What follows belongs to an exercise in optimizing a design on an open flow for small area, a short achievable clock period and few clock cycles per item; a production flow would make more cautious choices.
RTL that was checked went through simulation tests only; none was proved equivalent to the original.
Some runs may be left out. An edit can pass the tests and still lose a function that they never use.
No functional check of the RTL was part of runs 5 and 6.

## flow/config.mk

```make
export PLATFORM = sky130hd
export DESIGN_NAME = arctan_top
export DESIGN_NICKNAME = arctan_top
export VERILOG_FILES = /design/flow/design.v
export SDC_FILE = /design/flow/constraint.sdc
export NUM_CORES = 4
export LEC_CHECK = 0
export CAP_MARGIN = 20
export CORE_MARGIN = 2
export CORE_UTILIZATION = 40
export SLEW_MARGIN = 20
```

## flow/constraint.sdc

```tcl
create_clock -name core_clock -period 200.0 [get_ports {clk}]
set_input_delay 40.0000 -clock core_clock [delete_from_list [all_inputs] [get_ports {clk}]]
set_output_delay 40.0000 -clock core_clock [all_outputs]
set_load 0.01 [all_outputs]
```

## flow/design.v

```verilog
module arctan_step #(parameter K = 0) (
	input  [33:0] x,
	input  [32:0] u,
	input         n,
	output [33:0] xo,
	output [32:0] uo,
	output        no
);
wire [33:0] xs;
wire [33:0] us;
wire [33:0] ua = {1'b0, u};
wire [33:0] xb = ~xs;
wire [34:0] cy;
wire [34:0] cx;
wire [33:0] w;
assign cy[0] = 1'b1;
assign cx[0] = n;
genvar i;
generate for (i = 0; i < 34; i = i + 1) begin : b
	if (i + K < 34) begin : in
		assign xs[i] = x[i+K];
		assign us[i] = ua[i+K];
	end else begin : ext
		assign xs[i] = x[33];
		assign us[i] = 1'b0;
	end
	assign w[i]    = ua[i] ^ xb[i] ^ cy[i];
	assign cy[i+1] = (ua[i] & xb[i]) | (cy[i] & (ua[i] ^ xb[i]));
	assign xo[i]   = x[i] ^ us[i] ^ cx[i];
	assign cx[i+1] = (x[i] & us[i]) | (cx[i] & (x[i] ^ us[i]));
end endgenerate
assign uo = w[32:0] ^ {33{w[33]}};
assign no = n ^ w[33];
endmodule
module arctan(
	input             clk,
	input      [31:0] inx,
	input      [31:0] iny,
	output     [31:0] out
);
wire [33:0] x_0 = {{2{inx[31]}}, inx};
wire        n_0 = iny[31];
wire [32:0] u_0 = {2'b0, iny[30:0] ^ {31{iny[31]}}};
wire [37:0] d_0 = {37'b0, n_0};
wire [33:0] x_1; wire [32:0] u_1; wire n_1;
arctan_step #(.K(0)) s0(.x(x_0), .u(u_0), .n(n_0), .xo(x_1), .uo(u_1), .no(n_1));
wire [33:0] x_2; wire [32:0] u_2; wire n_2;
arctan_step #(.K(1)) s1(.x(x_1), .u(u_1), .n(n_1), .xo(x_2), .uo(u_2), .no(n_2));
wire [33:0] x_3; wire [32:0] u_3; wire n_3;
arctan_step #(.K(2)) s2(.x(x_2), .u(u_2), .n(n_2), .xo(x_3), .uo(u_3), .no(n_3));
wire [37:0] dc_0;
assign dc_0[0:0] = d_0[0:0];
assign dc_0[1] = n_1;
assign dc_0[2] = n_2;
assign dc_0[3] = n_3;
assign dc_0[37:4] = 0;
reg [33:0] rx_0; reg [32:0] ru_0; reg rn_0; reg [3:0] rd_0;
always @(posedge clk) begin rx_0 <= x_3; ru_0 <= u_3; rn_0 <= n_3; rd_0 <= dc_0[3:0]; end
wire [37:0] rdx_0 = {34'b0, rd_0};
wire [33:0] x_4; wire [32:0] u_4; wire n_4;
arctan_step #(.K(3)) s3(.x(rx_0), .u(ru_0), .n(rn_0), .xo(x_4), .uo(u_4), .no(n_4));
wire [33:0] x_5; wire [32:0] u_5; wire n_5;
arctan_step #(.K(4)) s4(.x(x_4), .u(u_4), .n(n_4), .xo(x_5), .uo(u_5), .no(n_5));
wire [33:0] x_6; wire [32:0] u_6; wire n_6;
arctan_step #(.K(5)) s5(.x(x_5), .u(u_5), .n(n_5), .xo(x_6), .uo(u_6), .no(n_6));
wire [37:0] dc_1;
assign dc_1[3:0] = rdx_0[3:0];
assign dc_1[4] = n_4;
assign dc_1[5] = n_5;
assign dc_1[6] = n_6;
assign dc_1[37:7] = 0;
reg [33:0] rx_1; reg [32:0] ru_1; reg rn_1; reg [6:0] rd_1;
always @(posedge clk) begin rx_1 <= x_6; ru_1 <= u_6; rn_1 <= n_6; rd_1 <= dc_1[6:0]; end
wire [37:0] rdx_1 = {31'b0, rd_1};
wire [33:0] x_7; wire [32:0] u_7; wire n_7;
arctan_step #(.K(6)) s6(.x(rx_1), .u(ru_1), .n(rn_1), .xo(x_7), .uo(u_7), .no(n_7));
wire [33:0] x_8; wire [32:0] u_8; wire n_8;
arctan_step #(.K(7)) s7(.x(x_7), .u(u_7), .n(n_7), .xo(x_8), .uo(u_8), .no(n_8));
wire [33:0] x_9; wire [32:0] u_9; wire n_9;
arctan_step #(.K(8)) s8(.x(x_8), .u(u_8), .n(n_8), .xo(x_9), .uo(u_9), .no(n_9));
wire [37:0] dc_2;
assign dc_2[6:0] = rdx_1[6:0];
assign dc_2[7] = n_7;
assign dc_2[8] = n_8;
assign dc_2[9] = n_9;
assign dc_2[37:10] = 0;
reg [33:0] rx_2; reg [32:0] ru_2; reg rn_2; reg [9:0] rd_2;
always @(posedge clk) begin rx_2 <= x_9; ru_2 <= u_9; rn_2 <= n_9; rd_2 <= dc_2[9:0]; end
wire [37:0] rdx_2 = {28'b0, rd_2};
wire [33:0] x_10; wire [32:0] u_10; wire n_10;
arctan_step #(.K(9)) s9(.x(rx_2), .u(ru_2), .n(rn_2), .xo(x_10), .uo(u_10), .no(n_10));
wire [33:0] x_11; wire [32:0] u_11; wire n_11;
arctan_step #(.K(10)) s10(.x(x_10), .u(u_10), .n(n_10), .xo(x_11), .uo(u_11), .no(n_11));
wire [33:0] x_12; wire [32:0] u_12; wire n_12;
arctan_step #(.K(11)) s11(.x(x_11), .u(u_11), .n(n_11), .xo(x_12), .uo(u_12), .no(n_12));
wire [37:0] dc_3;
assign dc_3[9:0] = rdx_2[9:0];
assign dc_3[10] = n_10;
assign dc_3[11] = n_11;
assign dc_3[12] = n_12;
assign dc_3[37:13] = 0;
reg [33:0] rx_3; reg [32:0] ru_3; reg rn_3; reg [12:0] rd_3;
always @(posedge clk) begin rx_3 <= x_12; ru_3 <= u_12; rn_3 <= n_12; rd_3 <= dc_3[12:0]; end
wire [37:0] rdx_3 = {25'b0, rd_3};
wire [33:0] x_13; wire [32:0] u_13; wire n_13;
arctan_step #(.K(12)) s12(.x(rx_3), .u(ru_3), .n(rn_3), .xo(x_13), .uo(u_13), .no(n_13));
wire [33:0] x_14; wire [32:0] u_14; wire n_14;
arctan_step #(.K(13)) s13(.x(x_13), .u(u_13), .n(n_13), .xo(x_14), .uo(u_14), .no(n_14));
wire [33:0] x_15; wire [32:0] u_15; wire n_15;
arctan_step #(.K(14)) s14(.x(x_14), .u(u_14), .n(n_14), .xo(x_15), .uo(u_15), .no(n_15));
wire [37:0] dc_4;
assign dc_4[12:0] = rdx_3[12:0];
assign dc_4[13] = n_13;
assign dc_4[14] = n_14;
assign dc_4[15] = n_15;
assign dc_4[37:16] = 0;
reg [33:0] rx_4; reg [32:0] ru_4; reg rn_4; reg [15:0] rd_4;
always @(posedge clk) begin rx_4 <= x_15; ru_4 <= u_15; rn_4 <= n_15; rd_4 <= dc_4[15:0]; end
wire [37:0] rdx_4 = {22'b0, rd_4};
wire [33:0] x_16; wire [32:0] u_16; wire n_16;
arctan_step #(.K(15)) s15(.x(rx_4), .u(ru_4), .n(rn_4), .xo(x_16), .uo(u_16), .no(n_16));
wire [33:0] x_17; wire [32:0] u_17; wire n_17;
arctan_step #(.K(16)) s16(.x(x_16), .u(u_16), .n(n_16), .xo(x_17), .uo(u_17), .no(n_17));
wire [33:0] x_18; wire [32:0] u_18; wire n_18;
arctan_step #(.K(17)) s17(.x(x_17), .u(u_17), .n(n_17), .xo(x_18), .uo(u_18), .no(n_18));
wire [37:0] dc_5;
assign dc_5[15:0] = rdx_4[15:0];
assign dc_5[16] = n_16;
assign dc_5[17] = n_17;
assign dc_5[18] = n_18;
assign dc_5[37:19] = 0;
reg [33:0] rx_5; reg [32:0] ru_5; reg rn_5; reg [18:0] rd_5;
always @(posedge clk) begin rx_5 <= x_18; ru_5 <= u_18; rn_5 <= n_18; rd_5 <= dc_5[18:0]; end
wire [37:0] rdx_5 = {19'b0, rd_5};
wire [33:0] x_19; wire [32:0] u_19; wire n_19;
arctan_step #(.K(18)) s18(.x(rx_5), .u(ru_5), .n(rn_5), .xo(x_19), .uo(u_19), .no(n_19));
wire [33:0] x_20; wire [32:0] u_20; wire n_20;
arctan_step #(.K(19)) s19(.x(x_19), .u(u_19), .n(n_19), .xo(x_20), .uo(u_20), .no(n_20));
wire [33:0] x_21; wire [32:0] u_21; wire n_21;
arctan_step #(.K(20)) s20(.x(x_20), .u(u_20), .n(n_20), .xo(x_21), .uo(u_21), .no(n_21));
wire [37:0] dc_6;
assign dc_6[18:0] = rdx_5[18:0];
assign dc_6[19] = n_19;
assign dc_6[20] = n_20;
assign dc_6[21] = n_21;
assign dc_6[37:22] = 0;
reg [33:0] rx_6; reg [32:0] ru_6; reg rn_6; reg [21:0] rd_6;
always @(posedge clk) begin rx_6 <= x_21; ru_6 <= u_21; rn_6 <= n_21; rd_6 <= dc_6[21:0]; end
wire [37:0] rdx_6 = {16'b0, rd_6};
wire [33:0] x_22; wire [32:0] u_22; wire n_22;
arctan_step #(.K(21)) s21(.x(rx_6), .u(ru_6), .n(rn_6), .xo(x_22), .uo(u_22), .no(n_22));
wire [33:0] x_23; wire [32:0] u_23; wire n_23;
arctan_step #(.K(22)) s22(.x(x_22), .u(u_22), .n(n_22), .xo(x_23), .uo(u_23), .no(n_23));
wire [33:0] x_24; wire [32:0] u_24; wire n_24;
arctan_step #(.K(23)) s23(.x(x_23), .u(u_23), .n(n_23), .xo(x_24), .uo(u_24), .no(n_24));
wire [37:0] dc_7;
assign dc_7[21:0] = rdx_6[21:0];
assign dc_7[22] = n_22;
assign dc_7[23] = n_23;
assign dc_7[24] = n_24;
assign dc_7[37:25] = 0;
reg [33:0] rx_7; reg [32:0] ru_7; reg rn_7; reg [24:0] rd_7;
always @(posedge clk) begin rx_7 <= x_24; ru_7 <= u_24; rn_7 <= n_24; rd_7 <= dc_7[24:0]; end
wire [37:0] rdx_7 = {13'b0, rd_7};
wire [33:0] x_25; wire [32:0] u_25; wire n_25;
arctan_step #(.K(24)) s24(.x(rx_7), .u(ru_7), .n(rn_7), .xo(x_25), .uo(u_25), .no(n_25));
wire [33:0] x_26; wire [32:0] u_26; wire n_26;
arctan_step #(.K(25)) s25(.x(x_25), .u(u_25), .n(n_25), .xo(x_26), .uo(u_26), .no(n_26));
wire [33:0] x_27; wire [32:0] u_27; wire n_27;
arctan_step #(.K(26)) s26(.x(x_26), .u(u_26), .n(n_26), .xo(x_27), .uo(u_27), .no(n_27));
wire [37:0] dc_8;
assign dc_8[24:0] = rdx_7[24:0];
assign dc_8[25] = n_25;
assign dc_8[26] = n_26;
assign dc_8[27] = n_27;
assign dc_8[37:28] = 0;
reg [33:0] rx_8; reg [32:0] ru_8; reg rn_8; reg [27:0] rd_8;
always @(posedge clk) begin rx_8 <= x_27; ru_8 <= u_27; rn_8 <= n_27; rd_8 <= dc_8[27:0]; end
wire [37:0] rdx_8 = {10'b0, rd_8};
wire [33:0] x_28; wire [32:0] u_28; wire n_28;
arctan_step #(.K(27)) s27(.x(rx_8), .u(ru_8), .n(rn_8), .xo(x_28), .uo(u_28), .no(n_28));
wire [33:0] x_29; wire [32:0] u_29; wire n_29;
arctan_step #(.K(28)) s28(.x(x_28), .u(u_28), .n(n_28), .xo(x_29), .uo(u_29), .no(n_29));
wire [33:0] x_30; wire [32:0] u_30; wire n_30;
arctan_step #(.K(29)) s29(.x(x_29), .u(u_29), .n(n_29), .xo(x_30), .uo(u_30), .no(n_30));
wire [37:0] dc_9;
assign dc_9[27:0] = rdx_8[27:0];
assign dc_9[28] = n_28;
assign dc_9[29] = n_29;
assign dc_9[30] = n_30;
assign dc_9[37:31] = 0;
reg [33:0] rx_9; reg [32:0] ru_9; reg rn_9; reg [30:0] rd_9;
always @(posedge clk) begin rx_9 <= x_30; ru_9 <= u_30; rn_9 <= n_30; rd_9 <= dc_9[30:0]; end
wire [37:0] rdx_9 = {7'b0, rd_9};
wire [33:0] x_31; wire [32:0] u_31; wire n_31;
arctan_step #(.K(30)) s30(.x(rx_9), .u(ru_9), .n(rn_9), .xo(x_31), .uo(u_31), .no(n_31));
wire [33:0] x_32; wire [32:0] u_32; wire n_32;
arctan_step #(.K(31)) s31(.x(x_31), .u(u_31), .n(n_31), .xo(x_32), .uo(u_32), .no(n_32));
wire [33:0] x_33; wire [32:0] u_33; wire n_33;
arctan_step #(.K(32)) s32(.x(x_32), .u(u_32), .n(n_32), .xo(x_33), .uo(u_33), .no(n_33));
wire [37:0] dc_10;
assign dc_10[30:0] = rdx_9[30:0];
assign dc_10[31] = n_31;
assign dc_10[32] = n_32;
assign dc_10[33] = n_33;
assign dc_10[37:34] = 0;
reg [33:0] rx_10; reg [32:0] ru_10; reg rn_10; reg [33:0] rd_10;
always @(posedge clk) begin rx_10 <= x_33; ru_10 <= u_33; rn_10 <= n_33; rd_10 <= dc_10[33:0]; end
wire [37:0] rdx_10 = {4'b0, rd_10};
wire [33:0] x_34; wire [32:0] u_34; wire n_34;
arctan_step #(.K(33)) s33(.x(rx_10), .u(ru_10), .n(rn_10), .xo(x_34), .uo(u_34), .no(n_34));
wire [33:0] x_35; wire [32:0] u_35; wire n_35;
arctan_step #(.K(34)) s34(.x(x_34), .u(u_34), .n(n_34), .xo(x_35), .uo(u_35), .no(n_35));
wire [33:0] x_36; wire [32:0] u_36; wire n_36;
arctan_step #(.K(35)) s35(.x(x_35), .u(u_35), .n(n_35), .xo(x_36), .uo(u_36), .no(n_36));
wire [37:0] dc_11;
assign dc_11[33:0] = rdx_10[33:0];
assign dc_11[34] = n_34;
assign dc_11[35] = n_35;
assign dc_11[36] = n_36;
assign dc_11[37:37] = 0;
reg [33:0] rx_11; reg [32:0] ru_11; reg rn_11; reg [36:0] rd_11;
always @(posedge clk) begin rx_11 <= x_36; ru_11 <= u_36; rn_11 <= n_36; rd_11 <= dc_11[36:0]; end
wire [37:0] rdx_11 = {1'b0, rd_11};
wire [33:0] x_37; wire [32:0] u_37; wire n_37;
arctan_step #(.K(36)) s36(.x(rx_11), .u(ru_11), .n(rn_11), .xo(x_37), .uo(u_37), .no(n_37));
wire [37:0] dc_12;
assign dc_12[36:0] = rdx_11[36:0];
assign dc_12[37] = n_37;
wire [37:0] nfin = dc_12;
wire zt1;
wire zt2;
assign zt1 = ~nfin[2] ^ ~nfin[3] ^ ~nfin[5];
assign zt2 = (~nfin[2] & ~nfin[3]) | (~nfin[5] & (~nfin[2] ^ ~nfin[3]));
wire zt3;
wire zt4;
assign zt3 = ~nfin[6] ^ ~nfin[7] ^ nfin[8];
assign zt4 = (~nfin[6] & ~nfin[7]) | (nfin[8] & (~nfin[6] ^ ~nfin[7]));
wire zt5;
wire zt6;
assign zt5 = nfin[9] ^ ~nfin[11] ^ ~nfin[13];
assign zt6 = (nfin[9] & ~nfin[11]) | (~nfin[13] & (nfin[9] ^ ~nfin[11]));
wire zt7;
wire zt8;
assign zt7 = nfin[19] ^ nfin[20] ^ ~nfin[21];
assign zt8 = (nfin[19] & nfin[20]) | (~nfin[21] & (nfin[19] ^ nfin[20]));
wire zt9;
wire zt10;
assign zt9 = nfin[23] ^ nfin[24] ^ ~nfin[25];
assign zt10 = (nfin[23] & nfin[24]) | (~nfin[25] & (nfin[23] ^ nfin[24]));
wire zt11;
wire zt12;
assign zt11 = ~nfin[27] ^ ~nfin[30] ^ ~nfin[32];
assign zt12 = (~nfin[27] & ~nfin[30]) | (~nfin[32] & (~nfin[27] ^ ~nfin[30]));
wire zt13;
wire zt14;
assign zt13 = nfin[35] ^ nfin[36] ^ ~nfin[37];
assign zt14 = (nfin[35] & nfin[36]) | (~nfin[37] & (nfin[35] ^ nfin[36]));
wire zt15;
wire zt16;
assign zt15 = nfin[1] ^ ~nfin[12] ^ nfin[18];
assign zt16 = (nfin[1] & ~nfin[12]) | (nfin[18] & (nfin[1] ^ ~nfin[12]));
wire zt17;
wire zt18;
assign zt17 = nfin[22] ^ ~nfin[26] ^ ~nfin[29];
assign zt18 = (nfin[22] & ~nfin[26]) | (~nfin[29] & (nfin[22] ^ ~nfin[26]));
wire zt19;
wire zt20;
assign zt19 = nfin[2] ^ nfin[4] ^ ~nfin[5];
assign zt20 = (nfin[2] & nfin[4]) | (~nfin[5] & (nfin[2] ^ nfin[4]));
wire zt21;
wire zt22;
assign zt21 = nfin[8] ^ nfin[11] ^ nfin[17];
assign zt22 = (nfin[8] & nfin[11]) | (nfin[17] & (nfin[8] ^ nfin[11]));
wire zt23;
wire zt24;
assign zt23 = nfin[20] ^ nfin[21] ^ nfin[24];
assign zt24 = (nfin[20] & nfin[21]) | (nfin[24] & (nfin[20] ^ nfin[21]));
wire zt25;
wire zt26;
assign zt25 = ~nfin[25] ^ ~nfin[28] ^ ~nfin[30];
assign zt26 = (~nfin[25] & ~nfin[28]) | (~nfin[30] & (~nfin[25] ^ ~nfin[28]));
wire zt27;
wire zt28;
assign zt27 = ~nfin[1] ^ ~nfin[3] ^ nfin[9];
assign zt28 = (~nfin[1] & ~nfin[3]) | (nfin[9] & (~nfin[1] ^ ~nfin[3]));
wire zt29;
wire zt30;
assign zt29 = nfin[16] ^ nfin[19] ^ nfin[23];
assign zt30 = (nfin[16] & nfin[19]) | (nfin[23] & (nfin[16] ^ nfin[19]));
wire zt31;
wire zt32;
assign zt31 = ~nfin[27] ^ ~nfin[29] ^ nfin[32];
assign zt32 = (~nfin[27] & ~nfin[29]) | (nfin[32] & (~nfin[27] ^ ~nfin[29]));
wire zt33;
wire zt34;
assign zt33 = ~nfin[4] ^ nfin[6] ^ nfin[15];
assign zt34 = (~nfin[4] & nfin[6]) | (nfin[15] & (~nfin[4] ^ nfin[6]));
wire zt35;
wire zt36;
assign zt35 = nfin[18] ^ nfin[22] ^ ~nfin[24];
assign zt36 = (nfin[18] & nfin[22]) | (~nfin[24] & (nfin[18] ^ nfin[22]));
wire zt37;
wire zt38;
assign zt37 = ~nfin[26] ^ ~nfin[28] ^ nfin[31];
assign zt38 = (~nfin[26] & ~nfin[28]) | (nfin[31] & (~nfin[26] ^ ~nfin[28]));
wire zt39;
wire zt40;
assign zt39 = ~nfin[1] ^ nfin[5] ^ ~nfin[7];
assign zt40 = (~nfin[1] & nfin[5]) | (~nfin[7] & (~nfin[1] ^ nfin[5]));
wire zt41;
wire zt42;
assign zt41 = ~nfin[8] ^ nfin[14] ^ nfin[17];
assign zt42 = (~nfin[8] & nfin[14]) | (nfin[17] & (~nfin[8] ^ nfin[14]));
wire zt43;
wire zt44;
assign zt43 = nfin[21] ^ ~nfin[23] ^ ~nfin[25];
assign zt44 = (nfin[21] & ~nfin[23]) | (~nfin[25] & (nfin[21] ^ ~nfin[23]));
wire zt45;
wire zt46;
assign zt45 = ~nfin[27] ^ nfin[30] ^ ~nfin[33];
assign zt46 = (~nfin[27] & nfin[30]) | (~nfin[33] & (~nfin[27] ^ nfin[30]));
wire zt47;
wire zt48;
assign zt47 = ~nfin[3] ^ ~nfin[4] ^ nfin[6];
assign zt48 = (~nfin[3] & ~nfin[4]) | (nfin[6] & (~nfin[3] ^ ~nfin[4]));
wire zt49;
wire zt50;
assign zt49 = nfin[9] ^ nfin[10] ^ nfin[13];
assign zt50 = (nfin[9] & nfin[10]) | (nfin[13] & (nfin[9] ^ nfin[10]));
wire zt51;
wire zt52;
assign zt51 = nfin[16] ^ nfin[20] ^ ~nfin[22];
assign zt52 = (nfin[16] & nfin[20]) | (~nfin[22] & (nfin[16] ^ nfin[20]));
wire zt53;
wire zt54;
assign zt53 = ~nfin[24] ^ ~nfin[26] ^ nfin[29];
assign zt54 = (~nfin[24] & ~nfin[26]) | (nfin[29] & (~nfin[24] ^ ~nfin[26]));
wire zt55;
wire zt56;
assign zt55 = nfin[1] ^ ~nfin[2] ^ nfin[7];
assign zt56 = (nfin[1] & ~nfin[2]) | (nfin[7] & (nfin[1] ^ ~nfin[2]));
wire zt57;
wire zt58;
assign zt57 = nfin[12] ^ nfin[15] ^ nfin[19];
assign zt58 = (nfin[12] & nfin[15]) | (nfin[19] & (nfin[12] ^ nfin[15]));
wire zt59;
wire zt60;
assign zt59 = ~nfin[21] ^ ~nfin[23] ^ ~nfin[25];
assign zt60 = (~nfin[21] & ~nfin[23]) | (~nfin[25] & (~nfin[21] ^ ~nfin[23]));
wire zt61;
wire zt62;
assign zt61 = nfin[28] ^ ~nfin[31] ^ 1'b1;
assign zt62 = (nfin[28] & ~nfin[31]) | (1'b1 & (nfin[28] ^ ~nfin[31]));
wire zt63;
wire zt64;
assign zt63 = ~nfin[5] ^ nfin[6] ^ ~nfin[8];
assign zt64 = (~nfin[5] & nfin[6]) | (~nfin[8] & (~nfin[5] ^ nfin[6]));
wire zt65;
wire zt66;
assign zt65 = nfin[11] ^ nfin[14] ^ nfin[18];
assign zt66 = (nfin[11] & nfin[14]) | (nfin[18] & (nfin[11] ^ nfin[14]));
wire zt67;
wire zt68;
assign zt67 = ~nfin[20] ^ ~nfin[22] ^ ~nfin[24];
assign zt68 = (~nfin[20] & ~nfin[22]) | (~nfin[24] & (~nfin[20] ^ ~nfin[22]));
wire zt69;
wire zt70;
assign zt69 = ~nfin[1] ^ ~nfin[3] ^ nfin[4];
assign zt70 = (~nfin[1] & ~nfin[3]) | (nfin[4] & (~nfin[1] ^ ~nfin[3]));
wire zt71;
wire zt72;
assign zt71 = ~nfin[9] ^ nfin[10] ^ nfin[13];
assign zt72 = (~nfin[9] & nfin[10]) | (nfin[13] & (~nfin[9] ^ nfin[10]));
wire zt73;
wire zt74;
assign zt73 = nfin[17] ^ ~nfin[19] ^ ~nfin[21];
assign zt74 = (nfin[17] & ~nfin[19]) | (~nfin[21] & (nfin[17] ^ ~nfin[19]));
wire zt75;
wire zt76;
assign zt75 = ~nfin[23] ^ nfin[26] ^ ~nfin[29];
assign zt76 = (~nfin[23] & nfin[26]) | (~nfin[29] & (~nfin[23] ^ nfin[26]));
wire zt77;
wire zt78;
assign zt77 = ~nfin[5] ^ nfin[6] ^ ~nfin[8];
assign zt78 = (~nfin[5] & nfin[6]) | (~nfin[8] & (~nfin[5] ^ nfin[6]));
wire zt79;
wire zt80;
assign zt79 = nfin[12] ^ nfin[16] ^ ~nfin[18];
assign zt80 = (nfin[12] & nfin[16]) | (~nfin[18] & (nfin[12] ^ nfin[16]));
wire zt81;
wire zt82;
assign zt81 = ~nfin[20] ^ ~nfin[22] ^ nfin[25];
assign zt82 = (~nfin[20] & ~nfin[22]) | (nfin[25] & (~nfin[20] ^ ~nfin[22]));
wire zt83;
wire zt84;
assign zt83 = ~nfin[4] ^ nfin[7] ^ nfin[9];
assign zt84 = (~nfin[4] & nfin[7]) | (nfin[9] & (~nfin[4] ^ nfin[7]));
wire zt85;
wire zt86;
assign zt85 = nfin[11] ^ nfin[15] ^ ~nfin[17];
assign zt86 = (nfin[11] & nfin[15]) | (~nfin[17] & (nfin[11] ^ nfin[15]));
wire zt87;
wire zt88;
assign zt87 = ~nfin[19] ^ ~nfin[21] ^ nfin[24];
assign zt88 = (~nfin[19] & ~nfin[21]) | (nfin[24] & (~nfin[19] ^ ~nfin[21]));
wire zt89;
wire zt90;
assign zt89 = nfin[1] ^ ~nfin[3] ^ ~nfin[5];
assign zt90 = (nfin[1] & ~nfin[3]) | (~nfin[5] & (nfin[1] ^ ~nfin[3]));
wire zt91;
wire zt92;
assign zt91 = nfin[10] ^ nfin[14] ^ ~nfin[16];
assign zt92 = (nfin[10] & nfin[14]) | (~nfin[16] & (nfin[10] ^ nfin[14]));
wire zt93;
wire zt94;
assign zt93 = ~nfin[18] ^ ~nfin[20] ^ nfin[23];
assign zt94 = (~nfin[18] & ~nfin[20]) | (nfin[23] & (~nfin[18] ^ ~nfin[20]));
wire zt95;
wire zt96;
assign zt95 = ~nfin[4] ^ ~nfin[6] ^ nfin[7];
assign zt96 = (~nfin[4] & ~nfin[6]) | (nfin[7] & (~nfin[4] ^ ~nfin[6]));
wire zt97;
wire zt98;
assign zt97 = ~nfin[8] ^ nfin[9] ^ nfin[13];
assign zt98 = (~nfin[8] & nfin[9]) | (nfin[13] & (~nfin[8] ^ nfin[9]));
wire zt99;
wire zt100;
assign zt99 = ~nfin[15] ^ ~nfin[17] ^ ~nfin[19];
assign zt100 = (~nfin[15] & ~nfin[17]) | (~nfin[19] & (~nfin[15] ^ ~nfin[17]));
wire zt101;
wire zt102;
assign zt101 = nfin[22] ^ ~nfin[25] ^ 1'b1;
assign zt102 = (nfin[22] & ~nfin[25]) | (1'b1 & (nfin[22] ^ ~nfin[25]));
wire zt103;
wire zt104;
assign zt103 = ~nfin[1] ^ ~nfin[2] ^ nfin[12];
assign zt104 = (~nfin[1] & ~nfin[2]) | (nfin[12] & (~nfin[1] ^ ~nfin[2]));
wire zt105;
wire zt106;
assign zt105 = ~nfin[14] ^ ~nfin[16] ^ ~nfin[18];
assign zt106 = (~nfin[14] & ~nfin[16]) | (~nfin[18] & (~nfin[14] ^ ~nfin[16]));
wire zt107;
wire zt108;
assign zt107 = nfin[21] ^ ~nfin[24] ^ 1'b1;
assign zt108 = (nfin[21] & ~nfin[24]) | (1'b1 & (nfin[21] ^ ~nfin[24]));
wire zt109;
wire zt110;
assign zt109 = ~nfin[4] ^ nfin[5] ^ nfin[8];
assign zt110 = (~nfin[4] & nfin[5]) | (nfin[8] & (~nfin[4] ^ nfin[5]));
wire zt111;
wire zt112;
assign zt111 = nfin[11] ^ ~nfin[13] ^ ~nfin[15];
assign zt112 = (nfin[11] & ~nfin[13]) | (~nfin[15] & (nfin[11] ^ ~nfin[13]));
wire zt113;
wire zt114;
assign zt113 = ~nfin[17] ^ nfin[20] ^ ~nfin[23];
assign zt114 = (~nfin[17] & nfin[20]) | (~nfin[23] & (~nfin[17] ^ nfin[20]));
wire zt115;
wire zt116;
assign zt115 = nfin[1] ^ nfin[2] ^ ~nfin[3];
assign zt116 = (nfin[1] & nfin[2]) | (~nfin[3] & (nfin[1] ^ nfin[2]));
wire zt117;
wire zt118;
assign zt117 = nfin[7] ^ nfin[10] ^ ~nfin[12];
assign zt118 = (nfin[7] & nfin[10]) | (~nfin[12] & (nfin[7] ^ nfin[10]));
wire zt119;
wire zt120;
assign zt119 = ~nfin[14] ^ ~nfin[16] ^ nfin[19];
assign zt120 = (~nfin[14] & ~nfin[16]) | (nfin[19] & (~nfin[14] ^ ~nfin[16]));
wire zt121;
wire zt122;
assign zt121 = ~nfin[4] ^ ~nfin[6] ^ nfin[9];
assign zt122 = (~nfin[4] & ~nfin[6]) | (nfin[9] & (~nfin[4] ^ ~nfin[6]));
wire zt123;
wire zt124;
assign zt123 = ~nfin[11] ^ ~nfin[13] ^ ~nfin[15];
assign zt124 = (~nfin[11] & ~nfin[13]) | (~nfin[15] & (~nfin[11] ^ ~nfin[13]));
wire zt125;
wire zt126;
assign zt125 = nfin[18] ^ ~nfin[21] ^ 1'b1;
assign zt126 = (nfin[18] & ~nfin[21]) | (1'b1 & (nfin[18] ^ ~nfin[21]));
wire zt127;
wire zt128;
assign zt127 = nfin[8] ^ ~nfin[10] ^ ~nfin[12];
assign zt128 = (nfin[8] & ~nfin[10]) | (~nfin[12] & (nfin[8] ^ ~nfin[10]));
wire zt129;
wire zt130;
assign zt129 = ~nfin[14] ^ nfin[17] ^ ~nfin[20];
assign zt130 = (~nfin[14] & nfin[17]) | (~nfin[20] & (~nfin[14] ^ nfin[17]));
wire zt131;
wire zt132;
assign zt131 = ~nfin[1] ^ ~nfin[2] ^ ~nfin[4];
assign zt132 = (~nfin[1] & ~nfin[2]) | (~nfin[4] & (~nfin[1] ^ ~nfin[2]));
wire zt133;
wire zt134;
assign zt133 = nfin[5] ^ ~nfin[6] ^ nfin[7];
assign zt134 = (nfin[5] & ~nfin[6]) | (nfin[7] & (nfin[5] ^ ~nfin[6]));
wire zt135;
wire zt136;
assign zt135 = ~nfin[9] ^ ~nfin[11] ^ ~nfin[13];
assign zt136 = (~nfin[9] & ~nfin[11]) | (~nfin[13] & (~nfin[9] ^ ~nfin[11]));
wire zt137;
wire zt138;
assign zt137 = nfin[16] ^ ~nfin[19] ^ 1'b1;
assign zt138 = (nfin[16] & ~nfin[19]) | (1'b1 & (nfin[16] ^ ~nfin[19]));
wire zt139;
wire zt140;
assign zt139 = ~nfin[8] ^ ~nfin[10] ^ ~nfin[12];
assign zt140 = (~nfin[8] & ~nfin[10]) | (~nfin[12] & (~nfin[8] ^ ~nfin[10]));
wire zt141;
wire zt142;
assign zt141 = nfin[15] ^ ~nfin[18] ^ 1'b1;
assign zt142 = (nfin[15] & ~nfin[18]) | (1'b1 & (nfin[15] ^ ~nfin[18]));
wire zt143;
wire zt144;
assign zt143 = ~nfin[1] ^ ~nfin[6] ^ ~nfin[7];
assign zt144 = (~nfin[1] & ~nfin[6]) | (~nfin[7] & (~nfin[1] ^ ~nfin[6]));
wire zt145;
wire zt146;
assign zt145 = ~nfin[9] ^ ~nfin[11] ^ nfin[14];
assign zt146 = (~nfin[9] & ~nfin[11]) | (nfin[14] & (~nfin[9] ^ ~nfin[11]));
wire zt147;
wire zt148;
assign zt147 = ~nfin[2] ^ ~nfin[5] ^ ~nfin[8];
assign zt148 = (~nfin[2] & ~nfin[5]) | (~nfin[8] & (~nfin[2] ^ ~nfin[5]));
wire zt149;
wire zt150;
assign zt149 = ~nfin[10] ^ nfin[13] ^ ~nfin[16];
assign zt150 = (~nfin[10] & nfin[13]) | (~nfin[16] & (~nfin[10] ^ nfin[13]));
wire zt151;
wire zt152;
assign zt151 = ~nfin[1] ^ nfin[4] ^ ~nfin[7];
assign zt152 = (~nfin[1] & nfin[4]) | (~nfin[7] & (~nfin[1] ^ nfin[4]));
wire zt153;
wire zt154;
assign zt153 = ~nfin[9] ^ nfin[12] ^ ~nfin[15];
assign zt154 = (~nfin[9] & nfin[12]) | (~nfin[15] & (~nfin[9] ^ nfin[12]));
wire zt155;
wire zt156;
assign zt155 = ~nfin[2] ^ ~nfin[6] ^ ~nfin[8];
assign zt156 = (~nfin[2] & ~nfin[6]) | (~nfin[8] & (~nfin[2] ^ ~nfin[6]));
wire zt157;
wire zt158;
assign zt157 = ~nfin[5] ^ ~nfin[7] ^ nfin[10];
assign zt158 = (~nfin[5] & ~nfin[7]) | (nfin[10] & (~nfin[5] ^ ~nfin[7]));
wire zt159;
wire zt160;
assign zt159 = ~nfin[4] ^ ~nfin[6] ^ nfin[9];
assign zt160 = (~nfin[4] & ~nfin[6]) | (nfin[9] & (~nfin[4] ^ ~nfin[6]));
wire zt161;
wire zt162;
assign zt161 = ~nfin[2] ^ ~nfin[5] ^ nfin[8];
assign zt162 = (~nfin[2] & ~nfin[5]) | (nfin[8] & (~nfin[2] ^ ~nfin[5]));
wire zt163;
wire zt164;
assign zt163 = ~nfin[1] ^ ~nfin[4] ^ nfin[7];
assign zt164 = (~nfin[1] & ~nfin[4]) | (nfin[7] & (~nfin[1] ^ ~nfin[4]));
wire zt165;
wire zt166;
assign zt165 = ~nfin[3] ^ nfin[6] ^ ~nfin[9];
assign zt166 = (~nfin[3] & nfin[6]) | (~nfin[9] & (~nfin[3] ^ nfin[6]));
wire zt167;
wire zt168;
assign zt167 = ~nfin[1] ^ nfin[4] ^ ~nfin[7];
assign zt168 = (~nfin[1] & nfin[4]) | (~nfin[7] & (~nfin[1] ^ nfin[4]));
wire zt169;
wire zt170;
assign zt169 = ~nfin[0] ^ nfin[3] ^ ~nfin[6];
assign zt170 = (~nfin[0] & nfin[3]) | (~nfin[6] & (~nfin[0] ^ nfin[3]));
wire zt171;
wire zt172;
assign zt171 = ~nfin[1] ^ nfin[2] ^ ~nfin[5];
assign zt172 = (~nfin[1] & nfin[2]) | (~nfin[5] & (~nfin[1] ^ nfin[2]));
wire zt173;
wire zt174;
assign zt173 = nfin[0] ^ ~nfin[4] ^ 1'b1;
assign zt174 = (nfin[0] & ~nfin[4]) | (1'b1 & (nfin[0] ^ ~nfin[4]));
wire zt175;
wire zt176;
assign zt175 = nfin[1] ^ ~nfin[3] ^ 1'b1;
assign zt176 = (nfin[1] & ~nfin[3]) | (1'b1 & (nfin[1] ^ ~nfin[3]));
wire zt177;
wire zt178;
assign zt177 = zt1 ^ zt3 ^ zt5;
assign zt178 = (zt1 & zt3) | (zt5 & (zt1 ^ zt3));
wire zt179;
wire zt180;
assign zt179 = zt7 ^ zt9 ^ zt11;
assign zt180 = (zt7 & zt9) | (zt11 & (zt7 ^ zt9));
wire zt181;
wire zt182;
assign zt181 = zt2 ^ zt4 ^ zt6;
assign zt182 = (zt2 & zt4) | (zt6 & (zt2 ^ zt4));
wire zt183;
wire zt184;
assign zt183 = zt8 ^ zt10 ^ zt12;
assign zt184 = (zt8 & zt10) | (zt12 & (zt8 ^ zt10));
wire zt185;
wire zt186;
assign zt185 = zt14 ^ zt15 ^ zt17;
assign zt186 = (zt14 & zt15) | (zt17 & (zt14 ^ zt15));
wire zt187;
wire zt188;
assign zt187 = zt16 ^ zt18 ^ zt19;
assign zt188 = (zt16 & zt18) | (zt19 & (zt16 ^ zt18));
wire zt189;
wire zt190;
assign zt189 = zt21 ^ zt23 ^ zt25;
assign zt190 = (zt21 & zt23) | (zt25 & (zt21 ^ zt23));
wire zt191;
wire zt192;
assign zt191 = zt20 ^ zt22 ^ zt24;
assign zt192 = (zt20 & zt22) | (zt24 & (zt20 ^ zt22));
wire zt193;
wire zt194;
assign zt193 = zt26 ^ zt27 ^ zt29;
assign zt194 = (zt26 & zt27) | (zt29 & (zt26 ^ zt27));
wire zt195;
wire zt196;
assign zt195 = zt31 ^ ~nfin[35] ^ 1'b1;
assign zt196 = (zt31 & ~nfin[35]) | (1'b1 & (zt31 ^ ~nfin[35]));
wire zt197;
wire zt198;
assign zt197 = zt28 ^ zt30 ^ zt32;
assign zt198 = (zt28 & zt30) | (zt32 & (zt28 ^ zt30));
wire zt199;
wire zt200;
assign zt199 = zt33 ^ zt35 ^ zt37;
assign zt200 = (zt33 & zt35) | (zt37 & (zt33 ^ zt35));
wire zt201;
wire zt202;
assign zt201 = zt34 ^ zt36 ^ zt38;
assign zt202 = (zt34 & zt36) | (zt38 & (zt34 ^ zt36));
wire zt203;
wire zt204;
assign zt203 = zt39 ^ zt41 ^ zt43;
assign zt204 = (zt39 & zt41) | (zt43 & (zt39 ^ zt41));
wire zt205;
wire zt206;
assign zt205 = zt40 ^ zt42 ^ zt44;
assign zt206 = (zt40 & zt42) | (zt44 & (zt40 ^ zt42));
wire zt207;
wire zt208;
assign zt207 = zt46 ^ zt47 ^ zt49;
assign zt208 = (zt46 & zt47) | (zt49 & (zt46 ^ zt47));
wire zt209;
wire zt210;
assign zt209 = zt51 ^ zt53 ^ ~nfin[32];
assign zt210 = (zt51 & zt53) | (~nfin[32] & (zt51 ^ zt53));
wire zt211;
wire zt212;
assign zt211 = zt48 ^ zt50 ^ zt52;
assign zt212 = (zt48 & zt50) | (zt52 & (zt48 ^ zt50));
wire zt213;
wire zt214;
assign zt213 = zt54 ^ zt55 ^ zt57;
assign zt214 = (zt54 & zt55) | (zt57 & (zt54 ^ zt55));
wire zt215;
wire zt216;
assign zt215 = zt56 ^ zt58 ^ zt60;
assign zt216 = (zt56 & zt58) | (zt60 & (zt56 ^ zt58));
wire zt217;
wire zt218;
assign zt217 = zt62 ^ zt63 ^ zt65;
assign zt218 = (zt62 & zt63) | (zt65 & (zt62 ^ zt63));
wire zt219;
wire zt220;
assign zt219 = zt67 ^ nfin[27] ^ ~nfin[30];
assign zt220 = (zt67 & nfin[27]) | (~nfin[30] & (zt67 ^ nfin[27]));
wire zt221;
wire zt222;
assign zt221 = zt64 ^ zt66 ^ zt68;
assign zt222 = (zt64 & zt66) | (zt68 & (zt64 ^ zt66));
wire zt223;
wire zt224;
assign zt223 = zt69 ^ zt71 ^ zt73;
assign zt224 = (zt69 & zt71) | (zt73 & (zt69 ^ zt71));
wire zt225;
wire zt226;
assign zt225 = zt70 ^ zt72 ^ zt74;
assign zt226 = (zt70 & zt72) | (zt74 & (zt70 ^ zt72));
wire zt227;
wire zt228;
assign zt227 = zt76 ^ zt77 ^ zt79;
assign zt228 = (zt76 & zt77) | (zt79 & (zt76 ^ zt77));
wire zt229;
wire zt230;
assign zt229 = zt81 ^ ~nfin[28] ^ 1'b1;
assign zt230 = (zt81 & ~nfin[28]) | (1'b1 & (zt81 ^ ~nfin[28]));
wire zt231;
wire zt232;
assign zt231 = zt78 ^ zt80 ^ zt82;
assign zt232 = (zt78 & zt80) | (zt82 & (zt78 ^ zt80));
wire zt233;
wire zt234;
assign zt233 = zt83 ^ zt85 ^ zt87;
assign zt234 = (zt83 & zt85) | (zt87 & (zt83 ^ zt85));
wire zt235;
wire zt236;
assign zt235 = zt84 ^ zt86 ^ zt88;
assign zt236 = (zt84 & zt86) | (zt88 & (zt84 ^ zt86));
wire zt237;
wire zt238;
assign zt237 = zt89 ^ zt91 ^ zt93;
assign zt238 = (zt89 & zt91) | (zt93 & (zt89 ^ zt91));
wire zt239;
wire zt240;
assign zt239 = zt90 ^ zt92 ^ zt94;
assign zt240 = (zt90 & zt92) | (zt94 & (zt90 ^ zt92));
wire zt241;
wire zt242;
assign zt241 = zt95 ^ zt97 ^ zt99;
assign zt242 = (zt95 & zt97) | (zt99 & (zt95 ^ zt97));
wire zt243;
wire zt244;
assign zt243 = zt96 ^ zt98 ^ zt100;
assign zt244 = (zt96 & zt98) | (zt100 & (zt96 ^ zt98));
wire zt245;
wire zt246;
assign zt245 = zt102 ^ zt103 ^ zt105;
assign zt246 = (zt102 & zt103) | (zt105 & (zt102 ^ zt103));
wire zt247;
wire zt248;
assign zt247 = zt104 ^ zt106 ^ zt108;
assign zt248 = (zt104 & zt106) | (zt108 & (zt104 ^ zt106));
wire zt249;
wire zt250;
assign zt249 = zt109 ^ zt111 ^ zt113;
assign zt250 = (zt109 & zt111) | (zt113 & (zt109 ^ zt111));
wire zt251;
wire zt252;
assign zt251 = zt110 ^ zt112 ^ zt114;
assign zt252 = (zt110 & zt112) | (zt114 & (zt110 ^ zt112));
wire zt253;
wire zt254;
assign zt253 = zt115 ^ zt117 ^ zt119;
assign zt254 = (zt115 & zt117) | (zt119 & (zt115 ^ zt117));
wire zt255;
wire zt256;
assign zt255 = zt116 ^ zt118 ^ zt120;
assign zt256 = (zt116 & zt118) | (zt120 & (zt116 ^ zt118));
wire zt257;
wire zt258;
assign zt257 = zt121 ^ zt123 ^ zt125;
assign zt258 = (zt121 & zt123) | (zt125 & (zt121 ^ zt123));
wire zt259;
wire zt260;
assign zt259 = zt122 ^ zt124 ^ zt126;
assign zt260 = (zt122 & zt124) | (zt126 & (zt122 ^ zt124));
wire zt261;
wire zt262;
assign zt261 = zt127 ^ zt129 ^ 1'b1;
assign zt262 = (zt127 & zt129) | (1'b1 & (zt127 ^ zt129));
wire zt263;
wire zt264;
assign zt263 = zt128 ^ zt130 ^ zt131;
assign zt264 = (zt128 & zt130) | (zt131 & (zt128 ^ zt130));
wire zt265;
wire zt266;
assign zt265 = zt133 ^ zt135 ^ zt137;
assign zt266 = (zt133 & zt135) | (zt137 & (zt133 ^ zt135));
wire zt267;
wire zt268;
assign zt267 = zt132 ^ zt134 ^ zt136;
assign zt268 = (zt132 & zt134) | (zt136 & (zt132 ^ zt134));
wire zt269;
wire zt270;
assign zt269 = zt138 ^ zt139 ^ zt141;
assign zt270 = (zt138 & zt139) | (zt141 & (zt138 ^ zt139));
wire zt271;
wire zt272;
assign zt271 = zt140 ^ zt142 ^ zt143;
assign zt272 = (zt140 & zt142) | (zt143 & (zt140 ^ zt142));
wire zt273;
wire zt274;
assign zt273 = zt144 ^ zt146 ^ zt147;
assign zt274 = (zt144 & zt146) | (zt147 & (zt144 ^ zt146));
wire zt275;
wire zt276;
assign zt275 = zt148 ^ zt150 ^ zt151;
assign zt276 = (zt148 & zt150) | (zt151 & (zt148 ^ zt150));
wire zt277;
wire zt278;
assign zt277 = zt152 ^ zt154 ^ zt155;
assign zt278 = (zt152 & zt154) | (zt155 & (zt152 ^ zt154));
wire zt279;
wire zt280;
assign zt279 = zt156 ^ zt157 ^ ~nfin[13];
assign zt280 = (zt156 & zt157) | (~nfin[13] & (zt156 ^ zt157));
wire zt281;
wire zt282;
assign zt281 = zt158 ^ zt159 ^ ~nfin[12];
assign zt282 = (zt158 & zt159) | (~nfin[12] & (zt158 ^ zt159));
wire zt283;
wire zt284;
assign zt283 = zt160 ^ zt161 ^ ~nfin[11];
assign zt284 = (zt160 & zt161) | (~nfin[11] & (zt160 ^ zt161));
wire zt285;
wire zt286;
assign zt285 = zt162 ^ zt163 ^ ~nfin[10];
assign zt286 = (zt162 & zt163) | (~nfin[10] & (zt162 ^ zt163));
wire zt287;
wire zt288;
assign zt287 = zt166 ^ nfin[5] ^ ~nfin[8];
assign zt288 = (zt166 & nfin[5]) | (~nfin[8] & (zt166 ^ nfin[5]));
wire zt289;
wire zt290;
assign zt289 = zt170 ^ zt171 ^ 1'b1;
assign zt290 = (zt170 & zt171) | (1'b1 & (zt170 ^ zt171));
wire zt291;
wire zt292;
assign zt291 = zt176 ^ nfin[0] ^ ~nfin[2];
assign zt292 = (zt176 & nfin[0]) | (~nfin[2] & (zt176 ^ nfin[0]));
wire zt293;
wire zt294;
assign zt293 = zt177 ^ zt179 ^ zt13;
assign zt294 = (zt177 & zt179) | (zt13 & (zt177 ^ zt179));
wire zt295;
wire zt296;
assign zt295 = zt178 ^ zt180 ^ zt181;
assign zt296 = (zt178 & zt180) | (zt181 & (zt178 ^ zt180));
wire zt297;
wire zt298;
assign zt297 = zt183 ^ zt185 ^ ~nfin[31];
assign zt298 = (zt183 & zt185) | (~nfin[31] & (zt183 ^ zt185));
wire zt299;
wire zt300;
assign zt299 = zt182 ^ zt184 ^ zt186;
assign zt300 = (zt182 & zt184) | (zt186 & (zt182 ^ zt184));
wire zt301;
wire zt302;
assign zt301 = zt187 ^ zt189 ^ nfin[33];
assign zt302 = (zt187 & zt189) | (nfin[33] & (zt187 ^ zt189));
wire zt303;
wire zt304;
assign zt303 = zt188 ^ zt190 ^ zt191;
assign zt304 = (zt188 & zt190) | (zt191 & (zt188 ^ zt190));
wire zt305;
wire zt306;
assign zt305 = zt192 ^ zt194 ^ zt196;
assign zt306 = (zt192 & zt194) | (zt196 & (zt192 ^ zt194));
wire zt307;
wire zt308;
assign zt307 = zt197 ^ zt199 ^ ~nfin[34];
assign zt308 = (zt197 & zt199) | (~nfin[34] & (zt197 ^ zt199));
wire zt309;
wire zt310;
assign zt309 = zt198 ^ zt200 ^ zt201;
assign zt310 = (zt198 & zt200) | (zt201 & (zt198 ^ zt200));
wire zt311;
wire zt312;
assign zt311 = zt203 ^ zt45 ^ 1'b1;
assign zt312 = (zt203 & zt45) | (1'b1 & (zt203 ^ zt45));
wire zt313;
wire zt314;
assign zt313 = zt202 ^ zt204 ^ zt205;
assign zt314 = (zt202 & zt204) | (zt205 & (zt202 ^ zt204));
wire zt315;
wire zt316;
assign zt315 = zt206 ^ zt208 ^ zt210;
assign zt316 = (zt206 & zt208) | (zt210 & (zt206 ^ zt208));
wire zt317;
wire zt318;
assign zt317 = zt211 ^ zt213 ^ zt59;
assign zt318 = (zt211 & zt213) | (zt59 & (zt211 ^ zt213));
wire zt319;
wire zt320;
assign zt319 = zt212 ^ zt214 ^ zt215;
assign zt320 = (zt212 & zt214) | (zt215 & (zt212 ^ zt214));
wire zt321;
wire zt322;
assign zt321 = zt216 ^ zt218 ^ zt220;
assign zt322 = (zt216 & zt218) | (zt220 & (zt216 ^ zt218));
wire zt323;
wire zt324;
assign zt323 = zt221 ^ zt223 ^ zt75;
assign zt324 = (zt221 & zt223) | (zt75 & (zt221 ^ zt223));
wire zt325;
wire zt326;
assign zt325 = zt222 ^ zt224 ^ zt225;
assign zt326 = (zt222 & zt224) | (zt225 & (zt222 ^ zt224));
wire zt327;
wire zt328;
assign zt327 = zt226 ^ zt228 ^ zt230;
assign zt328 = (zt226 & zt228) | (zt230 & (zt226 ^ zt228));
wire zt329;
wire zt330;
assign zt329 = zt231 ^ zt233 ^ ~nfin[27];
assign zt330 = (zt231 & zt233) | (~nfin[27] & (zt231 ^ zt233));
wire zt331;
wire zt332;
assign zt331 = zt232 ^ zt234 ^ zt235;
assign zt332 = (zt232 & zt234) | (zt235 & (zt232 ^ zt234));
wire zt333;
wire zt334;
assign zt333 = zt236 ^ zt238 ^ zt239;
assign zt334 = (zt236 & zt238) | (zt239 & (zt236 ^ zt238));
wire zt335;
wire zt336;
assign zt335 = zt240 ^ zt242 ^ zt243;
assign zt336 = (zt240 & zt242) | (zt243 & (zt240 ^ zt242));
wire zt337;
wire zt338;
assign zt337 = zt244 ^ zt246 ^ zt247;
assign zt338 = (zt244 & zt246) | (zt247 & (zt244 ^ zt246));
wire zt339;
wire zt340;
assign zt339 = zt248 ^ zt250 ^ zt251;
assign zt340 = (zt248 & zt250) | (zt251 & (zt248 ^ zt250));
wire zt341;
wire zt342;
assign zt341 = zt252 ^ zt254 ^ zt255;
assign zt342 = (zt252 & zt254) | (zt255 & (zt252 ^ zt254));
wire zt343;
wire zt344;
assign zt343 = zt256 ^ zt258 ^ zt259;
assign zt344 = (zt256 & zt258) | (zt259 & (zt256 ^ zt258));
wire zt345;
wire zt346;
assign zt345 = zt260 ^ zt262 ^ zt263;
assign zt346 = (zt260 & zt262) | (zt263 & (zt260 ^ zt262));
wire zt347;
wire zt348;
assign zt347 = zt264 ^ zt266 ^ zt267;
assign zt348 = (zt264 & zt266) | (zt267 & (zt264 ^ zt266));
wire zt349;
wire zt350;
assign zt349 = zt268 ^ zt270 ^ zt271;
assign zt350 = (zt268 & zt270) | (zt271 & (zt268 ^ zt270));
wire zt351;
wire zt352;
assign zt351 = zt272 ^ zt273 ^ zt149;
assign zt352 = (zt272 & zt273) | (zt149 & (zt272 ^ zt273));
wire zt353;
wire zt354;
assign zt353 = zt274 ^ zt275 ^ zt153;
assign zt354 = (zt274 & zt275) | (zt153 & (zt274 ^ zt275));
wire zt355;
wire zt356;
assign zt355 = zt276 ^ zt277 ^ nfin[11];
assign zt356 = (zt276 & zt277) | (nfin[11] & (zt276 ^ zt277));
wire zt357;
wire zt358;
assign zt357 = zt278 ^ zt279 ^ 1'b1;
assign zt358 = (zt278 & zt279) | (1'b1 & (zt278 ^ zt279));
wire zt359;
wire zt360;
assign zt359 = zt280 ^ zt281 ^ 1'b1;
assign zt360 = (zt280 & zt281) | (1'b1 & (zt280 ^ zt281));
wire zt361;
wire zt362;
assign zt361 = zt282 ^ zt283 ^ 1'b1;
assign zt362 = (zt282 & zt283) | (1'b1 & (zt282 ^ zt283));
wire zt363;
wire zt364;
assign zt363 = zt286 ^ zt164 ^ zt165;
assign zt364 = (zt286 & zt164) | (zt165 & (zt286 ^ zt164));
wire zt365;
wire zt366;
assign zt365 = zt290 ^ zt172 ^ zt173;
assign zt366 = (zt290 & zt172) | (zt173 & (zt290 ^ zt172));
wire zt367;
wire zt368;
assign zt367 = zt292 ^ ~nfin[1] ^ 1'b1;
assign zt368 = (zt292 & ~nfin[1]) | (1'b1 & (zt292 ^ ~nfin[1]));
wire zt369;
wire zt370;
assign zt369 = zt294 ^ zt295 ^ zt297;
assign zt370 = (zt294 & zt295) | (zt297 & (zt294 ^ zt295));
wire zt371;
wire zt372;
assign zt371 = zt296 ^ zt298 ^ zt299;
assign zt372 = (zt296 & zt298) | (zt299 & (zt296 ^ zt298));
wire zt373;
wire zt374;
assign zt373 = zt300 ^ zt302 ^ zt303;
assign zt374 = (zt300 & zt302) | (zt303 & (zt300 ^ zt302));
wire zt375;
wire zt376;
assign zt375 = zt304 ^ zt305 ^ zt307;
assign zt376 = (zt304 & zt305) | (zt307 & (zt304 ^ zt305));
wire zt377;
wire zt378;
assign zt377 = zt306 ^ zt308 ^ zt309;
assign zt378 = (zt306 & zt308) | (zt309 & (zt306 ^ zt308));
wire zt379;
wire zt380;
assign zt379 = zt310 ^ zt312 ^ zt313;
assign zt380 = (zt310 & zt312) | (zt313 & (zt310 ^ zt312));
wire zt381;
wire zt382;
assign zt381 = zt314 ^ zt315 ^ zt317;
assign zt382 = (zt314 & zt315) | (zt317 & (zt314 ^ zt315));
wire zt383;
wire zt384;
assign zt383 = zt316 ^ zt318 ^ zt319;
assign zt384 = (zt316 & zt318) | (zt319 & (zt316 ^ zt318));
wire zt385;
wire zt386;
assign zt385 = zt320 ^ zt321 ^ zt323;
assign zt386 = (zt320 & zt321) | (zt323 & (zt320 ^ zt321));
wire zt387;
wire zt388;
assign zt387 = zt322 ^ zt324 ^ zt325;
assign zt388 = (zt322 & zt324) | (zt325 & (zt322 ^ zt324));
wire zt389;
wire zt390;
assign zt389 = zt326 ^ zt327 ^ zt329;
assign zt390 = (zt326 & zt327) | (zt329 & (zt326 ^ zt327));
wire zt391;
wire zt392;
assign zt391 = zt328 ^ zt330 ^ zt331;
assign zt392 = (zt328 & zt330) | (zt331 & (zt328 ^ zt330));
wire zt393;
wire zt394;
assign zt393 = zt332 ^ zt333 ^ zt241;
assign zt394 = (zt332 & zt333) | (zt241 & (zt332 ^ zt333));
wire zt395;
wire zt396;
assign zt395 = zt334 ^ zt335 ^ zt245;
assign zt396 = (zt334 & zt335) | (zt245 & (zt334 ^ zt335));
wire zt397;
wire zt398;
assign zt397 = zt336 ^ zt337 ^ zt249;
assign zt398 = (zt336 & zt337) | (zt249 & (zt336 ^ zt337));
wire zt399;
wire zt400;
assign zt399 = zt338 ^ zt339 ^ zt253;
assign zt400 = (zt338 & zt339) | (zt253 & (zt338 ^ zt339));
wire zt401;
wire zt402;
assign zt401 = zt340 ^ zt341 ^ zt257;
assign zt402 = (zt340 & zt341) | (zt257 & (zt340 ^ zt341));
wire zt403;
wire zt404;
assign zt403 = zt342 ^ zt343 ^ zt261;
assign zt404 = (zt342 & zt343) | (zt261 & (zt342 ^ zt343));
wire zt405;
wire zt406;
assign zt405 = zt344 ^ zt345 ^ zt265;
assign zt406 = (zt344 & zt345) | (zt265 & (zt344 ^ zt345));
wire zt407;
wire zt408;
assign zt407 = zt346 ^ zt347 ^ zt269;
assign zt408 = (zt346 & zt347) | (zt269 & (zt346 ^ zt347));
wire zt409;
wire zt410;
assign zt409 = zt348 ^ zt349 ^ zt145;
assign zt410 = (zt348 & zt349) | (zt145 & (zt348 ^ zt349));
wire zt411;
wire zt412;
assign zt411 = zt350 ^ zt351 ^ 1'b1;
assign zt412 = (zt350 & zt351) | (1'b1 & (zt350 ^ zt351));
wire zt413;
wire zt414;
assign zt413 = zt354 ^ zt355 ^ ~nfin[14];
assign zt414 = (zt354 & zt355) | (~nfin[14] & (zt354 ^ zt355));
wire zt415;
wire zt416;
assign zt415 = zt362 ^ zt284 ^ zt285;
assign zt416 = (zt362 & zt284) | (zt285 & (zt362 ^ zt284));
wire zt417;
wire zt418;
assign zt417 = zt366 ^ zt174 ^ zt175;
assign zt418 = (zt366 & zt174) | (zt175 & (zt366 ^ zt174));
wire zt419;
wire zt420;
assign zt419 = zt370 ^ zt371 ^ zt301;
assign zt420 = (zt370 & zt371) | (zt301 & (zt370 ^ zt371));
wire zt421;
wire zt422;
assign zt421 = zt372 ^ zt373 ^ zt193;
assign zt422 = (zt372 & zt373) | (zt193 & (zt372 ^ zt373));
wire zt423;
wire zt424;
assign zt423 = zt374 ^ zt375 ^ 1'b1;
assign zt424 = (zt374 & zt375) | (1'b1 & (zt374 ^ zt375));
wire zt425;
wire zt426;
assign zt425 = zt376 ^ zt377 ^ zt311;
assign zt426 = (zt376 & zt377) | (zt311 & (zt376 ^ zt377));
wire zt427;
wire zt428;
assign zt427 = zt378 ^ zt379 ^ zt207;
assign zt428 = (zt378 & zt379) | (zt207 & (zt378 ^ zt379));
wire zt429;
wire zt430;
assign zt429 = zt380 ^ zt381 ^ zt61;
assign zt430 = (zt380 & zt381) | (zt61 & (zt380 ^ zt381));
wire zt431;
wire zt432;
assign zt431 = zt382 ^ zt383 ^ zt217;
assign zt432 = (zt382 & zt383) | (zt217 & (zt382 ^ zt383));
wire zt433;
wire zt434;
assign zt433 = zt386 ^ zt387 ^ zt227;
assign zt434 = (zt386 & zt387) | (zt227 & (zt386 ^ zt387));
wire zt435;
wire zt436;
assign zt435 = zt388 ^ zt389 ^ 1'b1;
assign zt436 = (zt388 & zt389) | (1'b1 & (zt388 ^ zt389));
wire zt437;
wire zt438;
assign zt437 = zt390 ^ zt391 ^ zt237;
assign zt438 = (zt390 & zt391) | (zt237 & (zt390 ^ zt391));
wire zt439;
wire zt440;
assign zt439 = zt392 ^ zt393 ^ zt101;
assign zt440 = (zt392 & zt393) | (zt101 & (zt392 ^ zt393));
wire zt441;
wire zt442;
assign zt441 = zt394 ^ zt395 ^ zt107;
assign zt442 = (zt394 & zt395) | (zt107 & (zt394 ^ zt395));
wire zt443;
wire zt444;
assign zt443 = zt398 ^ zt399 ^ ~nfin[22];
assign zt444 = (zt398 & zt399) | (~nfin[22] & (zt398 ^ zt399));
wire zt445;
wire zt446;
assign zt445 = zt408 ^ zt409 ^ ~nfin[17];
assign zt446 = (zt408 & zt409) | (~nfin[17] & (zt408 ^ zt409));
wire zt447;
wire zt448;
assign zt447 = zt412 ^ zt352 ^ zt353;
assign zt448 = (zt412 & zt352) | (zt353 & (zt412 ^ zt352));
wire zt449;
wire zt450;
assign zt449 = zt414 ^ zt356 ^ zt357;
assign zt450 = (zt414 & zt356) | (zt357 & (zt414 ^ zt356));
wire zt451;
wire zt452;
assign zt451 = zt420 ^ zt421 ^ zt195;
assign zt452 = (zt420 & zt421) | (zt195 & (zt420 ^ zt421));
wire zt453;
wire zt454;
assign zt453 = zt426 ^ zt427 ^ zt209;
assign zt454 = (zt426 & zt427) | (zt209 & (zt426 ^ zt427));
wire zt455;
wire zt456;
assign zt455 = zt430 ^ zt431 ^ zt219;
assign zt456 = (zt430 & zt431) | (zt219 & (zt430 ^ zt431));
wire zt457;
wire zt458;
assign zt457 = zt432 ^ zt384 ^ zt385;
assign zt458 = (zt432 & zt384) | (zt385 & (zt432 ^ zt384));
wire zt459;
wire zt460;
assign zt459 = zt436 ^ zt437 ^ ~nfin[26];
assign zt460 = (zt436 & zt437) | (~nfin[26] & (zt436 ^ zt437));
wire zt461;
wire zt462;
assign zt461 = zt442 ^ zt396 ^ zt397;
assign zt462 = (zt442 & zt396) | (zt397 & (zt442 ^ zt396));
wire zt463;
wire zt464;
assign zt463 = zt444 ^ zt400 ^ zt401;
assign zt464 = (zt444 & zt400) | (zt401 & (zt444 ^ zt400));
wire zt465;
wire zt466;
assign zt465 = zt446 ^ zt410 ^ zt411;
assign zt466 = (zt446 & zt410) | (zt411 & (zt446 ^ zt410));
wire zt467;
wire zt468;
assign zt467 = zt450 ^ zt358 ^ zt359;
assign zt468 = (zt450 & zt358) | (zt359 & (zt450 ^ zt358));
wire zt469;
wire zt470;
assign zt469 = zt452 ^ zt422 ^ zt423;
assign zt470 = (zt452 & zt422) | (zt423 & (zt452 ^ zt422));
wire zt471;
wire zt472;
assign zt471 = zt454 ^ zt428 ^ zt429;
assign zt472 = (zt454 & zt428) | (zt429 & (zt454 ^ zt428));
wire zt473;
wire zt474;
assign zt473 = zt458 ^ zt433 ^ zt229;
assign zt474 = (zt458 & zt433) | (zt229 & (zt458 ^ zt433));
wire zt475;
wire zt476;
assign zt475 = zt460 ^ zt438 ^ zt439;
assign zt476 = (zt460 & zt438) | (zt439 & (zt460 ^ zt438));
wire zt477;
wire zt478;
assign zt477 = zt464 ^ zt402 ^ zt403;
assign zt478 = (zt464 & zt402) | (zt403 & (zt464 ^ zt402));
wire zt479;
wire zt480;
assign zt479 = zt468 ^ zt360 ^ zt361;
assign zt480 = (zt468 & zt360) | (zt361 & (zt468 ^ zt360));
wire zt481;
wire zt482;
assign zt481 = zt470 ^ zt424 ^ zt425;
assign zt482 = (zt470 & zt424) | (zt425 & (zt470 ^ zt424));
wire zt483;
wire zt484;
assign zt483 = zt474 ^ zt434 ^ zt435;
assign zt484 = (zt474 & zt434) | (zt435 & (zt474 ^ zt434));
wire zt485;
wire zt486;
assign zt485 = zt476 ^ zt440 ^ zt441;
assign zt486 = (zt476 & zt440) | (zt441 & (zt476 ^ zt440));
wire zt487;
wire zt488;
assign zt487 = zt478 ^ zt404 ^ zt405;
assign zt488 = (zt478 & zt404) | (zt405 & (zt478 ^ zt404));
wire zt489;
wire zt490;
assign zt489 = zt488 ^ zt406 ^ zt407;
assign zt490 = (zt488 & zt406) | (zt407 & (zt488 ^ zt406));
wire [39:0] zsum;
assign zsum[0] = 1'b1 ^ 1'b0 ^ 1'b0;
wire zt491;
assign zt491 = (1'b1 & 1'b0) | (1'b0 & (1'b1 ^ 1'b0));
assign zsum[1] = zt293 ^ 1'b1 ^ zt491;
wire zt492;
assign zt492 = (zt293 & 1'b1) | (zt491 & (zt293 ^ 1'b1));
assign zsum[2] = zt369 ^ nfin[34] ^ zt492;
wire zt493;
assign zt493 = (zt369 & nfin[34]) | (zt492 & (zt369 ^ nfin[34]));
assign zsum[3] = zt419 ^ ~nfin[36] ^ zt493;
wire zt494;
assign zt494 = (zt419 & ~nfin[36]) | (zt493 & (zt419 ^ ~nfin[36]));
assign zsum[4] = zt451 ^ 1'b0 ^ zt494;
wire zt495;
assign zt495 = (zt451 & 1'b0) | (zt494 & (zt451 ^ 1'b0));
assign zsum[5] = zt469 ^ 1'b0 ^ zt495;
wire zt496;
assign zt496 = (zt469 & 1'b0) | (zt495 & (zt469 ^ 1'b0));
assign zsum[6] = zt481 ^ 1'b0 ^ zt496;
wire zt497;
assign zt497 = (zt481 & 1'b0) | (zt496 & (zt481 ^ 1'b0));
assign zsum[7] = zt482 ^ zt453 ^ zt497;
wire zt498;
assign zt498 = (zt482 & zt453) | (zt497 & (zt482 ^ zt453));
assign zsum[8] = zt471 ^ 1'b0 ^ zt498;
wire zt499;
assign zt499 = (zt471 & 1'b0) | (zt498 & (zt471 ^ 1'b0));
assign zsum[9] = zt472 ^ zt455 ^ zt499;
wire zt500;
assign zt500 = (zt472 & zt455) | (zt499 & (zt472 ^ zt455));
assign zsum[10] = zt456 ^ zt457 ^ zt500;
wire zt501;
assign zt501 = (zt456 & zt457) | (zt500 & (zt456 ^ zt457));
assign zsum[11] = zt473 ^ 1'b0 ^ zt501;
wire zt502;
assign zt502 = (zt473 & 1'b0) | (zt501 & (zt473 ^ 1'b0));
assign zsum[12] = zt483 ^ 1'b0 ^ zt502;
wire zt503;
assign zt503 = (zt483 & 1'b0) | (zt502 & (zt483 ^ 1'b0));
assign zsum[13] = zt484 ^ zt459 ^ zt503;
wire zt504;
assign zt504 = (zt484 & zt459) | (zt503 & (zt484 ^ zt459));
assign zsum[14] = zt475 ^ 1'b0 ^ zt504;
wire zt505;
assign zt505 = (zt475 & 1'b0) | (zt504 & (zt475 ^ 1'b0));
assign zsum[15] = zt485 ^ 1'b0 ^ zt505;
wire zt506;
assign zt506 = (zt485 & 1'b0) | (zt505 & (zt485 ^ 1'b0));
assign zsum[16] = zt486 ^ zt461 ^ zt506;
wire zt507;
assign zt507 = (zt486 & zt461) | (zt506 & (zt486 ^ zt461));
assign zsum[17] = zt462 ^ zt443 ^ zt507;
wire zt508;
assign zt508 = (zt462 & zt443) | (zt507 & (zt462 ^ zt443));
assign zsum[18] = zt463 ^ 1'b0 ^ zt508;
wire zt509;
assign zt509 = (zt463 & 1'b0) | (zt508 & (zt463 ^ 1'b0));
assign zsum[19] = zt477 ^ 1'b0 ^ zt509;
wire zt510;
assign zt510 = (zt477 & 1'b0) | (zt509 & (zt477 ^ 1'b0));
assign zsum[20] = zt487 ^ 1'b0 ^ zt510;
wire zt511;
assign zt511 = (zt487 & 1'b0) | (zt510 & (zt487 ^ 1'b0));
assign zsum[21] = zt489 ^ 1'b0 ^ zt511;
wire zt512;
assign zt512 = (zt489 & 1'b0) | (zt511 & (zt489 ^ 1'b0));
assign zsum[22] = zt490 ^ zt445 ^ zt512;
wire zt513;
assign zt513 = (zt490 & zt445) | (zt512 & (zt490 ^ zt445));
assign zsum[23] = zt465 ^ 1'b0 ^ zt513;
wire zt514;
assign zt514 = (zt465 & 1'b0) | (zt513 & (zt465 ^ 1'b0));
assign zsum[24] = zt466 ^ zt447 ^ zt514;
wire zt515;
assign zt515 = (zt466 & zt447) | (zt514 & (zt466 ^ zt447));
assign zsum[25] = zt448 ^ zt413 ^ zt515;
wire zt516;
assign zt516 = (zt448 & zt413) | (zt515 & (zt448 ^ zt413));
assign zsum[26] = zt449 ^ 1'b0 ^ zt516;
wire zt517;
assign zt517 = (zt449 & 1'b0) | (zt516 & (zt449 ^ 1'b0));
assign zsum[27] = zt467 ^ 1'b0 ^ zt517;
wire zt518;
assign zt518 = (zt467 & 1'b0) | (zt517 & (zt467 ^ 1'b0));
assign zsum[28] = zt479 ^ 1'b0 ^ zt518;
wire zt519;
assign zt519 = (zt479 & 1'b0) | (zt518 & (zt479 ^ 1'b0));
assign zsum[29] = zt480 ^ zt415 ^ zt519;
wire zt520;
assign zt520 = (zt480 & zt415) | (zt519 & (zt480 ^ zt415));
assign zsum[30] = zt416 ^ zt363 ^ zt520;
wire zt521;
assign zt521 = (zt416 & zt363) | (zt520 & (zt416 ^ zt363));
assign zsum[31] = zt364 ^ zt287 ^ zt521;
wire zt522;
assign zt522 = (zt364 & zt287) | (zt521 & (zt364 ^ zt287));
assign zsum[32] = zt288 ^ zt167 ^ zt522;
wire zt523;
assign zt523 = (zt288 & zt167) | (zt522 & (zt288 ^ zt167));
assign zsum[33] = zt168 ^ zt169 ^ zt523;
wire zt524;
assign zt524 = (zt168 & zt169) | (zt523 & (zt168 ^ zt169));
assign zsum[34] = zt289 ^ 1'b0 ^ zt524;
wire zt525;
assign zt525 = (zt289 & 1'b0) | (zt524 & (zt289 ^ 1'b0));
assign zsum[35] = zt365 ^ 1'b0 ^ zt525;
wire zt526;
assign zt526 = (zt365 & 1'b0) | (zt525 & (zt365 ^ 1'b0));
assign zsum[36] = zt417 ^ 1'b0 ^ zt526;
wire zt527;
assign zt527 = (zt417 & 1'b0) | (zt526 & (zt417 ^ 1'b0));
assign zsum[37] = zt418 ^ zt291 ^ zt527;
wire zt528;
assign zt528 = (zt418 & zt291) | (zt527 & (zt418 ^ zt291));
assign zsum[38] = zt367 ^ 1'b0 ^ zt528;
wire zt529;
assign zt529 = (zt367 & 1'b0) | (zt528 & (zt367 ^ 1'b0));
assign zsum[39] = zt368 ^ ~nfin[0] ^ zt529;
assign out = zsum[39:8];
endmodule
module arctan_top(
	input             clk,
	input             rst,
	input             in_valid,
	output            in_ready,
	input      [31:0] inx,
	input      [31:0] iny,
	output reg        out_valid,
	output reg [31:0] out
);
reg [31:0] x_r, y_r;
reg [12:0] v_r;
wire [31:0] z;
arctan u_arctan(.clk(clk), .inx(x_r), .iny(y_r), .out(z));
assign in_ready = 1'b1;
always @(posedge clk) begin
	if (rst) begin
		v_r       <= 0;
		out_valid <= 1'b0;
	end
	else begin
		v_r       <= {v_r[11:0], in_valid};
		out_valid <= v_r[12];
	end
	x_r <= inx;
	y_r <= iny;
	out <= z;
end
endmodule
```

## flow/run.sh

```bash
#!/bin/bash
# synth_recipe.tcl (not shown) runs the flow's synth.tcl, then flattens the netlist and writes it again
# the make line also repeats each setting of config.mk as NAME=value (left out here)
make -C /OpenROAD-flow-scripts/flow DESIGN_CONFIG=/design/flow/config.mk WORK_HOME=/design/flow/orfs CLKGATE_MAP_FILE= SYNTH_SCRIPT=/design/flow/synth_recipe.tcl finish
```

Run 1, placed cells, one color a class:
(1 px per µm)
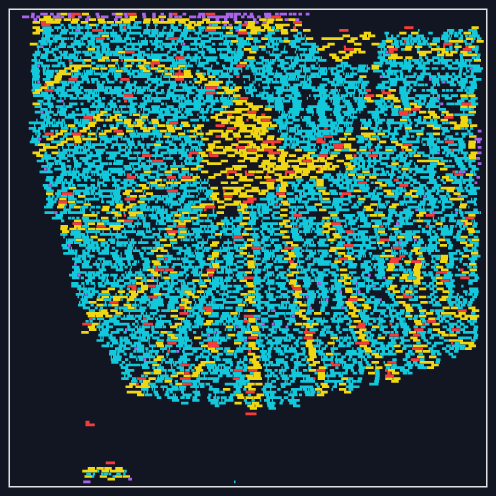
- cyan: combinational and other logic (cells 5490; share of their area 70%)
- red: clock drivers and dummy loads (cells 243; share of their area 4.9%)
- purple: remaining buffers and delay cells (cells 160; share of their area 1.5%)
- yellow: sequential cells (cells 1127; share of their area 24%)
core area: 222000 µm²
row cnt: 173
fraction of area in registers: 22.9%
final core utilization: 44.5%
fin area: 98700 µm²

Run 1, placement density heat map:
24 x 24 tiles, from white (low) to dark blue (high), 0 to 100% covered.
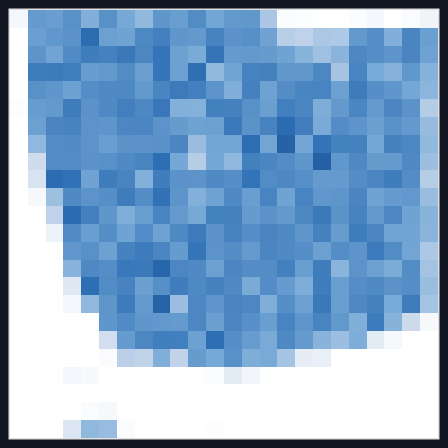
- nearly empty tiles: 25%
- mean over tiles: 42%
- emptiest ninth of the die: lower left
- fullest tile: 81%
- tiles over 75% full: 1.6%
Initial Util: 40.2%

==> qor.csv, run 1 <==
stage,metric,value,unit
place,place_ws,155260,ps
global_routing,antenna_found_initial,5,
clock_tree,cts_made_buffers,133,
synth,synth_edf_count,0,
global_routing,grt-ovfl-total,0,
finish,clock_area_share,4.72,%
finish,nMultiInputCombCells,4052,
sta,finalSetupViolCount,0,
worst_setup_path,critPathMaxFanout,33,
worst_setup_path,critical_path_class,reg2reg,
clock_tree,cts_tree,done,
floorplanning,nWellTaps,2975,
sta,skew,43.2,ps
outcome,status,no timing/DRC/antenna violations,
synth,syn_avg_cell_area,13.2,µm²
routing,met3_length,4060,µm
sta,min_period_over_period,22.2,%
routing,first_pass_iters,4,
finish,clkbuf_count,169,
finish,largest_reg_flops,36,
place,portBuffers,99,
routing,drc,0,
synth,yosysTopAreaCell,fa_1,
synth,ys_types,36,
finish,num-fill-cells,20164,
clock_tree,clockRootBuffer,clkbuf_16,
sta,setup_ws,155520,ps
sta,maxClockFrequency,0.0225,GHz
floorplanning,dieWidth,476,µm
sta,slew_headroom,30.1,%
clock_tree,cts_setup_buffers,0,
global_routing,grt_first_pass_wirelength,260000,µm
synth,ys_ff_latch,1127,
floorplanning,pin_count,101,
worst_setup_path,crit_top_cell,fa_1,
finish,flops_and_latches,1127,
synth,synth_top_area_share,44.5,%
global_routing,top_usage_layer,met2,
global_routing,grt_use_met2,25.7,%
sta,drv_slew,0,
routing,ant_nets,0,
finish,insertedDiodeCount,4,
finish,multi_input_area,60900,µm²
finish,largest_cell_class,multi-input combinational cells,
worst_setup_path,end_kind,register,
synth,synth_area,89100,µm²
finish,drive_gt1_share,4.97,%
sta,rsz0062_at_grt,false,
sta,finalHoldViolations,0,
synth,ys.flop_type,dfxtp_1,
Testbench counts for the RTL of run 1, summed over its fixed seeds: cycles 3,312, items 3,200.
Run 1, metal 3:
(1 px per µm)
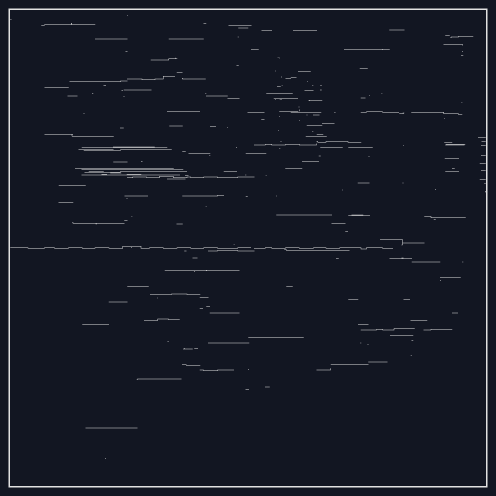
- share of all routed wire: 2.7%
- wire length on this layer: 4060 µm
- longest straight run: 102 µm

## run 1: cells by family after synthesis
kind of cell             after synthesis  synth area share [%]
adder cells (fa/ha/maj)             2684                  54.3
other                                  2               0.00843
flip-flops                          1127                  25.3
XOR/XNOR                            1292                  13.0
multiplexers                           2                0.0239
AO/OA/AOI/OAI                         35                 0.286
buffers and inverters               1552                  6.77
AND/OR/NAND/NOR                       35                 0.230
## run 1: critical path, delay by kind of cell, from the launching register on
kind	cells	cell delay, ps
xor+xnor	6	930
fa+ha+maj	98	40220
flops	1	690
buf+inv	14	2460
## run 1: worst paths after layout
| path | start | end | slack [ps] | cells after the start |
|---|---|---|---|---|
| setup / recovery | u_arctan.rx_10[33] | u_arctan.ru_11[5] | 155520 | 118 |
| hold / removal | u_arctan.rd_9[4] | u_arctan.rd_10[4] | 320 | 0 |
| setup reg to reg | u_arctan.rx_10[33] | u_arctan.ru_11[5] | 155520 | 118 |
| hold reg to reg | u_arctan.rd_9[4] | u_arctan.rd_10[4] | 320 | 0 |
## run 1: synth_stat cells, types with 10 or more instances
| library cell | instances |
|---|---|
| buf_2 | 67 |
| buf_4 | 34 |
| clkbuf_1 | 10 |
| dfxtp_1 | 1127 |
| fa_1 | 1979 |
| ha_1 | 705 |
| inv_1 | 1438 |
| nor2b_1 | 14 |
| xnor2_1 | 1132 |
| xnor2_2 | 14 |
| xor2_1 | 124 |
| xor2_2 | 21 |
## run 1: cell usage in the layout (no fill, tap or decap), types with 18 or more instances in the layout
cell | Yosys | final
buf_4 | 34 | 61
clkinv_2 | 0 | 19
fa_1 | 1979 | 1979
clkdlybuf4s50_1 | 0 | 99
clkbuf_1 | 10 | 18
dfxtp_1 | 1127 | 1126
xnor2_2 | 14 | 27
xnor2_1 | 1132 | 1110
xor2_1 | 124 | 124
clkbuf_16 | 0 | 136
inv_1 | 1438 | 1434
ha_1 | 705 | 705
==> run 2: a larger rewrite; changed files in full <==
==> flow/design.v <==
module arctan_step #(parameter K = 0) (
	input  [33:0] x,
	input  [32:0] u,
	input         n,
	output [33:0] xo,
	output [32:0] uo,
	output        no
);
wire [33:0] xs;
wire [33:0] us;
wire [33:0] ua = {1'b0, u};
wire [33:0] xb = ~xs;
wire [34:0] cy;
wire [34:0] cx;
wire [33:0] w;
assign cy[0] = 1'b1;
assign cx[0] = n;
genvar i;
generate for (i = 0; i < 34; i = i + 1) begin : b
	if (i + K < 34) begin : in
		assign xs[i] = x[i+K];
		assign us[i] = ua[i+K];
	end else begin : ext
		assign xs[i] = x[33];
		assign us[i] = 1'b0;
	end
	assign w[i]    = ua[i] ^ xb[i] ^ cy[i];
	assign cy[i+1] = (ua[i] & xb[i]) | (cy[i] & (ua[i] ^ xb[i]));
	assign xo[i]   = x[i] ^ us[i] ^ cx[i];
	assign cx[i+1] = (x[i] & us[i]) | (cx[i] & (x[i] ^ us[i]));
end endgenerate
assign uo = w[32:0] ^ {33{w[33]}};
assign no = n ^ w[33];
endmodule
module arctan(
	input             clk,
	input      [31:0] inx,
	input      [31:0] iny,
	output     [31:0] out
);
wire [33:0] x_0 = {{2{inx[31]}}, inx};
wire        n_0 = iny[31];
wire [32:0] u_0 = {2'b0, iny[30:0] ^ {31{iny[31]}}};
wire [33:0] x_1; wire [32:0] u_1; wire n_1;
arctan_step #(.K(0)) s0(.x(x_0), .u(u_0), .n(n_0), .xo(x_1), .uo(u_1), .no(n_1));
wire [33:0] x_2; wire [32:0] u_2; wire n_2;
arctan_step #(.K(1)) s1(.x(x_1), .u(u_1), .n(n_1), .xo(x_2), .uo(u_2), .no(n_2));
wire [33:0] x_3; wire [32:0] u_3; wire n_3;
arctan_step #(.K(2)) s2(.x(x_2), .u(u_2), .n(n_2), .xo(x_3), .uo(u_3), .no(n_3));
reg [3:0] rd_0;
always @(posedge clk) rd_0 <= {n_3, n_2, n_1, n_0};
reg [33:0] rx_0; reg [32:0] ru_0;
always @(posedge clk) begin rx_0 <= x_3; ru_0 <= u_3; end
wire [33:0] x_4; wire [32:0] u_4; wire n_4;
arctan_step #(.K(3)) s3(.x(rx_0), .u(ru_0), .n(rd_0[3]), .xo(x_4), .uo(u_4), .no(n_4));
wire [33:0] x_5; wire [32:0] u_5; wire n_5;
arctan_step #(.K(4)) s4(.x(x_4), .u(u_4), .n(n_4), .xo(x_5), .uo(u_5), .no(n_5));
wire [33:0] x_6; wire [32:0] u_6; wire n_6;
arctan_step #(.K(5)) s5(.x(x_5), .u(u_5), .n(n_5), .xo(x_6), .uo(u_6), .no(n_6));
reg [6:0] rd_1;
always @(posedge clk) rd_1 <= {n_6, n_5, n_4, rd_0[3], rd_0[2], rd_0[1], rd_0[0]};
reg [33:0] rx_1; reg [32:0] ru_1;
always @(posedge clk) begin rx_1 <= x_6; ru_1 <= u_6; end
wire [33:0] x_7; wire [32:0] u_7; wire n_7;
arctan_step #(.K(6)) s6(.x(rx_1), .u(ru_1), .n(rd_1[6]), .xo(x_7), .uo(u_7), .no(n_7));
wire [33:0] x_8; wire [32:0] u_8; wire n_8;
arctan_step #(.K(7)) s7(.x(x_7), .u(u_7), .n(n_7), .xo(x_8), .uo(u_8), .no(n_8));
wire [33:0] x_9; wire [32:0] u_9; wire n_9;
arctan_step #(.K(8)) s8(.x(x_8), .u(u_8), .n(n_8), .xo(x_9), .uo(u_9), .no(n_9));
reg [9:0] rd_2;
always @(posedge clk) rd_2 <= {n_9, n_8, n_7, rd_1[6], rd_1[5], rd_1[4], rd_1[3], rd_1[2], rd_1[1], rd_1[0]};
reg [33:0] rx_2; reg [32:0] ru_2;
always @(posedge clk) begin rx_2 <= x_9; ru_2 <= u_9; end
wire [33:0] x_10; wire [32:0] u_10; wire n_10;
arctan_step #(.K(9)) s9(.x(rx_2), .u(ru_2), .n(rd_2[9]), .xo(x_10), .uo(u_10), .no(n_10));
wire [33:0] x_11; wire [32:0] u_11; wire n_11;
arctan_step #(.K(10)) s10(.x(x_10), .u(u_10), .n(n_10), .xo(x_11), .uo(u_11), .no(n_11));
wire [33:0] x_12; wire [32:0] u_12; wire n_12;
arctan_step #(.K(11)) s11(.x(x_11), .u(u_11), .n(n_11), .xo(x_12), .uo(u_12), .no(n_12));
reg [12:0] rd_3;
always @(posedge clk) rd_3 <= {n_12, n_11, n_10, rd_2[9], rd_2[8], rd_2[7], rd_2[6], rd_2[5], rd_2[4], rd_2[3], rd_2[2], rd_2[1], rd_2[0]};
reg [33:0] rx_3; reg [32:0] ru_3;
always @(posedge clk) begin rx_3 <= x_12; ru_3 <= u_12; end
wire [33:0] x_13; wire [32:0] u_13; wire n_13;
arctan_step #(.K(12)) s12(.x(rx_3), .u(ru_3), .n(rd_3[12]), .xo(x_13), .uo(u_13), .no(n_13));
wire [33:0] x_14; wire [32:0] u_14; wire n_14;
arctan_step #(.K(13)) s13(.x(x_13), .u(u_13), .n(n_13), .xo(x_14), .uo(u_14), .no(n_14));
wire [33:0] x_15; wire [32:0] u_15; wire n_15;
arctan_step #(.K(14)) s14(.x(x_14), .u(u_14), .n(n_14), .xo(x_15), .uo(u_15), .no(n_15));
reg [15:0] rd_4;
always @(posedge clk) rd_4 <= {n_15, n_14, n_13, rd_3[12], rd_3[11], rd_3[10], rd_3[9], rd_3[8], rd_3[7], rd_3[6], rd_3[5], rd_3[4], rd_3[3], rd_3[2], rd_3[1], rd_3[0]};
reg [33:0] rx_4; reg [32:0] ru_4;
always @(posedge clk) begin rx_4 <= x_15; ru_4 <= u_15; end
wire [33:0] x_16; wire [32:0] u_16; wire n_16;
arctan_step #(.K(15)) s15(.x(rx_4), .u(ru_4), .n(rd_4[15]), .xo(x_16), .uo(u_16), .no(n_16));
wire [33:0] x_17; wire [32:0] u_17; wire n_17;
arctan_step #(.K(16)) s16(.x(x_16), .u(u_16), .n(n_16), .xo(x_17), .uo(u_17), .no(n_17));
wire [33:0] x_18; wire [32:0] u_18; wire n_18;
arctan_step #(.K(17)) s17(.x(x_17), .u(u_17), .n(n_17), .xo(x_18), .uo(u_18), .no(n_18));
reg [18:0] rd_5;
always @(posedge clk) rd_5 <= {n_18, n_17, n_16, rd_4[15], rd_4[14], rd_4[13], rd_4[12], rd_4[11], rd_4[10], rd_4[9], rd_4[8], rd_4[7], rd_4[6], rd_4[5], rd_4[4], rd_4[3], rd_4[2], rd_4[1], rd_4[0]};
reg [33:0] rx_5; reg [32:0] ru_5;
always @(posedge clk) begin rx_5 <= x_18; ru_5 <= u_18; end
wire [33:0] x_19; wire [32:0] u_19; wire n_19;
arctan_step #(.K(18)) s18(.x(rx_5), .u(ru_5), .n(rd_5[18]), .xo(x_19), .uo(u_19), .no(n_19));
wire [33:0] x_20; wire [32:0] u_20; wire n_20;
arctan_step #(.K(19)) s19(.x(x_19), .u(u_19), .n(n_19), .xo(x_20), .uo(u_20), .no(n_20));
wire [33:0] x_21; wire [32:0] u_21; wire n_21;
arctan_step #(.K(20)) s20(.x(x_20), .u(u_20), .n(n_20), .xo(x_21), .uo(u_21), .no(n_21));
reg [21:0] rd_6;
always @(posedge clk) rd_6 <= {n_21, n_20, n_19, rd_5[18], rd_5[17], rd_5[16], rd_5[15], rd_5[14], rd_5[13], rd_5[12], rd_5[11], rd_5[10], rd_5[9], rd_5[8], rd_5[7], rd_5[6], rd_5[5], rd_5[4], rd_5[3], rd_5[2], rd_5[1], rd_5[0]};
reg [33:0] rx_6; reg [32:0] ru_6;
always @(posedge clk) begin rx_6 <= x_21; ru_6 <= u_21; end
wire [33:0] x_22; wire [32:0] u_22; wire n_22;
arctan_step #(.K(21)) s21(.x(rx_6), .u(ru_6), .n(rd_6[21]), .xo(x_22), .uo(u_22), .no(n_22));
wire [33:0] x_23; wire [32:0] u_23; wire n_23;
arctan_step #(.K(22)) s22(.x(x_22), .u(u_22), .n(n_22), .xo(x_23), .uo(u_23), .no(n_23));
wire [33:0] x_24; wire [32:0] u_24; wire n_24;
arctan_step #(.K(23)) s23(.x(x_23), .u(u_23), .n(n_23), .xo(x_24), .uo(u_24), .no(n_24));
reg [24:0] rd_7;
always @(posedge clk) rd_7 <= {n_24, n_23, n_22, rd_6[21], rd_6[20], rd_6[19], rd_6[18], rd_6[17], rd_6[16], rd_6[15], rd_6[14], rd_6[13], rd_6[12], rd_6[11], rd_6[10], rd_6[9], rd_6[8], rd_6[7], rd_6[6], rd_6[5], rd_6[4], rd_6[3], rd_6[2], rd_6[1], rd_6[0]};
reg [33:0] rx_7; reg [32:0] ru_7;
always @(posedge clk) begin rx_7 <= x_24; ru_7 <= u_24; end
wire [33:0] x_25; wire [32:0] u_25; wire n_25;
arctan_step #(.K(24)) s24(.x(rx_7), .u(ru_7), .n(rd_7[24]), .xo(x_25), .uo(u_25), .no(n_25));
wire [33:0] x_26; wire [32:0] u_26; wire n_26;
arctan_step #(.K(25)) s25(.x(x_25), .u(u_25), .n(n_25), .xo(x_26), .uo(u_26), .no(n_26));
wire [33:0] x_27; wire [32:0] u_27; wire n_27;
arctan_step #(.K(26)) s26(.x(x_26), .u(u_26), .n(n_26), .xo(x_27), .uo(u_27), .no(n_27));
reg [27:0] rd_8;
always @(posedge clk) rd_8 <= {n_27, n_26, n_25, rd_7[24], rd_7[23], rd_7[22], rd_7[21], rd_7[20], rd_7[19], rd_7[18], rd_7[17], rd_7[16], rd_7[15], rd_7[14], rd_7[13], rd_7[12], rd_7[11], rd_7[10], rd_7[9], rd_7[8], rd_7[7], rd_7[6], rd_7[5], rd_7[4], rd_7[3], rd_7[2], rd_7[1], rd_7[0]};
reg [33:0] rx_8; reg [32:0] ru_8;
always @(posedge clk) begin rx_8 <= x_27; ru_8 <= u_27; end
wire [33:0] x_28; wire [32:0] u_28; wire n_28;
arctan_step #(.K(27)) s27(.x(rx_8), .u(ru_8), .n(rd_8[27]), .xo(x_28), .uo(u_28), .no(n_28));
wire [33:0] x_29; wire [32:0] u_29; wire n_29;
arctan_step #(.K(28)) s28(.x(x_28), .u(u_28), .n(n_28), .xo(x_29), .uo(u_29), .no(n_29));
wire [33:0] x_30; wire [32:0] u_30; wire n_30;
arctan_step #(.K(29)) s29(.x(x_29), .u(u_29), .n(n_29), .xo(x_30), .uo(u_30), .no(n_30));
reg [30:0] rd_9;
always @(posedge clk) rd_9 <= {n_30, n_29, n_28, rd_8[27], rd_8[26], rd_8[25], rd_8[24], rd_8[23], rd_8[22], rd_8[21], rd_8[20], rd_8[19], rd_8[18], rd_8[17], rd_8[16], rd_8[15], rd_8[14], rd_8[13], rd_8[12], rd_8[11], rd_8[10], rd_8[9], rd_8[8], rd_8[7], rd_8[6], rd_8[5], rd_8[4], rd_8[3], rd_8[2], rd_8[1], rd_8[0]};
reg [33:0] rx_9; reg [32:0] ru_9;
always @(posedge clk) begin rx_9 <= x_30; ru_9 <= u_30; end
wire [33:0] x_31; wire [32:0] u_31; wire n_31;
arctan_step #(.K(30)) s30(.x(rx_9), .u(ru_9), .n(rd_9[30]), .xo(x_31), .uo(u_31), .no(n_31));
wire [33:0] x_32; wire [32:0] u_32; wire n_32;
arctan_step #(.K(31)) s31(.x(x_31), .u(u_31), .n(n_31), .xo(x_32), .uo(u_32), .no(n_32));
wire [33:0] x_33; wire [32:0] u_33; wire n_33;
arctan_step #(.K(32)) s32(.x(x_32), .u(u_32), .n(n_32), .xo(x_33), .uo(u_33), .no(n_33));
reg [33:0] rd_10;
always @(posedge clk) rd_10 <= {n_33, n_32, n_31, rd_9[30], rd_9[29], rd_9[28], rd_9[27], rd_9[26], rd_9[25], rd_9[24], rd_9[23], rd_9[22], rd_9[21], rd_9[20], rd_9[19], rd_9[18], rd_9[17], rd_9[16], rd_9[15], rd_9[14], rd_9[13], rd_9[12], rd_9[11], rd_9[10], rd_9[9], rd_9[8], rd_9[7], rd_9[6], rd_9[5], rd_9[4], rd_9[3], rd_9[2], rd_9[1], rd_9[0]};
wire zt1;
wire zt2;
assign zt1 = ~rd_10[2] ^ ~rd_10[3] ^ ~rd_10[5];
assign zt2 = (~rd_10[2] & ~rd_10[3]) | (~rd_10[5] & (~rd_10[2] ^ ~rd_10[3]));
wire zt3;
wire zt4;
assign zt3 = ~rd_10[6] ^ ~rd_10[7] ^ rd_10[8];
assign zt4 = (~rd_10[6] & ~rd_10[7]) | (rd_10[8] & (~rd_10[6] ^ ~rd_10[7]));
wire zt5;
wire zt6;
assign zt5 = rd_10[9] ^ ~rd_10[11] ^ ~rd_10[13];
assign zt6 = (rd_10[9] & ~rd_10[11]) | (~rd_10[13] & (rd_10[9] ^ ~rd_10[11]));
wire zt7;
wire zt8;
assign zt7 = rd_10[19] ^ rd_10[20] ^ ~rd_10[21];
assign zt8 = (rd_10[19] & rd_10[20]) | (~rd_10[21] & (rd_10[19] ^ rd_10[20]));
wire zt9;
wire zt10;
assign zt9 = rd_10[23] ^ rd_10[24] ^ ~rd_10[25];
assign zt10 = (rd_10[23] & rd_10[24]) | (~rd_10[25] & (rd_10[23] ^ rd_10[24]));
wire zt11;
wire zt12;
assign zt11 = ~rd_10[27] ^ ~rd_10[30] ^ ~rd_10[32];
assign zt12 = (~rd_10[27] & ~rd_10[30]) | (~rd_10[32] & (~rd_10[27] ^ ~rd_10[30]));
wire zt13;
wire zt14;
assign zt13 = rd_10[1] ^ ~rd_10[12] ^ rd_10[18];
assign zt14 = (rd_10[1] & ~rd_10[12]) | (rd_10[18] & (rd_10[1] ^ ~rd_10[12]));
wire zt15;
wire zt16;
assign zt15 = rd_10[22] ^ ~rd_10[26] ^ ~rd_10[29];
assign zt16 = (rd_10[22] & ~rd_10[26]) | (~rd_10[29] & (rd_10[22] ^ ~rd_10[26]));
wire zt17;
wire zt18;
assign zt17 = rd_10[2] ^ rd_10[4] ^ ~rd_10[5];
assign zt18 = (rd_10[2] & rd_10[4]) | (~rd_10[5] & (rd_10[2] ^ rd_10[4]));
wire zt19;
wire zt20;
assign zt19 = rd_10[8] ^ rd_10[11] ^ rd_10[17];
assign zt20 = (rd_10[8] & rd_10[11]) | (rd_10[17] & (rd_10[8] ^ rd_10[11]));
wire zt21;
wire zt22;
assign zt21 = rd_10[20] ^ rd_10[21] ^ rd_10[24];
assign zt22 = (rd_10[20] & rd_10[21]) | (rd_10[24] & (rd_10[20] ^ rd_10[21]));
wire zt23;
wire zt24;
assign zt23 = ~rd_10[25] ^ ~rd_10[28] ^ ~rd_10[30];
assign zt24 = (~rd_10[25] & ~rd_10[28]) | (~rd_10[30] & (~rd_10[25] ^ ~rd_10[28]));
wire zt25;
wire zt26;
assign zt25 = ~rd_10[1] ^ ~rd_10[3] ^ rd_10[9];
assign zt26 = (~rd_10[1] & ~rd_10[3]) | (rd_10[9] & (~rd_10[1] ^ ~rd_10[3]));
wire zt27;
wire zt28;
assign zt27 = rd_10[16] ^ rd_10[19] ^ rd_10[23];
assign zt28 = (rd_10[16] & rd_10[19]) | (rd_10[23] & (rd_10[16] ^ rd_10[19]));
wire zt29;
wire zt30;
assign zt29 = ~rd_10[27] ^ ~rd_10[29] ^ rd_10[32];
assign zt30 = (~rd_10[27] & ~rd_10[29]) | (rd_10[32] & (~rd_10[27] ^ ~rd_10[29]));
wire zt31;
wire zt32;
assign zt31 = ~rd_10[4] ^ rd_10[6] ^ rd_10[15];
assign zt32 = (~rd_10[4] & rd_10[6]) | (rd_10[15] & (~rd_10[4] ^ rd_10[6]));
wire zt33;
wire zt34;
assign zt33 = rd_10[18] ^ rd_10[22] ^ ~rd_10[24];
assign zt34 = (rd_10[18] & rd_10[22]) | (~rd_10[24] & (rd_10[18] ^ rd_10[22]));
wire zt35;
wire zt36;
assign zt35 = ~rd_10[26] ^ ~rd_10[28] ^ rd_10[31];
assign zt36 = (~rd_10[26] & ~rd_10[28]) | (rd_10[31] & (~rd_10[26] ^ ~rd_10[28]));
wire zt37;
wire zt38;
assign zt37 = ~rd_10[1] ^ rd_10[5] ^ ~rd_10[7];
assign zt38 = (~rd_10[1] & rd_10[5]) | (~rd_10[7] & (~rd_10[1] ^ rd_10[5]));
wire zt39;
wire zt40;
assign zt39 = ~rd_10[8] ^ rd_10[14] ^ rd_10[17];
assign zt40 = (~rd_10[8] & rd_10[14]) | (rd_10[17] & (~rd_10[8] ^ rd_10[14]));
wire zt41;
wire zt42;
assign zt41 = rd_10[21] ^ ~rd_10[23] ^ ~rd_10[25];
assign zt42 = (rd_10[21] & ~rd_10[23]) | (~rd_10[25] & (rd_10[21] ^ ~rd_10[23]));
wire zt43;
wire zt44;
assign zt43 = ~rd_10[27] ^ rd_10[30] ^ 1'b1;
assign zt44 = (~rd_10[27] & rd_10[30]) | (1'b1 & (~rd_10[27] ^ rd_10[30]));
wire zt45;
wire zt46;
assign zt45 = ~rd_10[3] ^ ~rd_10[4] ^ rd_10[6];
assign zt46 = (~rd_10[3] & ~rd_10[4]) | (rd_10[6] & (~rd_10[3] ^ ~rd_10[4]));
wire zt47;
wire zt48;
assign zt47 = rd_10[9] ^ rd_10[10] ^ rd_10[13];
assign zt48 = (rd_10[9] & rd_10[10]) | (rd_10[13] & (rd_10[9] ^ rd_10[10]));
wire zt49;
wire zt50;
assign zt49 = rd_10[16] ^ rd_10[20] ^ ~rd_10[22];
assign zt50 = (rd_10[16] & rd_10[20]) | (~rd_10[22] & (rd_10[16] ^ rd_10[20]));
wire zt51;
wire zt52;
assign zt51 = ~rd_10[24] ^ ~rd_10[26] ^ rd_10[29];
assign zt52 = (~rd_10[24] & ~rd_10[26]) | (rd_10[29] & (~rd_10[24] ^ ~rd_10[26]));
wire zt53;
wire zt54;
assign zt53 = rd_10[1] ^ ~rd_10[2] ^ rd_10[7];
assign zt54 = (rd_10[1] & ~rd_10[2]) | (rd_10[7] & (rd_10[1] ^ ~rd_10[2]));
wire zt55;
wire zt56;
assign zt55 = rd_10[12] ^ rd_10[15] ^ rd_10[19];
assign zt56 = (rd_10[12] & rd_10[15]) | (rd_10[19] & (rd_10[12] ^ rd_10[15]));
wire zt57;
wire zt58;
assign zt57 = ~rd_10[21] ^ ~rd_10[23] ^ ~rd_10[25];
assign zt58 = (~rd_10[21] & ~rd_10[23]) | (~rd_10[25] & (~rd_10[21] ^ ~rd_10[23]));
wire zt59;
wire zt60;
assign zt59 = rd_10[28] ^ ~rd_10[31] ^ 1'b1;
assign zt60 = (rd_10[28] & ~rd_10[31]) | (1'b1 & (rd_10[28] ^ ~rd_10[31]));
wire zt61;
wire zt62;
assign zt61 = ~rd_10[5] ^ rd_10[6] ^ ~rd_10[8];
assign zt62 = (~rd_10[5] & rd_10[6]) | (~rd_10[8] & (~rd_10[5] ^ rd_10[6]));
wire zt63;
wire zt64;
assign zt63 = rd_10[11] ^ rd_10[14] ^ rd_10[18];
assign zt64 = (rd_10[11] & rd_10[14]) | (rd_10[18] & (rd_10[11] ^ rd_10[14]));
wire zt65;
wire zt66;
assign zt65 = ~rd_10[20] ^ ~rd_10[22] ^ ~rd_10[24];
assign zt66 = (~rd_10[20] & ~rd_10[22]) | (~rd_10[24] & (~rd_10[20] ^ ~rd_10[22]));
wire zt67;
wire zt68;
assign zt67 = ~rd_10[1] ^ ~rd_10[3] ^ rd_10[4];
assign zt68 = (~rd_10[1] & ~rd_10[3]) | (rd_10[4] & (~rd_10[1] ^ ~rd_10[3]));
wire zt69;
wire zt70;
assign zt69 = ~rd_10[9] ^ rd_10[10] ^ rd_10[13];
assign zt70 = (~rd_10[9] & rd_10[10]) | (rd_10[13] & (~rd_10[9] ^ rd_10[10]));
wire zt71;
wire zt72;
assign zt71 = rd_10[17] ^ ~rd_10[19] ^ ~rd_10[21];
assign zt72 = (rd_10[17] & ~rd_10[19]) | (~rd_10[21] & (rd_10[17] ^ ~rd_10[19]));
wire zt73;
wire zt74;
assign zt73 = ~rd_10[23] ^ rd_10[26] ^ ~rd_10[29];
assign zt74 = (~rd_10[23] & rd_10[26]) | (~rd_10[29] & (~rd_10[23] ^ rd_10[26]));
wire zt75;
wire zt76;
assign zt75 = ~rd_10[5] ^ rd_10[6] ^ ~rd_10[8];
assign zt76 = (~rd_10[5] & rd_10[6]) | (~rd_10[8] & (~rd_10[5] ^ rd_10[6]));
wire zt77;
wire zt78;
assign zt77 = rd_10[12] ^ rd_10[16] ^ ~rd_10[18];
assign zt78 = (rd_10[12] & rd_10[16]) | (~rd_10[18] & (rd_10[12] ^ rd_10[16]));
wire zt79;
wire zt80;
assign zt79 = ~rd_10[20] ^ ~rd_10[22] ^ rd_10[25];
assign zt80 = (~rd_10[20] & ~rd_10[22]) | (rd_10[25] & (~rd_10[20] ^ ~rd_10[22]));
wire zt81;
wire zt82;
assign zt81 = ~rd_10[4] ^ rd_10[7] ^ rd_10[9];
assign zt82 = (~rd_10[4] & rd_10[7]) | (rd_10[9] & (~rd_10[4] ^ rd_10[7]));
wire zt83;
wire zt84;
assign zt83 = rd_10[11] ^ rd_10[15] ^ ~rd_10[17];
assign zt84 = (rd_10[11] & rd_10[15]) | (~rd_10[17] & (rd_10[11] ^ rd_10[15]));
wire zt85;
wire zt86;
assign zt85 = ~rd_10[19] ^ ~rd_10[21] ^ rd_10[24];
assign zt86 = (~rd_10[19] & ~rd_10[21]) | (rd_10[24] & (~rd_10[19] ^ ~rd_10[21]));
wire zt87;
wire zt88;
assign zt87 = rd_10[1] ^ ~rd_10[3] ^ ~rd_10[5];
assign zt88 = (rd_10[1] & ~rd_10[3]) | (~rd_10[5] & (rd_10[1] ^ ~rd_10[3]));
wire zt89;
wire zt90;
assign zt89 = rd_10[10] ^ rd_10[14] ^ ~rd_10[16];
assign zt90 = (rd_10[10] & rd_10[14]) | (~rd_10[16] & (rd_10[10] ^ rd_10[14]));
wire zt91;
wire zt92;
assign zt91 = ~rd_10[18] ^ ~rd_10[20] ^ rd_10[23];
assign zt92 = (~rd_10[18] & ~rd_10[20]) | (rd_10[23] & (~rd_10[18] ^ ~rd_10[20]));
wire zt93;
wire zt94;
assign zt93 = ~rd_10[4] ^ ~rd_10[6] ^ rd_10[7];
assign zt94 = (~rd_10[4] & ~rd_10[6]) | (rd_10[7] & (~rd_10[4] ^ ~rd_10[6]));
wire zt95;
wire zt96;
assign zt95 = ~rd_10[8] ^ rd_10[9] ^ rd_10[13];
assign zt96 = (~rd_10[8] & rd_10[9]) | (rd_10[13] & (~rd_10[8] ^ rd_10[9]));
wire zt97;
wire zt98;
assign zt97 = ~rd_10[15] ^ ~rd_10[17] ^ ~rd_10[19];
assign zt98 = (~rd_10[15] & ~rd_10[17]) | (~rd_10[19] & (~rd_10[15] ^ ~rd_10[17]));
wire zt99;
wire zt100;
assign zt99 = rd_10[22] ^ ~rd_10[25] ^ 1'b1;
assign zt100 = (rd_10[22] & ~rd_10[25]) | (1'b1 & (rd_10[22] ^ ~rd_10[25]));
wire zt101;
wire zt102;
assign zt101 = ~rd_10[1] ^ ~rd_10[2] ^ rd_10[12];
assign zt102 = (~rd_10[1] & ~rd_10[2]) | (rd_10[12] & (~rd_10[1] ^ ~rd_10[2]));
wire zt103;
wire zt104;
assign zt103 = ~rd_10[14] ^ ~rd_10[16] ^ ~rd_10[18];
assign zt104 = (~rd_10[14] & ~rd_10[16]) | (~rd_10[18] & (~rd_10[14] ^ ~rd_10[16]));
wire zt105;
wire zt106;
assign zt105 = rd_10[21] ^ ~rd_10[24] ^ 1'b1;
assign zt106 = (rd_10[21] & ~rd_10[24]) | (1'b1 & (rd_10[21] ^ ~rd_10[24]));
wire zt107;
wire zt108;
assign zt107 = ~rd_10[4] ^ rd_10[5] ^ rd_10[8];
assign zt108 = (~rd_10[4] & rd_10[5]) | (rd_10[8] & (~rd_10[4] ^ rd_10[5]));
wire zt109;
wire zt110;
assign zt109 = rd_10[11] ^ ~rd_10[13] ^ ~rd_10[15];
assign zt110 = (rd_10[11] & ~rd_10[13]) | (~rd_10[15] & (rd_10[11] ^ ~rd_10[13]));
wire zt111;
wire zt112;
assign zt111 = ~rd_10[17] ^ rd_10[20] ^ ~rd_10[23];
assign zt112 = (~rd_10[17] & rd_10[20]) | (~rd_10[23] & (~rd_10[17] ^ rd_10[20]));
wire zt113;
wire zt114;
assign zt113 = rd_10[1] ^ rd_10[2] ^ ~rd_10[3];
assign zt114 = (rd_10[1] & rd_10[2]) | (~rd_10[3] & (rd_10[1] ^ rd_10[2]));
wire zt115;
wire zt116;
assign zt115 = rd_10[7] ^ rd_10[10] ^ ~rd_10[12];
assign zt116 = (rd_10[7] & rd_10[10]) | (~rd_10[12] & (rd_10[7] ^ rd_10[10]));
wire zt117;
wire zt118;
assign zt117 = ~rd_10[14] ^ ~rd_10[16] ^ rd_10[19];
assign zt118 = (~rd_10[14] & ~rd_10[16]) | (rd_10[19] & (~rd_10[14] ^ ~rd_10[16]));
wire zt119;
wire zt120;
assign zt119 = ~rd_10[4] ^ ~rd_10[6] ^ rd_10[9];
assign zt120 = (~rd_10[4] & ~rd_10[6]) | (rd_10[9] & (~rd_10[4] ^ ~rd_10[6]));
wire zt121;
wire zt122;
assign zt121 = ~rd_10[11] ^ ~rd_10[13] ^ ~rd_10[15];
assign zt122 = (~rd_10[11] & ~rd_10[13]) | (~rd_10[15] & (~rd_10[11] ^ ~rd_10[13]));
wire zt123;
wire zt124;
assign zt123 = rd_10[18] ^ ~rd_10[21] ^ 1'b1;
assign zt124 = (rd_10[18] & ~rd_10[21]) | (1'b1 & (rd_10[18] ^ ~rd_10[21]));
wire zt125;
wire zt126;
assign zt125 = rd_10[8] ^ ~rd_10[10] ^ ~rd_10[12];
assign zt126 = (rd_10[8] & ~rd_10[10]) | (~rd_10[12] & (rd_10[8] ^ ~rd_10[10]));
wire zt127;
wire zt128;
assign zt127 = ~rd_10[14] ^ rd_10[17] ^ ~rd_10[20];
assign zt128 = (~rd_10[14] & rd_10[17]) | (~rd_10[20] & (~rd_10[14] ^ rd_10[17]));
wire zt129;
wire zt130;
assign zt129 = ~rd_10[1] ^ ~rd_10[2] ^ ~rd_10[4];
assign zt130 = (~rd_10[1] & ~rd_10[2]) | (~rd_10[4] & (~rd_10[1] ^ ~rd_10[2]));
wire zt131;
wire zt132;
assign zt131 = rd_10[5] ^ ~rd_10[6] ^ rd_10[7];
assign zt132 = (rd_10[5] & ~rd_10[6]) | (rd_10[7] & (rd_10[5] ^ ~rd_10[6]));
wire zt133;
wire zt134;
assign zt133 = ~rd_10[9] ^ ~rd_10[11] ^ ~rd_10[13];
assign zt134 = (~rd_10[9] & ~rd_10[11]) | (~rd_10[13] & (~rd_10[9] ^ ~rd_10[11]));
wire zt135;
wire zt136;
assign zt135 = rd_10[16] ^ ~rd_10[19] ^ 1'b1;
assign zt136 = (rd_10[16] & ~rd_10[19]) | (1'b1 & (rd_10[16] ^ ~rd_10[19]));
wire zt137;
wire zt138;
assign zt137 = ~rd_10[8] ^ ~rd_10[10] ^ ~rd_10[12];
assign zt138 = (~rd_10[8] & ~rd_10[10]) | (~rd_10[12] & (~rd_10[8] ^ ~rd_10[10]));
wire zt139;
wire zt140;
assign zt139 = rd_10[15] ^ ~rd_10[18] ^ 1'b1;
assign zt140 = (rd_10[15] & ~rd_10[18]) | (1'b1 & (rd_10[15] ^ ~rd_10[18]));
wire zt141;
wire zt142;
assign zt141 = ~rd_10[1] ^ ~rd_10[6] ^ ~rd_10[7];
assign zt142 = (~rd_10[1] & ~rd_10[6]) | (~rd_10[7] & (~rd_10[1] ^ ~rd_10[6]));
wire zt143;
wire zt144;
assign zt143 = ~rd_10[9] ^ ~rd_10[11] ^ rd_10[14];
assign zt144 = (~rd_10[9] & ~rd_10[11]) | (rd_10[14] & (~rd_10[9] ^ ~rd_10[11]));
wire zt145;
wire zt146;
assign zt145 = ~rd_10[2] ^ ~rd_10[5] ^ ~rd_10[8];
assign zt146 = (~rd_10[2] & ~rd_10[5]) | (~rd_10[8] & (~rd_10[2] ^ ~rd_10[5]));
wire zt147;
wire zt148;
assign zt147 = ~rd_10[10] ^ rd_10[13] ^ ~rd_10[16];
assign zt148 = (~rd_10[10] & rd_10[13]) | (~rd_10[16] & (~rd_10[10] ^ rd_10[13]));
wire zt149;
wire zt150;
assign zt149 = ~rd_10[1] ^ rd_10[4] ^ ~rd_10[7];
assign zt150 = (~rd_10[1] & rd_10[4]) | (~rd_10[7] & (~rd_10[1] ^ rd_10[4]));
wire zt151;
wire zt152;
assign zt151 = ~rd_10[9] ^ rd_10[12] ^ ~rd_10[15];
assign zt152 = (~rd_10[9] & rd_10[12]) | (~rd_10[15] & (~rd_10[9] ^ rd_10[12]));
wire zt153;
wire zt154;
assign zt153 = ~rd_10[2] ^ ~rd_10[6] ^ ~rd_10[8];
assign zt154 = (~rd_10[2] & ~rd_10[6]) | (~rd_10[8] & (~rd_10[2] ^ ~rd_10[6]));
wire zt155;
wire zt156;
assign zt155 = ~rd_10[5] ^ ~rd_10[7] ^ rd_10[10];
assign zt156 = (~rd_10[5] & ~rd_10[7]) | (rd_10[10] & (~rd_10[5] ^ ~rd_10[7]));
wire zt157;
wire zt158;
assign zt157 = ~rd_10[4] ^ ~rd_10[6] ^ rd_10[9];
assign zt158 = (~rd_10[4] & ~rd_10[6]) | (rd_10[9] & (~rd_10[4] ^ ~rd_10[6]));
wire zt159;
wire zt160;
assign zt159 = ~rd_10[2] ^ ~rd_10[5] ^ rd_10[8];
assign zt160 = (~rd_10[2] & ~rd_10[5]) | (rd_10[8] & (~rd_10[2] ^ ~rd_10[5]));
wire zt161;
wire zt162;
assign zt161 = ~rd_10[1] ^ ~rd_10[4] ^ rd_10[7];
assign zt162 = (~rd_10[1] & ~rd_10[4]) | (rd_10[7] & (~rd_10[1] ^ ~rd_10[4]));
wire zt163;
wire zt164;
assign zt163 = ~rd_10[3] ^ rd_10[6] ^ ~rd_10[9];
assign zt164 = (~rd_10[3] & rd_10[6]) | (~rd_10[9] & (~rd_10[3] ^ rd_10[6]));
wire zt165;
wire zt166;
assign zt165 = ~rd_10[1] ^ rd_10[4] ^ ~rd_10[7];
assign zt166 = (~rd_10[1] & rd_10[4]) | (~rd_10[7] & (~rd_10[1] ^ rd_10[4]));
wire zt167;
wire zt168;
assign zt167 = ~rd_10[0] ^ rd_10[3] ^ ~rd_10[6];
assign zt168 = (~rd_10[0] & rd_10[3]) | (~rd_10[6] & (~rd_10[0] ^ rd_10[3]));
wire zt169;
wire zt170;
assign zt169 = ~rd_10[1] ^ rd_10[2] ^ ~rd_10[5];
assign zt170 = (~rd_10[1] & rd_10[2]) | (~rd_10[5] & (~rd_10[1] ^ rd_10[2]));
wire zt171;
wire zt172;
assign zt171 = rd_10[0] ^ ~rd_10[4] ^ 1'b1;
assign zt172 = (rd_10[0] & ~rd_10[4]) | (1'b1 & (rd_10[0] ^ ~rd_10[4]));
wire zt173;
wire zt174;
assign zt173 = rd_10[1] ^ ~rd_10[3] ^ 1'b1;
assign zt174 = (rd_10[1] & ~rd_10[3]) | (1'b1 & (rd_10[1] ^ ~rd_10[3]));
wire zt175;
wire zt176;
assign zt175 = zt1 ^ zt3 ^ zt5;
assign zt176 = (zt1 & zt3) | (zt5 & (zt1 ^ zt3));
wire zt177;
wire zt178;
assign zt177 = zt7 ^ zt9 ^ zt11;
assign zt178 = (zt7 & zt9) | (zt11 & (zt7 ^ zt9));
wire zt179;
wire zt180;
assign zt179 = zt2 ^ zt4 ^ zt6;
assign zt180 = (zt2 & zt4) | (zt6 & (zt2 ^ zt4));
wire zt181;
wire zt182;
assign zt181 = zt8 ^ zt10 ^ zt12;
assign zt182 = (zt8 & zt10) | (zt12 & (zt8 ^ zt10));
wire zt183;
wire zt184;
assign zt183 = zt13 ^ zt15 ^ ~rd_10[31];
assign zt184 = (zt13 & zt15) | (~rd_10[31] & (zt13 ^ zt15));
wire zt185;
wire zt186;
assign zt185 = zt14 ^ zt16 ^ zt17;
assign zt186 = (zt14 & zt16) | (zt17 & (zt14 ^ zt16));
wire zt187;
wire zt188;
assign zt187 = zt19 ^ zt21 ^ zt23;
assign zt188 = (zt19 & zt21) | (zt23 & (zt19 ^ zt21));
wire zt189;
wire zt190;
assign zt189 = zt18 ^ zt20 ^ zt22;
assign zt190 = (zt18 & zt20) | (zt22 & (zt18 ^ zt20));
wire zt191;
wire zt192;
assign zt191 = zt24 ^ zt25 ^ zt27;
assign zt192 = (zt24 & zt25) | (zt27 & (zt24 ^ zt25));
wire zt193;
wire zt194;
assign zt193 = zt26 ^ zt28 ^ zt30;
assign zt194 = (zt26 & zt28) | (zt30 & (zt26 ^ zt28));
wire zt195;
wire zt196;
assign zt195 = zt31 ^ zt33 ^ zt35;
assign zt196 = (zt31 & zt33) | (zt35 & (zt31 ^ zt33));
wire zt197;
wire zt198;
assign zt197 = zt32 ^ zt34 ^ zt36;
assign zt198 = (zt32 & zt34) | (zt36 & (zt32 ^ zt34));
wire zt199;
wire zt200;
assign zt199 = zt37 ^ zt39 ^ zt41;
assign zt200 = (zt37 & zt39) | (zt41 & (zt37 ^ zt39));
wire zt201;
wire zt202;
assign zt201 = zt38 ^ zt40 ^ zt42;
assign zt202 = (zt38 & zt40) | (zt42 & (zt38 ^ zt40));
wire zt203;
wire zt204;
assign zt203 = zt44 ^ zt45 ^ zt47;
assign zt204 = (zt44 & zt45) | (zt47 & (zt44 ^ zt45));
wire zt205;
wire zt206;
assign zt205 = zt49 ^ zt51 ^ ~rd_10[32];
assign zt206 = (zt49 & zt51) | (~rd_10[32] & (zt49 ^ zt51));
wire zt207;
wire zt208;
assign zt207 = zt46 ^ zt48 ^ zt50;
assign zt208 = (zt46 & zt48) | (zt50 & (zt46 ^ zt48));
wire zt209;
wire zt210;
assign zt209 = zt52 ^ zt53 ^ zt55;
assign zt210 = (zt52 & zt53) | (zt55 & (zt52 ^ zt53));
wire zt211;
wire zt212;
assign zt211 = zt54 ^ zt56 ^ zt58;
assign zt212 = (zt54 & zt56) | (zt58 & (zt54 ^ zt56));
wire zt213;
wire zt214;
assign zt213 = zt60 ^ zt61 ^ zt63;
assign zt214 = (zt60 & zt61) | (zt63 & (zt60 ^ zt61));
wire zt215;
wire zt216;
assign zt215 = zt65 ^ rd_10[27] ^ ~rd_10[30];
assign zt216 = (zt65 & rd_10[27]) | (~rd_10[30] & (zt65 ^ rd_10[27]));
wire zt217;
wire zt218;
assign zt217 = zt62 ^ zt64 ^ zt66;
assign zt218 = (zt62 & zt64) | (zt66 & (zt62 ^ zt64));
wire zt219;
wire zt220;
assign zt219 = zt67 ^ zt69 ^ zt71;
assign zt220 = (zt67 & zt69) | (zt71 & (zt67 ^ zt69));
wire zt221;
wire zt222;
assign zt221 = zt68 ^ zt70 ^ zt72;
assign zt222 = (zt68 & zt70) | (zt72 & (zt68 ^ zt70));
wire zt223;
wire zt224;
assign zt223 = zt74 ^ zt75 ^ zt77;
assign zt224 = (zt74 & zt75) | (zt77 & (zt74 ^ zt75));
wire zt225;
wire zt226;
assign zt225 = zt79 ^ ~rd_10[28] ^ 1'b1;
assign zt226 = (zt79 & ~rd_10[28]) | (1'b1 & (zt79 ^ ~rd_10[28]));
wire zt227;
wire zt228;
assign zt227 = zt76 ^ zt78 ^ zt80;
assign zt228 = (zt76 & zt78) | (zt80 & (zt76 ^ zt78));
wire zt229;
wire zt230;
assign zt229 = zt81 ^ zt83 ^ zt85;
assign zt230 = (zt81 & zt83) | (zt85 & (zt81 ^ zt83));
wire zt231;
wire zt232;
assign zt231 = zt82 ^ zt84 ^ zt86;
assign zt232 = (zt82 & zt84) | (zt86 & (zt82 ^ zt84));
wire zt233;
wire zt234;
assign zt233 = zt87 ^ zt89 ^ zt91;
assign zt234 = (zt87 & zt89) | (zt91 & (zt87 ^ zt89));
wire zt235;
wire zt236;
assign zt235 = zt88 ^ zt90 ^ zt92;
assign zt236 = (zt88 & zt90) | (zt92 & (zt88 ^ zt90));
wire zt237;
wire zt238;
assign zt237 = zt93 ^ zt95 ^ zt97;
assign zt238 = (zt93 & zt95) | (zt97 & (zt93 ^ zt95));
wire zt239;
wire zt240;
assign zt239 = zt94 ^ zt96 ^ zt98;
assign zt240 = (zt94 & zt96) | (zt98 & (zt94 ^ zt96));
wire zt241;
wire zt242;
assign zt241 = zt100 ^ zt101 ^ zt103;
assign zt242 = (zt100 & zt101) | (zt103 & (zt100 ^ zt101));
wire zt243;
wire zt244;
assign zt243 = zt102 ^ zt104 ^ zt106;
assign zt244 = (zt102 & zt104) | (zt106 & (zt102 ^ zt104));
wire zt245;
wire zt246;
assign zt245 = zt107 ^ zt109 ^ zt111;
assign zt246 = (zt107 & zt109) | (zt111 & (zt107 ^ zt109));
wire zt247;
wire zt248;
assign zt247 = zt108 ^ zt110 ^ zt112;
assign zt248 = (zt108 & zt110) | (zt112 & (zt108 ^ zt110));
wire zt249;
wire zt250;
assign zt249 = zt113 ^ zt115 ^ zt117;
assign zt250 = (zt113 & zt115) | (zt117 & (zt113 ^ zt115));
wire zt251;
wire zt252;
assign zt251 = zt114 ^ zt116 ^ zt118;
assign zt252 = (zt114 & zt116) | (zt118 & (zt114 ^ zt116));
wire zt253;
wire zt254;
assign zt253 = zt119 ^ zt121 ^ zt123;
assign zt254 = (zt119 & zt121) | (zt123 & (zt119 ^ zt121));
wire zt255;
wire zt256;
assign zt255 = zt120 ^ zt122 ^ zt124;
assign zt256 = (zt120 & zt122) | (zt124 & (zt120 ^ zt122));
wire zt257;
wire zt258;
assign zt257 = zt125 ^ zt127 ^ 1'b1;
assign zt258 = (zt125 & zt127) | (1'b1 & (zt125 ^ zt127));
wire zt259;
wire zt260;
assign zt259 = zt126 ^ zt128 ^ zt129;
assign zt260 = (zt126 & zt128) | (zt129 & (zt126 ^ zt128));
wire zt261;
wire zt262;
assign zt261 = zt131 ^ zt133 ^ zt135;
assign zt262 = (zt131 & zt133) | (zt135 & (zt131 ^ zt133));
wire zt263;
wire zt264;
assign zt263 = zt130 ^ zt132 ^ zt134;
assign zt264 = (zt130 & zt132) | (zt134 & (zt130 ^ zt132));
wire zt265;
wire zt266;
assign zt265 = zt136 ^ zt137 ^ zt139;
assign zt266 = (zt136 & zt137) | (zt139 & (zt136 ^ zt137));
wire zt267;
wire zt268;
assign zt267 = zt138 ^ zt140 ^ zt141;
assign zt268 = (zt138 & zt140) | (zt141 & (zt138 ^ zt140));
wire zt269;
wire zt270;
assign zt269 = zt142 ^ zt144 ^ zt145;
assign zt270 = (zt142 & zt144) | (zt145 & (zt142 ^ zt144));
wire zt271;
wire zt272;
assign zt271 = zt146 ^ zt148 ^ zt149;
assign zt272 = (zt146 & zt148) | (zt149 & (zt146 ^ zt148));
wire zt273;
wire zt274;
assign zt273 = zt150 ^ zt152 ^ zt153;
assign zt274 = (zt150 & zt152) | (zt153 & (zt150 ^ zt152));
wire zt275;
wire zt276;
assign zt275 = zt154 ^ zt155 ^ ~rd_10[13];
assign zt276 = (zt154 & zt155) | (~rd_10[13] & (zt154 ^ zt155));
wire zt277;
wire zt278;
assign zt277 = zt156 ^ zt157 ^ ~rd_10[12];
assign zt278 = (zt156 & zt157) | (~rd_10[12] & (zt156 ^ zt157));
wire zt279;
wire zt280;
assign zt279 = zt158 ^ zt159 ^ ~rd_10[11];
assign zt280 = (zt158 & zt159) | (~rd_10[11] & (zt158 ^ zt159));
wire zt281;
wire zt282;
assign zt281 = zt160 ^ zt161 ^ ~rd_10[10];
assign zt282 = (zt160 & zt161) | (~rd_10[10] & (zt160 ^ zt161));
wire zt283;
wire zt284;
assign zt283 = zt164 ^ rd_10[5] ^ ~rd_10[8];
assign zt284 = (zt164 & rd_10[5]) | (~rd_10[8] & (zt164 ^ rd_10[5]));
wire zt285;
wire zt286;
assign zt285 = zt168 ^ zt169 ^ 1'b1;
assign zt286 = (zt168 & zt169) | (1'b1 & (zt168 ^ zt169));
wire zt287;
wire zt288;
assign zt287 = zt174 ^ rd_10[0] ^ ~rd_10[2];
assign zt288 = (zt174 & rd_10[0]) | (~rd_10[2] & (zt174 ^ rd_10[0]));
wire zt289;
wire zt290;
assign zt289 = zt175 ^ zt177 ^ ~rd_10[33];
assign zt290 = (zt175 & zt177) | (~rd_10[33] & (zt175 ^ zt177));
wire zt291;
wire zt292;
assign zt291 = zt176 ^ zt178 ^ zt179;
assign zt292 = (zt176 & zt178) | (zt179 & (zt176 ^ zt178));
wire zt293;
wire zt294;
assign zt293 = zt180 ^ zt182 ^ zt184;
assign zt294 = (zt180 & zt182) | (zt184 & (zt180 ^ zt182));
wire zt295;
wire zt296;
assign zt295 = zt185 ^ zt187 ^ ~rd_10[33];
assign zt296 = (zt185 & zt187) | (~rd_10[33] & (zt185 ^ zt187));
wire zt297;
wire zt298;
assign zt297 = zt186 ^ zt188 ^ zt189;
assign zt298 = (zt186 & zt188) | (zt189 & (zt186 ^ zt188));
wire zt299;
wire zt300;
assign zt299 = zt190 ^ zt192 ^ zt193;
assign zt300 = (zt190 & zt192) | (zt193 & (zt190 ^ zt192));
wire zt301;
wire zt302;
assign zt301 = zt195 ^ rd_10[33] ^ 1'b1;
assign zt302 = (zt195 & rd_10[33]) | (1'b1 & (zt195 ^ rd_10[33]));
wire zt303;
wire zt304;
assign zt303 = zt194 ^ zt196 ^ zt197;
assign zt304 = (zt194 & zt196) | (zt197 & (zt194 ^ zt196));
wire zt305;
wire zt306;
assign zt305 = zt198 ^ zt200 ^ zt201;
assign zt306 = (zt198 & zt200) | (zt201 & (zt198 ^ zt200));
wire zt307;
wire zt308;
assign zt307 = zt203 ^ zt205 ^ ~rd_10[33];
assign zt308 = (zt203 & zt205) | (~rd_10[33] & (zt203 ^ zt205));
wire zt309;
wire zt310;
assign zt309 = zt202 ^ zt204 ^ zt206;
assign zt310 = (zt202 & zt204) | (zt206 & (zt202 ^ zt204));
wire zt311;
wire zt312;
assign zt311 = zt207 ^ zt209 ^ zt57;
assign zt312 = (zt207 & zt209) | (zt57 & (zt207 ^ zt209));
wire zt313;
wire zt314;
assign zt313 = zt208 ^ zt210 ^ zt211;
assign zt314 = (zt208 & zt210) | (zt211 & (zt208 ^ zt210));
wire zt315;
wire zt316;
assign zt315 = zt212 ^ zt214 ^ zt216;
assign zt316 = (zt212 & zt214) | (zt216 & (zt212 ^ zt214));
wire zt317;
wire zt318;
assign zt317 = zt217 ^ zt219 ^ zt73;
assign zt318 = (zt217 & zt219) | (zt73 & (zt217 ^ zt219));
wire zt319;
wire zt320;
assign zt319 = zt218 ^ zt220 ^ zt221;
assign zt320 = (zt218 & zt220) | (zt221 & (zt218 ^ zt220));
wire zt321;
wire zt322;
assign zt321 = zt222 ^ zt224 ^ zt226;
assign zt322 = (zt222 & zt224) | (zt226 & (zt222 ^ zt224));
wire zt323;
wire zt324;
assign zt323 = zt227 ^ zt229 ^ ~rd_10[27];
assign zt324 = (zt227 & zt229) | (~rd_10[27] & (zt227 ^ zt229));
wire zt325;
wire zt326;
assign zt325 = zt228 ^ zt230 ^ zt231;
assign zt326 = (zt228 & zt230) | (zt231 & (zt228 ^ zt230));
wire zt327;
wire zt328;
assign zt327 = zt232 ^ zt234 ^ zt235;
assign zt328 = (zt232 & zt234) | (zt235 & (zt232 ^ zt234));
wire zt329;
wire zt330;
assign zt329 = zt236 ^ zt238 ^ zt239;
assign zt330 = (zt236 & zt238) | (zt239 & (zt236 ^ zt238));
wire zt331;
wire zt332;
assign zt331 = zt240 ^ zt242 ^ zt243;
assign zt332 = (zt240 & zt242) | (zt243 & (zt240 ^ zt242));
wire zt333;
wire zt334;
assign zt333 = zt244 ^ zt246 ^ zt247;
assign zt334 = (zt244 & zt246) | (zt247 & (zt244 ^ zt246));
wire zt335;
wire zt336;
assign zt335 = zt248 ^ zt250 ^ zt251;
assign zt336 = (zt248 & zt250) | (zt251 & (zt248 ^ zt250));
wire zt337;
wire zt338;
assign zt337 = zt252 ^ zt254 ^ zt255;
assign zt338 = (zt252 & zt254) | (zt255 & (zt252 ^ zt254));
wire zt339;
wire zt340;
assign zt339 = zt256 ^ zt258 ^ zt259;
assign zt340 = (zt256 & zt258) | (zt259 & (zt256 ^ zt258));
wire zt341;
wire zt342;
assign zt341 = zt260 ^ zt262 ^ zt263;
assign zt342 = (zt260 & zt262) | (zt263 & (zt260 ^ zt262));
wire zt343;
wire zt344;
assign zt343 = zt264 ^ zt266 ^ zt267;
assign zt344 = (zt264 & zt266) | (zt267 & (zt264 ^ zt266));
wire zt345;
wire zt346;
assign zt345 = zt268 ^ zt269 ^ zt147;
assign zt346 = (zt268 & zt269) | (zt147 & (zt268 ^ zt269));
wire zt347;
wire zt348;
assign zt347 = zt270 ^ zt271 ^ zt151;
assign zt348 = (zt270 & zt271) | (zt151 & (zt270 ^ zt271));
wire zt349;
wire zt350;
assign zt349 = zt272 ^ zt273 ^ rd_10[11];
assign zt350 = (zt272 & zt273) | (rd_10[11] & (zt272 ^ zt273));
wire zt351;
wire zt352;
assign zt351 = zt274 ^ zt275 ^ 1'b1;
assign zt352 = (zt274 & zt275) | (1'b1 & (zt274 ^ zt275));
wire zt353;
wire zt354;
assign zt353 = zt276 ^ zt277 ^ 1'b1;
assign zt354 = (zt276 & zt277) | (1'b1 & (zt276 ^ zt277));
wire zt355;
wire zt356;
assign zt355 = zt278 ^ zt279 ^ 1'b1;
assign zt356 = (zt278 & zt279) | (1'b1 & (zt278 ^ zt279));
wire zt357;
wire zt358;
assign zt357 = zt282 ^ zt162 ^ zt163;
assign zt358 = (zt282 & zt162) | (zt163 & (zt282 ^ zt162));
wire zt359;
wire zt360;
assign zt359 = zt286 ^ zt170 ^ zt171;
assign zt360 = (zt286 & zt170) | (zt171 & (zt286 ^ zt170));
wire zt361;
wire zt362;
assign zt361 = zt288 ^ ~rd_10[1] ^ 1'b1;
assign zt362 = (zt288 & ~rd_10[1]) | (1'b1 & (zt288 ^ ~rd_10[1]));
wire zt363;
wire zt364;
assign zt363 = zt290 ^ zt291 ^ zt181;
assign zt364 = (zt290 & zt291) | (zt181 & (zt290 ^ zt291));
wire zt365;
wire zt366;
assign zt365 = zt292 ^ zt293 ^ zt295;
assign zt366 = (zt292 & zt293) | (zt295 & (zt292 ^ zt293));
wire zt367;
wire zt368;
assign zt367 = zt294 ^ zt296 ^ zt297;
assign zt368 = (zt294 & zt296) | (zt297 & (zt294 ^ zt296));
wire zt369;
wire zt370;
assign zt369 = zt298 ^ zt299 ^ zt301;
assign zt370 = (zt298 & zt299) | (zt301 & (zt298 ^ zt299));
wire zt371;
wire zt372;
assign zt371 = zt300 ^ zt302 ^ zt303;
assign zt372 = (zt300 & zt302) | (zt303 & (zt300 ^ zt302));
wire zt373;
wire zt374;
assign zt373 = zt304 ^ zt305 ^ zt307;
assign zt374 = (zt304 & zt305) | (zt307 & (zt304 ^ zt305));
wire zt375;
wire zt376;
assign zt375 = zt306 ^ zt308 ^ zt309;
assign zt376 = (zt306 & zt308) | (zt309 & (zt306 ^ zt308));
wire zt377;
wire zt378;
assign zt377 = zt310 ^ zt312 ^ zt313;
assign zt378 = (zt310 & zt312) | (zt313 & (zt310 ^ zt312));
wire zt379;
wire zt380;
assign zt379 = zt314 ^ zt315 ^ zt317;
assign zt380 = (zt314 & zt315) | (zt317 & (zt314 ^ zt315));
wire zt381;
wire zt382;
assign zt381 = zt316 ^ zt318 ^ zt319;
assign zt382 = (zt316 & zt318) | (zt319 & (zt316 ^ zt318));
wire zt383;
wire zt384;
assign zt383 = zt320 ^ zt321 ^ zt323;
assign zt384 = (zt320 & zt321) | (zt323 & (zt320 ^ zt321));
wire zt385;
wire zt386;
assign zt385 = zt322 ^ zt324 ^ zt325;
assign zt386 = (zt322 & zt324) | (zt325 & (zt322 ^ zt324));
wire zt387;
wire zt388;
assign zt387 = zt326 ^ zt327 ^ zt237;
assign zt388 = (zt326 & zt327) | (zt237 & (zt326 ^ zt327));
wire zt389;
wire zt390;
assign zt389 = zt328 ^ zt329 ^ zt241;
assign zt390 = (zt328 & zt329) | (zt241 & (zt328 ^ zt329));
wire zt391;
wire zt392;
assign zt391 = zt330 ^ zt331 ^ zt245;
assign zt392 = (zt330 & zt331) | (zt245 & (zt330 ^ zt331));
wire zt393;
wire zt394;
assign zt393 = zt332 ^ zt333 ^ zt249;
assign zt394 = (zt332 & zt333) | (zt249 & (zt332 ^ zt333));
wire zt395;
wire zt396;
assign zt395 = zt334 ^ zt335 ^ zt253;
assign zt396 = (zt334 & zt335) | (zt253 & (zt334 ^ zt335));
wire zt397;
wire zt398;
assign zt397 = zt336 ^ zt337 ^ zt257;
assign zt398 = (zt336 & zt337) | (zt257 & (zt336 ^ zt337));
wire zt399;
wire zt400;
assign zt399 = zt338 ^ zt339 ^ zt261;
assign zt400 = (zt338 & zt339) | (zt261 & (zt338 ^ zt339));
wire zt401;
wire zt402;
assign zt401 = zt340 ^ zt341 ^ zt265;
assign zt402 = (zt340 & zt341) | (zt265 & (zt340 ^ zt341));
wire zt403;
wire zt404;
assign zt403 = zt342 ^ zt343 ^ zt143;
assign zt404 = (zt342 & zt343) | (zt143 & (zt342 ^ zt343));
wire zt405;
wire zt406;
assign zt405 = zt344 ^ zt345 ^ 1'b1;
assign zt406 = (zt344 & zt345) | (1'b1 & (zt344 ^ zt345));
wire zt407;
wire zt408;
assign zt407 = zt348 ^ zt349 ^ ~rd_10[14];
assign zt408 = (zt348 & zt349) | (~rd_10[14] & (zt348 ^ zt349));
wire zt409;
wire zt410;
assign zt409 = zt356 ^ zt280 ^ zt281;
assign zt410 = (zt356 & zt280) | (zt281 & (zt356 ^ zt280));
wire zt411;
wire zt412;
assign zt411 = zt360 ^ zt172 ^ zt173;
assign zt412 = (zt360 & zt172) | (zt173 & (zt360 ^ zt172));
wire zt413;
wire zt414;
assign zt413 = zt366 ^ zt367 ^ zt191;
assign zt414 = (zt366 & zt367) | (zt191 & (zt366 ^ zt367));
wire zt415;
wire zt416;
assign zt415 = zt370 ^ zt371 ^ zt199;
assign zt416 = (zt370 & zt371) | (zt199 & (zt370 ^ zt371));
wire zt417;
wire zt418;
assign zt417 = zt374 ^ zt375 ^ zt311;
assign zt418 = (zt374 & zt375) | (zt311 & (zt374 ^ zt375));
wire zt419;
wire zt420;
assign zt419 = zt376 ^ zt377 ^ zt213;
assign zt420 = (zt376 & zt377) | (zt213 & (zt376 ^ zt377));
wire zt421;
wire zt422;
assign zt421 = zt380 ^ zt381 ^ zt223;
assign zt422 = (zt380 & zt381) | (zt223 & (zt380 ^ zt381));
wire zt423;
wire zt424;
assign zt423 = zt382 ^ zt383 ^ 1'b1;
assign zt424 = (zt382 & zt383) | (1'b1 & (zt382 ^ zt383));
wire zt425;
wire zt426;
assign zt425 = zt384 ^ zt385 ^ zt233;
assign zt426 = (zt384 & zt385) | (zt233 & (zt384 ^ zt385));
wire zt427;
wire zt428;
assign zt427 = zt386 ^ zt387 ^ zt99;
assign zt428 = (zt386 & zt387) | (zt99 & (zt386 ^ zt387));
wire zt429;
wire zt430;
assign zt429 = zt388 ^ zt389 ^ zt105;
assign zt430 = (zt388 & zt389) | (zt105 & (zt388 ^ zt389));
wire zt431;
wire zt432;
assign zt431 = zt392 ^ zt393 ^ ~rd_10[22];
assign zt432 = (zt392 & zt393) | (~rd_10[22] & (zt392 ^ zt393));
wire zt433;
wire zt434;
assign zt433 = zt402 ^ zt403 ^ ~rd_10[17];
assign zt434 = (zt402 & zt403) | (~rd_10[17] & (zt402 ^ zt403));
wire zt435;
wire zt436;
assign zt435 = zt406 ^ zt346 ^ zt347;
assign zt436 = (zt406 & zt346) | (zt347 & (zt406 ^ zt346));
wire zt437;
wire zt438;
assign zt437 = zt408 ^ zt350 ^ zt351;
assign zt438 = (zt408 & zt350) | (zt351 & (zt408 ^ zt350));
wire zt439;
wire zt440;
assign zt439 = zt414 ^ zt368 ^ zt369;
assign zt440 = (zt414 & zt368) | (zt369 & (zt414 ^ zt368));
wire zt441;
wire zt442;
assign zt441 = zt416 ^ zt372 ^ zt373;
assign zt442 = (zt416 & zt372) | (zt373 & (zt416 ^ zt372));
wire zt443;
wire zt444;
assign zt443 = zt418 ^ zt419 ^ zt215;
assign zt444 = (zt418 & zt419) | (zt215 & (zt418 ^ zt419));
wire zt445;
wire zt446;
assign zt445 = zt420 ^ zt378 ^ zt379;
assign zt446 = (zt420 & zt378) | (zt379 & (zt420 ^ zt378));
wire zt447;
wire zt448;
assign zt447 = zt424 ^ zt425 ^ ~rd_10[26];
assign zt448 = (zt424 & zt425) | (~rd_10[26] & (zt424 ^ zt425));
wire zt449;
wire zt450;
assign zt449 = zt430 ^ zt390 ^ zt391;
assign zt450 = (zt430 & zt390) | (zt391 & (zt430 ^ zt390));
wire zt451;
wire zt452;
assign zt451 = zt432 ^ zt394 ^ zt395;
assign zt452 = (zt432 & zt394) | (zt395 & (zt432 ^ zt394));
wire zt453;
wire zt454;
assign zt453 = zt434 ^ zt404 ^ zt405;
assign zt454 = (zt434 & zt404) | (zt405 & (zt434 ^ zt404));
wire zt455;
wire zt456;
assign zt455 = zt438 ^ zt352 ^ zt353;
assign zt456 = (zt438 & zt352) | (zt353 & (zt438 ^ zt352));
wire zt457;
wire zt458;
assign zt457 = zt440 ^ zt415 ^ zt43;
assign zt458 = (zt440 & zt415) | (zt43 & (zt440 ^ zt415));
wire zt459;
wire zt460;
assign zt459 = zt442 ^ zt417 ^ zt59;
assign zt460 = (zt442 & zt417) | (zt59 & (zt442 ^ zt417));
wire zt461;
wire zt462;
assign zt461 = zt446 ^ zt421 ^ zt225;
assign zt462 = (zt446 & zt421) | (zt225 & (zt446 ^ zt421));
wire zt463;
wire zt464;
assign zt463 = zt448 ^ zt426 ^ zt427;
assign zt464 = (zt448 & zt426) | (zt427 & (zt448 ^ zt426));
wire zt465;
wire zt466;
assign zt465 = zt452 ^ zt396 ^ zt397;
assign zt466 = (zt452 & zt396) | (zt397 & (zt452 ^ zt396));
wire zt467;
wire zt468;
assign zt467 = zt456 ^ zt354 ^ zt355;
assign zt468 = (zt456 & zt354) | (zt355 & (zt456 ^ zt354));
wire zt469;
wire zt470;
assign zt469 = zt462 ^ zt422 ^ zt423;
assign zt470 = (zt462 & zt422) | (zt423 & (zt462 ^ zt422));
wire zt471;
wire zt472;
assign zt471 = zt464 ^ zt428 ^ zt429;
assign zt472 = (zt464 & zt428) | (zt429 & (zt464 ^ zt428));
wire zt473;
wire zt474;
assign zt473 = zt466 ^ zt398 ^ zt399;
assign zt474 = (zt466 & zt398) | (zt399 & (zt466 ^ zt398));
wire zt475;
wire zt476;
assign zt475 = zt474 ^ zt400 ^ zt401;
assign zt476 = (zt474 & zt400) | (zt401 & (zt474 ^ zt400));
wire [39:0] zsum;
assign zsum[0] = 1'b1 ^ 1'b0 ^ 1'b0;
wire zt477;
assign zt477 = (1'b1 & 1'b0) | (1'b0 & (1'b1 ^ 1'b0));
assign zsum[1] = zt289 ^ 1'b1 ^ zt477;
wire zt478;
assign zt478 = (zt289 & 1'b1) | (zt477 & (zt289 ^ 1'b1));
assign zsum[2] = zt363 ^ zt183 ^ zt478;
wire zt479;
assign zt479 = (zt363 & zt183) | (zt478 & (zt363 ^ zt183));
assign zsum[3] = zt364 ^ zt365 ^ zt479;
wire zt480;
assign zt480 = (zt364 & zt365) | (zt479 & (zt364 ^ zt365));
assign zsum[4] = zt413 ^ zt29 ^ zt480;
wire zt481;
assign zt481 = (zt413 & zt29) | (zt480 & (zt413 ^ zt29));
assign zsum[5] = zt439 ^ 1'b0 ^ zt481;
wire zt482;
assign zt482 = (zt439 & 1'b0) | (zt481 & (zt439 ^ 1'b0));
assign zsum[6] = zt457 ^ 1'b0 ^ zt482;
wire zt483;
assign zt483 = (zt457 & 1'b0) | (zt482 & (zt457 ^ 1'b0));
assign zsum[7] = zt458 ^ zt441 ^ zt483;
wire zt484;
assign zt484 = (zt458 & zt441) | (zt483 & (zt458 ^ zt441));
assign zsum[8] = zt459 ^ 1'b0 ^ zt484;
wire zt485;
assign zt485 = (zt459 & 1'b0) | (zt484 & (zt459 ^ 1'b0));
assign zsum[9] = zt460 ^ zt443 ^ zt485;
wire zt486;
assign zt486 = (zt460 & zt443) | (zt485 & (zt460 ^ zt443));
assign zsum[10] = zt444 ^ zt445 ^ zt486;
wire zt487;
assign zt487 = (zt444 & zt445) | (zt486 & (zt444 ^ zt445));
assign zsum[11] = zt461 ^ 1'b0 ^ zt487;
wire zt488;
assign zt488 = (zt461 & 1'b0) | (zt487 & (zt461 ^ 1'b0));
assign zsum[12] = zt469 ^ 1'b0 ^ zt488;
wire zt489;
assign zt489 = (zt469 & 1'b0) | (zt488 & (zt469 ^ 1'b0));
assign zsum[13] = zt470 ^ zt447 ^ zt489;
wire zt490;
assign zt490 = (zt470 & zt447) | (zt489 & (zt470 ^ zt447));
assign zsum[14] = zt463 ^ 1'b0 ^ zt490;
wire zt491;
assign zt491 = (zt463 & 1'b0) | (zt490 & (zt463 ^ 1'b0));
assign zsum[15] = zt471 ^ 1'b0 ^ zt491;
wire zt492;
assign zt492 = (zt471 & 1'b0) | (zt491 & (zt471 ^ 1'b0));
assign zsum[16] = zt472 ^ zt449 ^ zt492;
wire zt493;
assign zt493 = (zt472 & zt449) | (zt492 & (zt472 ^ zt449));
assign zsum[17] = zt450 ^ zt431 ^ zt493;
wire zt494;
assign zt494 = (zt450 & zt431) | (zt493 & (zt450 ^ zt431));
assign zsum[18] = zt451 ^ 1'b0 ^ zt494;
wire zt495;
assign zt495 = (zt451 & 1'b0) | (zt494 & (zt451 ^ 1'b0));
assign zsum[19] = zt465 ^ 1'b0 ^ zt495;
wire zt496;
assign zt496 = (zt465 & 1'b0) | (zt495 & (zt465 ^ 1'b0));
assign zsum[20] = zt473 ^ 1'b0 ^ zt496;
wire zt497;
assign zt497 = (zt473 & 1'b0) | (zt496 & (zt473 ^ 1'b0));
assign zsum[21] = zt475 ^ 1'b0 ^ zt497;
wire zt498;
assign zt498 = (zt475 & 1'b0) | (zt497 & (zt475 ^ 1'b0));
assign zsum[22] = zt476 ^ zt433 ^ zt498;
wire zt499;
assign zt499 = (zt476 & zt433) | (zt498 & (zt476 ^ zt433));
assign zsum[23] = zt453 ^ 1'b0 ^ zt499;
wire zt500;
assign zt500 = (zt453 & 1'b0) | (zt499 & (zt453 ^ 1'b0));
assign zsum[24] = zt454 ^ zt435 ^ zt500;
wire zt501;
assign zt501 = (zt454 & zt435) | (zt500 & (zt454 ^ zt435));
assign zsum[25] = zt436 ^ zt407 ^ zt501;
wire zt502;
assign zt502 = (zt436 & zt407) | (zt501 & (zt436 ^ zt407));
assign zsum[26] = zt437 ^ 1'b0 ^ zt502;
wire zt503;
assign zt503 = (zt437 & 1'b0) | (zt502 & (zt437 ^ 1'b0));
assign zsum[27] = zt455 ^ 1'b0 ^ zt503;
wire zt504;
assign zt504 = (zt455 & 1'b0) | (zt503 & (zt455 ^ 1'b0));
assign zsum[28] = zt467 ^ 1'b0 ^ zt504;
wire zt505;
assign zt505 = (zt467 & 1'b0) | (zt504 & (zt467 ^ 1'b0));
assign zsum[29] = zt468 ^ zt409 ^ zt505;
wire zt506;
assign zt506 = (zt468 & zt409) | (zt505 & (zt468 ^ zt409));
assign zsum[30] = zt410 ^ zt357 ^ zt506;
wire zt507;
assign zt507 = (zt410 & zt357) | (zt506 & (zt410 ^ zt357));
assign zsum[31] = zt358 ^ zt283 ^ zt507;
wire zt508;
assign zt508 = (zt358 & zt283) | (zt507 & (zt358 ^ zt283));
assign zsum[32] = zt284 ^ zt165 ^ zt508;
wire zt509;
assign zt509 = (zt284 & zt165) | (zt508 & (zt284 ^ zt165));
assign zsum[33] = zt166 ^ zt167 ^ zt509;
wire zt510;
assign zt510 = (zt166 & zt167) | (zt509 & (zt166 ^ zt167));
assign zsum[34] = zt285 ^ 1'b0 ^ zt510;
wire zt511;
assign zt511 = (zt285 & 1'b0) | (zt510 & (zt285 ^ 1'b0));
assign zsum[35] = zt359 ^ 1'b0 ^ zt511;
wire zt512;
assign zt512 = (zt359 & 1'b0) | (zt511 & (zt359 ^ 1'b0));
assign zsum[36] = zt411 ^ 1'b0 ^ zt512;
wire zt513;
assign zt513 = (zt411 & 1'b0) | (zt512 & (zt411 ^ 1'b0));
assign zsum[37] = zt412 ^ zt287 ^ zt513;
wire zt514;
assign zt514 = (zt412 & zt287) | (zt513 & (zt412 ^ zt287));
assign zsum[38] = zt361 ^ 1'b0 ^ zt514;
wire zt515;
assign zt515 = (zt361 & 1'b0) | (zt514 & (zt361 ^ 1'b0));
assign zsum[39] = zt362 ^ ~rd_10[0] ^ zt515;
assign out = zsum[39:8];
endmodule
module arctan_top(
	input             clk,
	input             rst,
	input             in_valid,
	output            in_ready,
	input      [31:0] inx,
	input      [31:0] iny,
	output reg        out_valid,
	output reg [31:0] out
);
reg [31:0] x_r, y_r;
reg [11:0] v_r;
wire [31:0] z;
arctan u_arctan(.clk(clk), .inx(x_r), .iny(y_r), .out(z));
assign in_ready = 1'b1;
always @(posedge clk) begin
	if (rst) begin
		v_r       <= 0;
		out_valid <= 1'b0;
	end
	else begin
		v_r       <= {v_r[10:0], in_valid};
		out_valid <= v_r[11];
	end
	x_r <= inx;
	y_r <= iny;
	out <= z;
end
endmodule
==> flow/config.mk <==
export PLATFORM = sky130hd
export DESIGN_NAME = arctan_top
export DESIGN_NICKNAME = arctan_top
export VERILOG_FILES = /design/flow/design.v
export SDC_FILE = /design/flow/constraint.sdc
export NUM_CORES = 4
export LEC_CHECK = 0
export CAP_MARGIN = 20
export CORE_MARGIN = 2
export CORE_UTILIZATION = 60
export CTS_BUF_LIST = sky130_fd_sc_hd__clkbuf_8
export SLEW_MARGIN = 20
Run 2, wires at chosen ports, followed through buffers:
(1.5 px per µm)
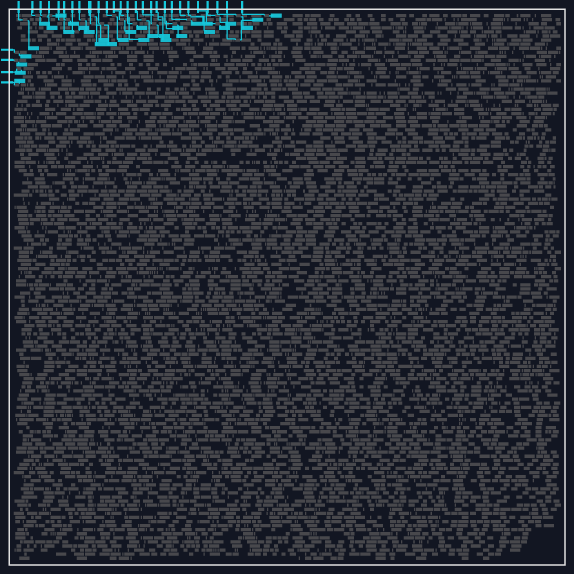
- cyan: `inx` (bits 32; direction input; end cells 32; wire 616 µm)
# port buffers: 99
# IOs: 101

Run 2, metal 3:
(1 px per µm)
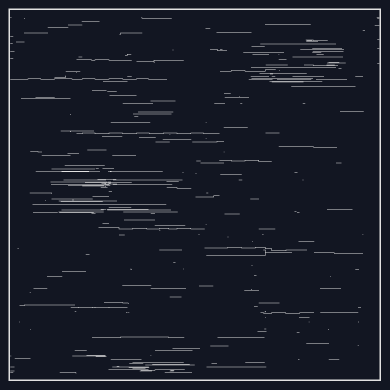
- nets with wire on the layer: 138
- main direction: horizontal
- longest straight run: 133 µm
drt total wl: 140000 µm
Vias: 39241
grt met3 use: 4.24%

Run 2, placement density heat map:
(1 px per µm) 37 x 37 tiles, from white (low) to dark blue (high), 0 to 100% covered.
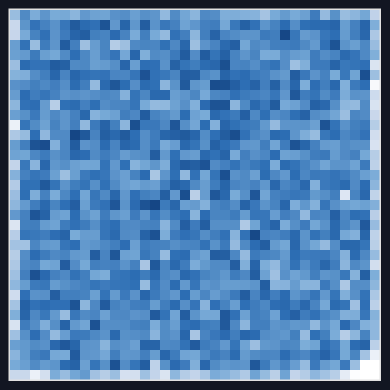
- nearly empty tiles: 0.40%
- tiles over 75% full: 19%
- mean over tiles: 62%
- fullest tile: 91%
final core utilization: 65.7%
Initial Util: 60.2%
core area: 133000 µm²

Run 2, clock tree after CTS:
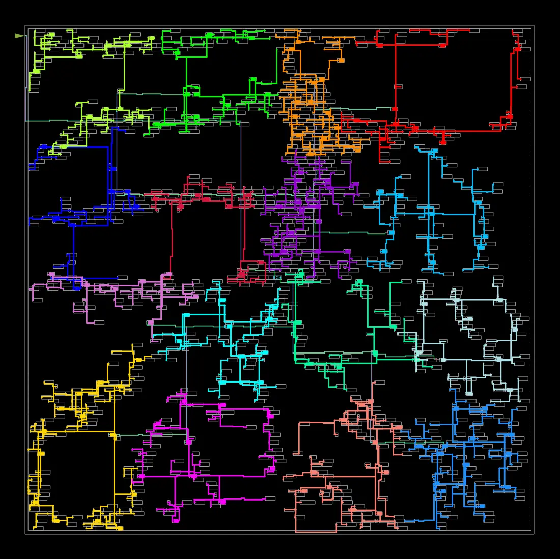
number of sequential cells: 988
htree depth: 4

==> qor.csv, run 2 <==
stage,metric,value,unit
synth,ys_ff_latch,988,
outcome,status,no timing/DRC/antenna violations,
routing,ant_nets,0,
sta,slew_headroom,32.2,%
worst_setup_path,end_kind,register,
sta,setup_ws,157760,ps
sta,skew,67.3,ps
synth,ys_types,39,
routing,drc,0,
place,place_ws,157350,ps
synth,synth_top_area_share,45.9,%
finish,num-fill-cells,10386,
synth,synth_xor_area_share,12.7,%
synth,synth-compound-area-share,0.312,%
sta,min_period_over_period,21.1,%
clock_tree,cts_setup_buffers,0,
worst_setup_path,critPathBufInv,9,
floorplanning,dieWidth,370,µm
finish,drive_gt1_share,5.60,%
global_routing,grt_first_pass_wirelength,242000,µm
worst_setup_path,critPathMaxFanout,33,
synth,synth-simple-area-share,0.267,%
clock_tree,cts_made_buffers,170,
synth,yosysMostFrequentCell,fa_1,
finish,final_cell_mix,"fa_1 (1839), inv_1 (1451), dfxtp_1 (987), xnor2_1 (985), ha_1 (576)",
finish,stdcell_area,87400,µm²
Testbench counts for the RTL of run 2, summed over its fixed seeds: cycles 3,304, items 3,200.
==> run 2: changes by cell type in the layout (fill, tap and decap cells not counted), moves of 7 or more <==
cell | previous run | this run
dfxtp_1 | 1126 | 987
fa_1 | 1979 | 1839
ha_1 | 705 | 576
clkinv_4 | 11 | 2
bufinv_16 | 14 | 7
xor2_2 | 10 | 0
clkbuf_8 | 15 | 208
xnor2_1 | 1110 | 985
inv_1 | 1434 | 1451
clkbuf_16 | 136 | 0
inv_6 | 7 | 0
clkinv_2 | 19 | 27
clkbuf_1 | 18 | 0
==> run 2: final timing paths <==
path	end	start	cells past startpoint	slack (ps)
max	u_arctan.rd_4[15]	u_arctan.rx_3[12]	114	157760
min	u_arctan.rd_10[20]	u_arctan.rd_9[20]	0	290
max reg2reg	u_arctan.rd_4[15]	u_arctan.rx_3[12]	114	157760
min reg2reg	u_arctan.rd_10[20]	u_arctan.rd_9[20]	0	290
==> run 2: cell type report <==
class,count,share of cell area (%)
Multi-Input combinational cell,3643,63.0
Sequential cell,988,22.6
Inverter,1405,6.03
Clock buffer,208,3.27
Tap cell,1768,2.53
Timing Repair Buffer,158,1.64
Clock inverter,100,0.872
Antenna cell,2,0.00572
==> run 2: logic make-up after synthesis <==
group           count (synthesis)
fa+ha+maj                    2415
buf+inv                      1508
xor+xnor                     1152
flops                         988
simple gates                   37
compound gates                 34
other cells                     2
mux                             1
==> run 2: routing by layer <==
layer | up-vias | GRT usage, % | wire length [µm]
li1 | 18144 | - | -
met1 | 20490 | 31.4 | 61600
met2 | 445 | 38.1 | 70200
met3 | 162 | 4.24 | 5850
met4 | 0 | 5.08 | 2530
met5 | - | 0 | 0
==> run 2: stage by stage <==
stage                     util, %  instances
after floorplan                 -       6139
after global placement       62.9       7962
after detailed placement     62.9       7962
after CTS                    65.7       8270
after global routing         65.7       8272
final                        65.7       8272
## Run 3: what changed since run 2
--- a/flow/config.mk
+++ b/flow/config.mk
@@ -7,6 +7,5 @@
 export LEC_CHECK = 0
 export CAP_MARGIN = 20
 export CORE_MARGIN = 2
-export CORE_UTILIZATION = 60
-export CTS_BUF_LIST = sky130_fd_sc_hd__clkbuf_8
+export CORE_UTILIZATION = 40
 export SLEW_MARGIN = 20
Run 3, placed cells, one color a class:
(1 px per µm)
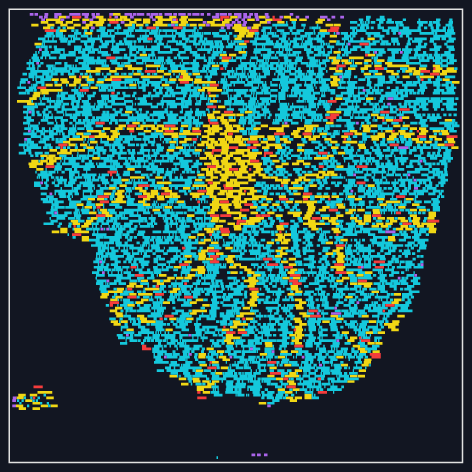
- purple: remaining buffers and delay cells (cells 151; share of their area 1.7%)
- yellow: sequential cells (cells 988; share of their area 23%)
- cyan: combinational and other logic (cells 5048; share of their area 71%)
- red: clock drivers and dummy loads (cells 195; share of their area 4.4%)
final core utilization: 44.5%
fin area: 88700 µm²

Run 3, placement density heat map:
23 x 23 tiles, from white (low) to dark blue (high), 0 to 100% covered.
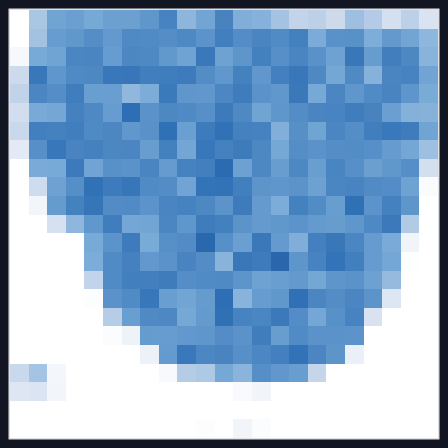
- fullest tile: 78%
- emptiest ninth of the die: lower left
- nearly empty tiles: 26%

Run 3, clock tree after CTS:
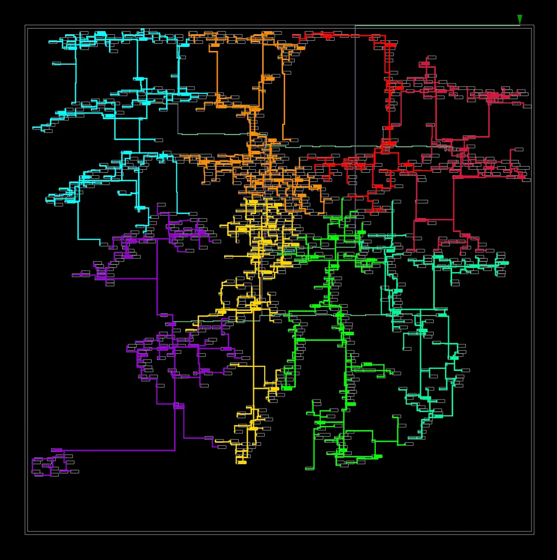
clk sink count: 988
Root Buffer: clkbuf_16

Run 3, wires at chosen ports, followed through buffers:
(1 px per µm)
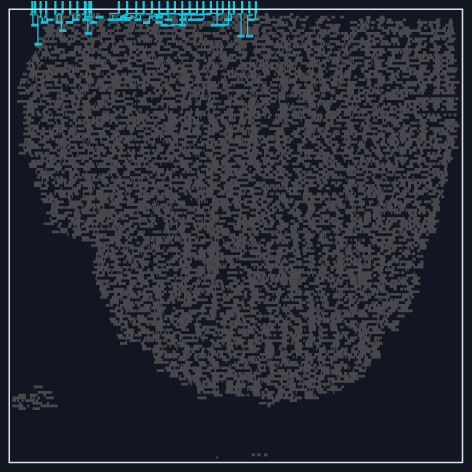
- cyan: `inx` (bits 32; direction input; end cells 32; wire 790 µm)

==> qor.csv, run 3 <==
stage,metric,value,unit
sta,min_period_over_period,21.2,%
floorplanning,dieWidth,452,µm
clock_tree,cts_made_buffers,105,
worst_setup_path,crit_top_cell,fa_1,
synth,yosysMostFrequentCell,fa_1,
clock_tree,htree_levels,3,
finish,final_common_cell,fa_1,
synth,ys_types,39,
routing,first_pass_iters,5,
sta,maxClockFrequency,0.0236,GHz
synth,synth_edf_count,0,
sta,finalSetupViolCount,0,
clock_tree,cts_setup_buffers,0,
worst_setup_path,critPathMaxFanout,33,
clock_tree,cts_tree,done,
synth,synth_commonest_cells,"fa_1 (1839), inv_1 (1405), xnor2_1 (1007)",
synth,syn_avg_cell_area,13.1,µm²
floorplanning,start_util,40.2,%
routing,ant_nets,0,
synth,yosysTopAreaCell,fa_1,
synth,ys_ff_latch,988,
place,portBuffers,99,
sta,finalHoldViolations,0,
sta,slew_headroom,28.5,%
global_routing,antenna_found_initial,1,
synth,synth_top_area_share,45.9,%
worst_setup_path,critPathSlowestCell,fa_1,
finish,final_cell_mix,"fa_1 (1839), inv_1 (1402), dfxtp_1 (987), xnor2_1 (985), ha_1 (576)",
outcome,status,no timing/DRC/antenna violations,
synth,synth_area,80200,µm²
hold_path,min_path_type,reg2reg,
sta,rsz0062_at_grt,false,
routing,wirelength,142000,µm
routing,vias,38448,
worst_setup_path,cpLargestDelayFamily,adder cells,
global_routing,grt-ovfl-total,0,
worst_setup_path,end_kind,register,
synth,ys.flop_type,dfxtp_1,
floorplanning,row_count,164,
finish,drive_gt1_share,4.37,%
finish,insertedDiodeCount,0,
global_routing,grt_first_pass_wirelength,244000,µm
sta,skew,59.3,ps
floorplanning,pin_count,101,
finish,final_nets,8776,
routing,drc,0,
floorplanning,core_area,199000,µm²
sta,drv_slew,0,
[run 3: cell counts after synthesis]
No cell type changed its count.
[run 3: kinds of logic (layout without fill, tap and decap cells)]
group,after synthesis,after routing,share of synthesized area [%]
other cells,2,4,0.00937
compound gates,34,34,0.312
flops,988,988,24.7
fa+ha+maj,2415,2415,54.9
simple gates,37,37,0.267
buf+inv,1508,1751,7.15
xor+xnor,1152,1152,12.7
mux,1,1,0.0140
[run 3: metal layers]
metal	GRT usage, %	part of all wire, %	routed length [µm]	up-vias
met5	0	0	0	-
met4	3.38	2.3	3320	0
met3	1.87	2.4	3440	172
met2	27.1	53	75300	287
met1	19.2	42	59900	20035
li1	-	-	-	17954
[run 3: final timing paths]
kind	cells after the start	endpoint	start	slack, ps
worst max-delay path	115	u_arctan.ru_4[4]	u_arctan.ru_3[0]	157640
worst min-delay path	0	u_arctan.rd_10[0]	u_arctan.rd_9[0]	320
worst min register to register	0	u_arctan.rd_10[0]	u_arctan.rd_9[0]	320
worst max register to register	115	u_arctan.ru_4[4]	u_arctan.ru_3[0]	157640
[run 3: area by class of cell]
| cell class | count | area (µm²) |
|---|---|---|
| clock inverter | 61 | 852 |
| inverter | 1405 | 5270 |
| timing repair buffer | 151 | 1450 |
| fill | 18398 | 111000 |
| multi-input combinational | 3643 | 55100 |
| tap | 2656 | 3320 |
| sequential | 988 | 19800 |
| clock buffer | 134 | 2910 |
[run 3: per-stage QoR]
stage          hold WS (ps)  area, µm²  worst slack (ps)  std cells
2_1_floorplan           310      80200            159540       6139
3_3_place_gp            310      84800            157820       8839
3_5_place_dp            312      84900            157610       8841
4_1_cts                 323      88600            157540       9036
5_1_grt                 326      88700            156100       9038
6_report                323      88700            157640       9038
## Run 4: what changed since run 3
--- a/flow/config.mk
+++ b/flow/config.mk
@@ -8,4 +8,5 @@
 export CAP_MARGIN = 20
 export CORE_MARGIN = 2
 export CORE_UTILIZATION = 40
+export CTS_BUF_LIST = sky130_fd_sc_hd__clkbuf_4
 export SLEW_MARGIN = 20
Run 4, metal 3:
(1 px per µm)
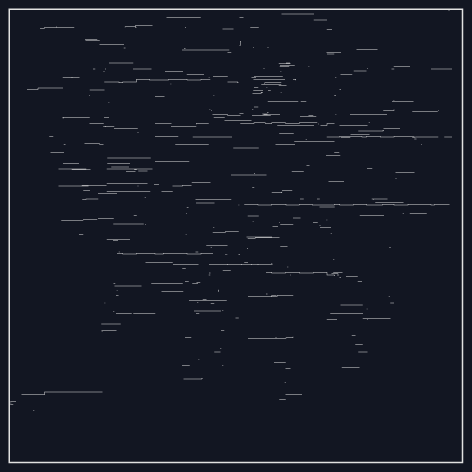
- main direction: horizontal
- nets with wire on the layer: 115
- longest straight run: 58.0 µm
- share of all routed wire: 2.9%
grt met3 use: 2.40%
Vias: 39491

Run 4, placement density heat map:
23 x 23 tiles, from white (low) to dark blue (high), 0 to 100% covered.
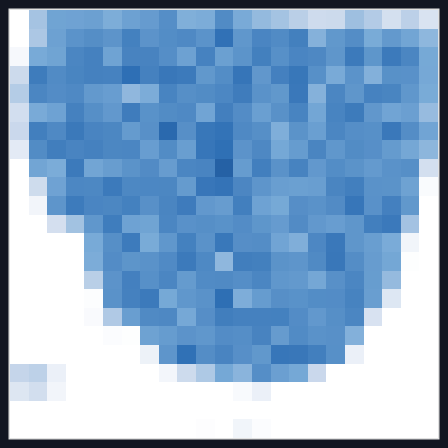
- emptiest ninth of the die: lower left
- fullest tile: 80%
- tiles over 75% full: 0.40%
- mean over tiles: 42%
- nearly empty tiles: 26%

Run 4, placed cells, one color a class:
(1 px per µm)
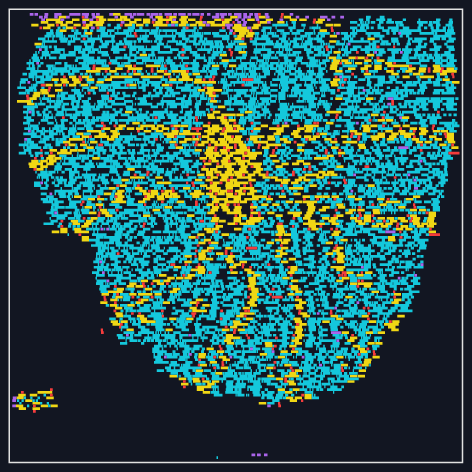
- purple: remaining buffers and delay cells (cells 151; share of their area 1.7%)
- cyan: combinational and other logic (cells 5048; share of their area 71%)
- yellow: sequential cells (cells 988; share of their area 23%)
- red: clock drivers and dummy loads (cells 447; share of their area 3.8%)
fraction of area in registers: 22.4%
fin area: 88200 µm²

Run 4, wires at chosen ports, followed through buffers:
(1 px per µm)
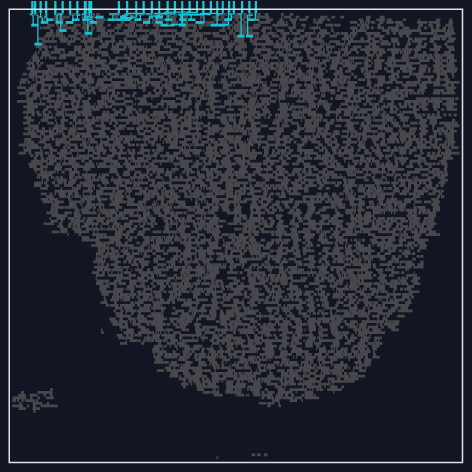
- cyan: `inx` (bits 32; direction input; end cells 32; wire 793 µm)

==> qor.csv, run 4 <==
stage,metric,value,unit
outcome,status,no timing/DRC/antenna violations,
worst_setup_path,reg2reg_setup_slack,157640,ps
clock_tree,cts_tree,done,
finish,instances_no_fill,9307,
floorplanning,core_area,199000,µm²
synth,synth_area,80200,µm²
clock_tree,cts.sinks,988,
synth,ys_types,39,
synth,ys_ff_latch,988,
sta,rsz0062_at_grt,false,
worst_setup_path,critPathBufInv,1,
sta,slew_headroom,27.7,%
worst_setup_path,cpLargestDelayFamily,buffers and inverters,
clock_tree,cts_setup_buffers,0,
routing,ant_nets,0,
sta,min_period_over_period,21.2,%
worst_setup_path,r2r-end,u_arctan.ru_4[11],
global_routing,grt-ovfl-total,0,
sta,skew,107,ps
global_routing,grt_first_pass_wirelength,247000,µm
floorplanning,row_count,164,
place,place_inst,8841,
synth,synth_top_area_share,45.9,%
worst_setup_path,rr_worst_depth,115,
synth,ys.flop_type,dfxtp_1,
==> run 4: cell count changes in the layout (fill, tap and decap cells not counted), sizes merged <==
cell	delta
bufinv	-9
clkbuf	+229
diode	+17
clkinvlp	-7
clkinv	+44
inv	-5
==> run 4: per-stage QoR <==
stage	hold slack, ps	worst slack, ps
after floorplan	310	159540
after global placement	310	157820
after detailed placement	312	157610
after CTS	238	157270
after global routing	267	156100
final	244	157600
==> run 4: cells by family after synthesis <==
family,count (synthesis),synth area share [%]
buf+inv,1508,7.15
other cells,2,0.00937
xor+xnor,1152,12.7
flops,988,24.7
compound gates,34,0.312
fa+ha+maj,2415,54.9
simple gates,37,0.267
mux,1,0.0140
==> run 4: worst max path at each step <==
| stage | start | endpoint | slack [ps] | cells past startpoint |
|---|---|---|---|---|
| final | out[31] | out[31] | 157600 | 1 |
| after global routing | u_arctan.rx_4[15] | u_arctan.ru_5[15] | 156100 | 114 |
| after detailed placement | u_arctan.ru_3[0] | u_arctan.ru_4[4] | 157610 | 115 |
| after CTS | out[31] | out[31] | 157270 | 1 |
| after global placement | u_arctan.rx_4[15] | u_arctan.rd_5[18] | 157820 | 114 |
| after floorplan | u_arctan.ru_7[0] | u_arctan.ru_8[31] | 159540 | 115 |
==> run 4: layout make-up <==
cell class	count	area, µm²
Antenna cell	17	42.5
Clock buffer	363	2730
Clock inverter	84	509
Fill cell	18566	111000
Inverter	1405	5270
Multi-Input combinational cell	3643	55100
Sequential cell	988	19800
Tap cell	2656	3320
Timing Repair Buffer	151	1450
==> run 4: routing by layer <==
layer | GRT usage [%] | vias up | wire length, µm
met3 | 2.40 | 226 | 4130
met4 | 4.60 | 0 | 3660
met2 | 27.2 | 441 | 76100
li1 | - | 18461 | -
met1 | 19.0 | 20363 | 59900
met5 | 0 | - | 0
--- run 5: outline of the changes from run 4 ---
flow/design.v: 1253 -> 3376 lines; modules unchanged: 0
  arctan: edited, 1190 -> 3336 lines
  arctan_fa: new, 4 lines
  arctan_ha: new, 4 lines
  arctan_sgn: new, 3 lines
  arctan_top: edited, 29 -> 29 lines
  removed: arctan_step
==> module arctan_sgn as of run 5 <==
module arctan_sgn(input a, input b, output y);
assign y = ~(a ^ b);
endmodule
==> module arctan_fa as of run 5 <==
module arctan_fa(input a, input b, input c, output s, output co);
assign s  = a ^ b ^ c;
assign co = (a & b) | (c & (a ^ b));
endmodule
==> module arctan_top as of run 5 <==
module arctan_top(
	input             clk,
	input             rst,
	input             in_valid,
	output            in_ready,
	input      [31:0] inx,
	input      [31:0] iny,
	output reg        out_valid,
	output reg [31:0] out
);
reg [31:0] x_r, y_r;
reg [6:0] v_r;
wire [31:0] z;
arctan u_arctan(.clk(clk), .inx(x_r), .iny(y_r), .out(z));
assign in_ready = 1'b1;
always @(posedge clk) begin
	if (rst) begin
		v_r       <= 0;
		out_valid <= 1'b0;
	end
	else begin
		v_r       <= {v_r[5:0], in_valid};
		out_valid <= v_r[6];
	end
	x_r <= inx;
	y_r <= iny;
	out <= z;
end
endmodule
==> module arctan_ha as of run 5 <==
module arctan_ha(input a, input b, output s, output co);
assign s  = a ^ b;
assign co = a & b;
endmodule
==> flow/flow/run.sh (new file) <==
#!/bin/bash
# The standard layout (standard.sh), with plain buf_2 cells as the port
# buffers instead of the delay buffer the resizer picks by default.
# make's full output goes to flow_make.log; ORFS keeps each step's log under orfs/logs/.
set -euo pipefail
BUFFER_PORTS_ARGS="-buffer_cell sky130_fd_sc_hd__buf_2" bash standard.sh finish > flow_make.log 2>&1
==> flow/standard.sh (new file) <==
#!/bin/bash
# synth_recipe.tcl (not shown) runs the flow's synth.tcl, then flattens the netlist and writes it again
# the make line also repeats each setting of config.mk as NAME=value (left out here)
make -C /OpenROAD-flow-scripts/flow DESIGN_CONFIG=/design/flow/config.mk WORK_HOME=/design/flow/orfs CLKGATE_MAP_FILE= SYNTH_SCRIPT=/design/flow/synth_recipe.tcl "${@:-finish}"
--- a/flow/config.mk
+++ b/flow/config.mk
@@ -9,4 +9,8 @@
 export CORE_MARGIN = 2
 export CORE_UTILIZATION = 40
-export CTS_BUF_LIST = sky130_fd_sc_hd__clkbuf_4
+export CTS_BUF_LIST = sky130_fd_sc_hd__clkbuf_8
+export CTS_CLUSTER_DIAMETER = 84
+export CTS_CLUSTER_SIZE = 14
 export SLEW_MARGIN = 20
+export SYNTH_HIERARCHICAL = 1
+export SYNTH_MINIMUM_KEEP_SIZE = 0
removed: flow/run.sh
Run 5, placement density heat map:
(1 px per µm) 34 x 34 tiles, from white (low) to dark blue (high), 0 to 100% covered.
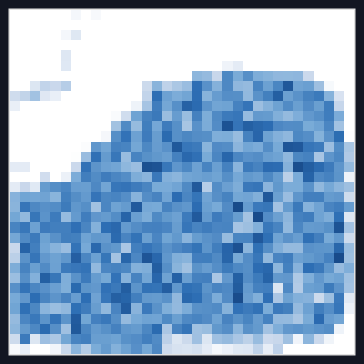
- fullest tile: 89%
- tiles over 75% full: 6.5%
- emptiest ninth of the die: upper left
- mean over tiles: 40%
- nearly empty tiles: 28%

Run 5, wires at chosen ports, followed through buffers:
(1.5 px per µm)
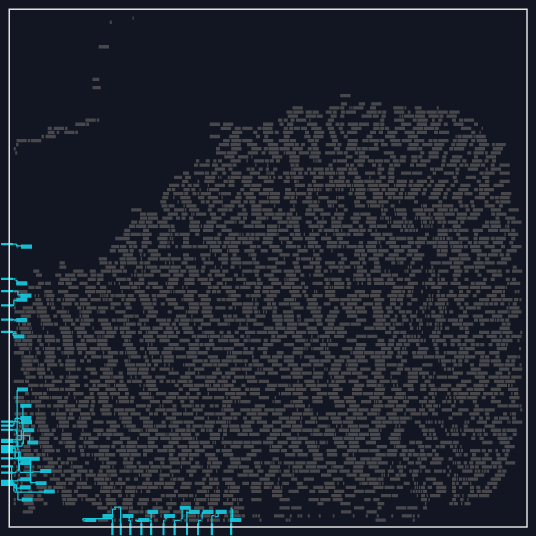
- cyan: `inx` (bits 32; direction input; end cells 32; wire 532 µm)

Run 5, placed cells, one color a class:
(1.5 px per µm)
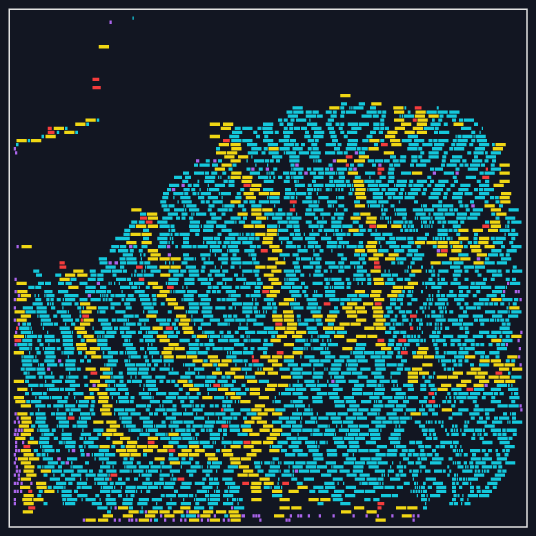
- cyan: combinational and other logic (cells 2848; share of their area 76%)
- red: clock drivers and dummy loads (cells 69; share of their area 1.8%)
- yellow: sequential cells (cells 500; share of their area 21%)
- purple: remaining buffers and delay cells (cells 135; share of their area 1.6%)
final core utilization: 43.2%
row cnt: 124
fraction of area in registers: 20.2%
fin area: 49400 µm²
core area: 115000 µm²

Run 5, clock tree after CTS:
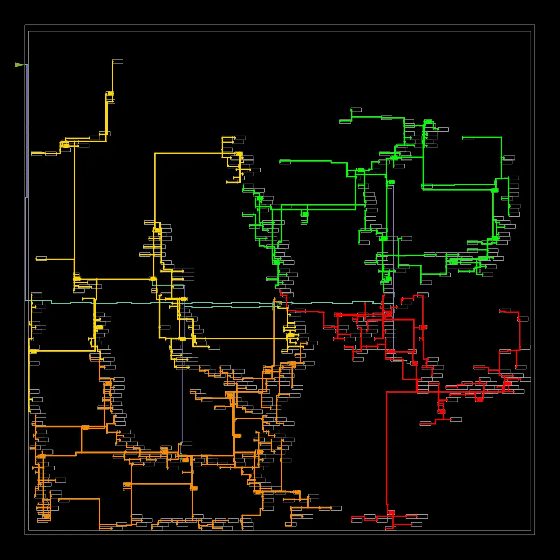
clk sink count: 500
Root Buffer: clkbuf_8
CTS buffer count: 48

==> qor.csv, run 5 <==
stage,metric,value,unit
outcome,status,no timing/DRC/antenna violations,
global_routing,antenna_found_initial,5,
finish,multi_input_area,34400,µm²
routing,route.met2.wl,45900,µm
synth,synth_top_area_share,48.9,%
finish,final_nets,5023,
place,post_dp_cell_area,48500,µm²
finish,largest_cell_class,multi-input combinational cells,
hold_path,min_path_type,reg2reg,
worst_setup_path,critPathSlowestCell,xnor2_1,
floorplanning,pin_count,101,
floorplanning,dieWidth,344,µm
routing,vias,22661,
routing,drc,0,
worst_setup_path,r2r-end,u_arctan.rf_4,
clock_tree,cts_setup_buffers,0,
finish,regArea,10000,µm²
worst_setup_path,critPathMaxFanout,10,
synth,syn_avg_cell_area,13.4,µm²
place,place_inst,4995,
sta,maxClockFrequency,0.0235,GHz
synth,yosysMostFrequentCell,fa_1,
routing,met3_length,2110,µm
hold_path,min_from,u_arctan.rd_1[4],
worst_setup_path,critical_path_class,reg2reg,
routing,ant_nets,0,
hold_path,whs_path_depth,0,
synth,synth_area,46300,µm²
worst_setup_path,r2r-start,u_arctan.rx_3[13],
synth,yosysTopAreaCell,fa_1,
finish,multi_input_area_share,69.5,%
clock_tree,htree_levels,2,
floorplanning,nWellTaps,1512,
place,place_ws,156410,ps
run 5: logic make-up after synthesis:
family / synth area share (%)
other: 0.0162
and+or+nand+nor: 2.01
DFF: 21.6
adders and majority gates: 56.8
AOI/OAI and AO/OA: 1.47
buffers and inverters: 4.64
xor gates and xnor gates: 13.3
muxes: 0.0703
run 5: per-module statistics from Yosys, one instance, submodules excluded:
module / copies in the design / area (µm²) / cells inside
arctan: 1 / 17600 / 1872
arctan_fa: 1130 / 20.0 / 1
arctan_ha: 268 / 12.5 / 1
arctan_sgn: 65 / 8.76 / 1
arctan_top: 1 / 2140 / 114
run 5: metrics by stage:
step,hold slack [ps]
after floorplan,310
after global placement,310
after detailed placement,312
after CTS,318
after global routing,333
final,315
run 5: how the worst max path moves through the flow:
stage / cells past startpoint / startpoint / end / slack, ps
after detailed placement: 108 / u_arctan.rx_3[13] / u_arctan.rf_4 / 156410
after floorplan: 117 / y_r[31] / u_arctan.ru_0[16] / 158540
after CTS: 108 / u_arctan.rx_3[13] / u_arctan.rf_4 / 156380
final: 108 / u_arctan.rx_3[13] / u_arctan.rf_4 / 157470
after global routing: 105 / u_arctan.rx_3[13] / u_arctan.ru_4[7] / 155670
after global placement: 108 / u_arctan.rx_3[13] / u_arctan.rf_4 / 156290
run 5: critical path, delay by kind of cell, from the launching register on:
kind	cells	cell delay, ps
DFF	1	330
xor gates and xnor gates	10	4250
and+or+nand+nor	2	160
AOI/OAI and AO/OA	1	100
adders and majority gates	95	37620
run 5: layer usage:
layer	GRT usage [%]	vias to the layer above
met5	0	-
met4	3.54	0
met3	1.71	87
met2	29.2	226
met1	19.6	11818
li1	-	10530
--- run 6: outline of the changes from run 5 ---
flow/design.v: 3376 -> 4797 lines; modules unchanged: 1
  arctan: edited, 3336 -> 4768 lines
  removed: arctan_fa, arctan_ha, arctan_sgn
==> flow/run.sh (new file) <==
#!/bin/bash
# synth_recipe.tcl (not shown) runs the flow's synth.tcl, then flattens the netlist and writes it again
# the make line also repeats each setting of config.mk as NAME=value (left out here)
make -C /OpenROAD-flow-scripts/flow DESIGN_CONFIG=/design/flow/config.mk WORK_HOME=/design/flow/orfs CLKGATE_MAP_FILE= SYNTH_SCRIPT=/design/flow/synth_recipe.tcl finish
--- a/flow/config.mk
+++ b/flow/config.mk
@@ -9,8 +9,3 @@
 export CORE_MARGIN = 2
 export CORE_UTILIZATION = 40
-export CTS_BUF_LIST = sky130_fd_sc_hd__clkbuf_8
-export CTS_CLUSTER_DIAMETER = 84
-export CTS_CLUSTER_SIZE = 14
 export SLEW_MARGIN = 20
-export SYNTH_HIERARCHICAL = 1
-export SYNTH_MINIMUM_KEEP_SIZE = 0
removed: flow/flow/run.sh
removed: flow/standard.sh
Run 6, clock tree after CTS:
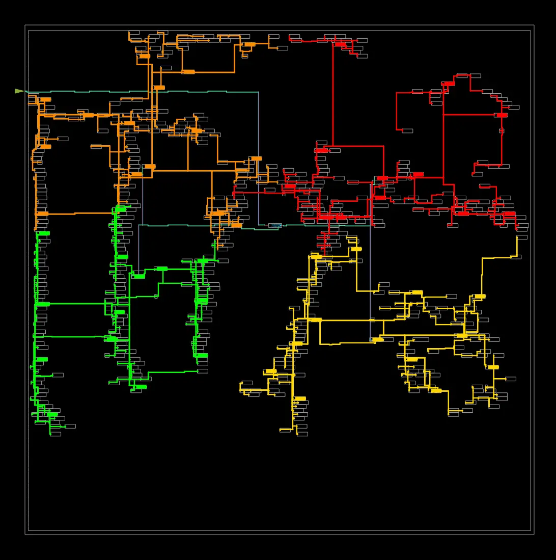
Root Buffer: clkbuf_16
clk sink count: 496
number of sequential cells: 496

Run 6, wires at chosen ports, followed through buffers:
(1.5 px per µm)
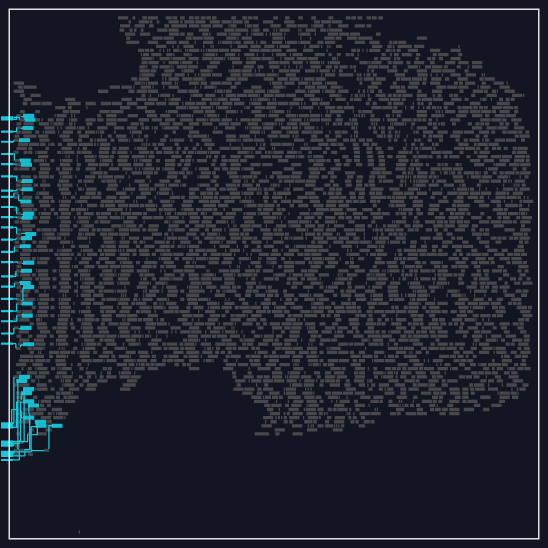
- cyan: `inx` (bits 32; direction input; end cells 32; wire 554 µm)

Run 6, metal 3:
(1.5 px per µm)
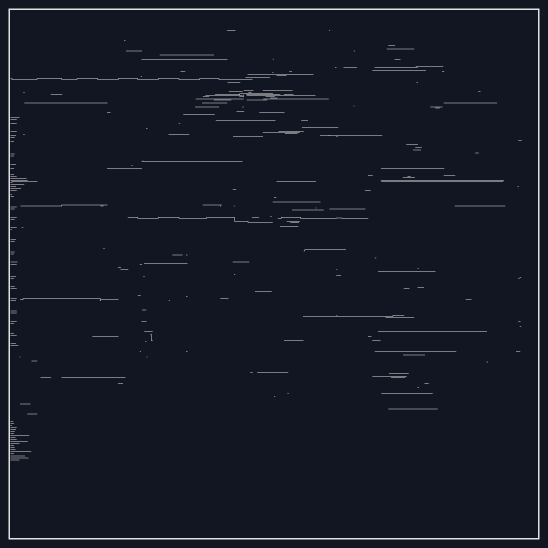
- longest straight run: 81.9 µm
- nets with wire on the layer: 157
- main direction: horizontal
- wire length on this layer: 2910 µm
- share of all routed wire: 3.2%
Vias: 24366
grt met3 use: 2.03%
drt total wl: 90300 µm

Run 6, placed cells, one color a class:
(1.5 px per µm)
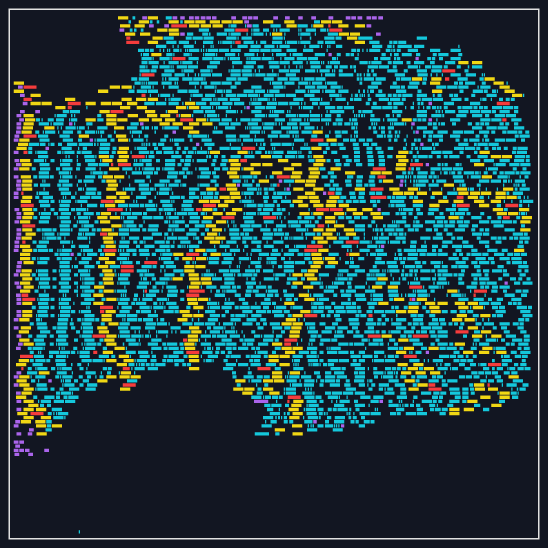
- purple: remaining buffers and delay cells (cells 131; share of their area 2.4%)
- yellow: sequential cells (cells 496; share of their area 19%)
- cyan: combinational and other logic (cells 3293; share of their area 75%)
- red: clock drivers and dummy loads (cells 102; share of their area 3.8%)
core area: 120000 µm²
final core utilization: 44.7%
fraction of area in registers: 18.5%

==> qor.csv, run 6 <==
stage,metric,value,unit
synth,yosysMostFrequentCell,fa_1,
synth,muxShareOfSynthArea,0.137,%
floorplanning,dieWidth,352,µm
routing,ant_nets,0,
clock_tree,cts_setup_buffers,0,
floorplanning,row_count,127,
global_routing,antenna_found_initial,2,
synth,synth_edf_count,0,
worst_setup_path,critPathSlowestCell,fa_1,
worst_setup_path,r2r-start,y_r[31],
synth,ys_ff_latch,496,
worst_setup_path,reg2reg_setup_slack,156960,ps
synth,synthAdderAreaFrac,56.8,%
synth,synth-compound-area-share,1.47,%
synth,syn_avg_cell_area,12.6,µm²
synth,synth_top_family_by_area,adder cells,
sta,holdWs,321,ps
synth,yosysTopAreaCell,fa_1,
synth,synth-simple-area-share,1.53,%
hold_path,whs_path_depth,0,
finish,regArea,9930,µm²
synth,synth_commonest_cells,"fa_1 (1131), inv_1 (848), dfxtp_1 (496)",
worst_setup_path,crit_top_cell,fa_1,
sta,drv_slew,0,
sta,skew,29.7,ps
floorplanning,start_util,40.4,%
finish,final_cell_mix,"fa_1 (1131), inv_1 (848), dfxtp_1 (495), xnor2_1 (425), ha_1 (390)",
outcome,status,no timing/DRC/antenna violations,
worst_setup_path,rr_worst_depth,110,
sta,slew_headroom,35.3,%
sta,maxClockFrequency,0.0232,GHz
sta,finalSetupViolCount,0,
finish,insertedDiodeCount,0,
synth,synth_xor_area_share,12.4,%
global_routing,grt-ovfl-total,0,
synth,synth_top_area_share,46.7,%
hold_path,min_from,u_arctan.rd_4[6],
place,place_ws,156620,ps
synth,synth_area,48400,µm²
floorplanning,pin_count,101,
finish,multi_input_area,35300,µm²
sta,min_period_over_period,21.5,%
finish,final_nets,5565,
clock_tree,htree_levels,2,
routing,first_pass_iters,5,
finish,drive_gt1_share,4.25,%
finish,final_common_cell,fa_1,
finish,num-fill-cells,11071,
global_routing,grt_first_pass_wirelength,156000,µm
run 6: cell types whose count changed after synthesis, moves of 15 or more:
| cell | change |
|---|---|
| inv_1 | +430 |
| xnor2_1 | -26 |
| buf_4 | -33 |
| a21oi_1 | -15 |
| clkbuf_1 | -21 |
| nor2_1 | -26 |
| ha_1 | +97 |
run 6: area by class of cell:
type	count	area share, %
multi-input combinational	2443	65.8
clock inverter	29	0.691
clock buffer	73	2.94
tap	1612	3.76
sequential	496	18.5
timing repair buffer	131	2.33
inverter	850	5.95
run 6: worst max path at each step:
stage	start	to	slack, ps	depth (start not counted)
2_1_floorplan	y_r[31]	u_arctan.ru_0[0]	156840	111
3_3_place_gp	y_r[31]	u_arctan.rf_0	156810	110
3_5_place_dp	y_r[31]	u_arctan.rf_0	156620	110
4_1_cts	y_r[31]	u_arctan.rf_0	156620	110
5_1_grt	y_r[31]	u_arctan.rf_0	155140	110
6_report	y_r[31]	u_arctan.rf_0	156960	110
run 6: layer usage:
| metal | wire length (µm) | part of all wire (%) | global-route usage (%) | up-vias |
|---|---|---|---|---|
| li1 | - | - | - | 11544 |
| met1 | 39500 | 44 | 20.6 | 12363 |
| met4 | 2860 | 3.2 | 4.52 | 2 |
| met3 | 2910 | 3.2 | 2.03 | 136 |
| met5 | 7 | 0.0078 | 0 | - |
| met2 | 45000 | 50 | 27.2 | 321 |
run 6: worst max-delay path: cells and delay by family (launching register included):
family / cells / cell delay (ps)
AO/OA/AOI/OAI: 1 / 90
flip-flops: 1 / 340
XOR/XNOR: 6 / 910
adder cells (fa/ha/maj): 96 / 39880
buffers and inverters: 5 / 1410
AND/OR/NAND/NOR: 2 / 260
run 6: per-stage QoR:
| step | instance area [µm²] | utilization, % | instances |
|---|---|---|---|
| finish | 53600 | 44.7 | 5634 |
| global route | 53600 | 44.7 | 5634 |
| CTS | 53600 | 44.7 | 5633 |
| detailed placement | 51600 | 43.0 | 5531 |
| global placement | 51600 | 43.0 | 5531 |
| floorplan | 48500 | - | 3847 |
## Run 7: large edit since run 6, in outline
flow/design.v: 4797 -> 4873 lines; modules unchanged: 1
  arctan: edited, 4768 -> 4844 lines
--- a/flow/config.mk
+++ b/flow/config.mk
@@ -9,3 +9,4 @@
 export CORE_MARGIN = 2
 export CORE_UTILIZATION = 40
+export CTS_BUF_LIST = sky130_fd_sc_hd__clkbuf_4
 export SLEW_MARGIN = 20
Run 7, clock tree after CTS:
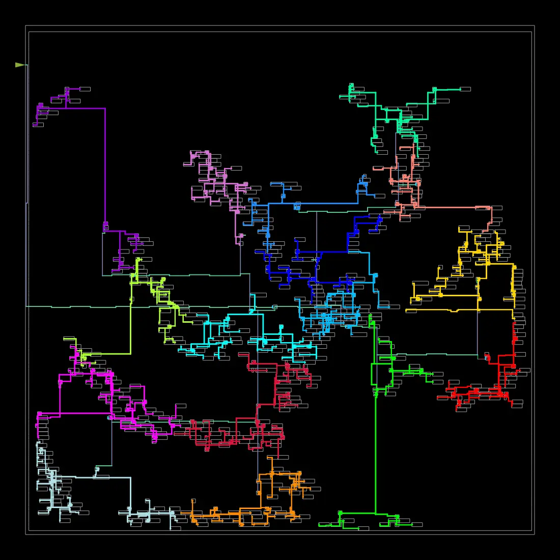
Root Buffer: clkbuf_4
CTS buffer count: 135

Run 7, wires at chosen ports, followed through buffers:
(1.5 px per µm)
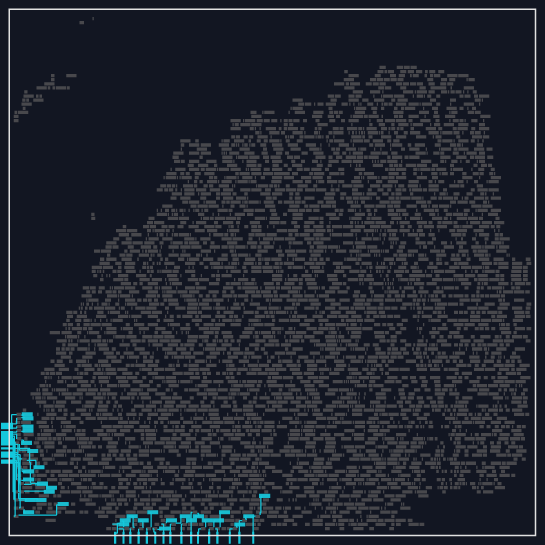
- cyan: `inx` (bits 32; direction input; end cells 32; wire 697 µm)

Run 7, placement density heat map:
(1 px per µm) 35 x 35 tiles, from white (low) to dark blue (high), 0 to 100% covered.
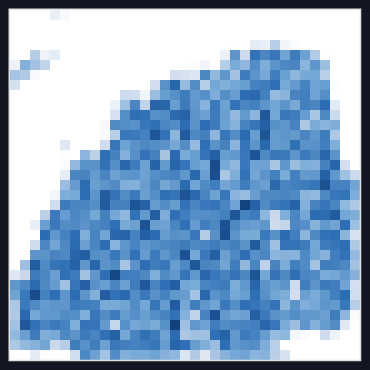
- tiles over 75% full: 8.2%
- nearly empty tiles: 28%
- fullest tile: 93%
- mean over tiles: 41%
- emptiest ninth of the die: upper left

Run 7, placed cells, one color a class:
(1.5 px per µm)
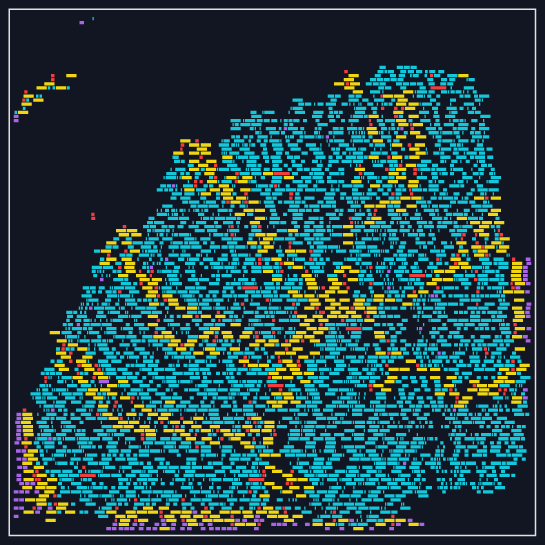
- cyan: combinational and other logic (cells 3327; share of their area 75%)
- purple: remaining buffers and delay cells (cells 119; share of their area 2.3%)
- red: clock drivers and dummy loads (cells 233; share of their area 3.6%)
- yellow: sequential cells (cells 496; share of their area 20%)
fraction of area in registers: 18.9%
core area: 118000 µm²
fin area: 52600 µm²
row cnt: 126

==> qor.csv, run 7 <==
stage,metric,value,unit
place,portBuffers,99,
sta,holdWs,294,ps
worst_setup_path,reg2reg_setup_slack,157540,ps
worst_setup_path,critPathMaxFanout,35,
sta,drv_slew,0,
routing,wirelength,88700,µm
synth,synth-compound-area-share,0.722,%
floorplanning,pin_count,101,
synth,synth_commonest_cells,"fa_1 (1103), inv_1 (923), dfxtp_1 (496)",
finish,final_common_cell,fa_1,
synth,yosysTopAreaCell,fa_1,
worst_setup_path,cpLargestDelayFamily,adder cells,
synth,synth_top_family_by_area,adder cells,
sta,min_period_over_period,21.2,%
outcome,status,no timing/DRC/antenna violations,
floorplanning,start_util,40.4,%
synth,ys.flop_type,dfxtp_1,
routing,ant_nets,0,
synth,ys_ff_latch,496,
synth,muxShareOfSynthArea,0.113,%
floorplanning,dieWidth,350,µm
routing,drc,0,
finish,final_cell_mix,"fa_1 (1103), inv_1 (923), dfxtp_1 (495), ha_1 (391), xnor2_1 (336)",
routing,first_pass_iters,6,
worst_setup_path,rr_worst_depth,110,
synth,synth_xor_area_share,12.3,%
worst_setup_path,r2r-start,y_r[31],
sta,slew_headroom,31.0,%
sta,finalHoldViolations,0,
clock_tree,cts_setup_buffers,0,
global_routing,grt_first_pass_wirelength,151000,µm
worst_setup_path,r2r-end,u_arctan.rx_0[33],
clock_tree,htree_levels,4,
finish,drive_gt1_share,6.13,%
synth,synthAdderAreaFrac,56.4,%
worst_setup_path,critPathSlowestCell,dfxtp_2,
sta,rsz0062_at_grt,false,
global_routing,grt-ovfl-total,0,
sta,maxClockFrequency,0.0235,GHz
worst_setup_path,critPathBufInv,8,
synth,synth_edf_count,0,
synth,synth_area,47800,µm²
global_routing,antenna_found_initial,2,
hold_path,min_path_type,reg2reg,
finish,final_nets,5640,
sta,finalSetupViolCount,0,
clock_tree,cts_tree,done,
worst_setup_path,end_kind,register,
hold_path,worstHoldEndpoint,u_arctan.rd_5[16],
synth,synth-simple-area-share,1.95,%
Testbench counts for the RTL of run 7, summed over its fixed seeds: cycles 3,264, items 3,200.
-- run 7: kinds of logic (layout without fill, tap and decap cells) --
family          Yosys count  after routing
compound gates           50             50
xor+xnor                668            668
fa+ha+maj              1494           1494
buf+inv                 983           1276
flops                   496            496
mux                       5              5
other cells               2             11
simple gates            182            182
-- run 7: stage by stage --
stage | worst slack [ps] | util [%] | cell area (µm²) | cells
5_1_grt | 155630 | 44.4 | 52600 | 5782
4_1_cts | 157160 | 44.4 | 52600 | 5774
6_report | 157540 | 44.4 | 52600 | 5782
3_3_place_gp | 157890 | 42.9 | 50800 | 5541
3_5_place_dp | 157170 | 42.9 | 50800 | 5541
2_1_floorplan | 158580 | - | 47800 | 3882
-- run 7: per-layer routing --
| layer | part of all wire [%] | up-vias | global-route usage [%] | wire [µm] |
|---|---|---|---|---|
| li1 | - | 11775 | - | - |
| met1 | 41 | 12869 | 19.1 | 36500 |
| met2 | 53 | 325 | 28.7 | 46800 |
| met3 | 3.7 | 122 | 2.76 | 3290 |
| met4 | 2.3 | 0 | 5.52 | 2040 |
| met5 | 0 | - | 0 | 0 |
-- run 7: how the worst max path moves through the flow --
| stage | startpoint | to | slack (ps) | cells after the start |
|---|---|---|---|---|
| detailed placement | y_r[31] | u_arctan.rx_0[33] | 157170 | 110 |
| global route | y_r[31] | u_arctan.rx_0[33] | 155630 | 110 |
| finish | y_r[31] | u_arctan.rx_0[33] | 157540 | 110 |
| global placement | y_r[31] | u_arctan.rx_0[33] | 157890 | 110 |
| CTS | y_r[31] | u_arctan.rx_0[33] | 157160 | 110 |
| floorplan | y_r[31] | u_arctan.rx_0[33] | 158580 | 109 |
-- run 7: layout make-up --
| cell class | count | area (µm²) |
|---|---|---|
| Sequential cell | 496 | 9930 |
| Multi-Input combinational cell | 2403 | 34200 |
| Timing Repair Buffer | 119 | 1150 |
| Tap cell | 1600 | 2000 |
| Clock buffer | 180 | 1350 |
| Clock inverter | 53 | 460 |
| Fill cell | 11060 | 65800 |
| Inverter | 924 | 3470 |
| Antenna cell | 7 | 17.5 |
## Run 8: what changed since run 7
--- a/flow/config.mk
+++ b/flow/config.mk
@@ -8,5 +8,4 @@
 export CAP_MARGIN = 20
 export CORE_MARGIN = 2
 export CORE_UTILIZATION = 40
-export CTS_BUF_LIST = sky130_fd_sc_hd__clkbuf_4
 export SLEW_MARGIN = 20
Run 8, clock tree after CTS:
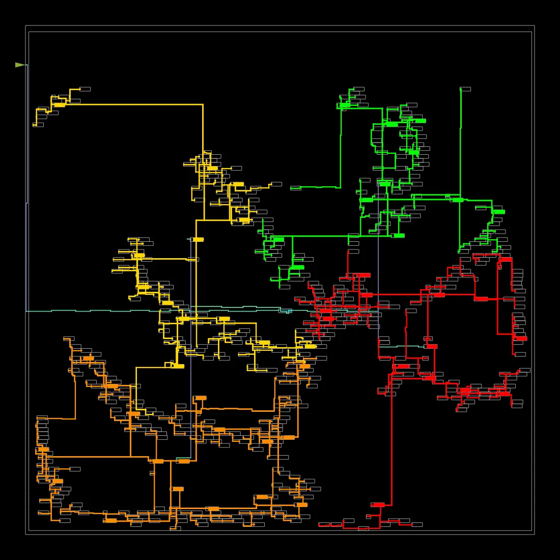
Root Buffer: clkbuf_16
CTS buffer count: 56

Run 8, wires at chosen ports, followed through buffers:
(1.5 px per µm)
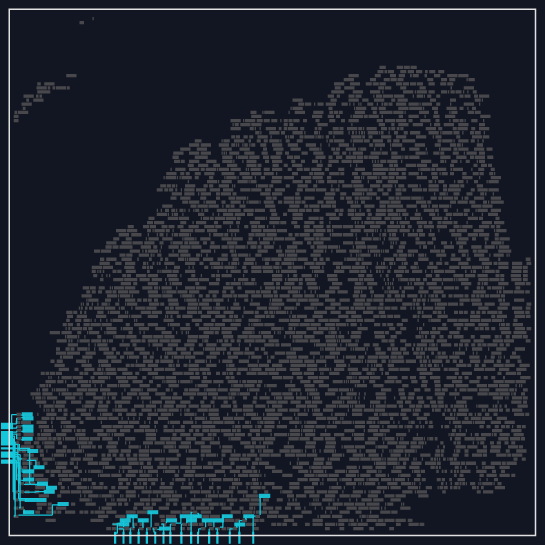
- cyan: `inx` (bits 32; direction input; end cells 32; wire 698 µm)

Run 8, placed cells, one color a class:
(1.5 px per µm)
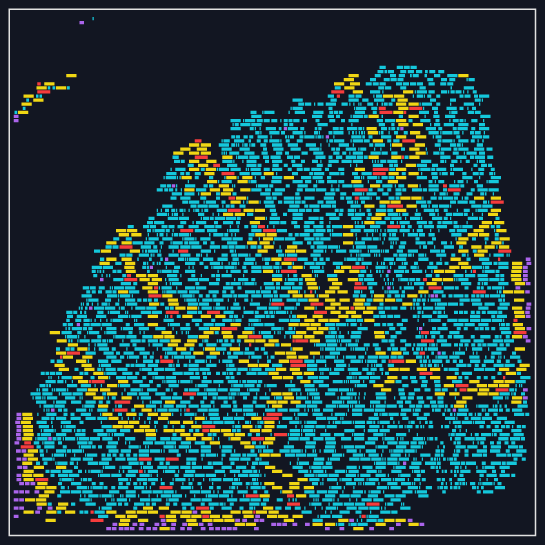
- red: clock drivers and dummy loads (cells 106; share of their area 4.0%)
- cyan: combinational and other logic (cells 3327; share of their area 74%)
- yellow: sequential cells (cells 496; share of their area 20%)
- purple: remaining buffers and delay cells (cells 118; share of their area 2.2%)
fin area: 52800 µm²
final core utilization: 44.6%
fraction of area in registers: 18.8%

Run 8, metal 3:
(1.5 px per µm)
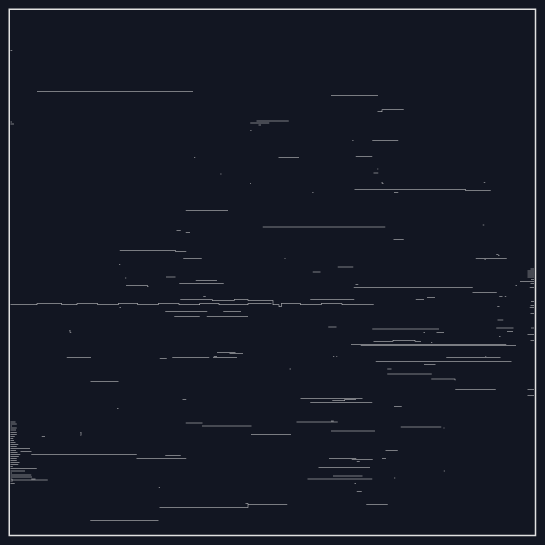
- nets with wire on the layer: 114
- wire length on this layer: 2700 µm
- share of all routed wire: 3.1%
- longest straight run: 104 µm

==> qor.csv, run 8 <==
stage,metric,value,unit
clock_tree,cts_setup_buffers,0,
routing,wirelength,88100,µm
sta,skew,48.0,ps
finish,final_cell_mix,"fa_1 (1103), inv_1 (923), dfxtp_1 (495), ha_1 (391), xnor2_1 (336)",
worst_setup_path,crit_top_cell,fa_1,
routing,drc,0,
synth,yosysTopAreaCell,fa_1,
place,place_ws,157170,ps
outcome,status,no timing/DRC/antenna violations,
finish,final_nets,5560,
floorplanning,dieWidth,350,µm
sta,drv_slew,0,
worst_setup_path,rr_worst_depth,110,
worst_setup_path,startpoint,y_r[31],
worst_setup_path,reg2reg_setup_slack,157540,ps
global_routing,grt-ovfl-total,0,
floorplanning,core_area,118000,µm²
synth,ys.flop_type,dfxtp_1,
synth,yosysMostFrequentCell,fa_1,
synth,syn_avg_cell_area,12.3,µm²
clock_tree,htree_levels,2,
worst_setup_path,r2r-start,y_r[31],
floorplanning,pin_count,101,
floorplanning,row_count,126,
worst_setup_path,critPathSlowestCell,dfxtp_2,
worst_setup_path,critical_path_class,reg2reg,
sta,finalSetupViolCount,0,
routing,vias,24514,
finish,multi_input_area,34200,µm²
hold_path,min_from,u_arctan.rd_0[0],
sta,maxClockFrequency,0.0235,GHz
floorplanning,start_util,40.4,%
hold_path,min_path_type,reg2reg,
sta,min_period_over_period,21.2,%
global_routing,antenna_found_initial,1,
finish,num-fill-cells,10966,
sta,finalHoldViolations,0,
synth,synth_top_area_share,46.2,%
synth,synth_commonest_cells,"fa_1 (1103), inv_1 (923), dfxtp_1 (496)",
finish,final_common_cell,fa_1,
routing,ant_nets,0,
synth,ys_ff_latch,496,
worst_setup_path,r2r-end,u_arctan.rx_0[33],
worst_setup_path,end_kind,register,
sta,rsz0062_at_grt,false,
global_routing,grt_first_pass_wirelength,150000,µm
worst_setup_path,critPathMaxFanout,35,
routing,first_pass_iters,7,
synth,ys_seq_area_share,20.8,%
worst_setup_path,crit_path_end,u_arctan.rx_0[33],
clock_tree,cts.sinks,496,
-- run 8: cell counts after synthesis --
Identical to the previous run, type by type.
-- run 8: kinds of logic (layout without fill, tap and decap cells) --
family	after synthesis	after routing	share of synthesized area, %
buffers and inverters	983	1148	7.75
DFF	496	496	20.8
xor gates and xnor gates	668	668	12.3
muxes	5	5	0.113
adders and majority gates	1494	1494	56.4
other	2	5	0.0157
and+or+nand+nor	182	182	1.95
AOI/OAI and AO/OA	50	50	0.722
-- run 8: stage by stage --
stage / hold slack, ps / std cells / utilization, % / cell area, µm²
2_1_floorplan: 310 / 3882 / - / 47800
3_3_place_gp: 310 / 5541 / 42.9 / 50800
3_5_place_dp: 312 / 5541 / 42.9 / 50800
4_1_cts: 322 / 5647 / 44.6 / 52800
5_1_grt: 327 / 5647 / 44.6 / 52800
6_report: 321 / 5648 / 44.6 / 52800
-- run 8: cell type report --
cell class	instances	share of cell area [%]
Antenna cell	1	0.00474
Sequential cell	496	18.8
Tap cell	1600	3.79
Timing Repair Buffer	118	2.15
Inverter	924	6.57
Clock inverter	36	0.879
Multi-Input combinational cell	2403	64.8
Clock buffer	70	2.96
-- run 8: how the worst min path moves through the flow --
stage	cells after the start	slack, ps	endpoint
floorplan	0	310	u_arctan.rd_1[0]
finish	0	320	u_arctan.rd_1[0]
CTS	0	320	u_arctan.rd_5[5]
global route	0	330	u_arctan.rd_1[1]
global placement	0	310	u_arctan.rd_2[5]
detailed placement	0	310	u_arctan.rd_2[4]
-- run 8: layer usage --
layer / GRT usage, % / up-vias / wire (µm)
li1: - / 11537 / -
met1: 19.3 / 12637 / 36800
met2: 29.0 / 247 / 46800
met3: 2.04 / 93 / 2700
met4: 3.69 / 0 / 1870
met5: 0 / - / 0
-- run 8: critical path: cells and delay by family (launching register included) --
kind | cells | cell delay, ps
xor gates and xnor gates | 5 | 950
adders and majority gates | 96 | 39050
buffers and inverters | 8 | 1210
DFF | 1 | 950
and+or+nand+nor | 1 | 50

==> afterwards: timing with drivers on the ports <==
No port has a modelled driver above. Below, the same layouts with a new extraction and two added sets of constraints.
Step 1, drivers: a clkbuf_16 drives clk and a buf_2 each remaining input, both assumed.
Step 2 times the ports against the registers' clock, not the clock port: input delays grow and output delays shrink by t, the midpoint of the rising clock arrivals with the driver on.
Slacks: no drivers / after step 1 / after step 2; pairs: no drivers / after step 1.
| run | t, ns | slack for setup (ns) | worst setup path at the end |
|---|---|---|---|
| run 1 | 0.849 | 155.516 / 155.516 / 155.516 | register to register |
| run 2 | 0.964 | 157.760 / 157.760 / 157.760 | register to register |
| run 3 | 0.783 | 157.636 / 157.636 / 157.636 | register to register |
| run 4 | 1.288 | 157.599 / 157.516 / 157.638 | register to register |
| run 5 | 0.770 | 157.468 / 157.468 / 157.468 | register to register |
| run 6 | 0.692 | 156.957 / 156.957 / 156.957 | register to register |
| run 7 | 1.105 | 157.535 / 157.535 / 157.535 | register to register |
| run 8 | 0.714 | 157.535 / 157.535 / 157.535 | register to register |
After both steps setup and hold are still met in every run listed.
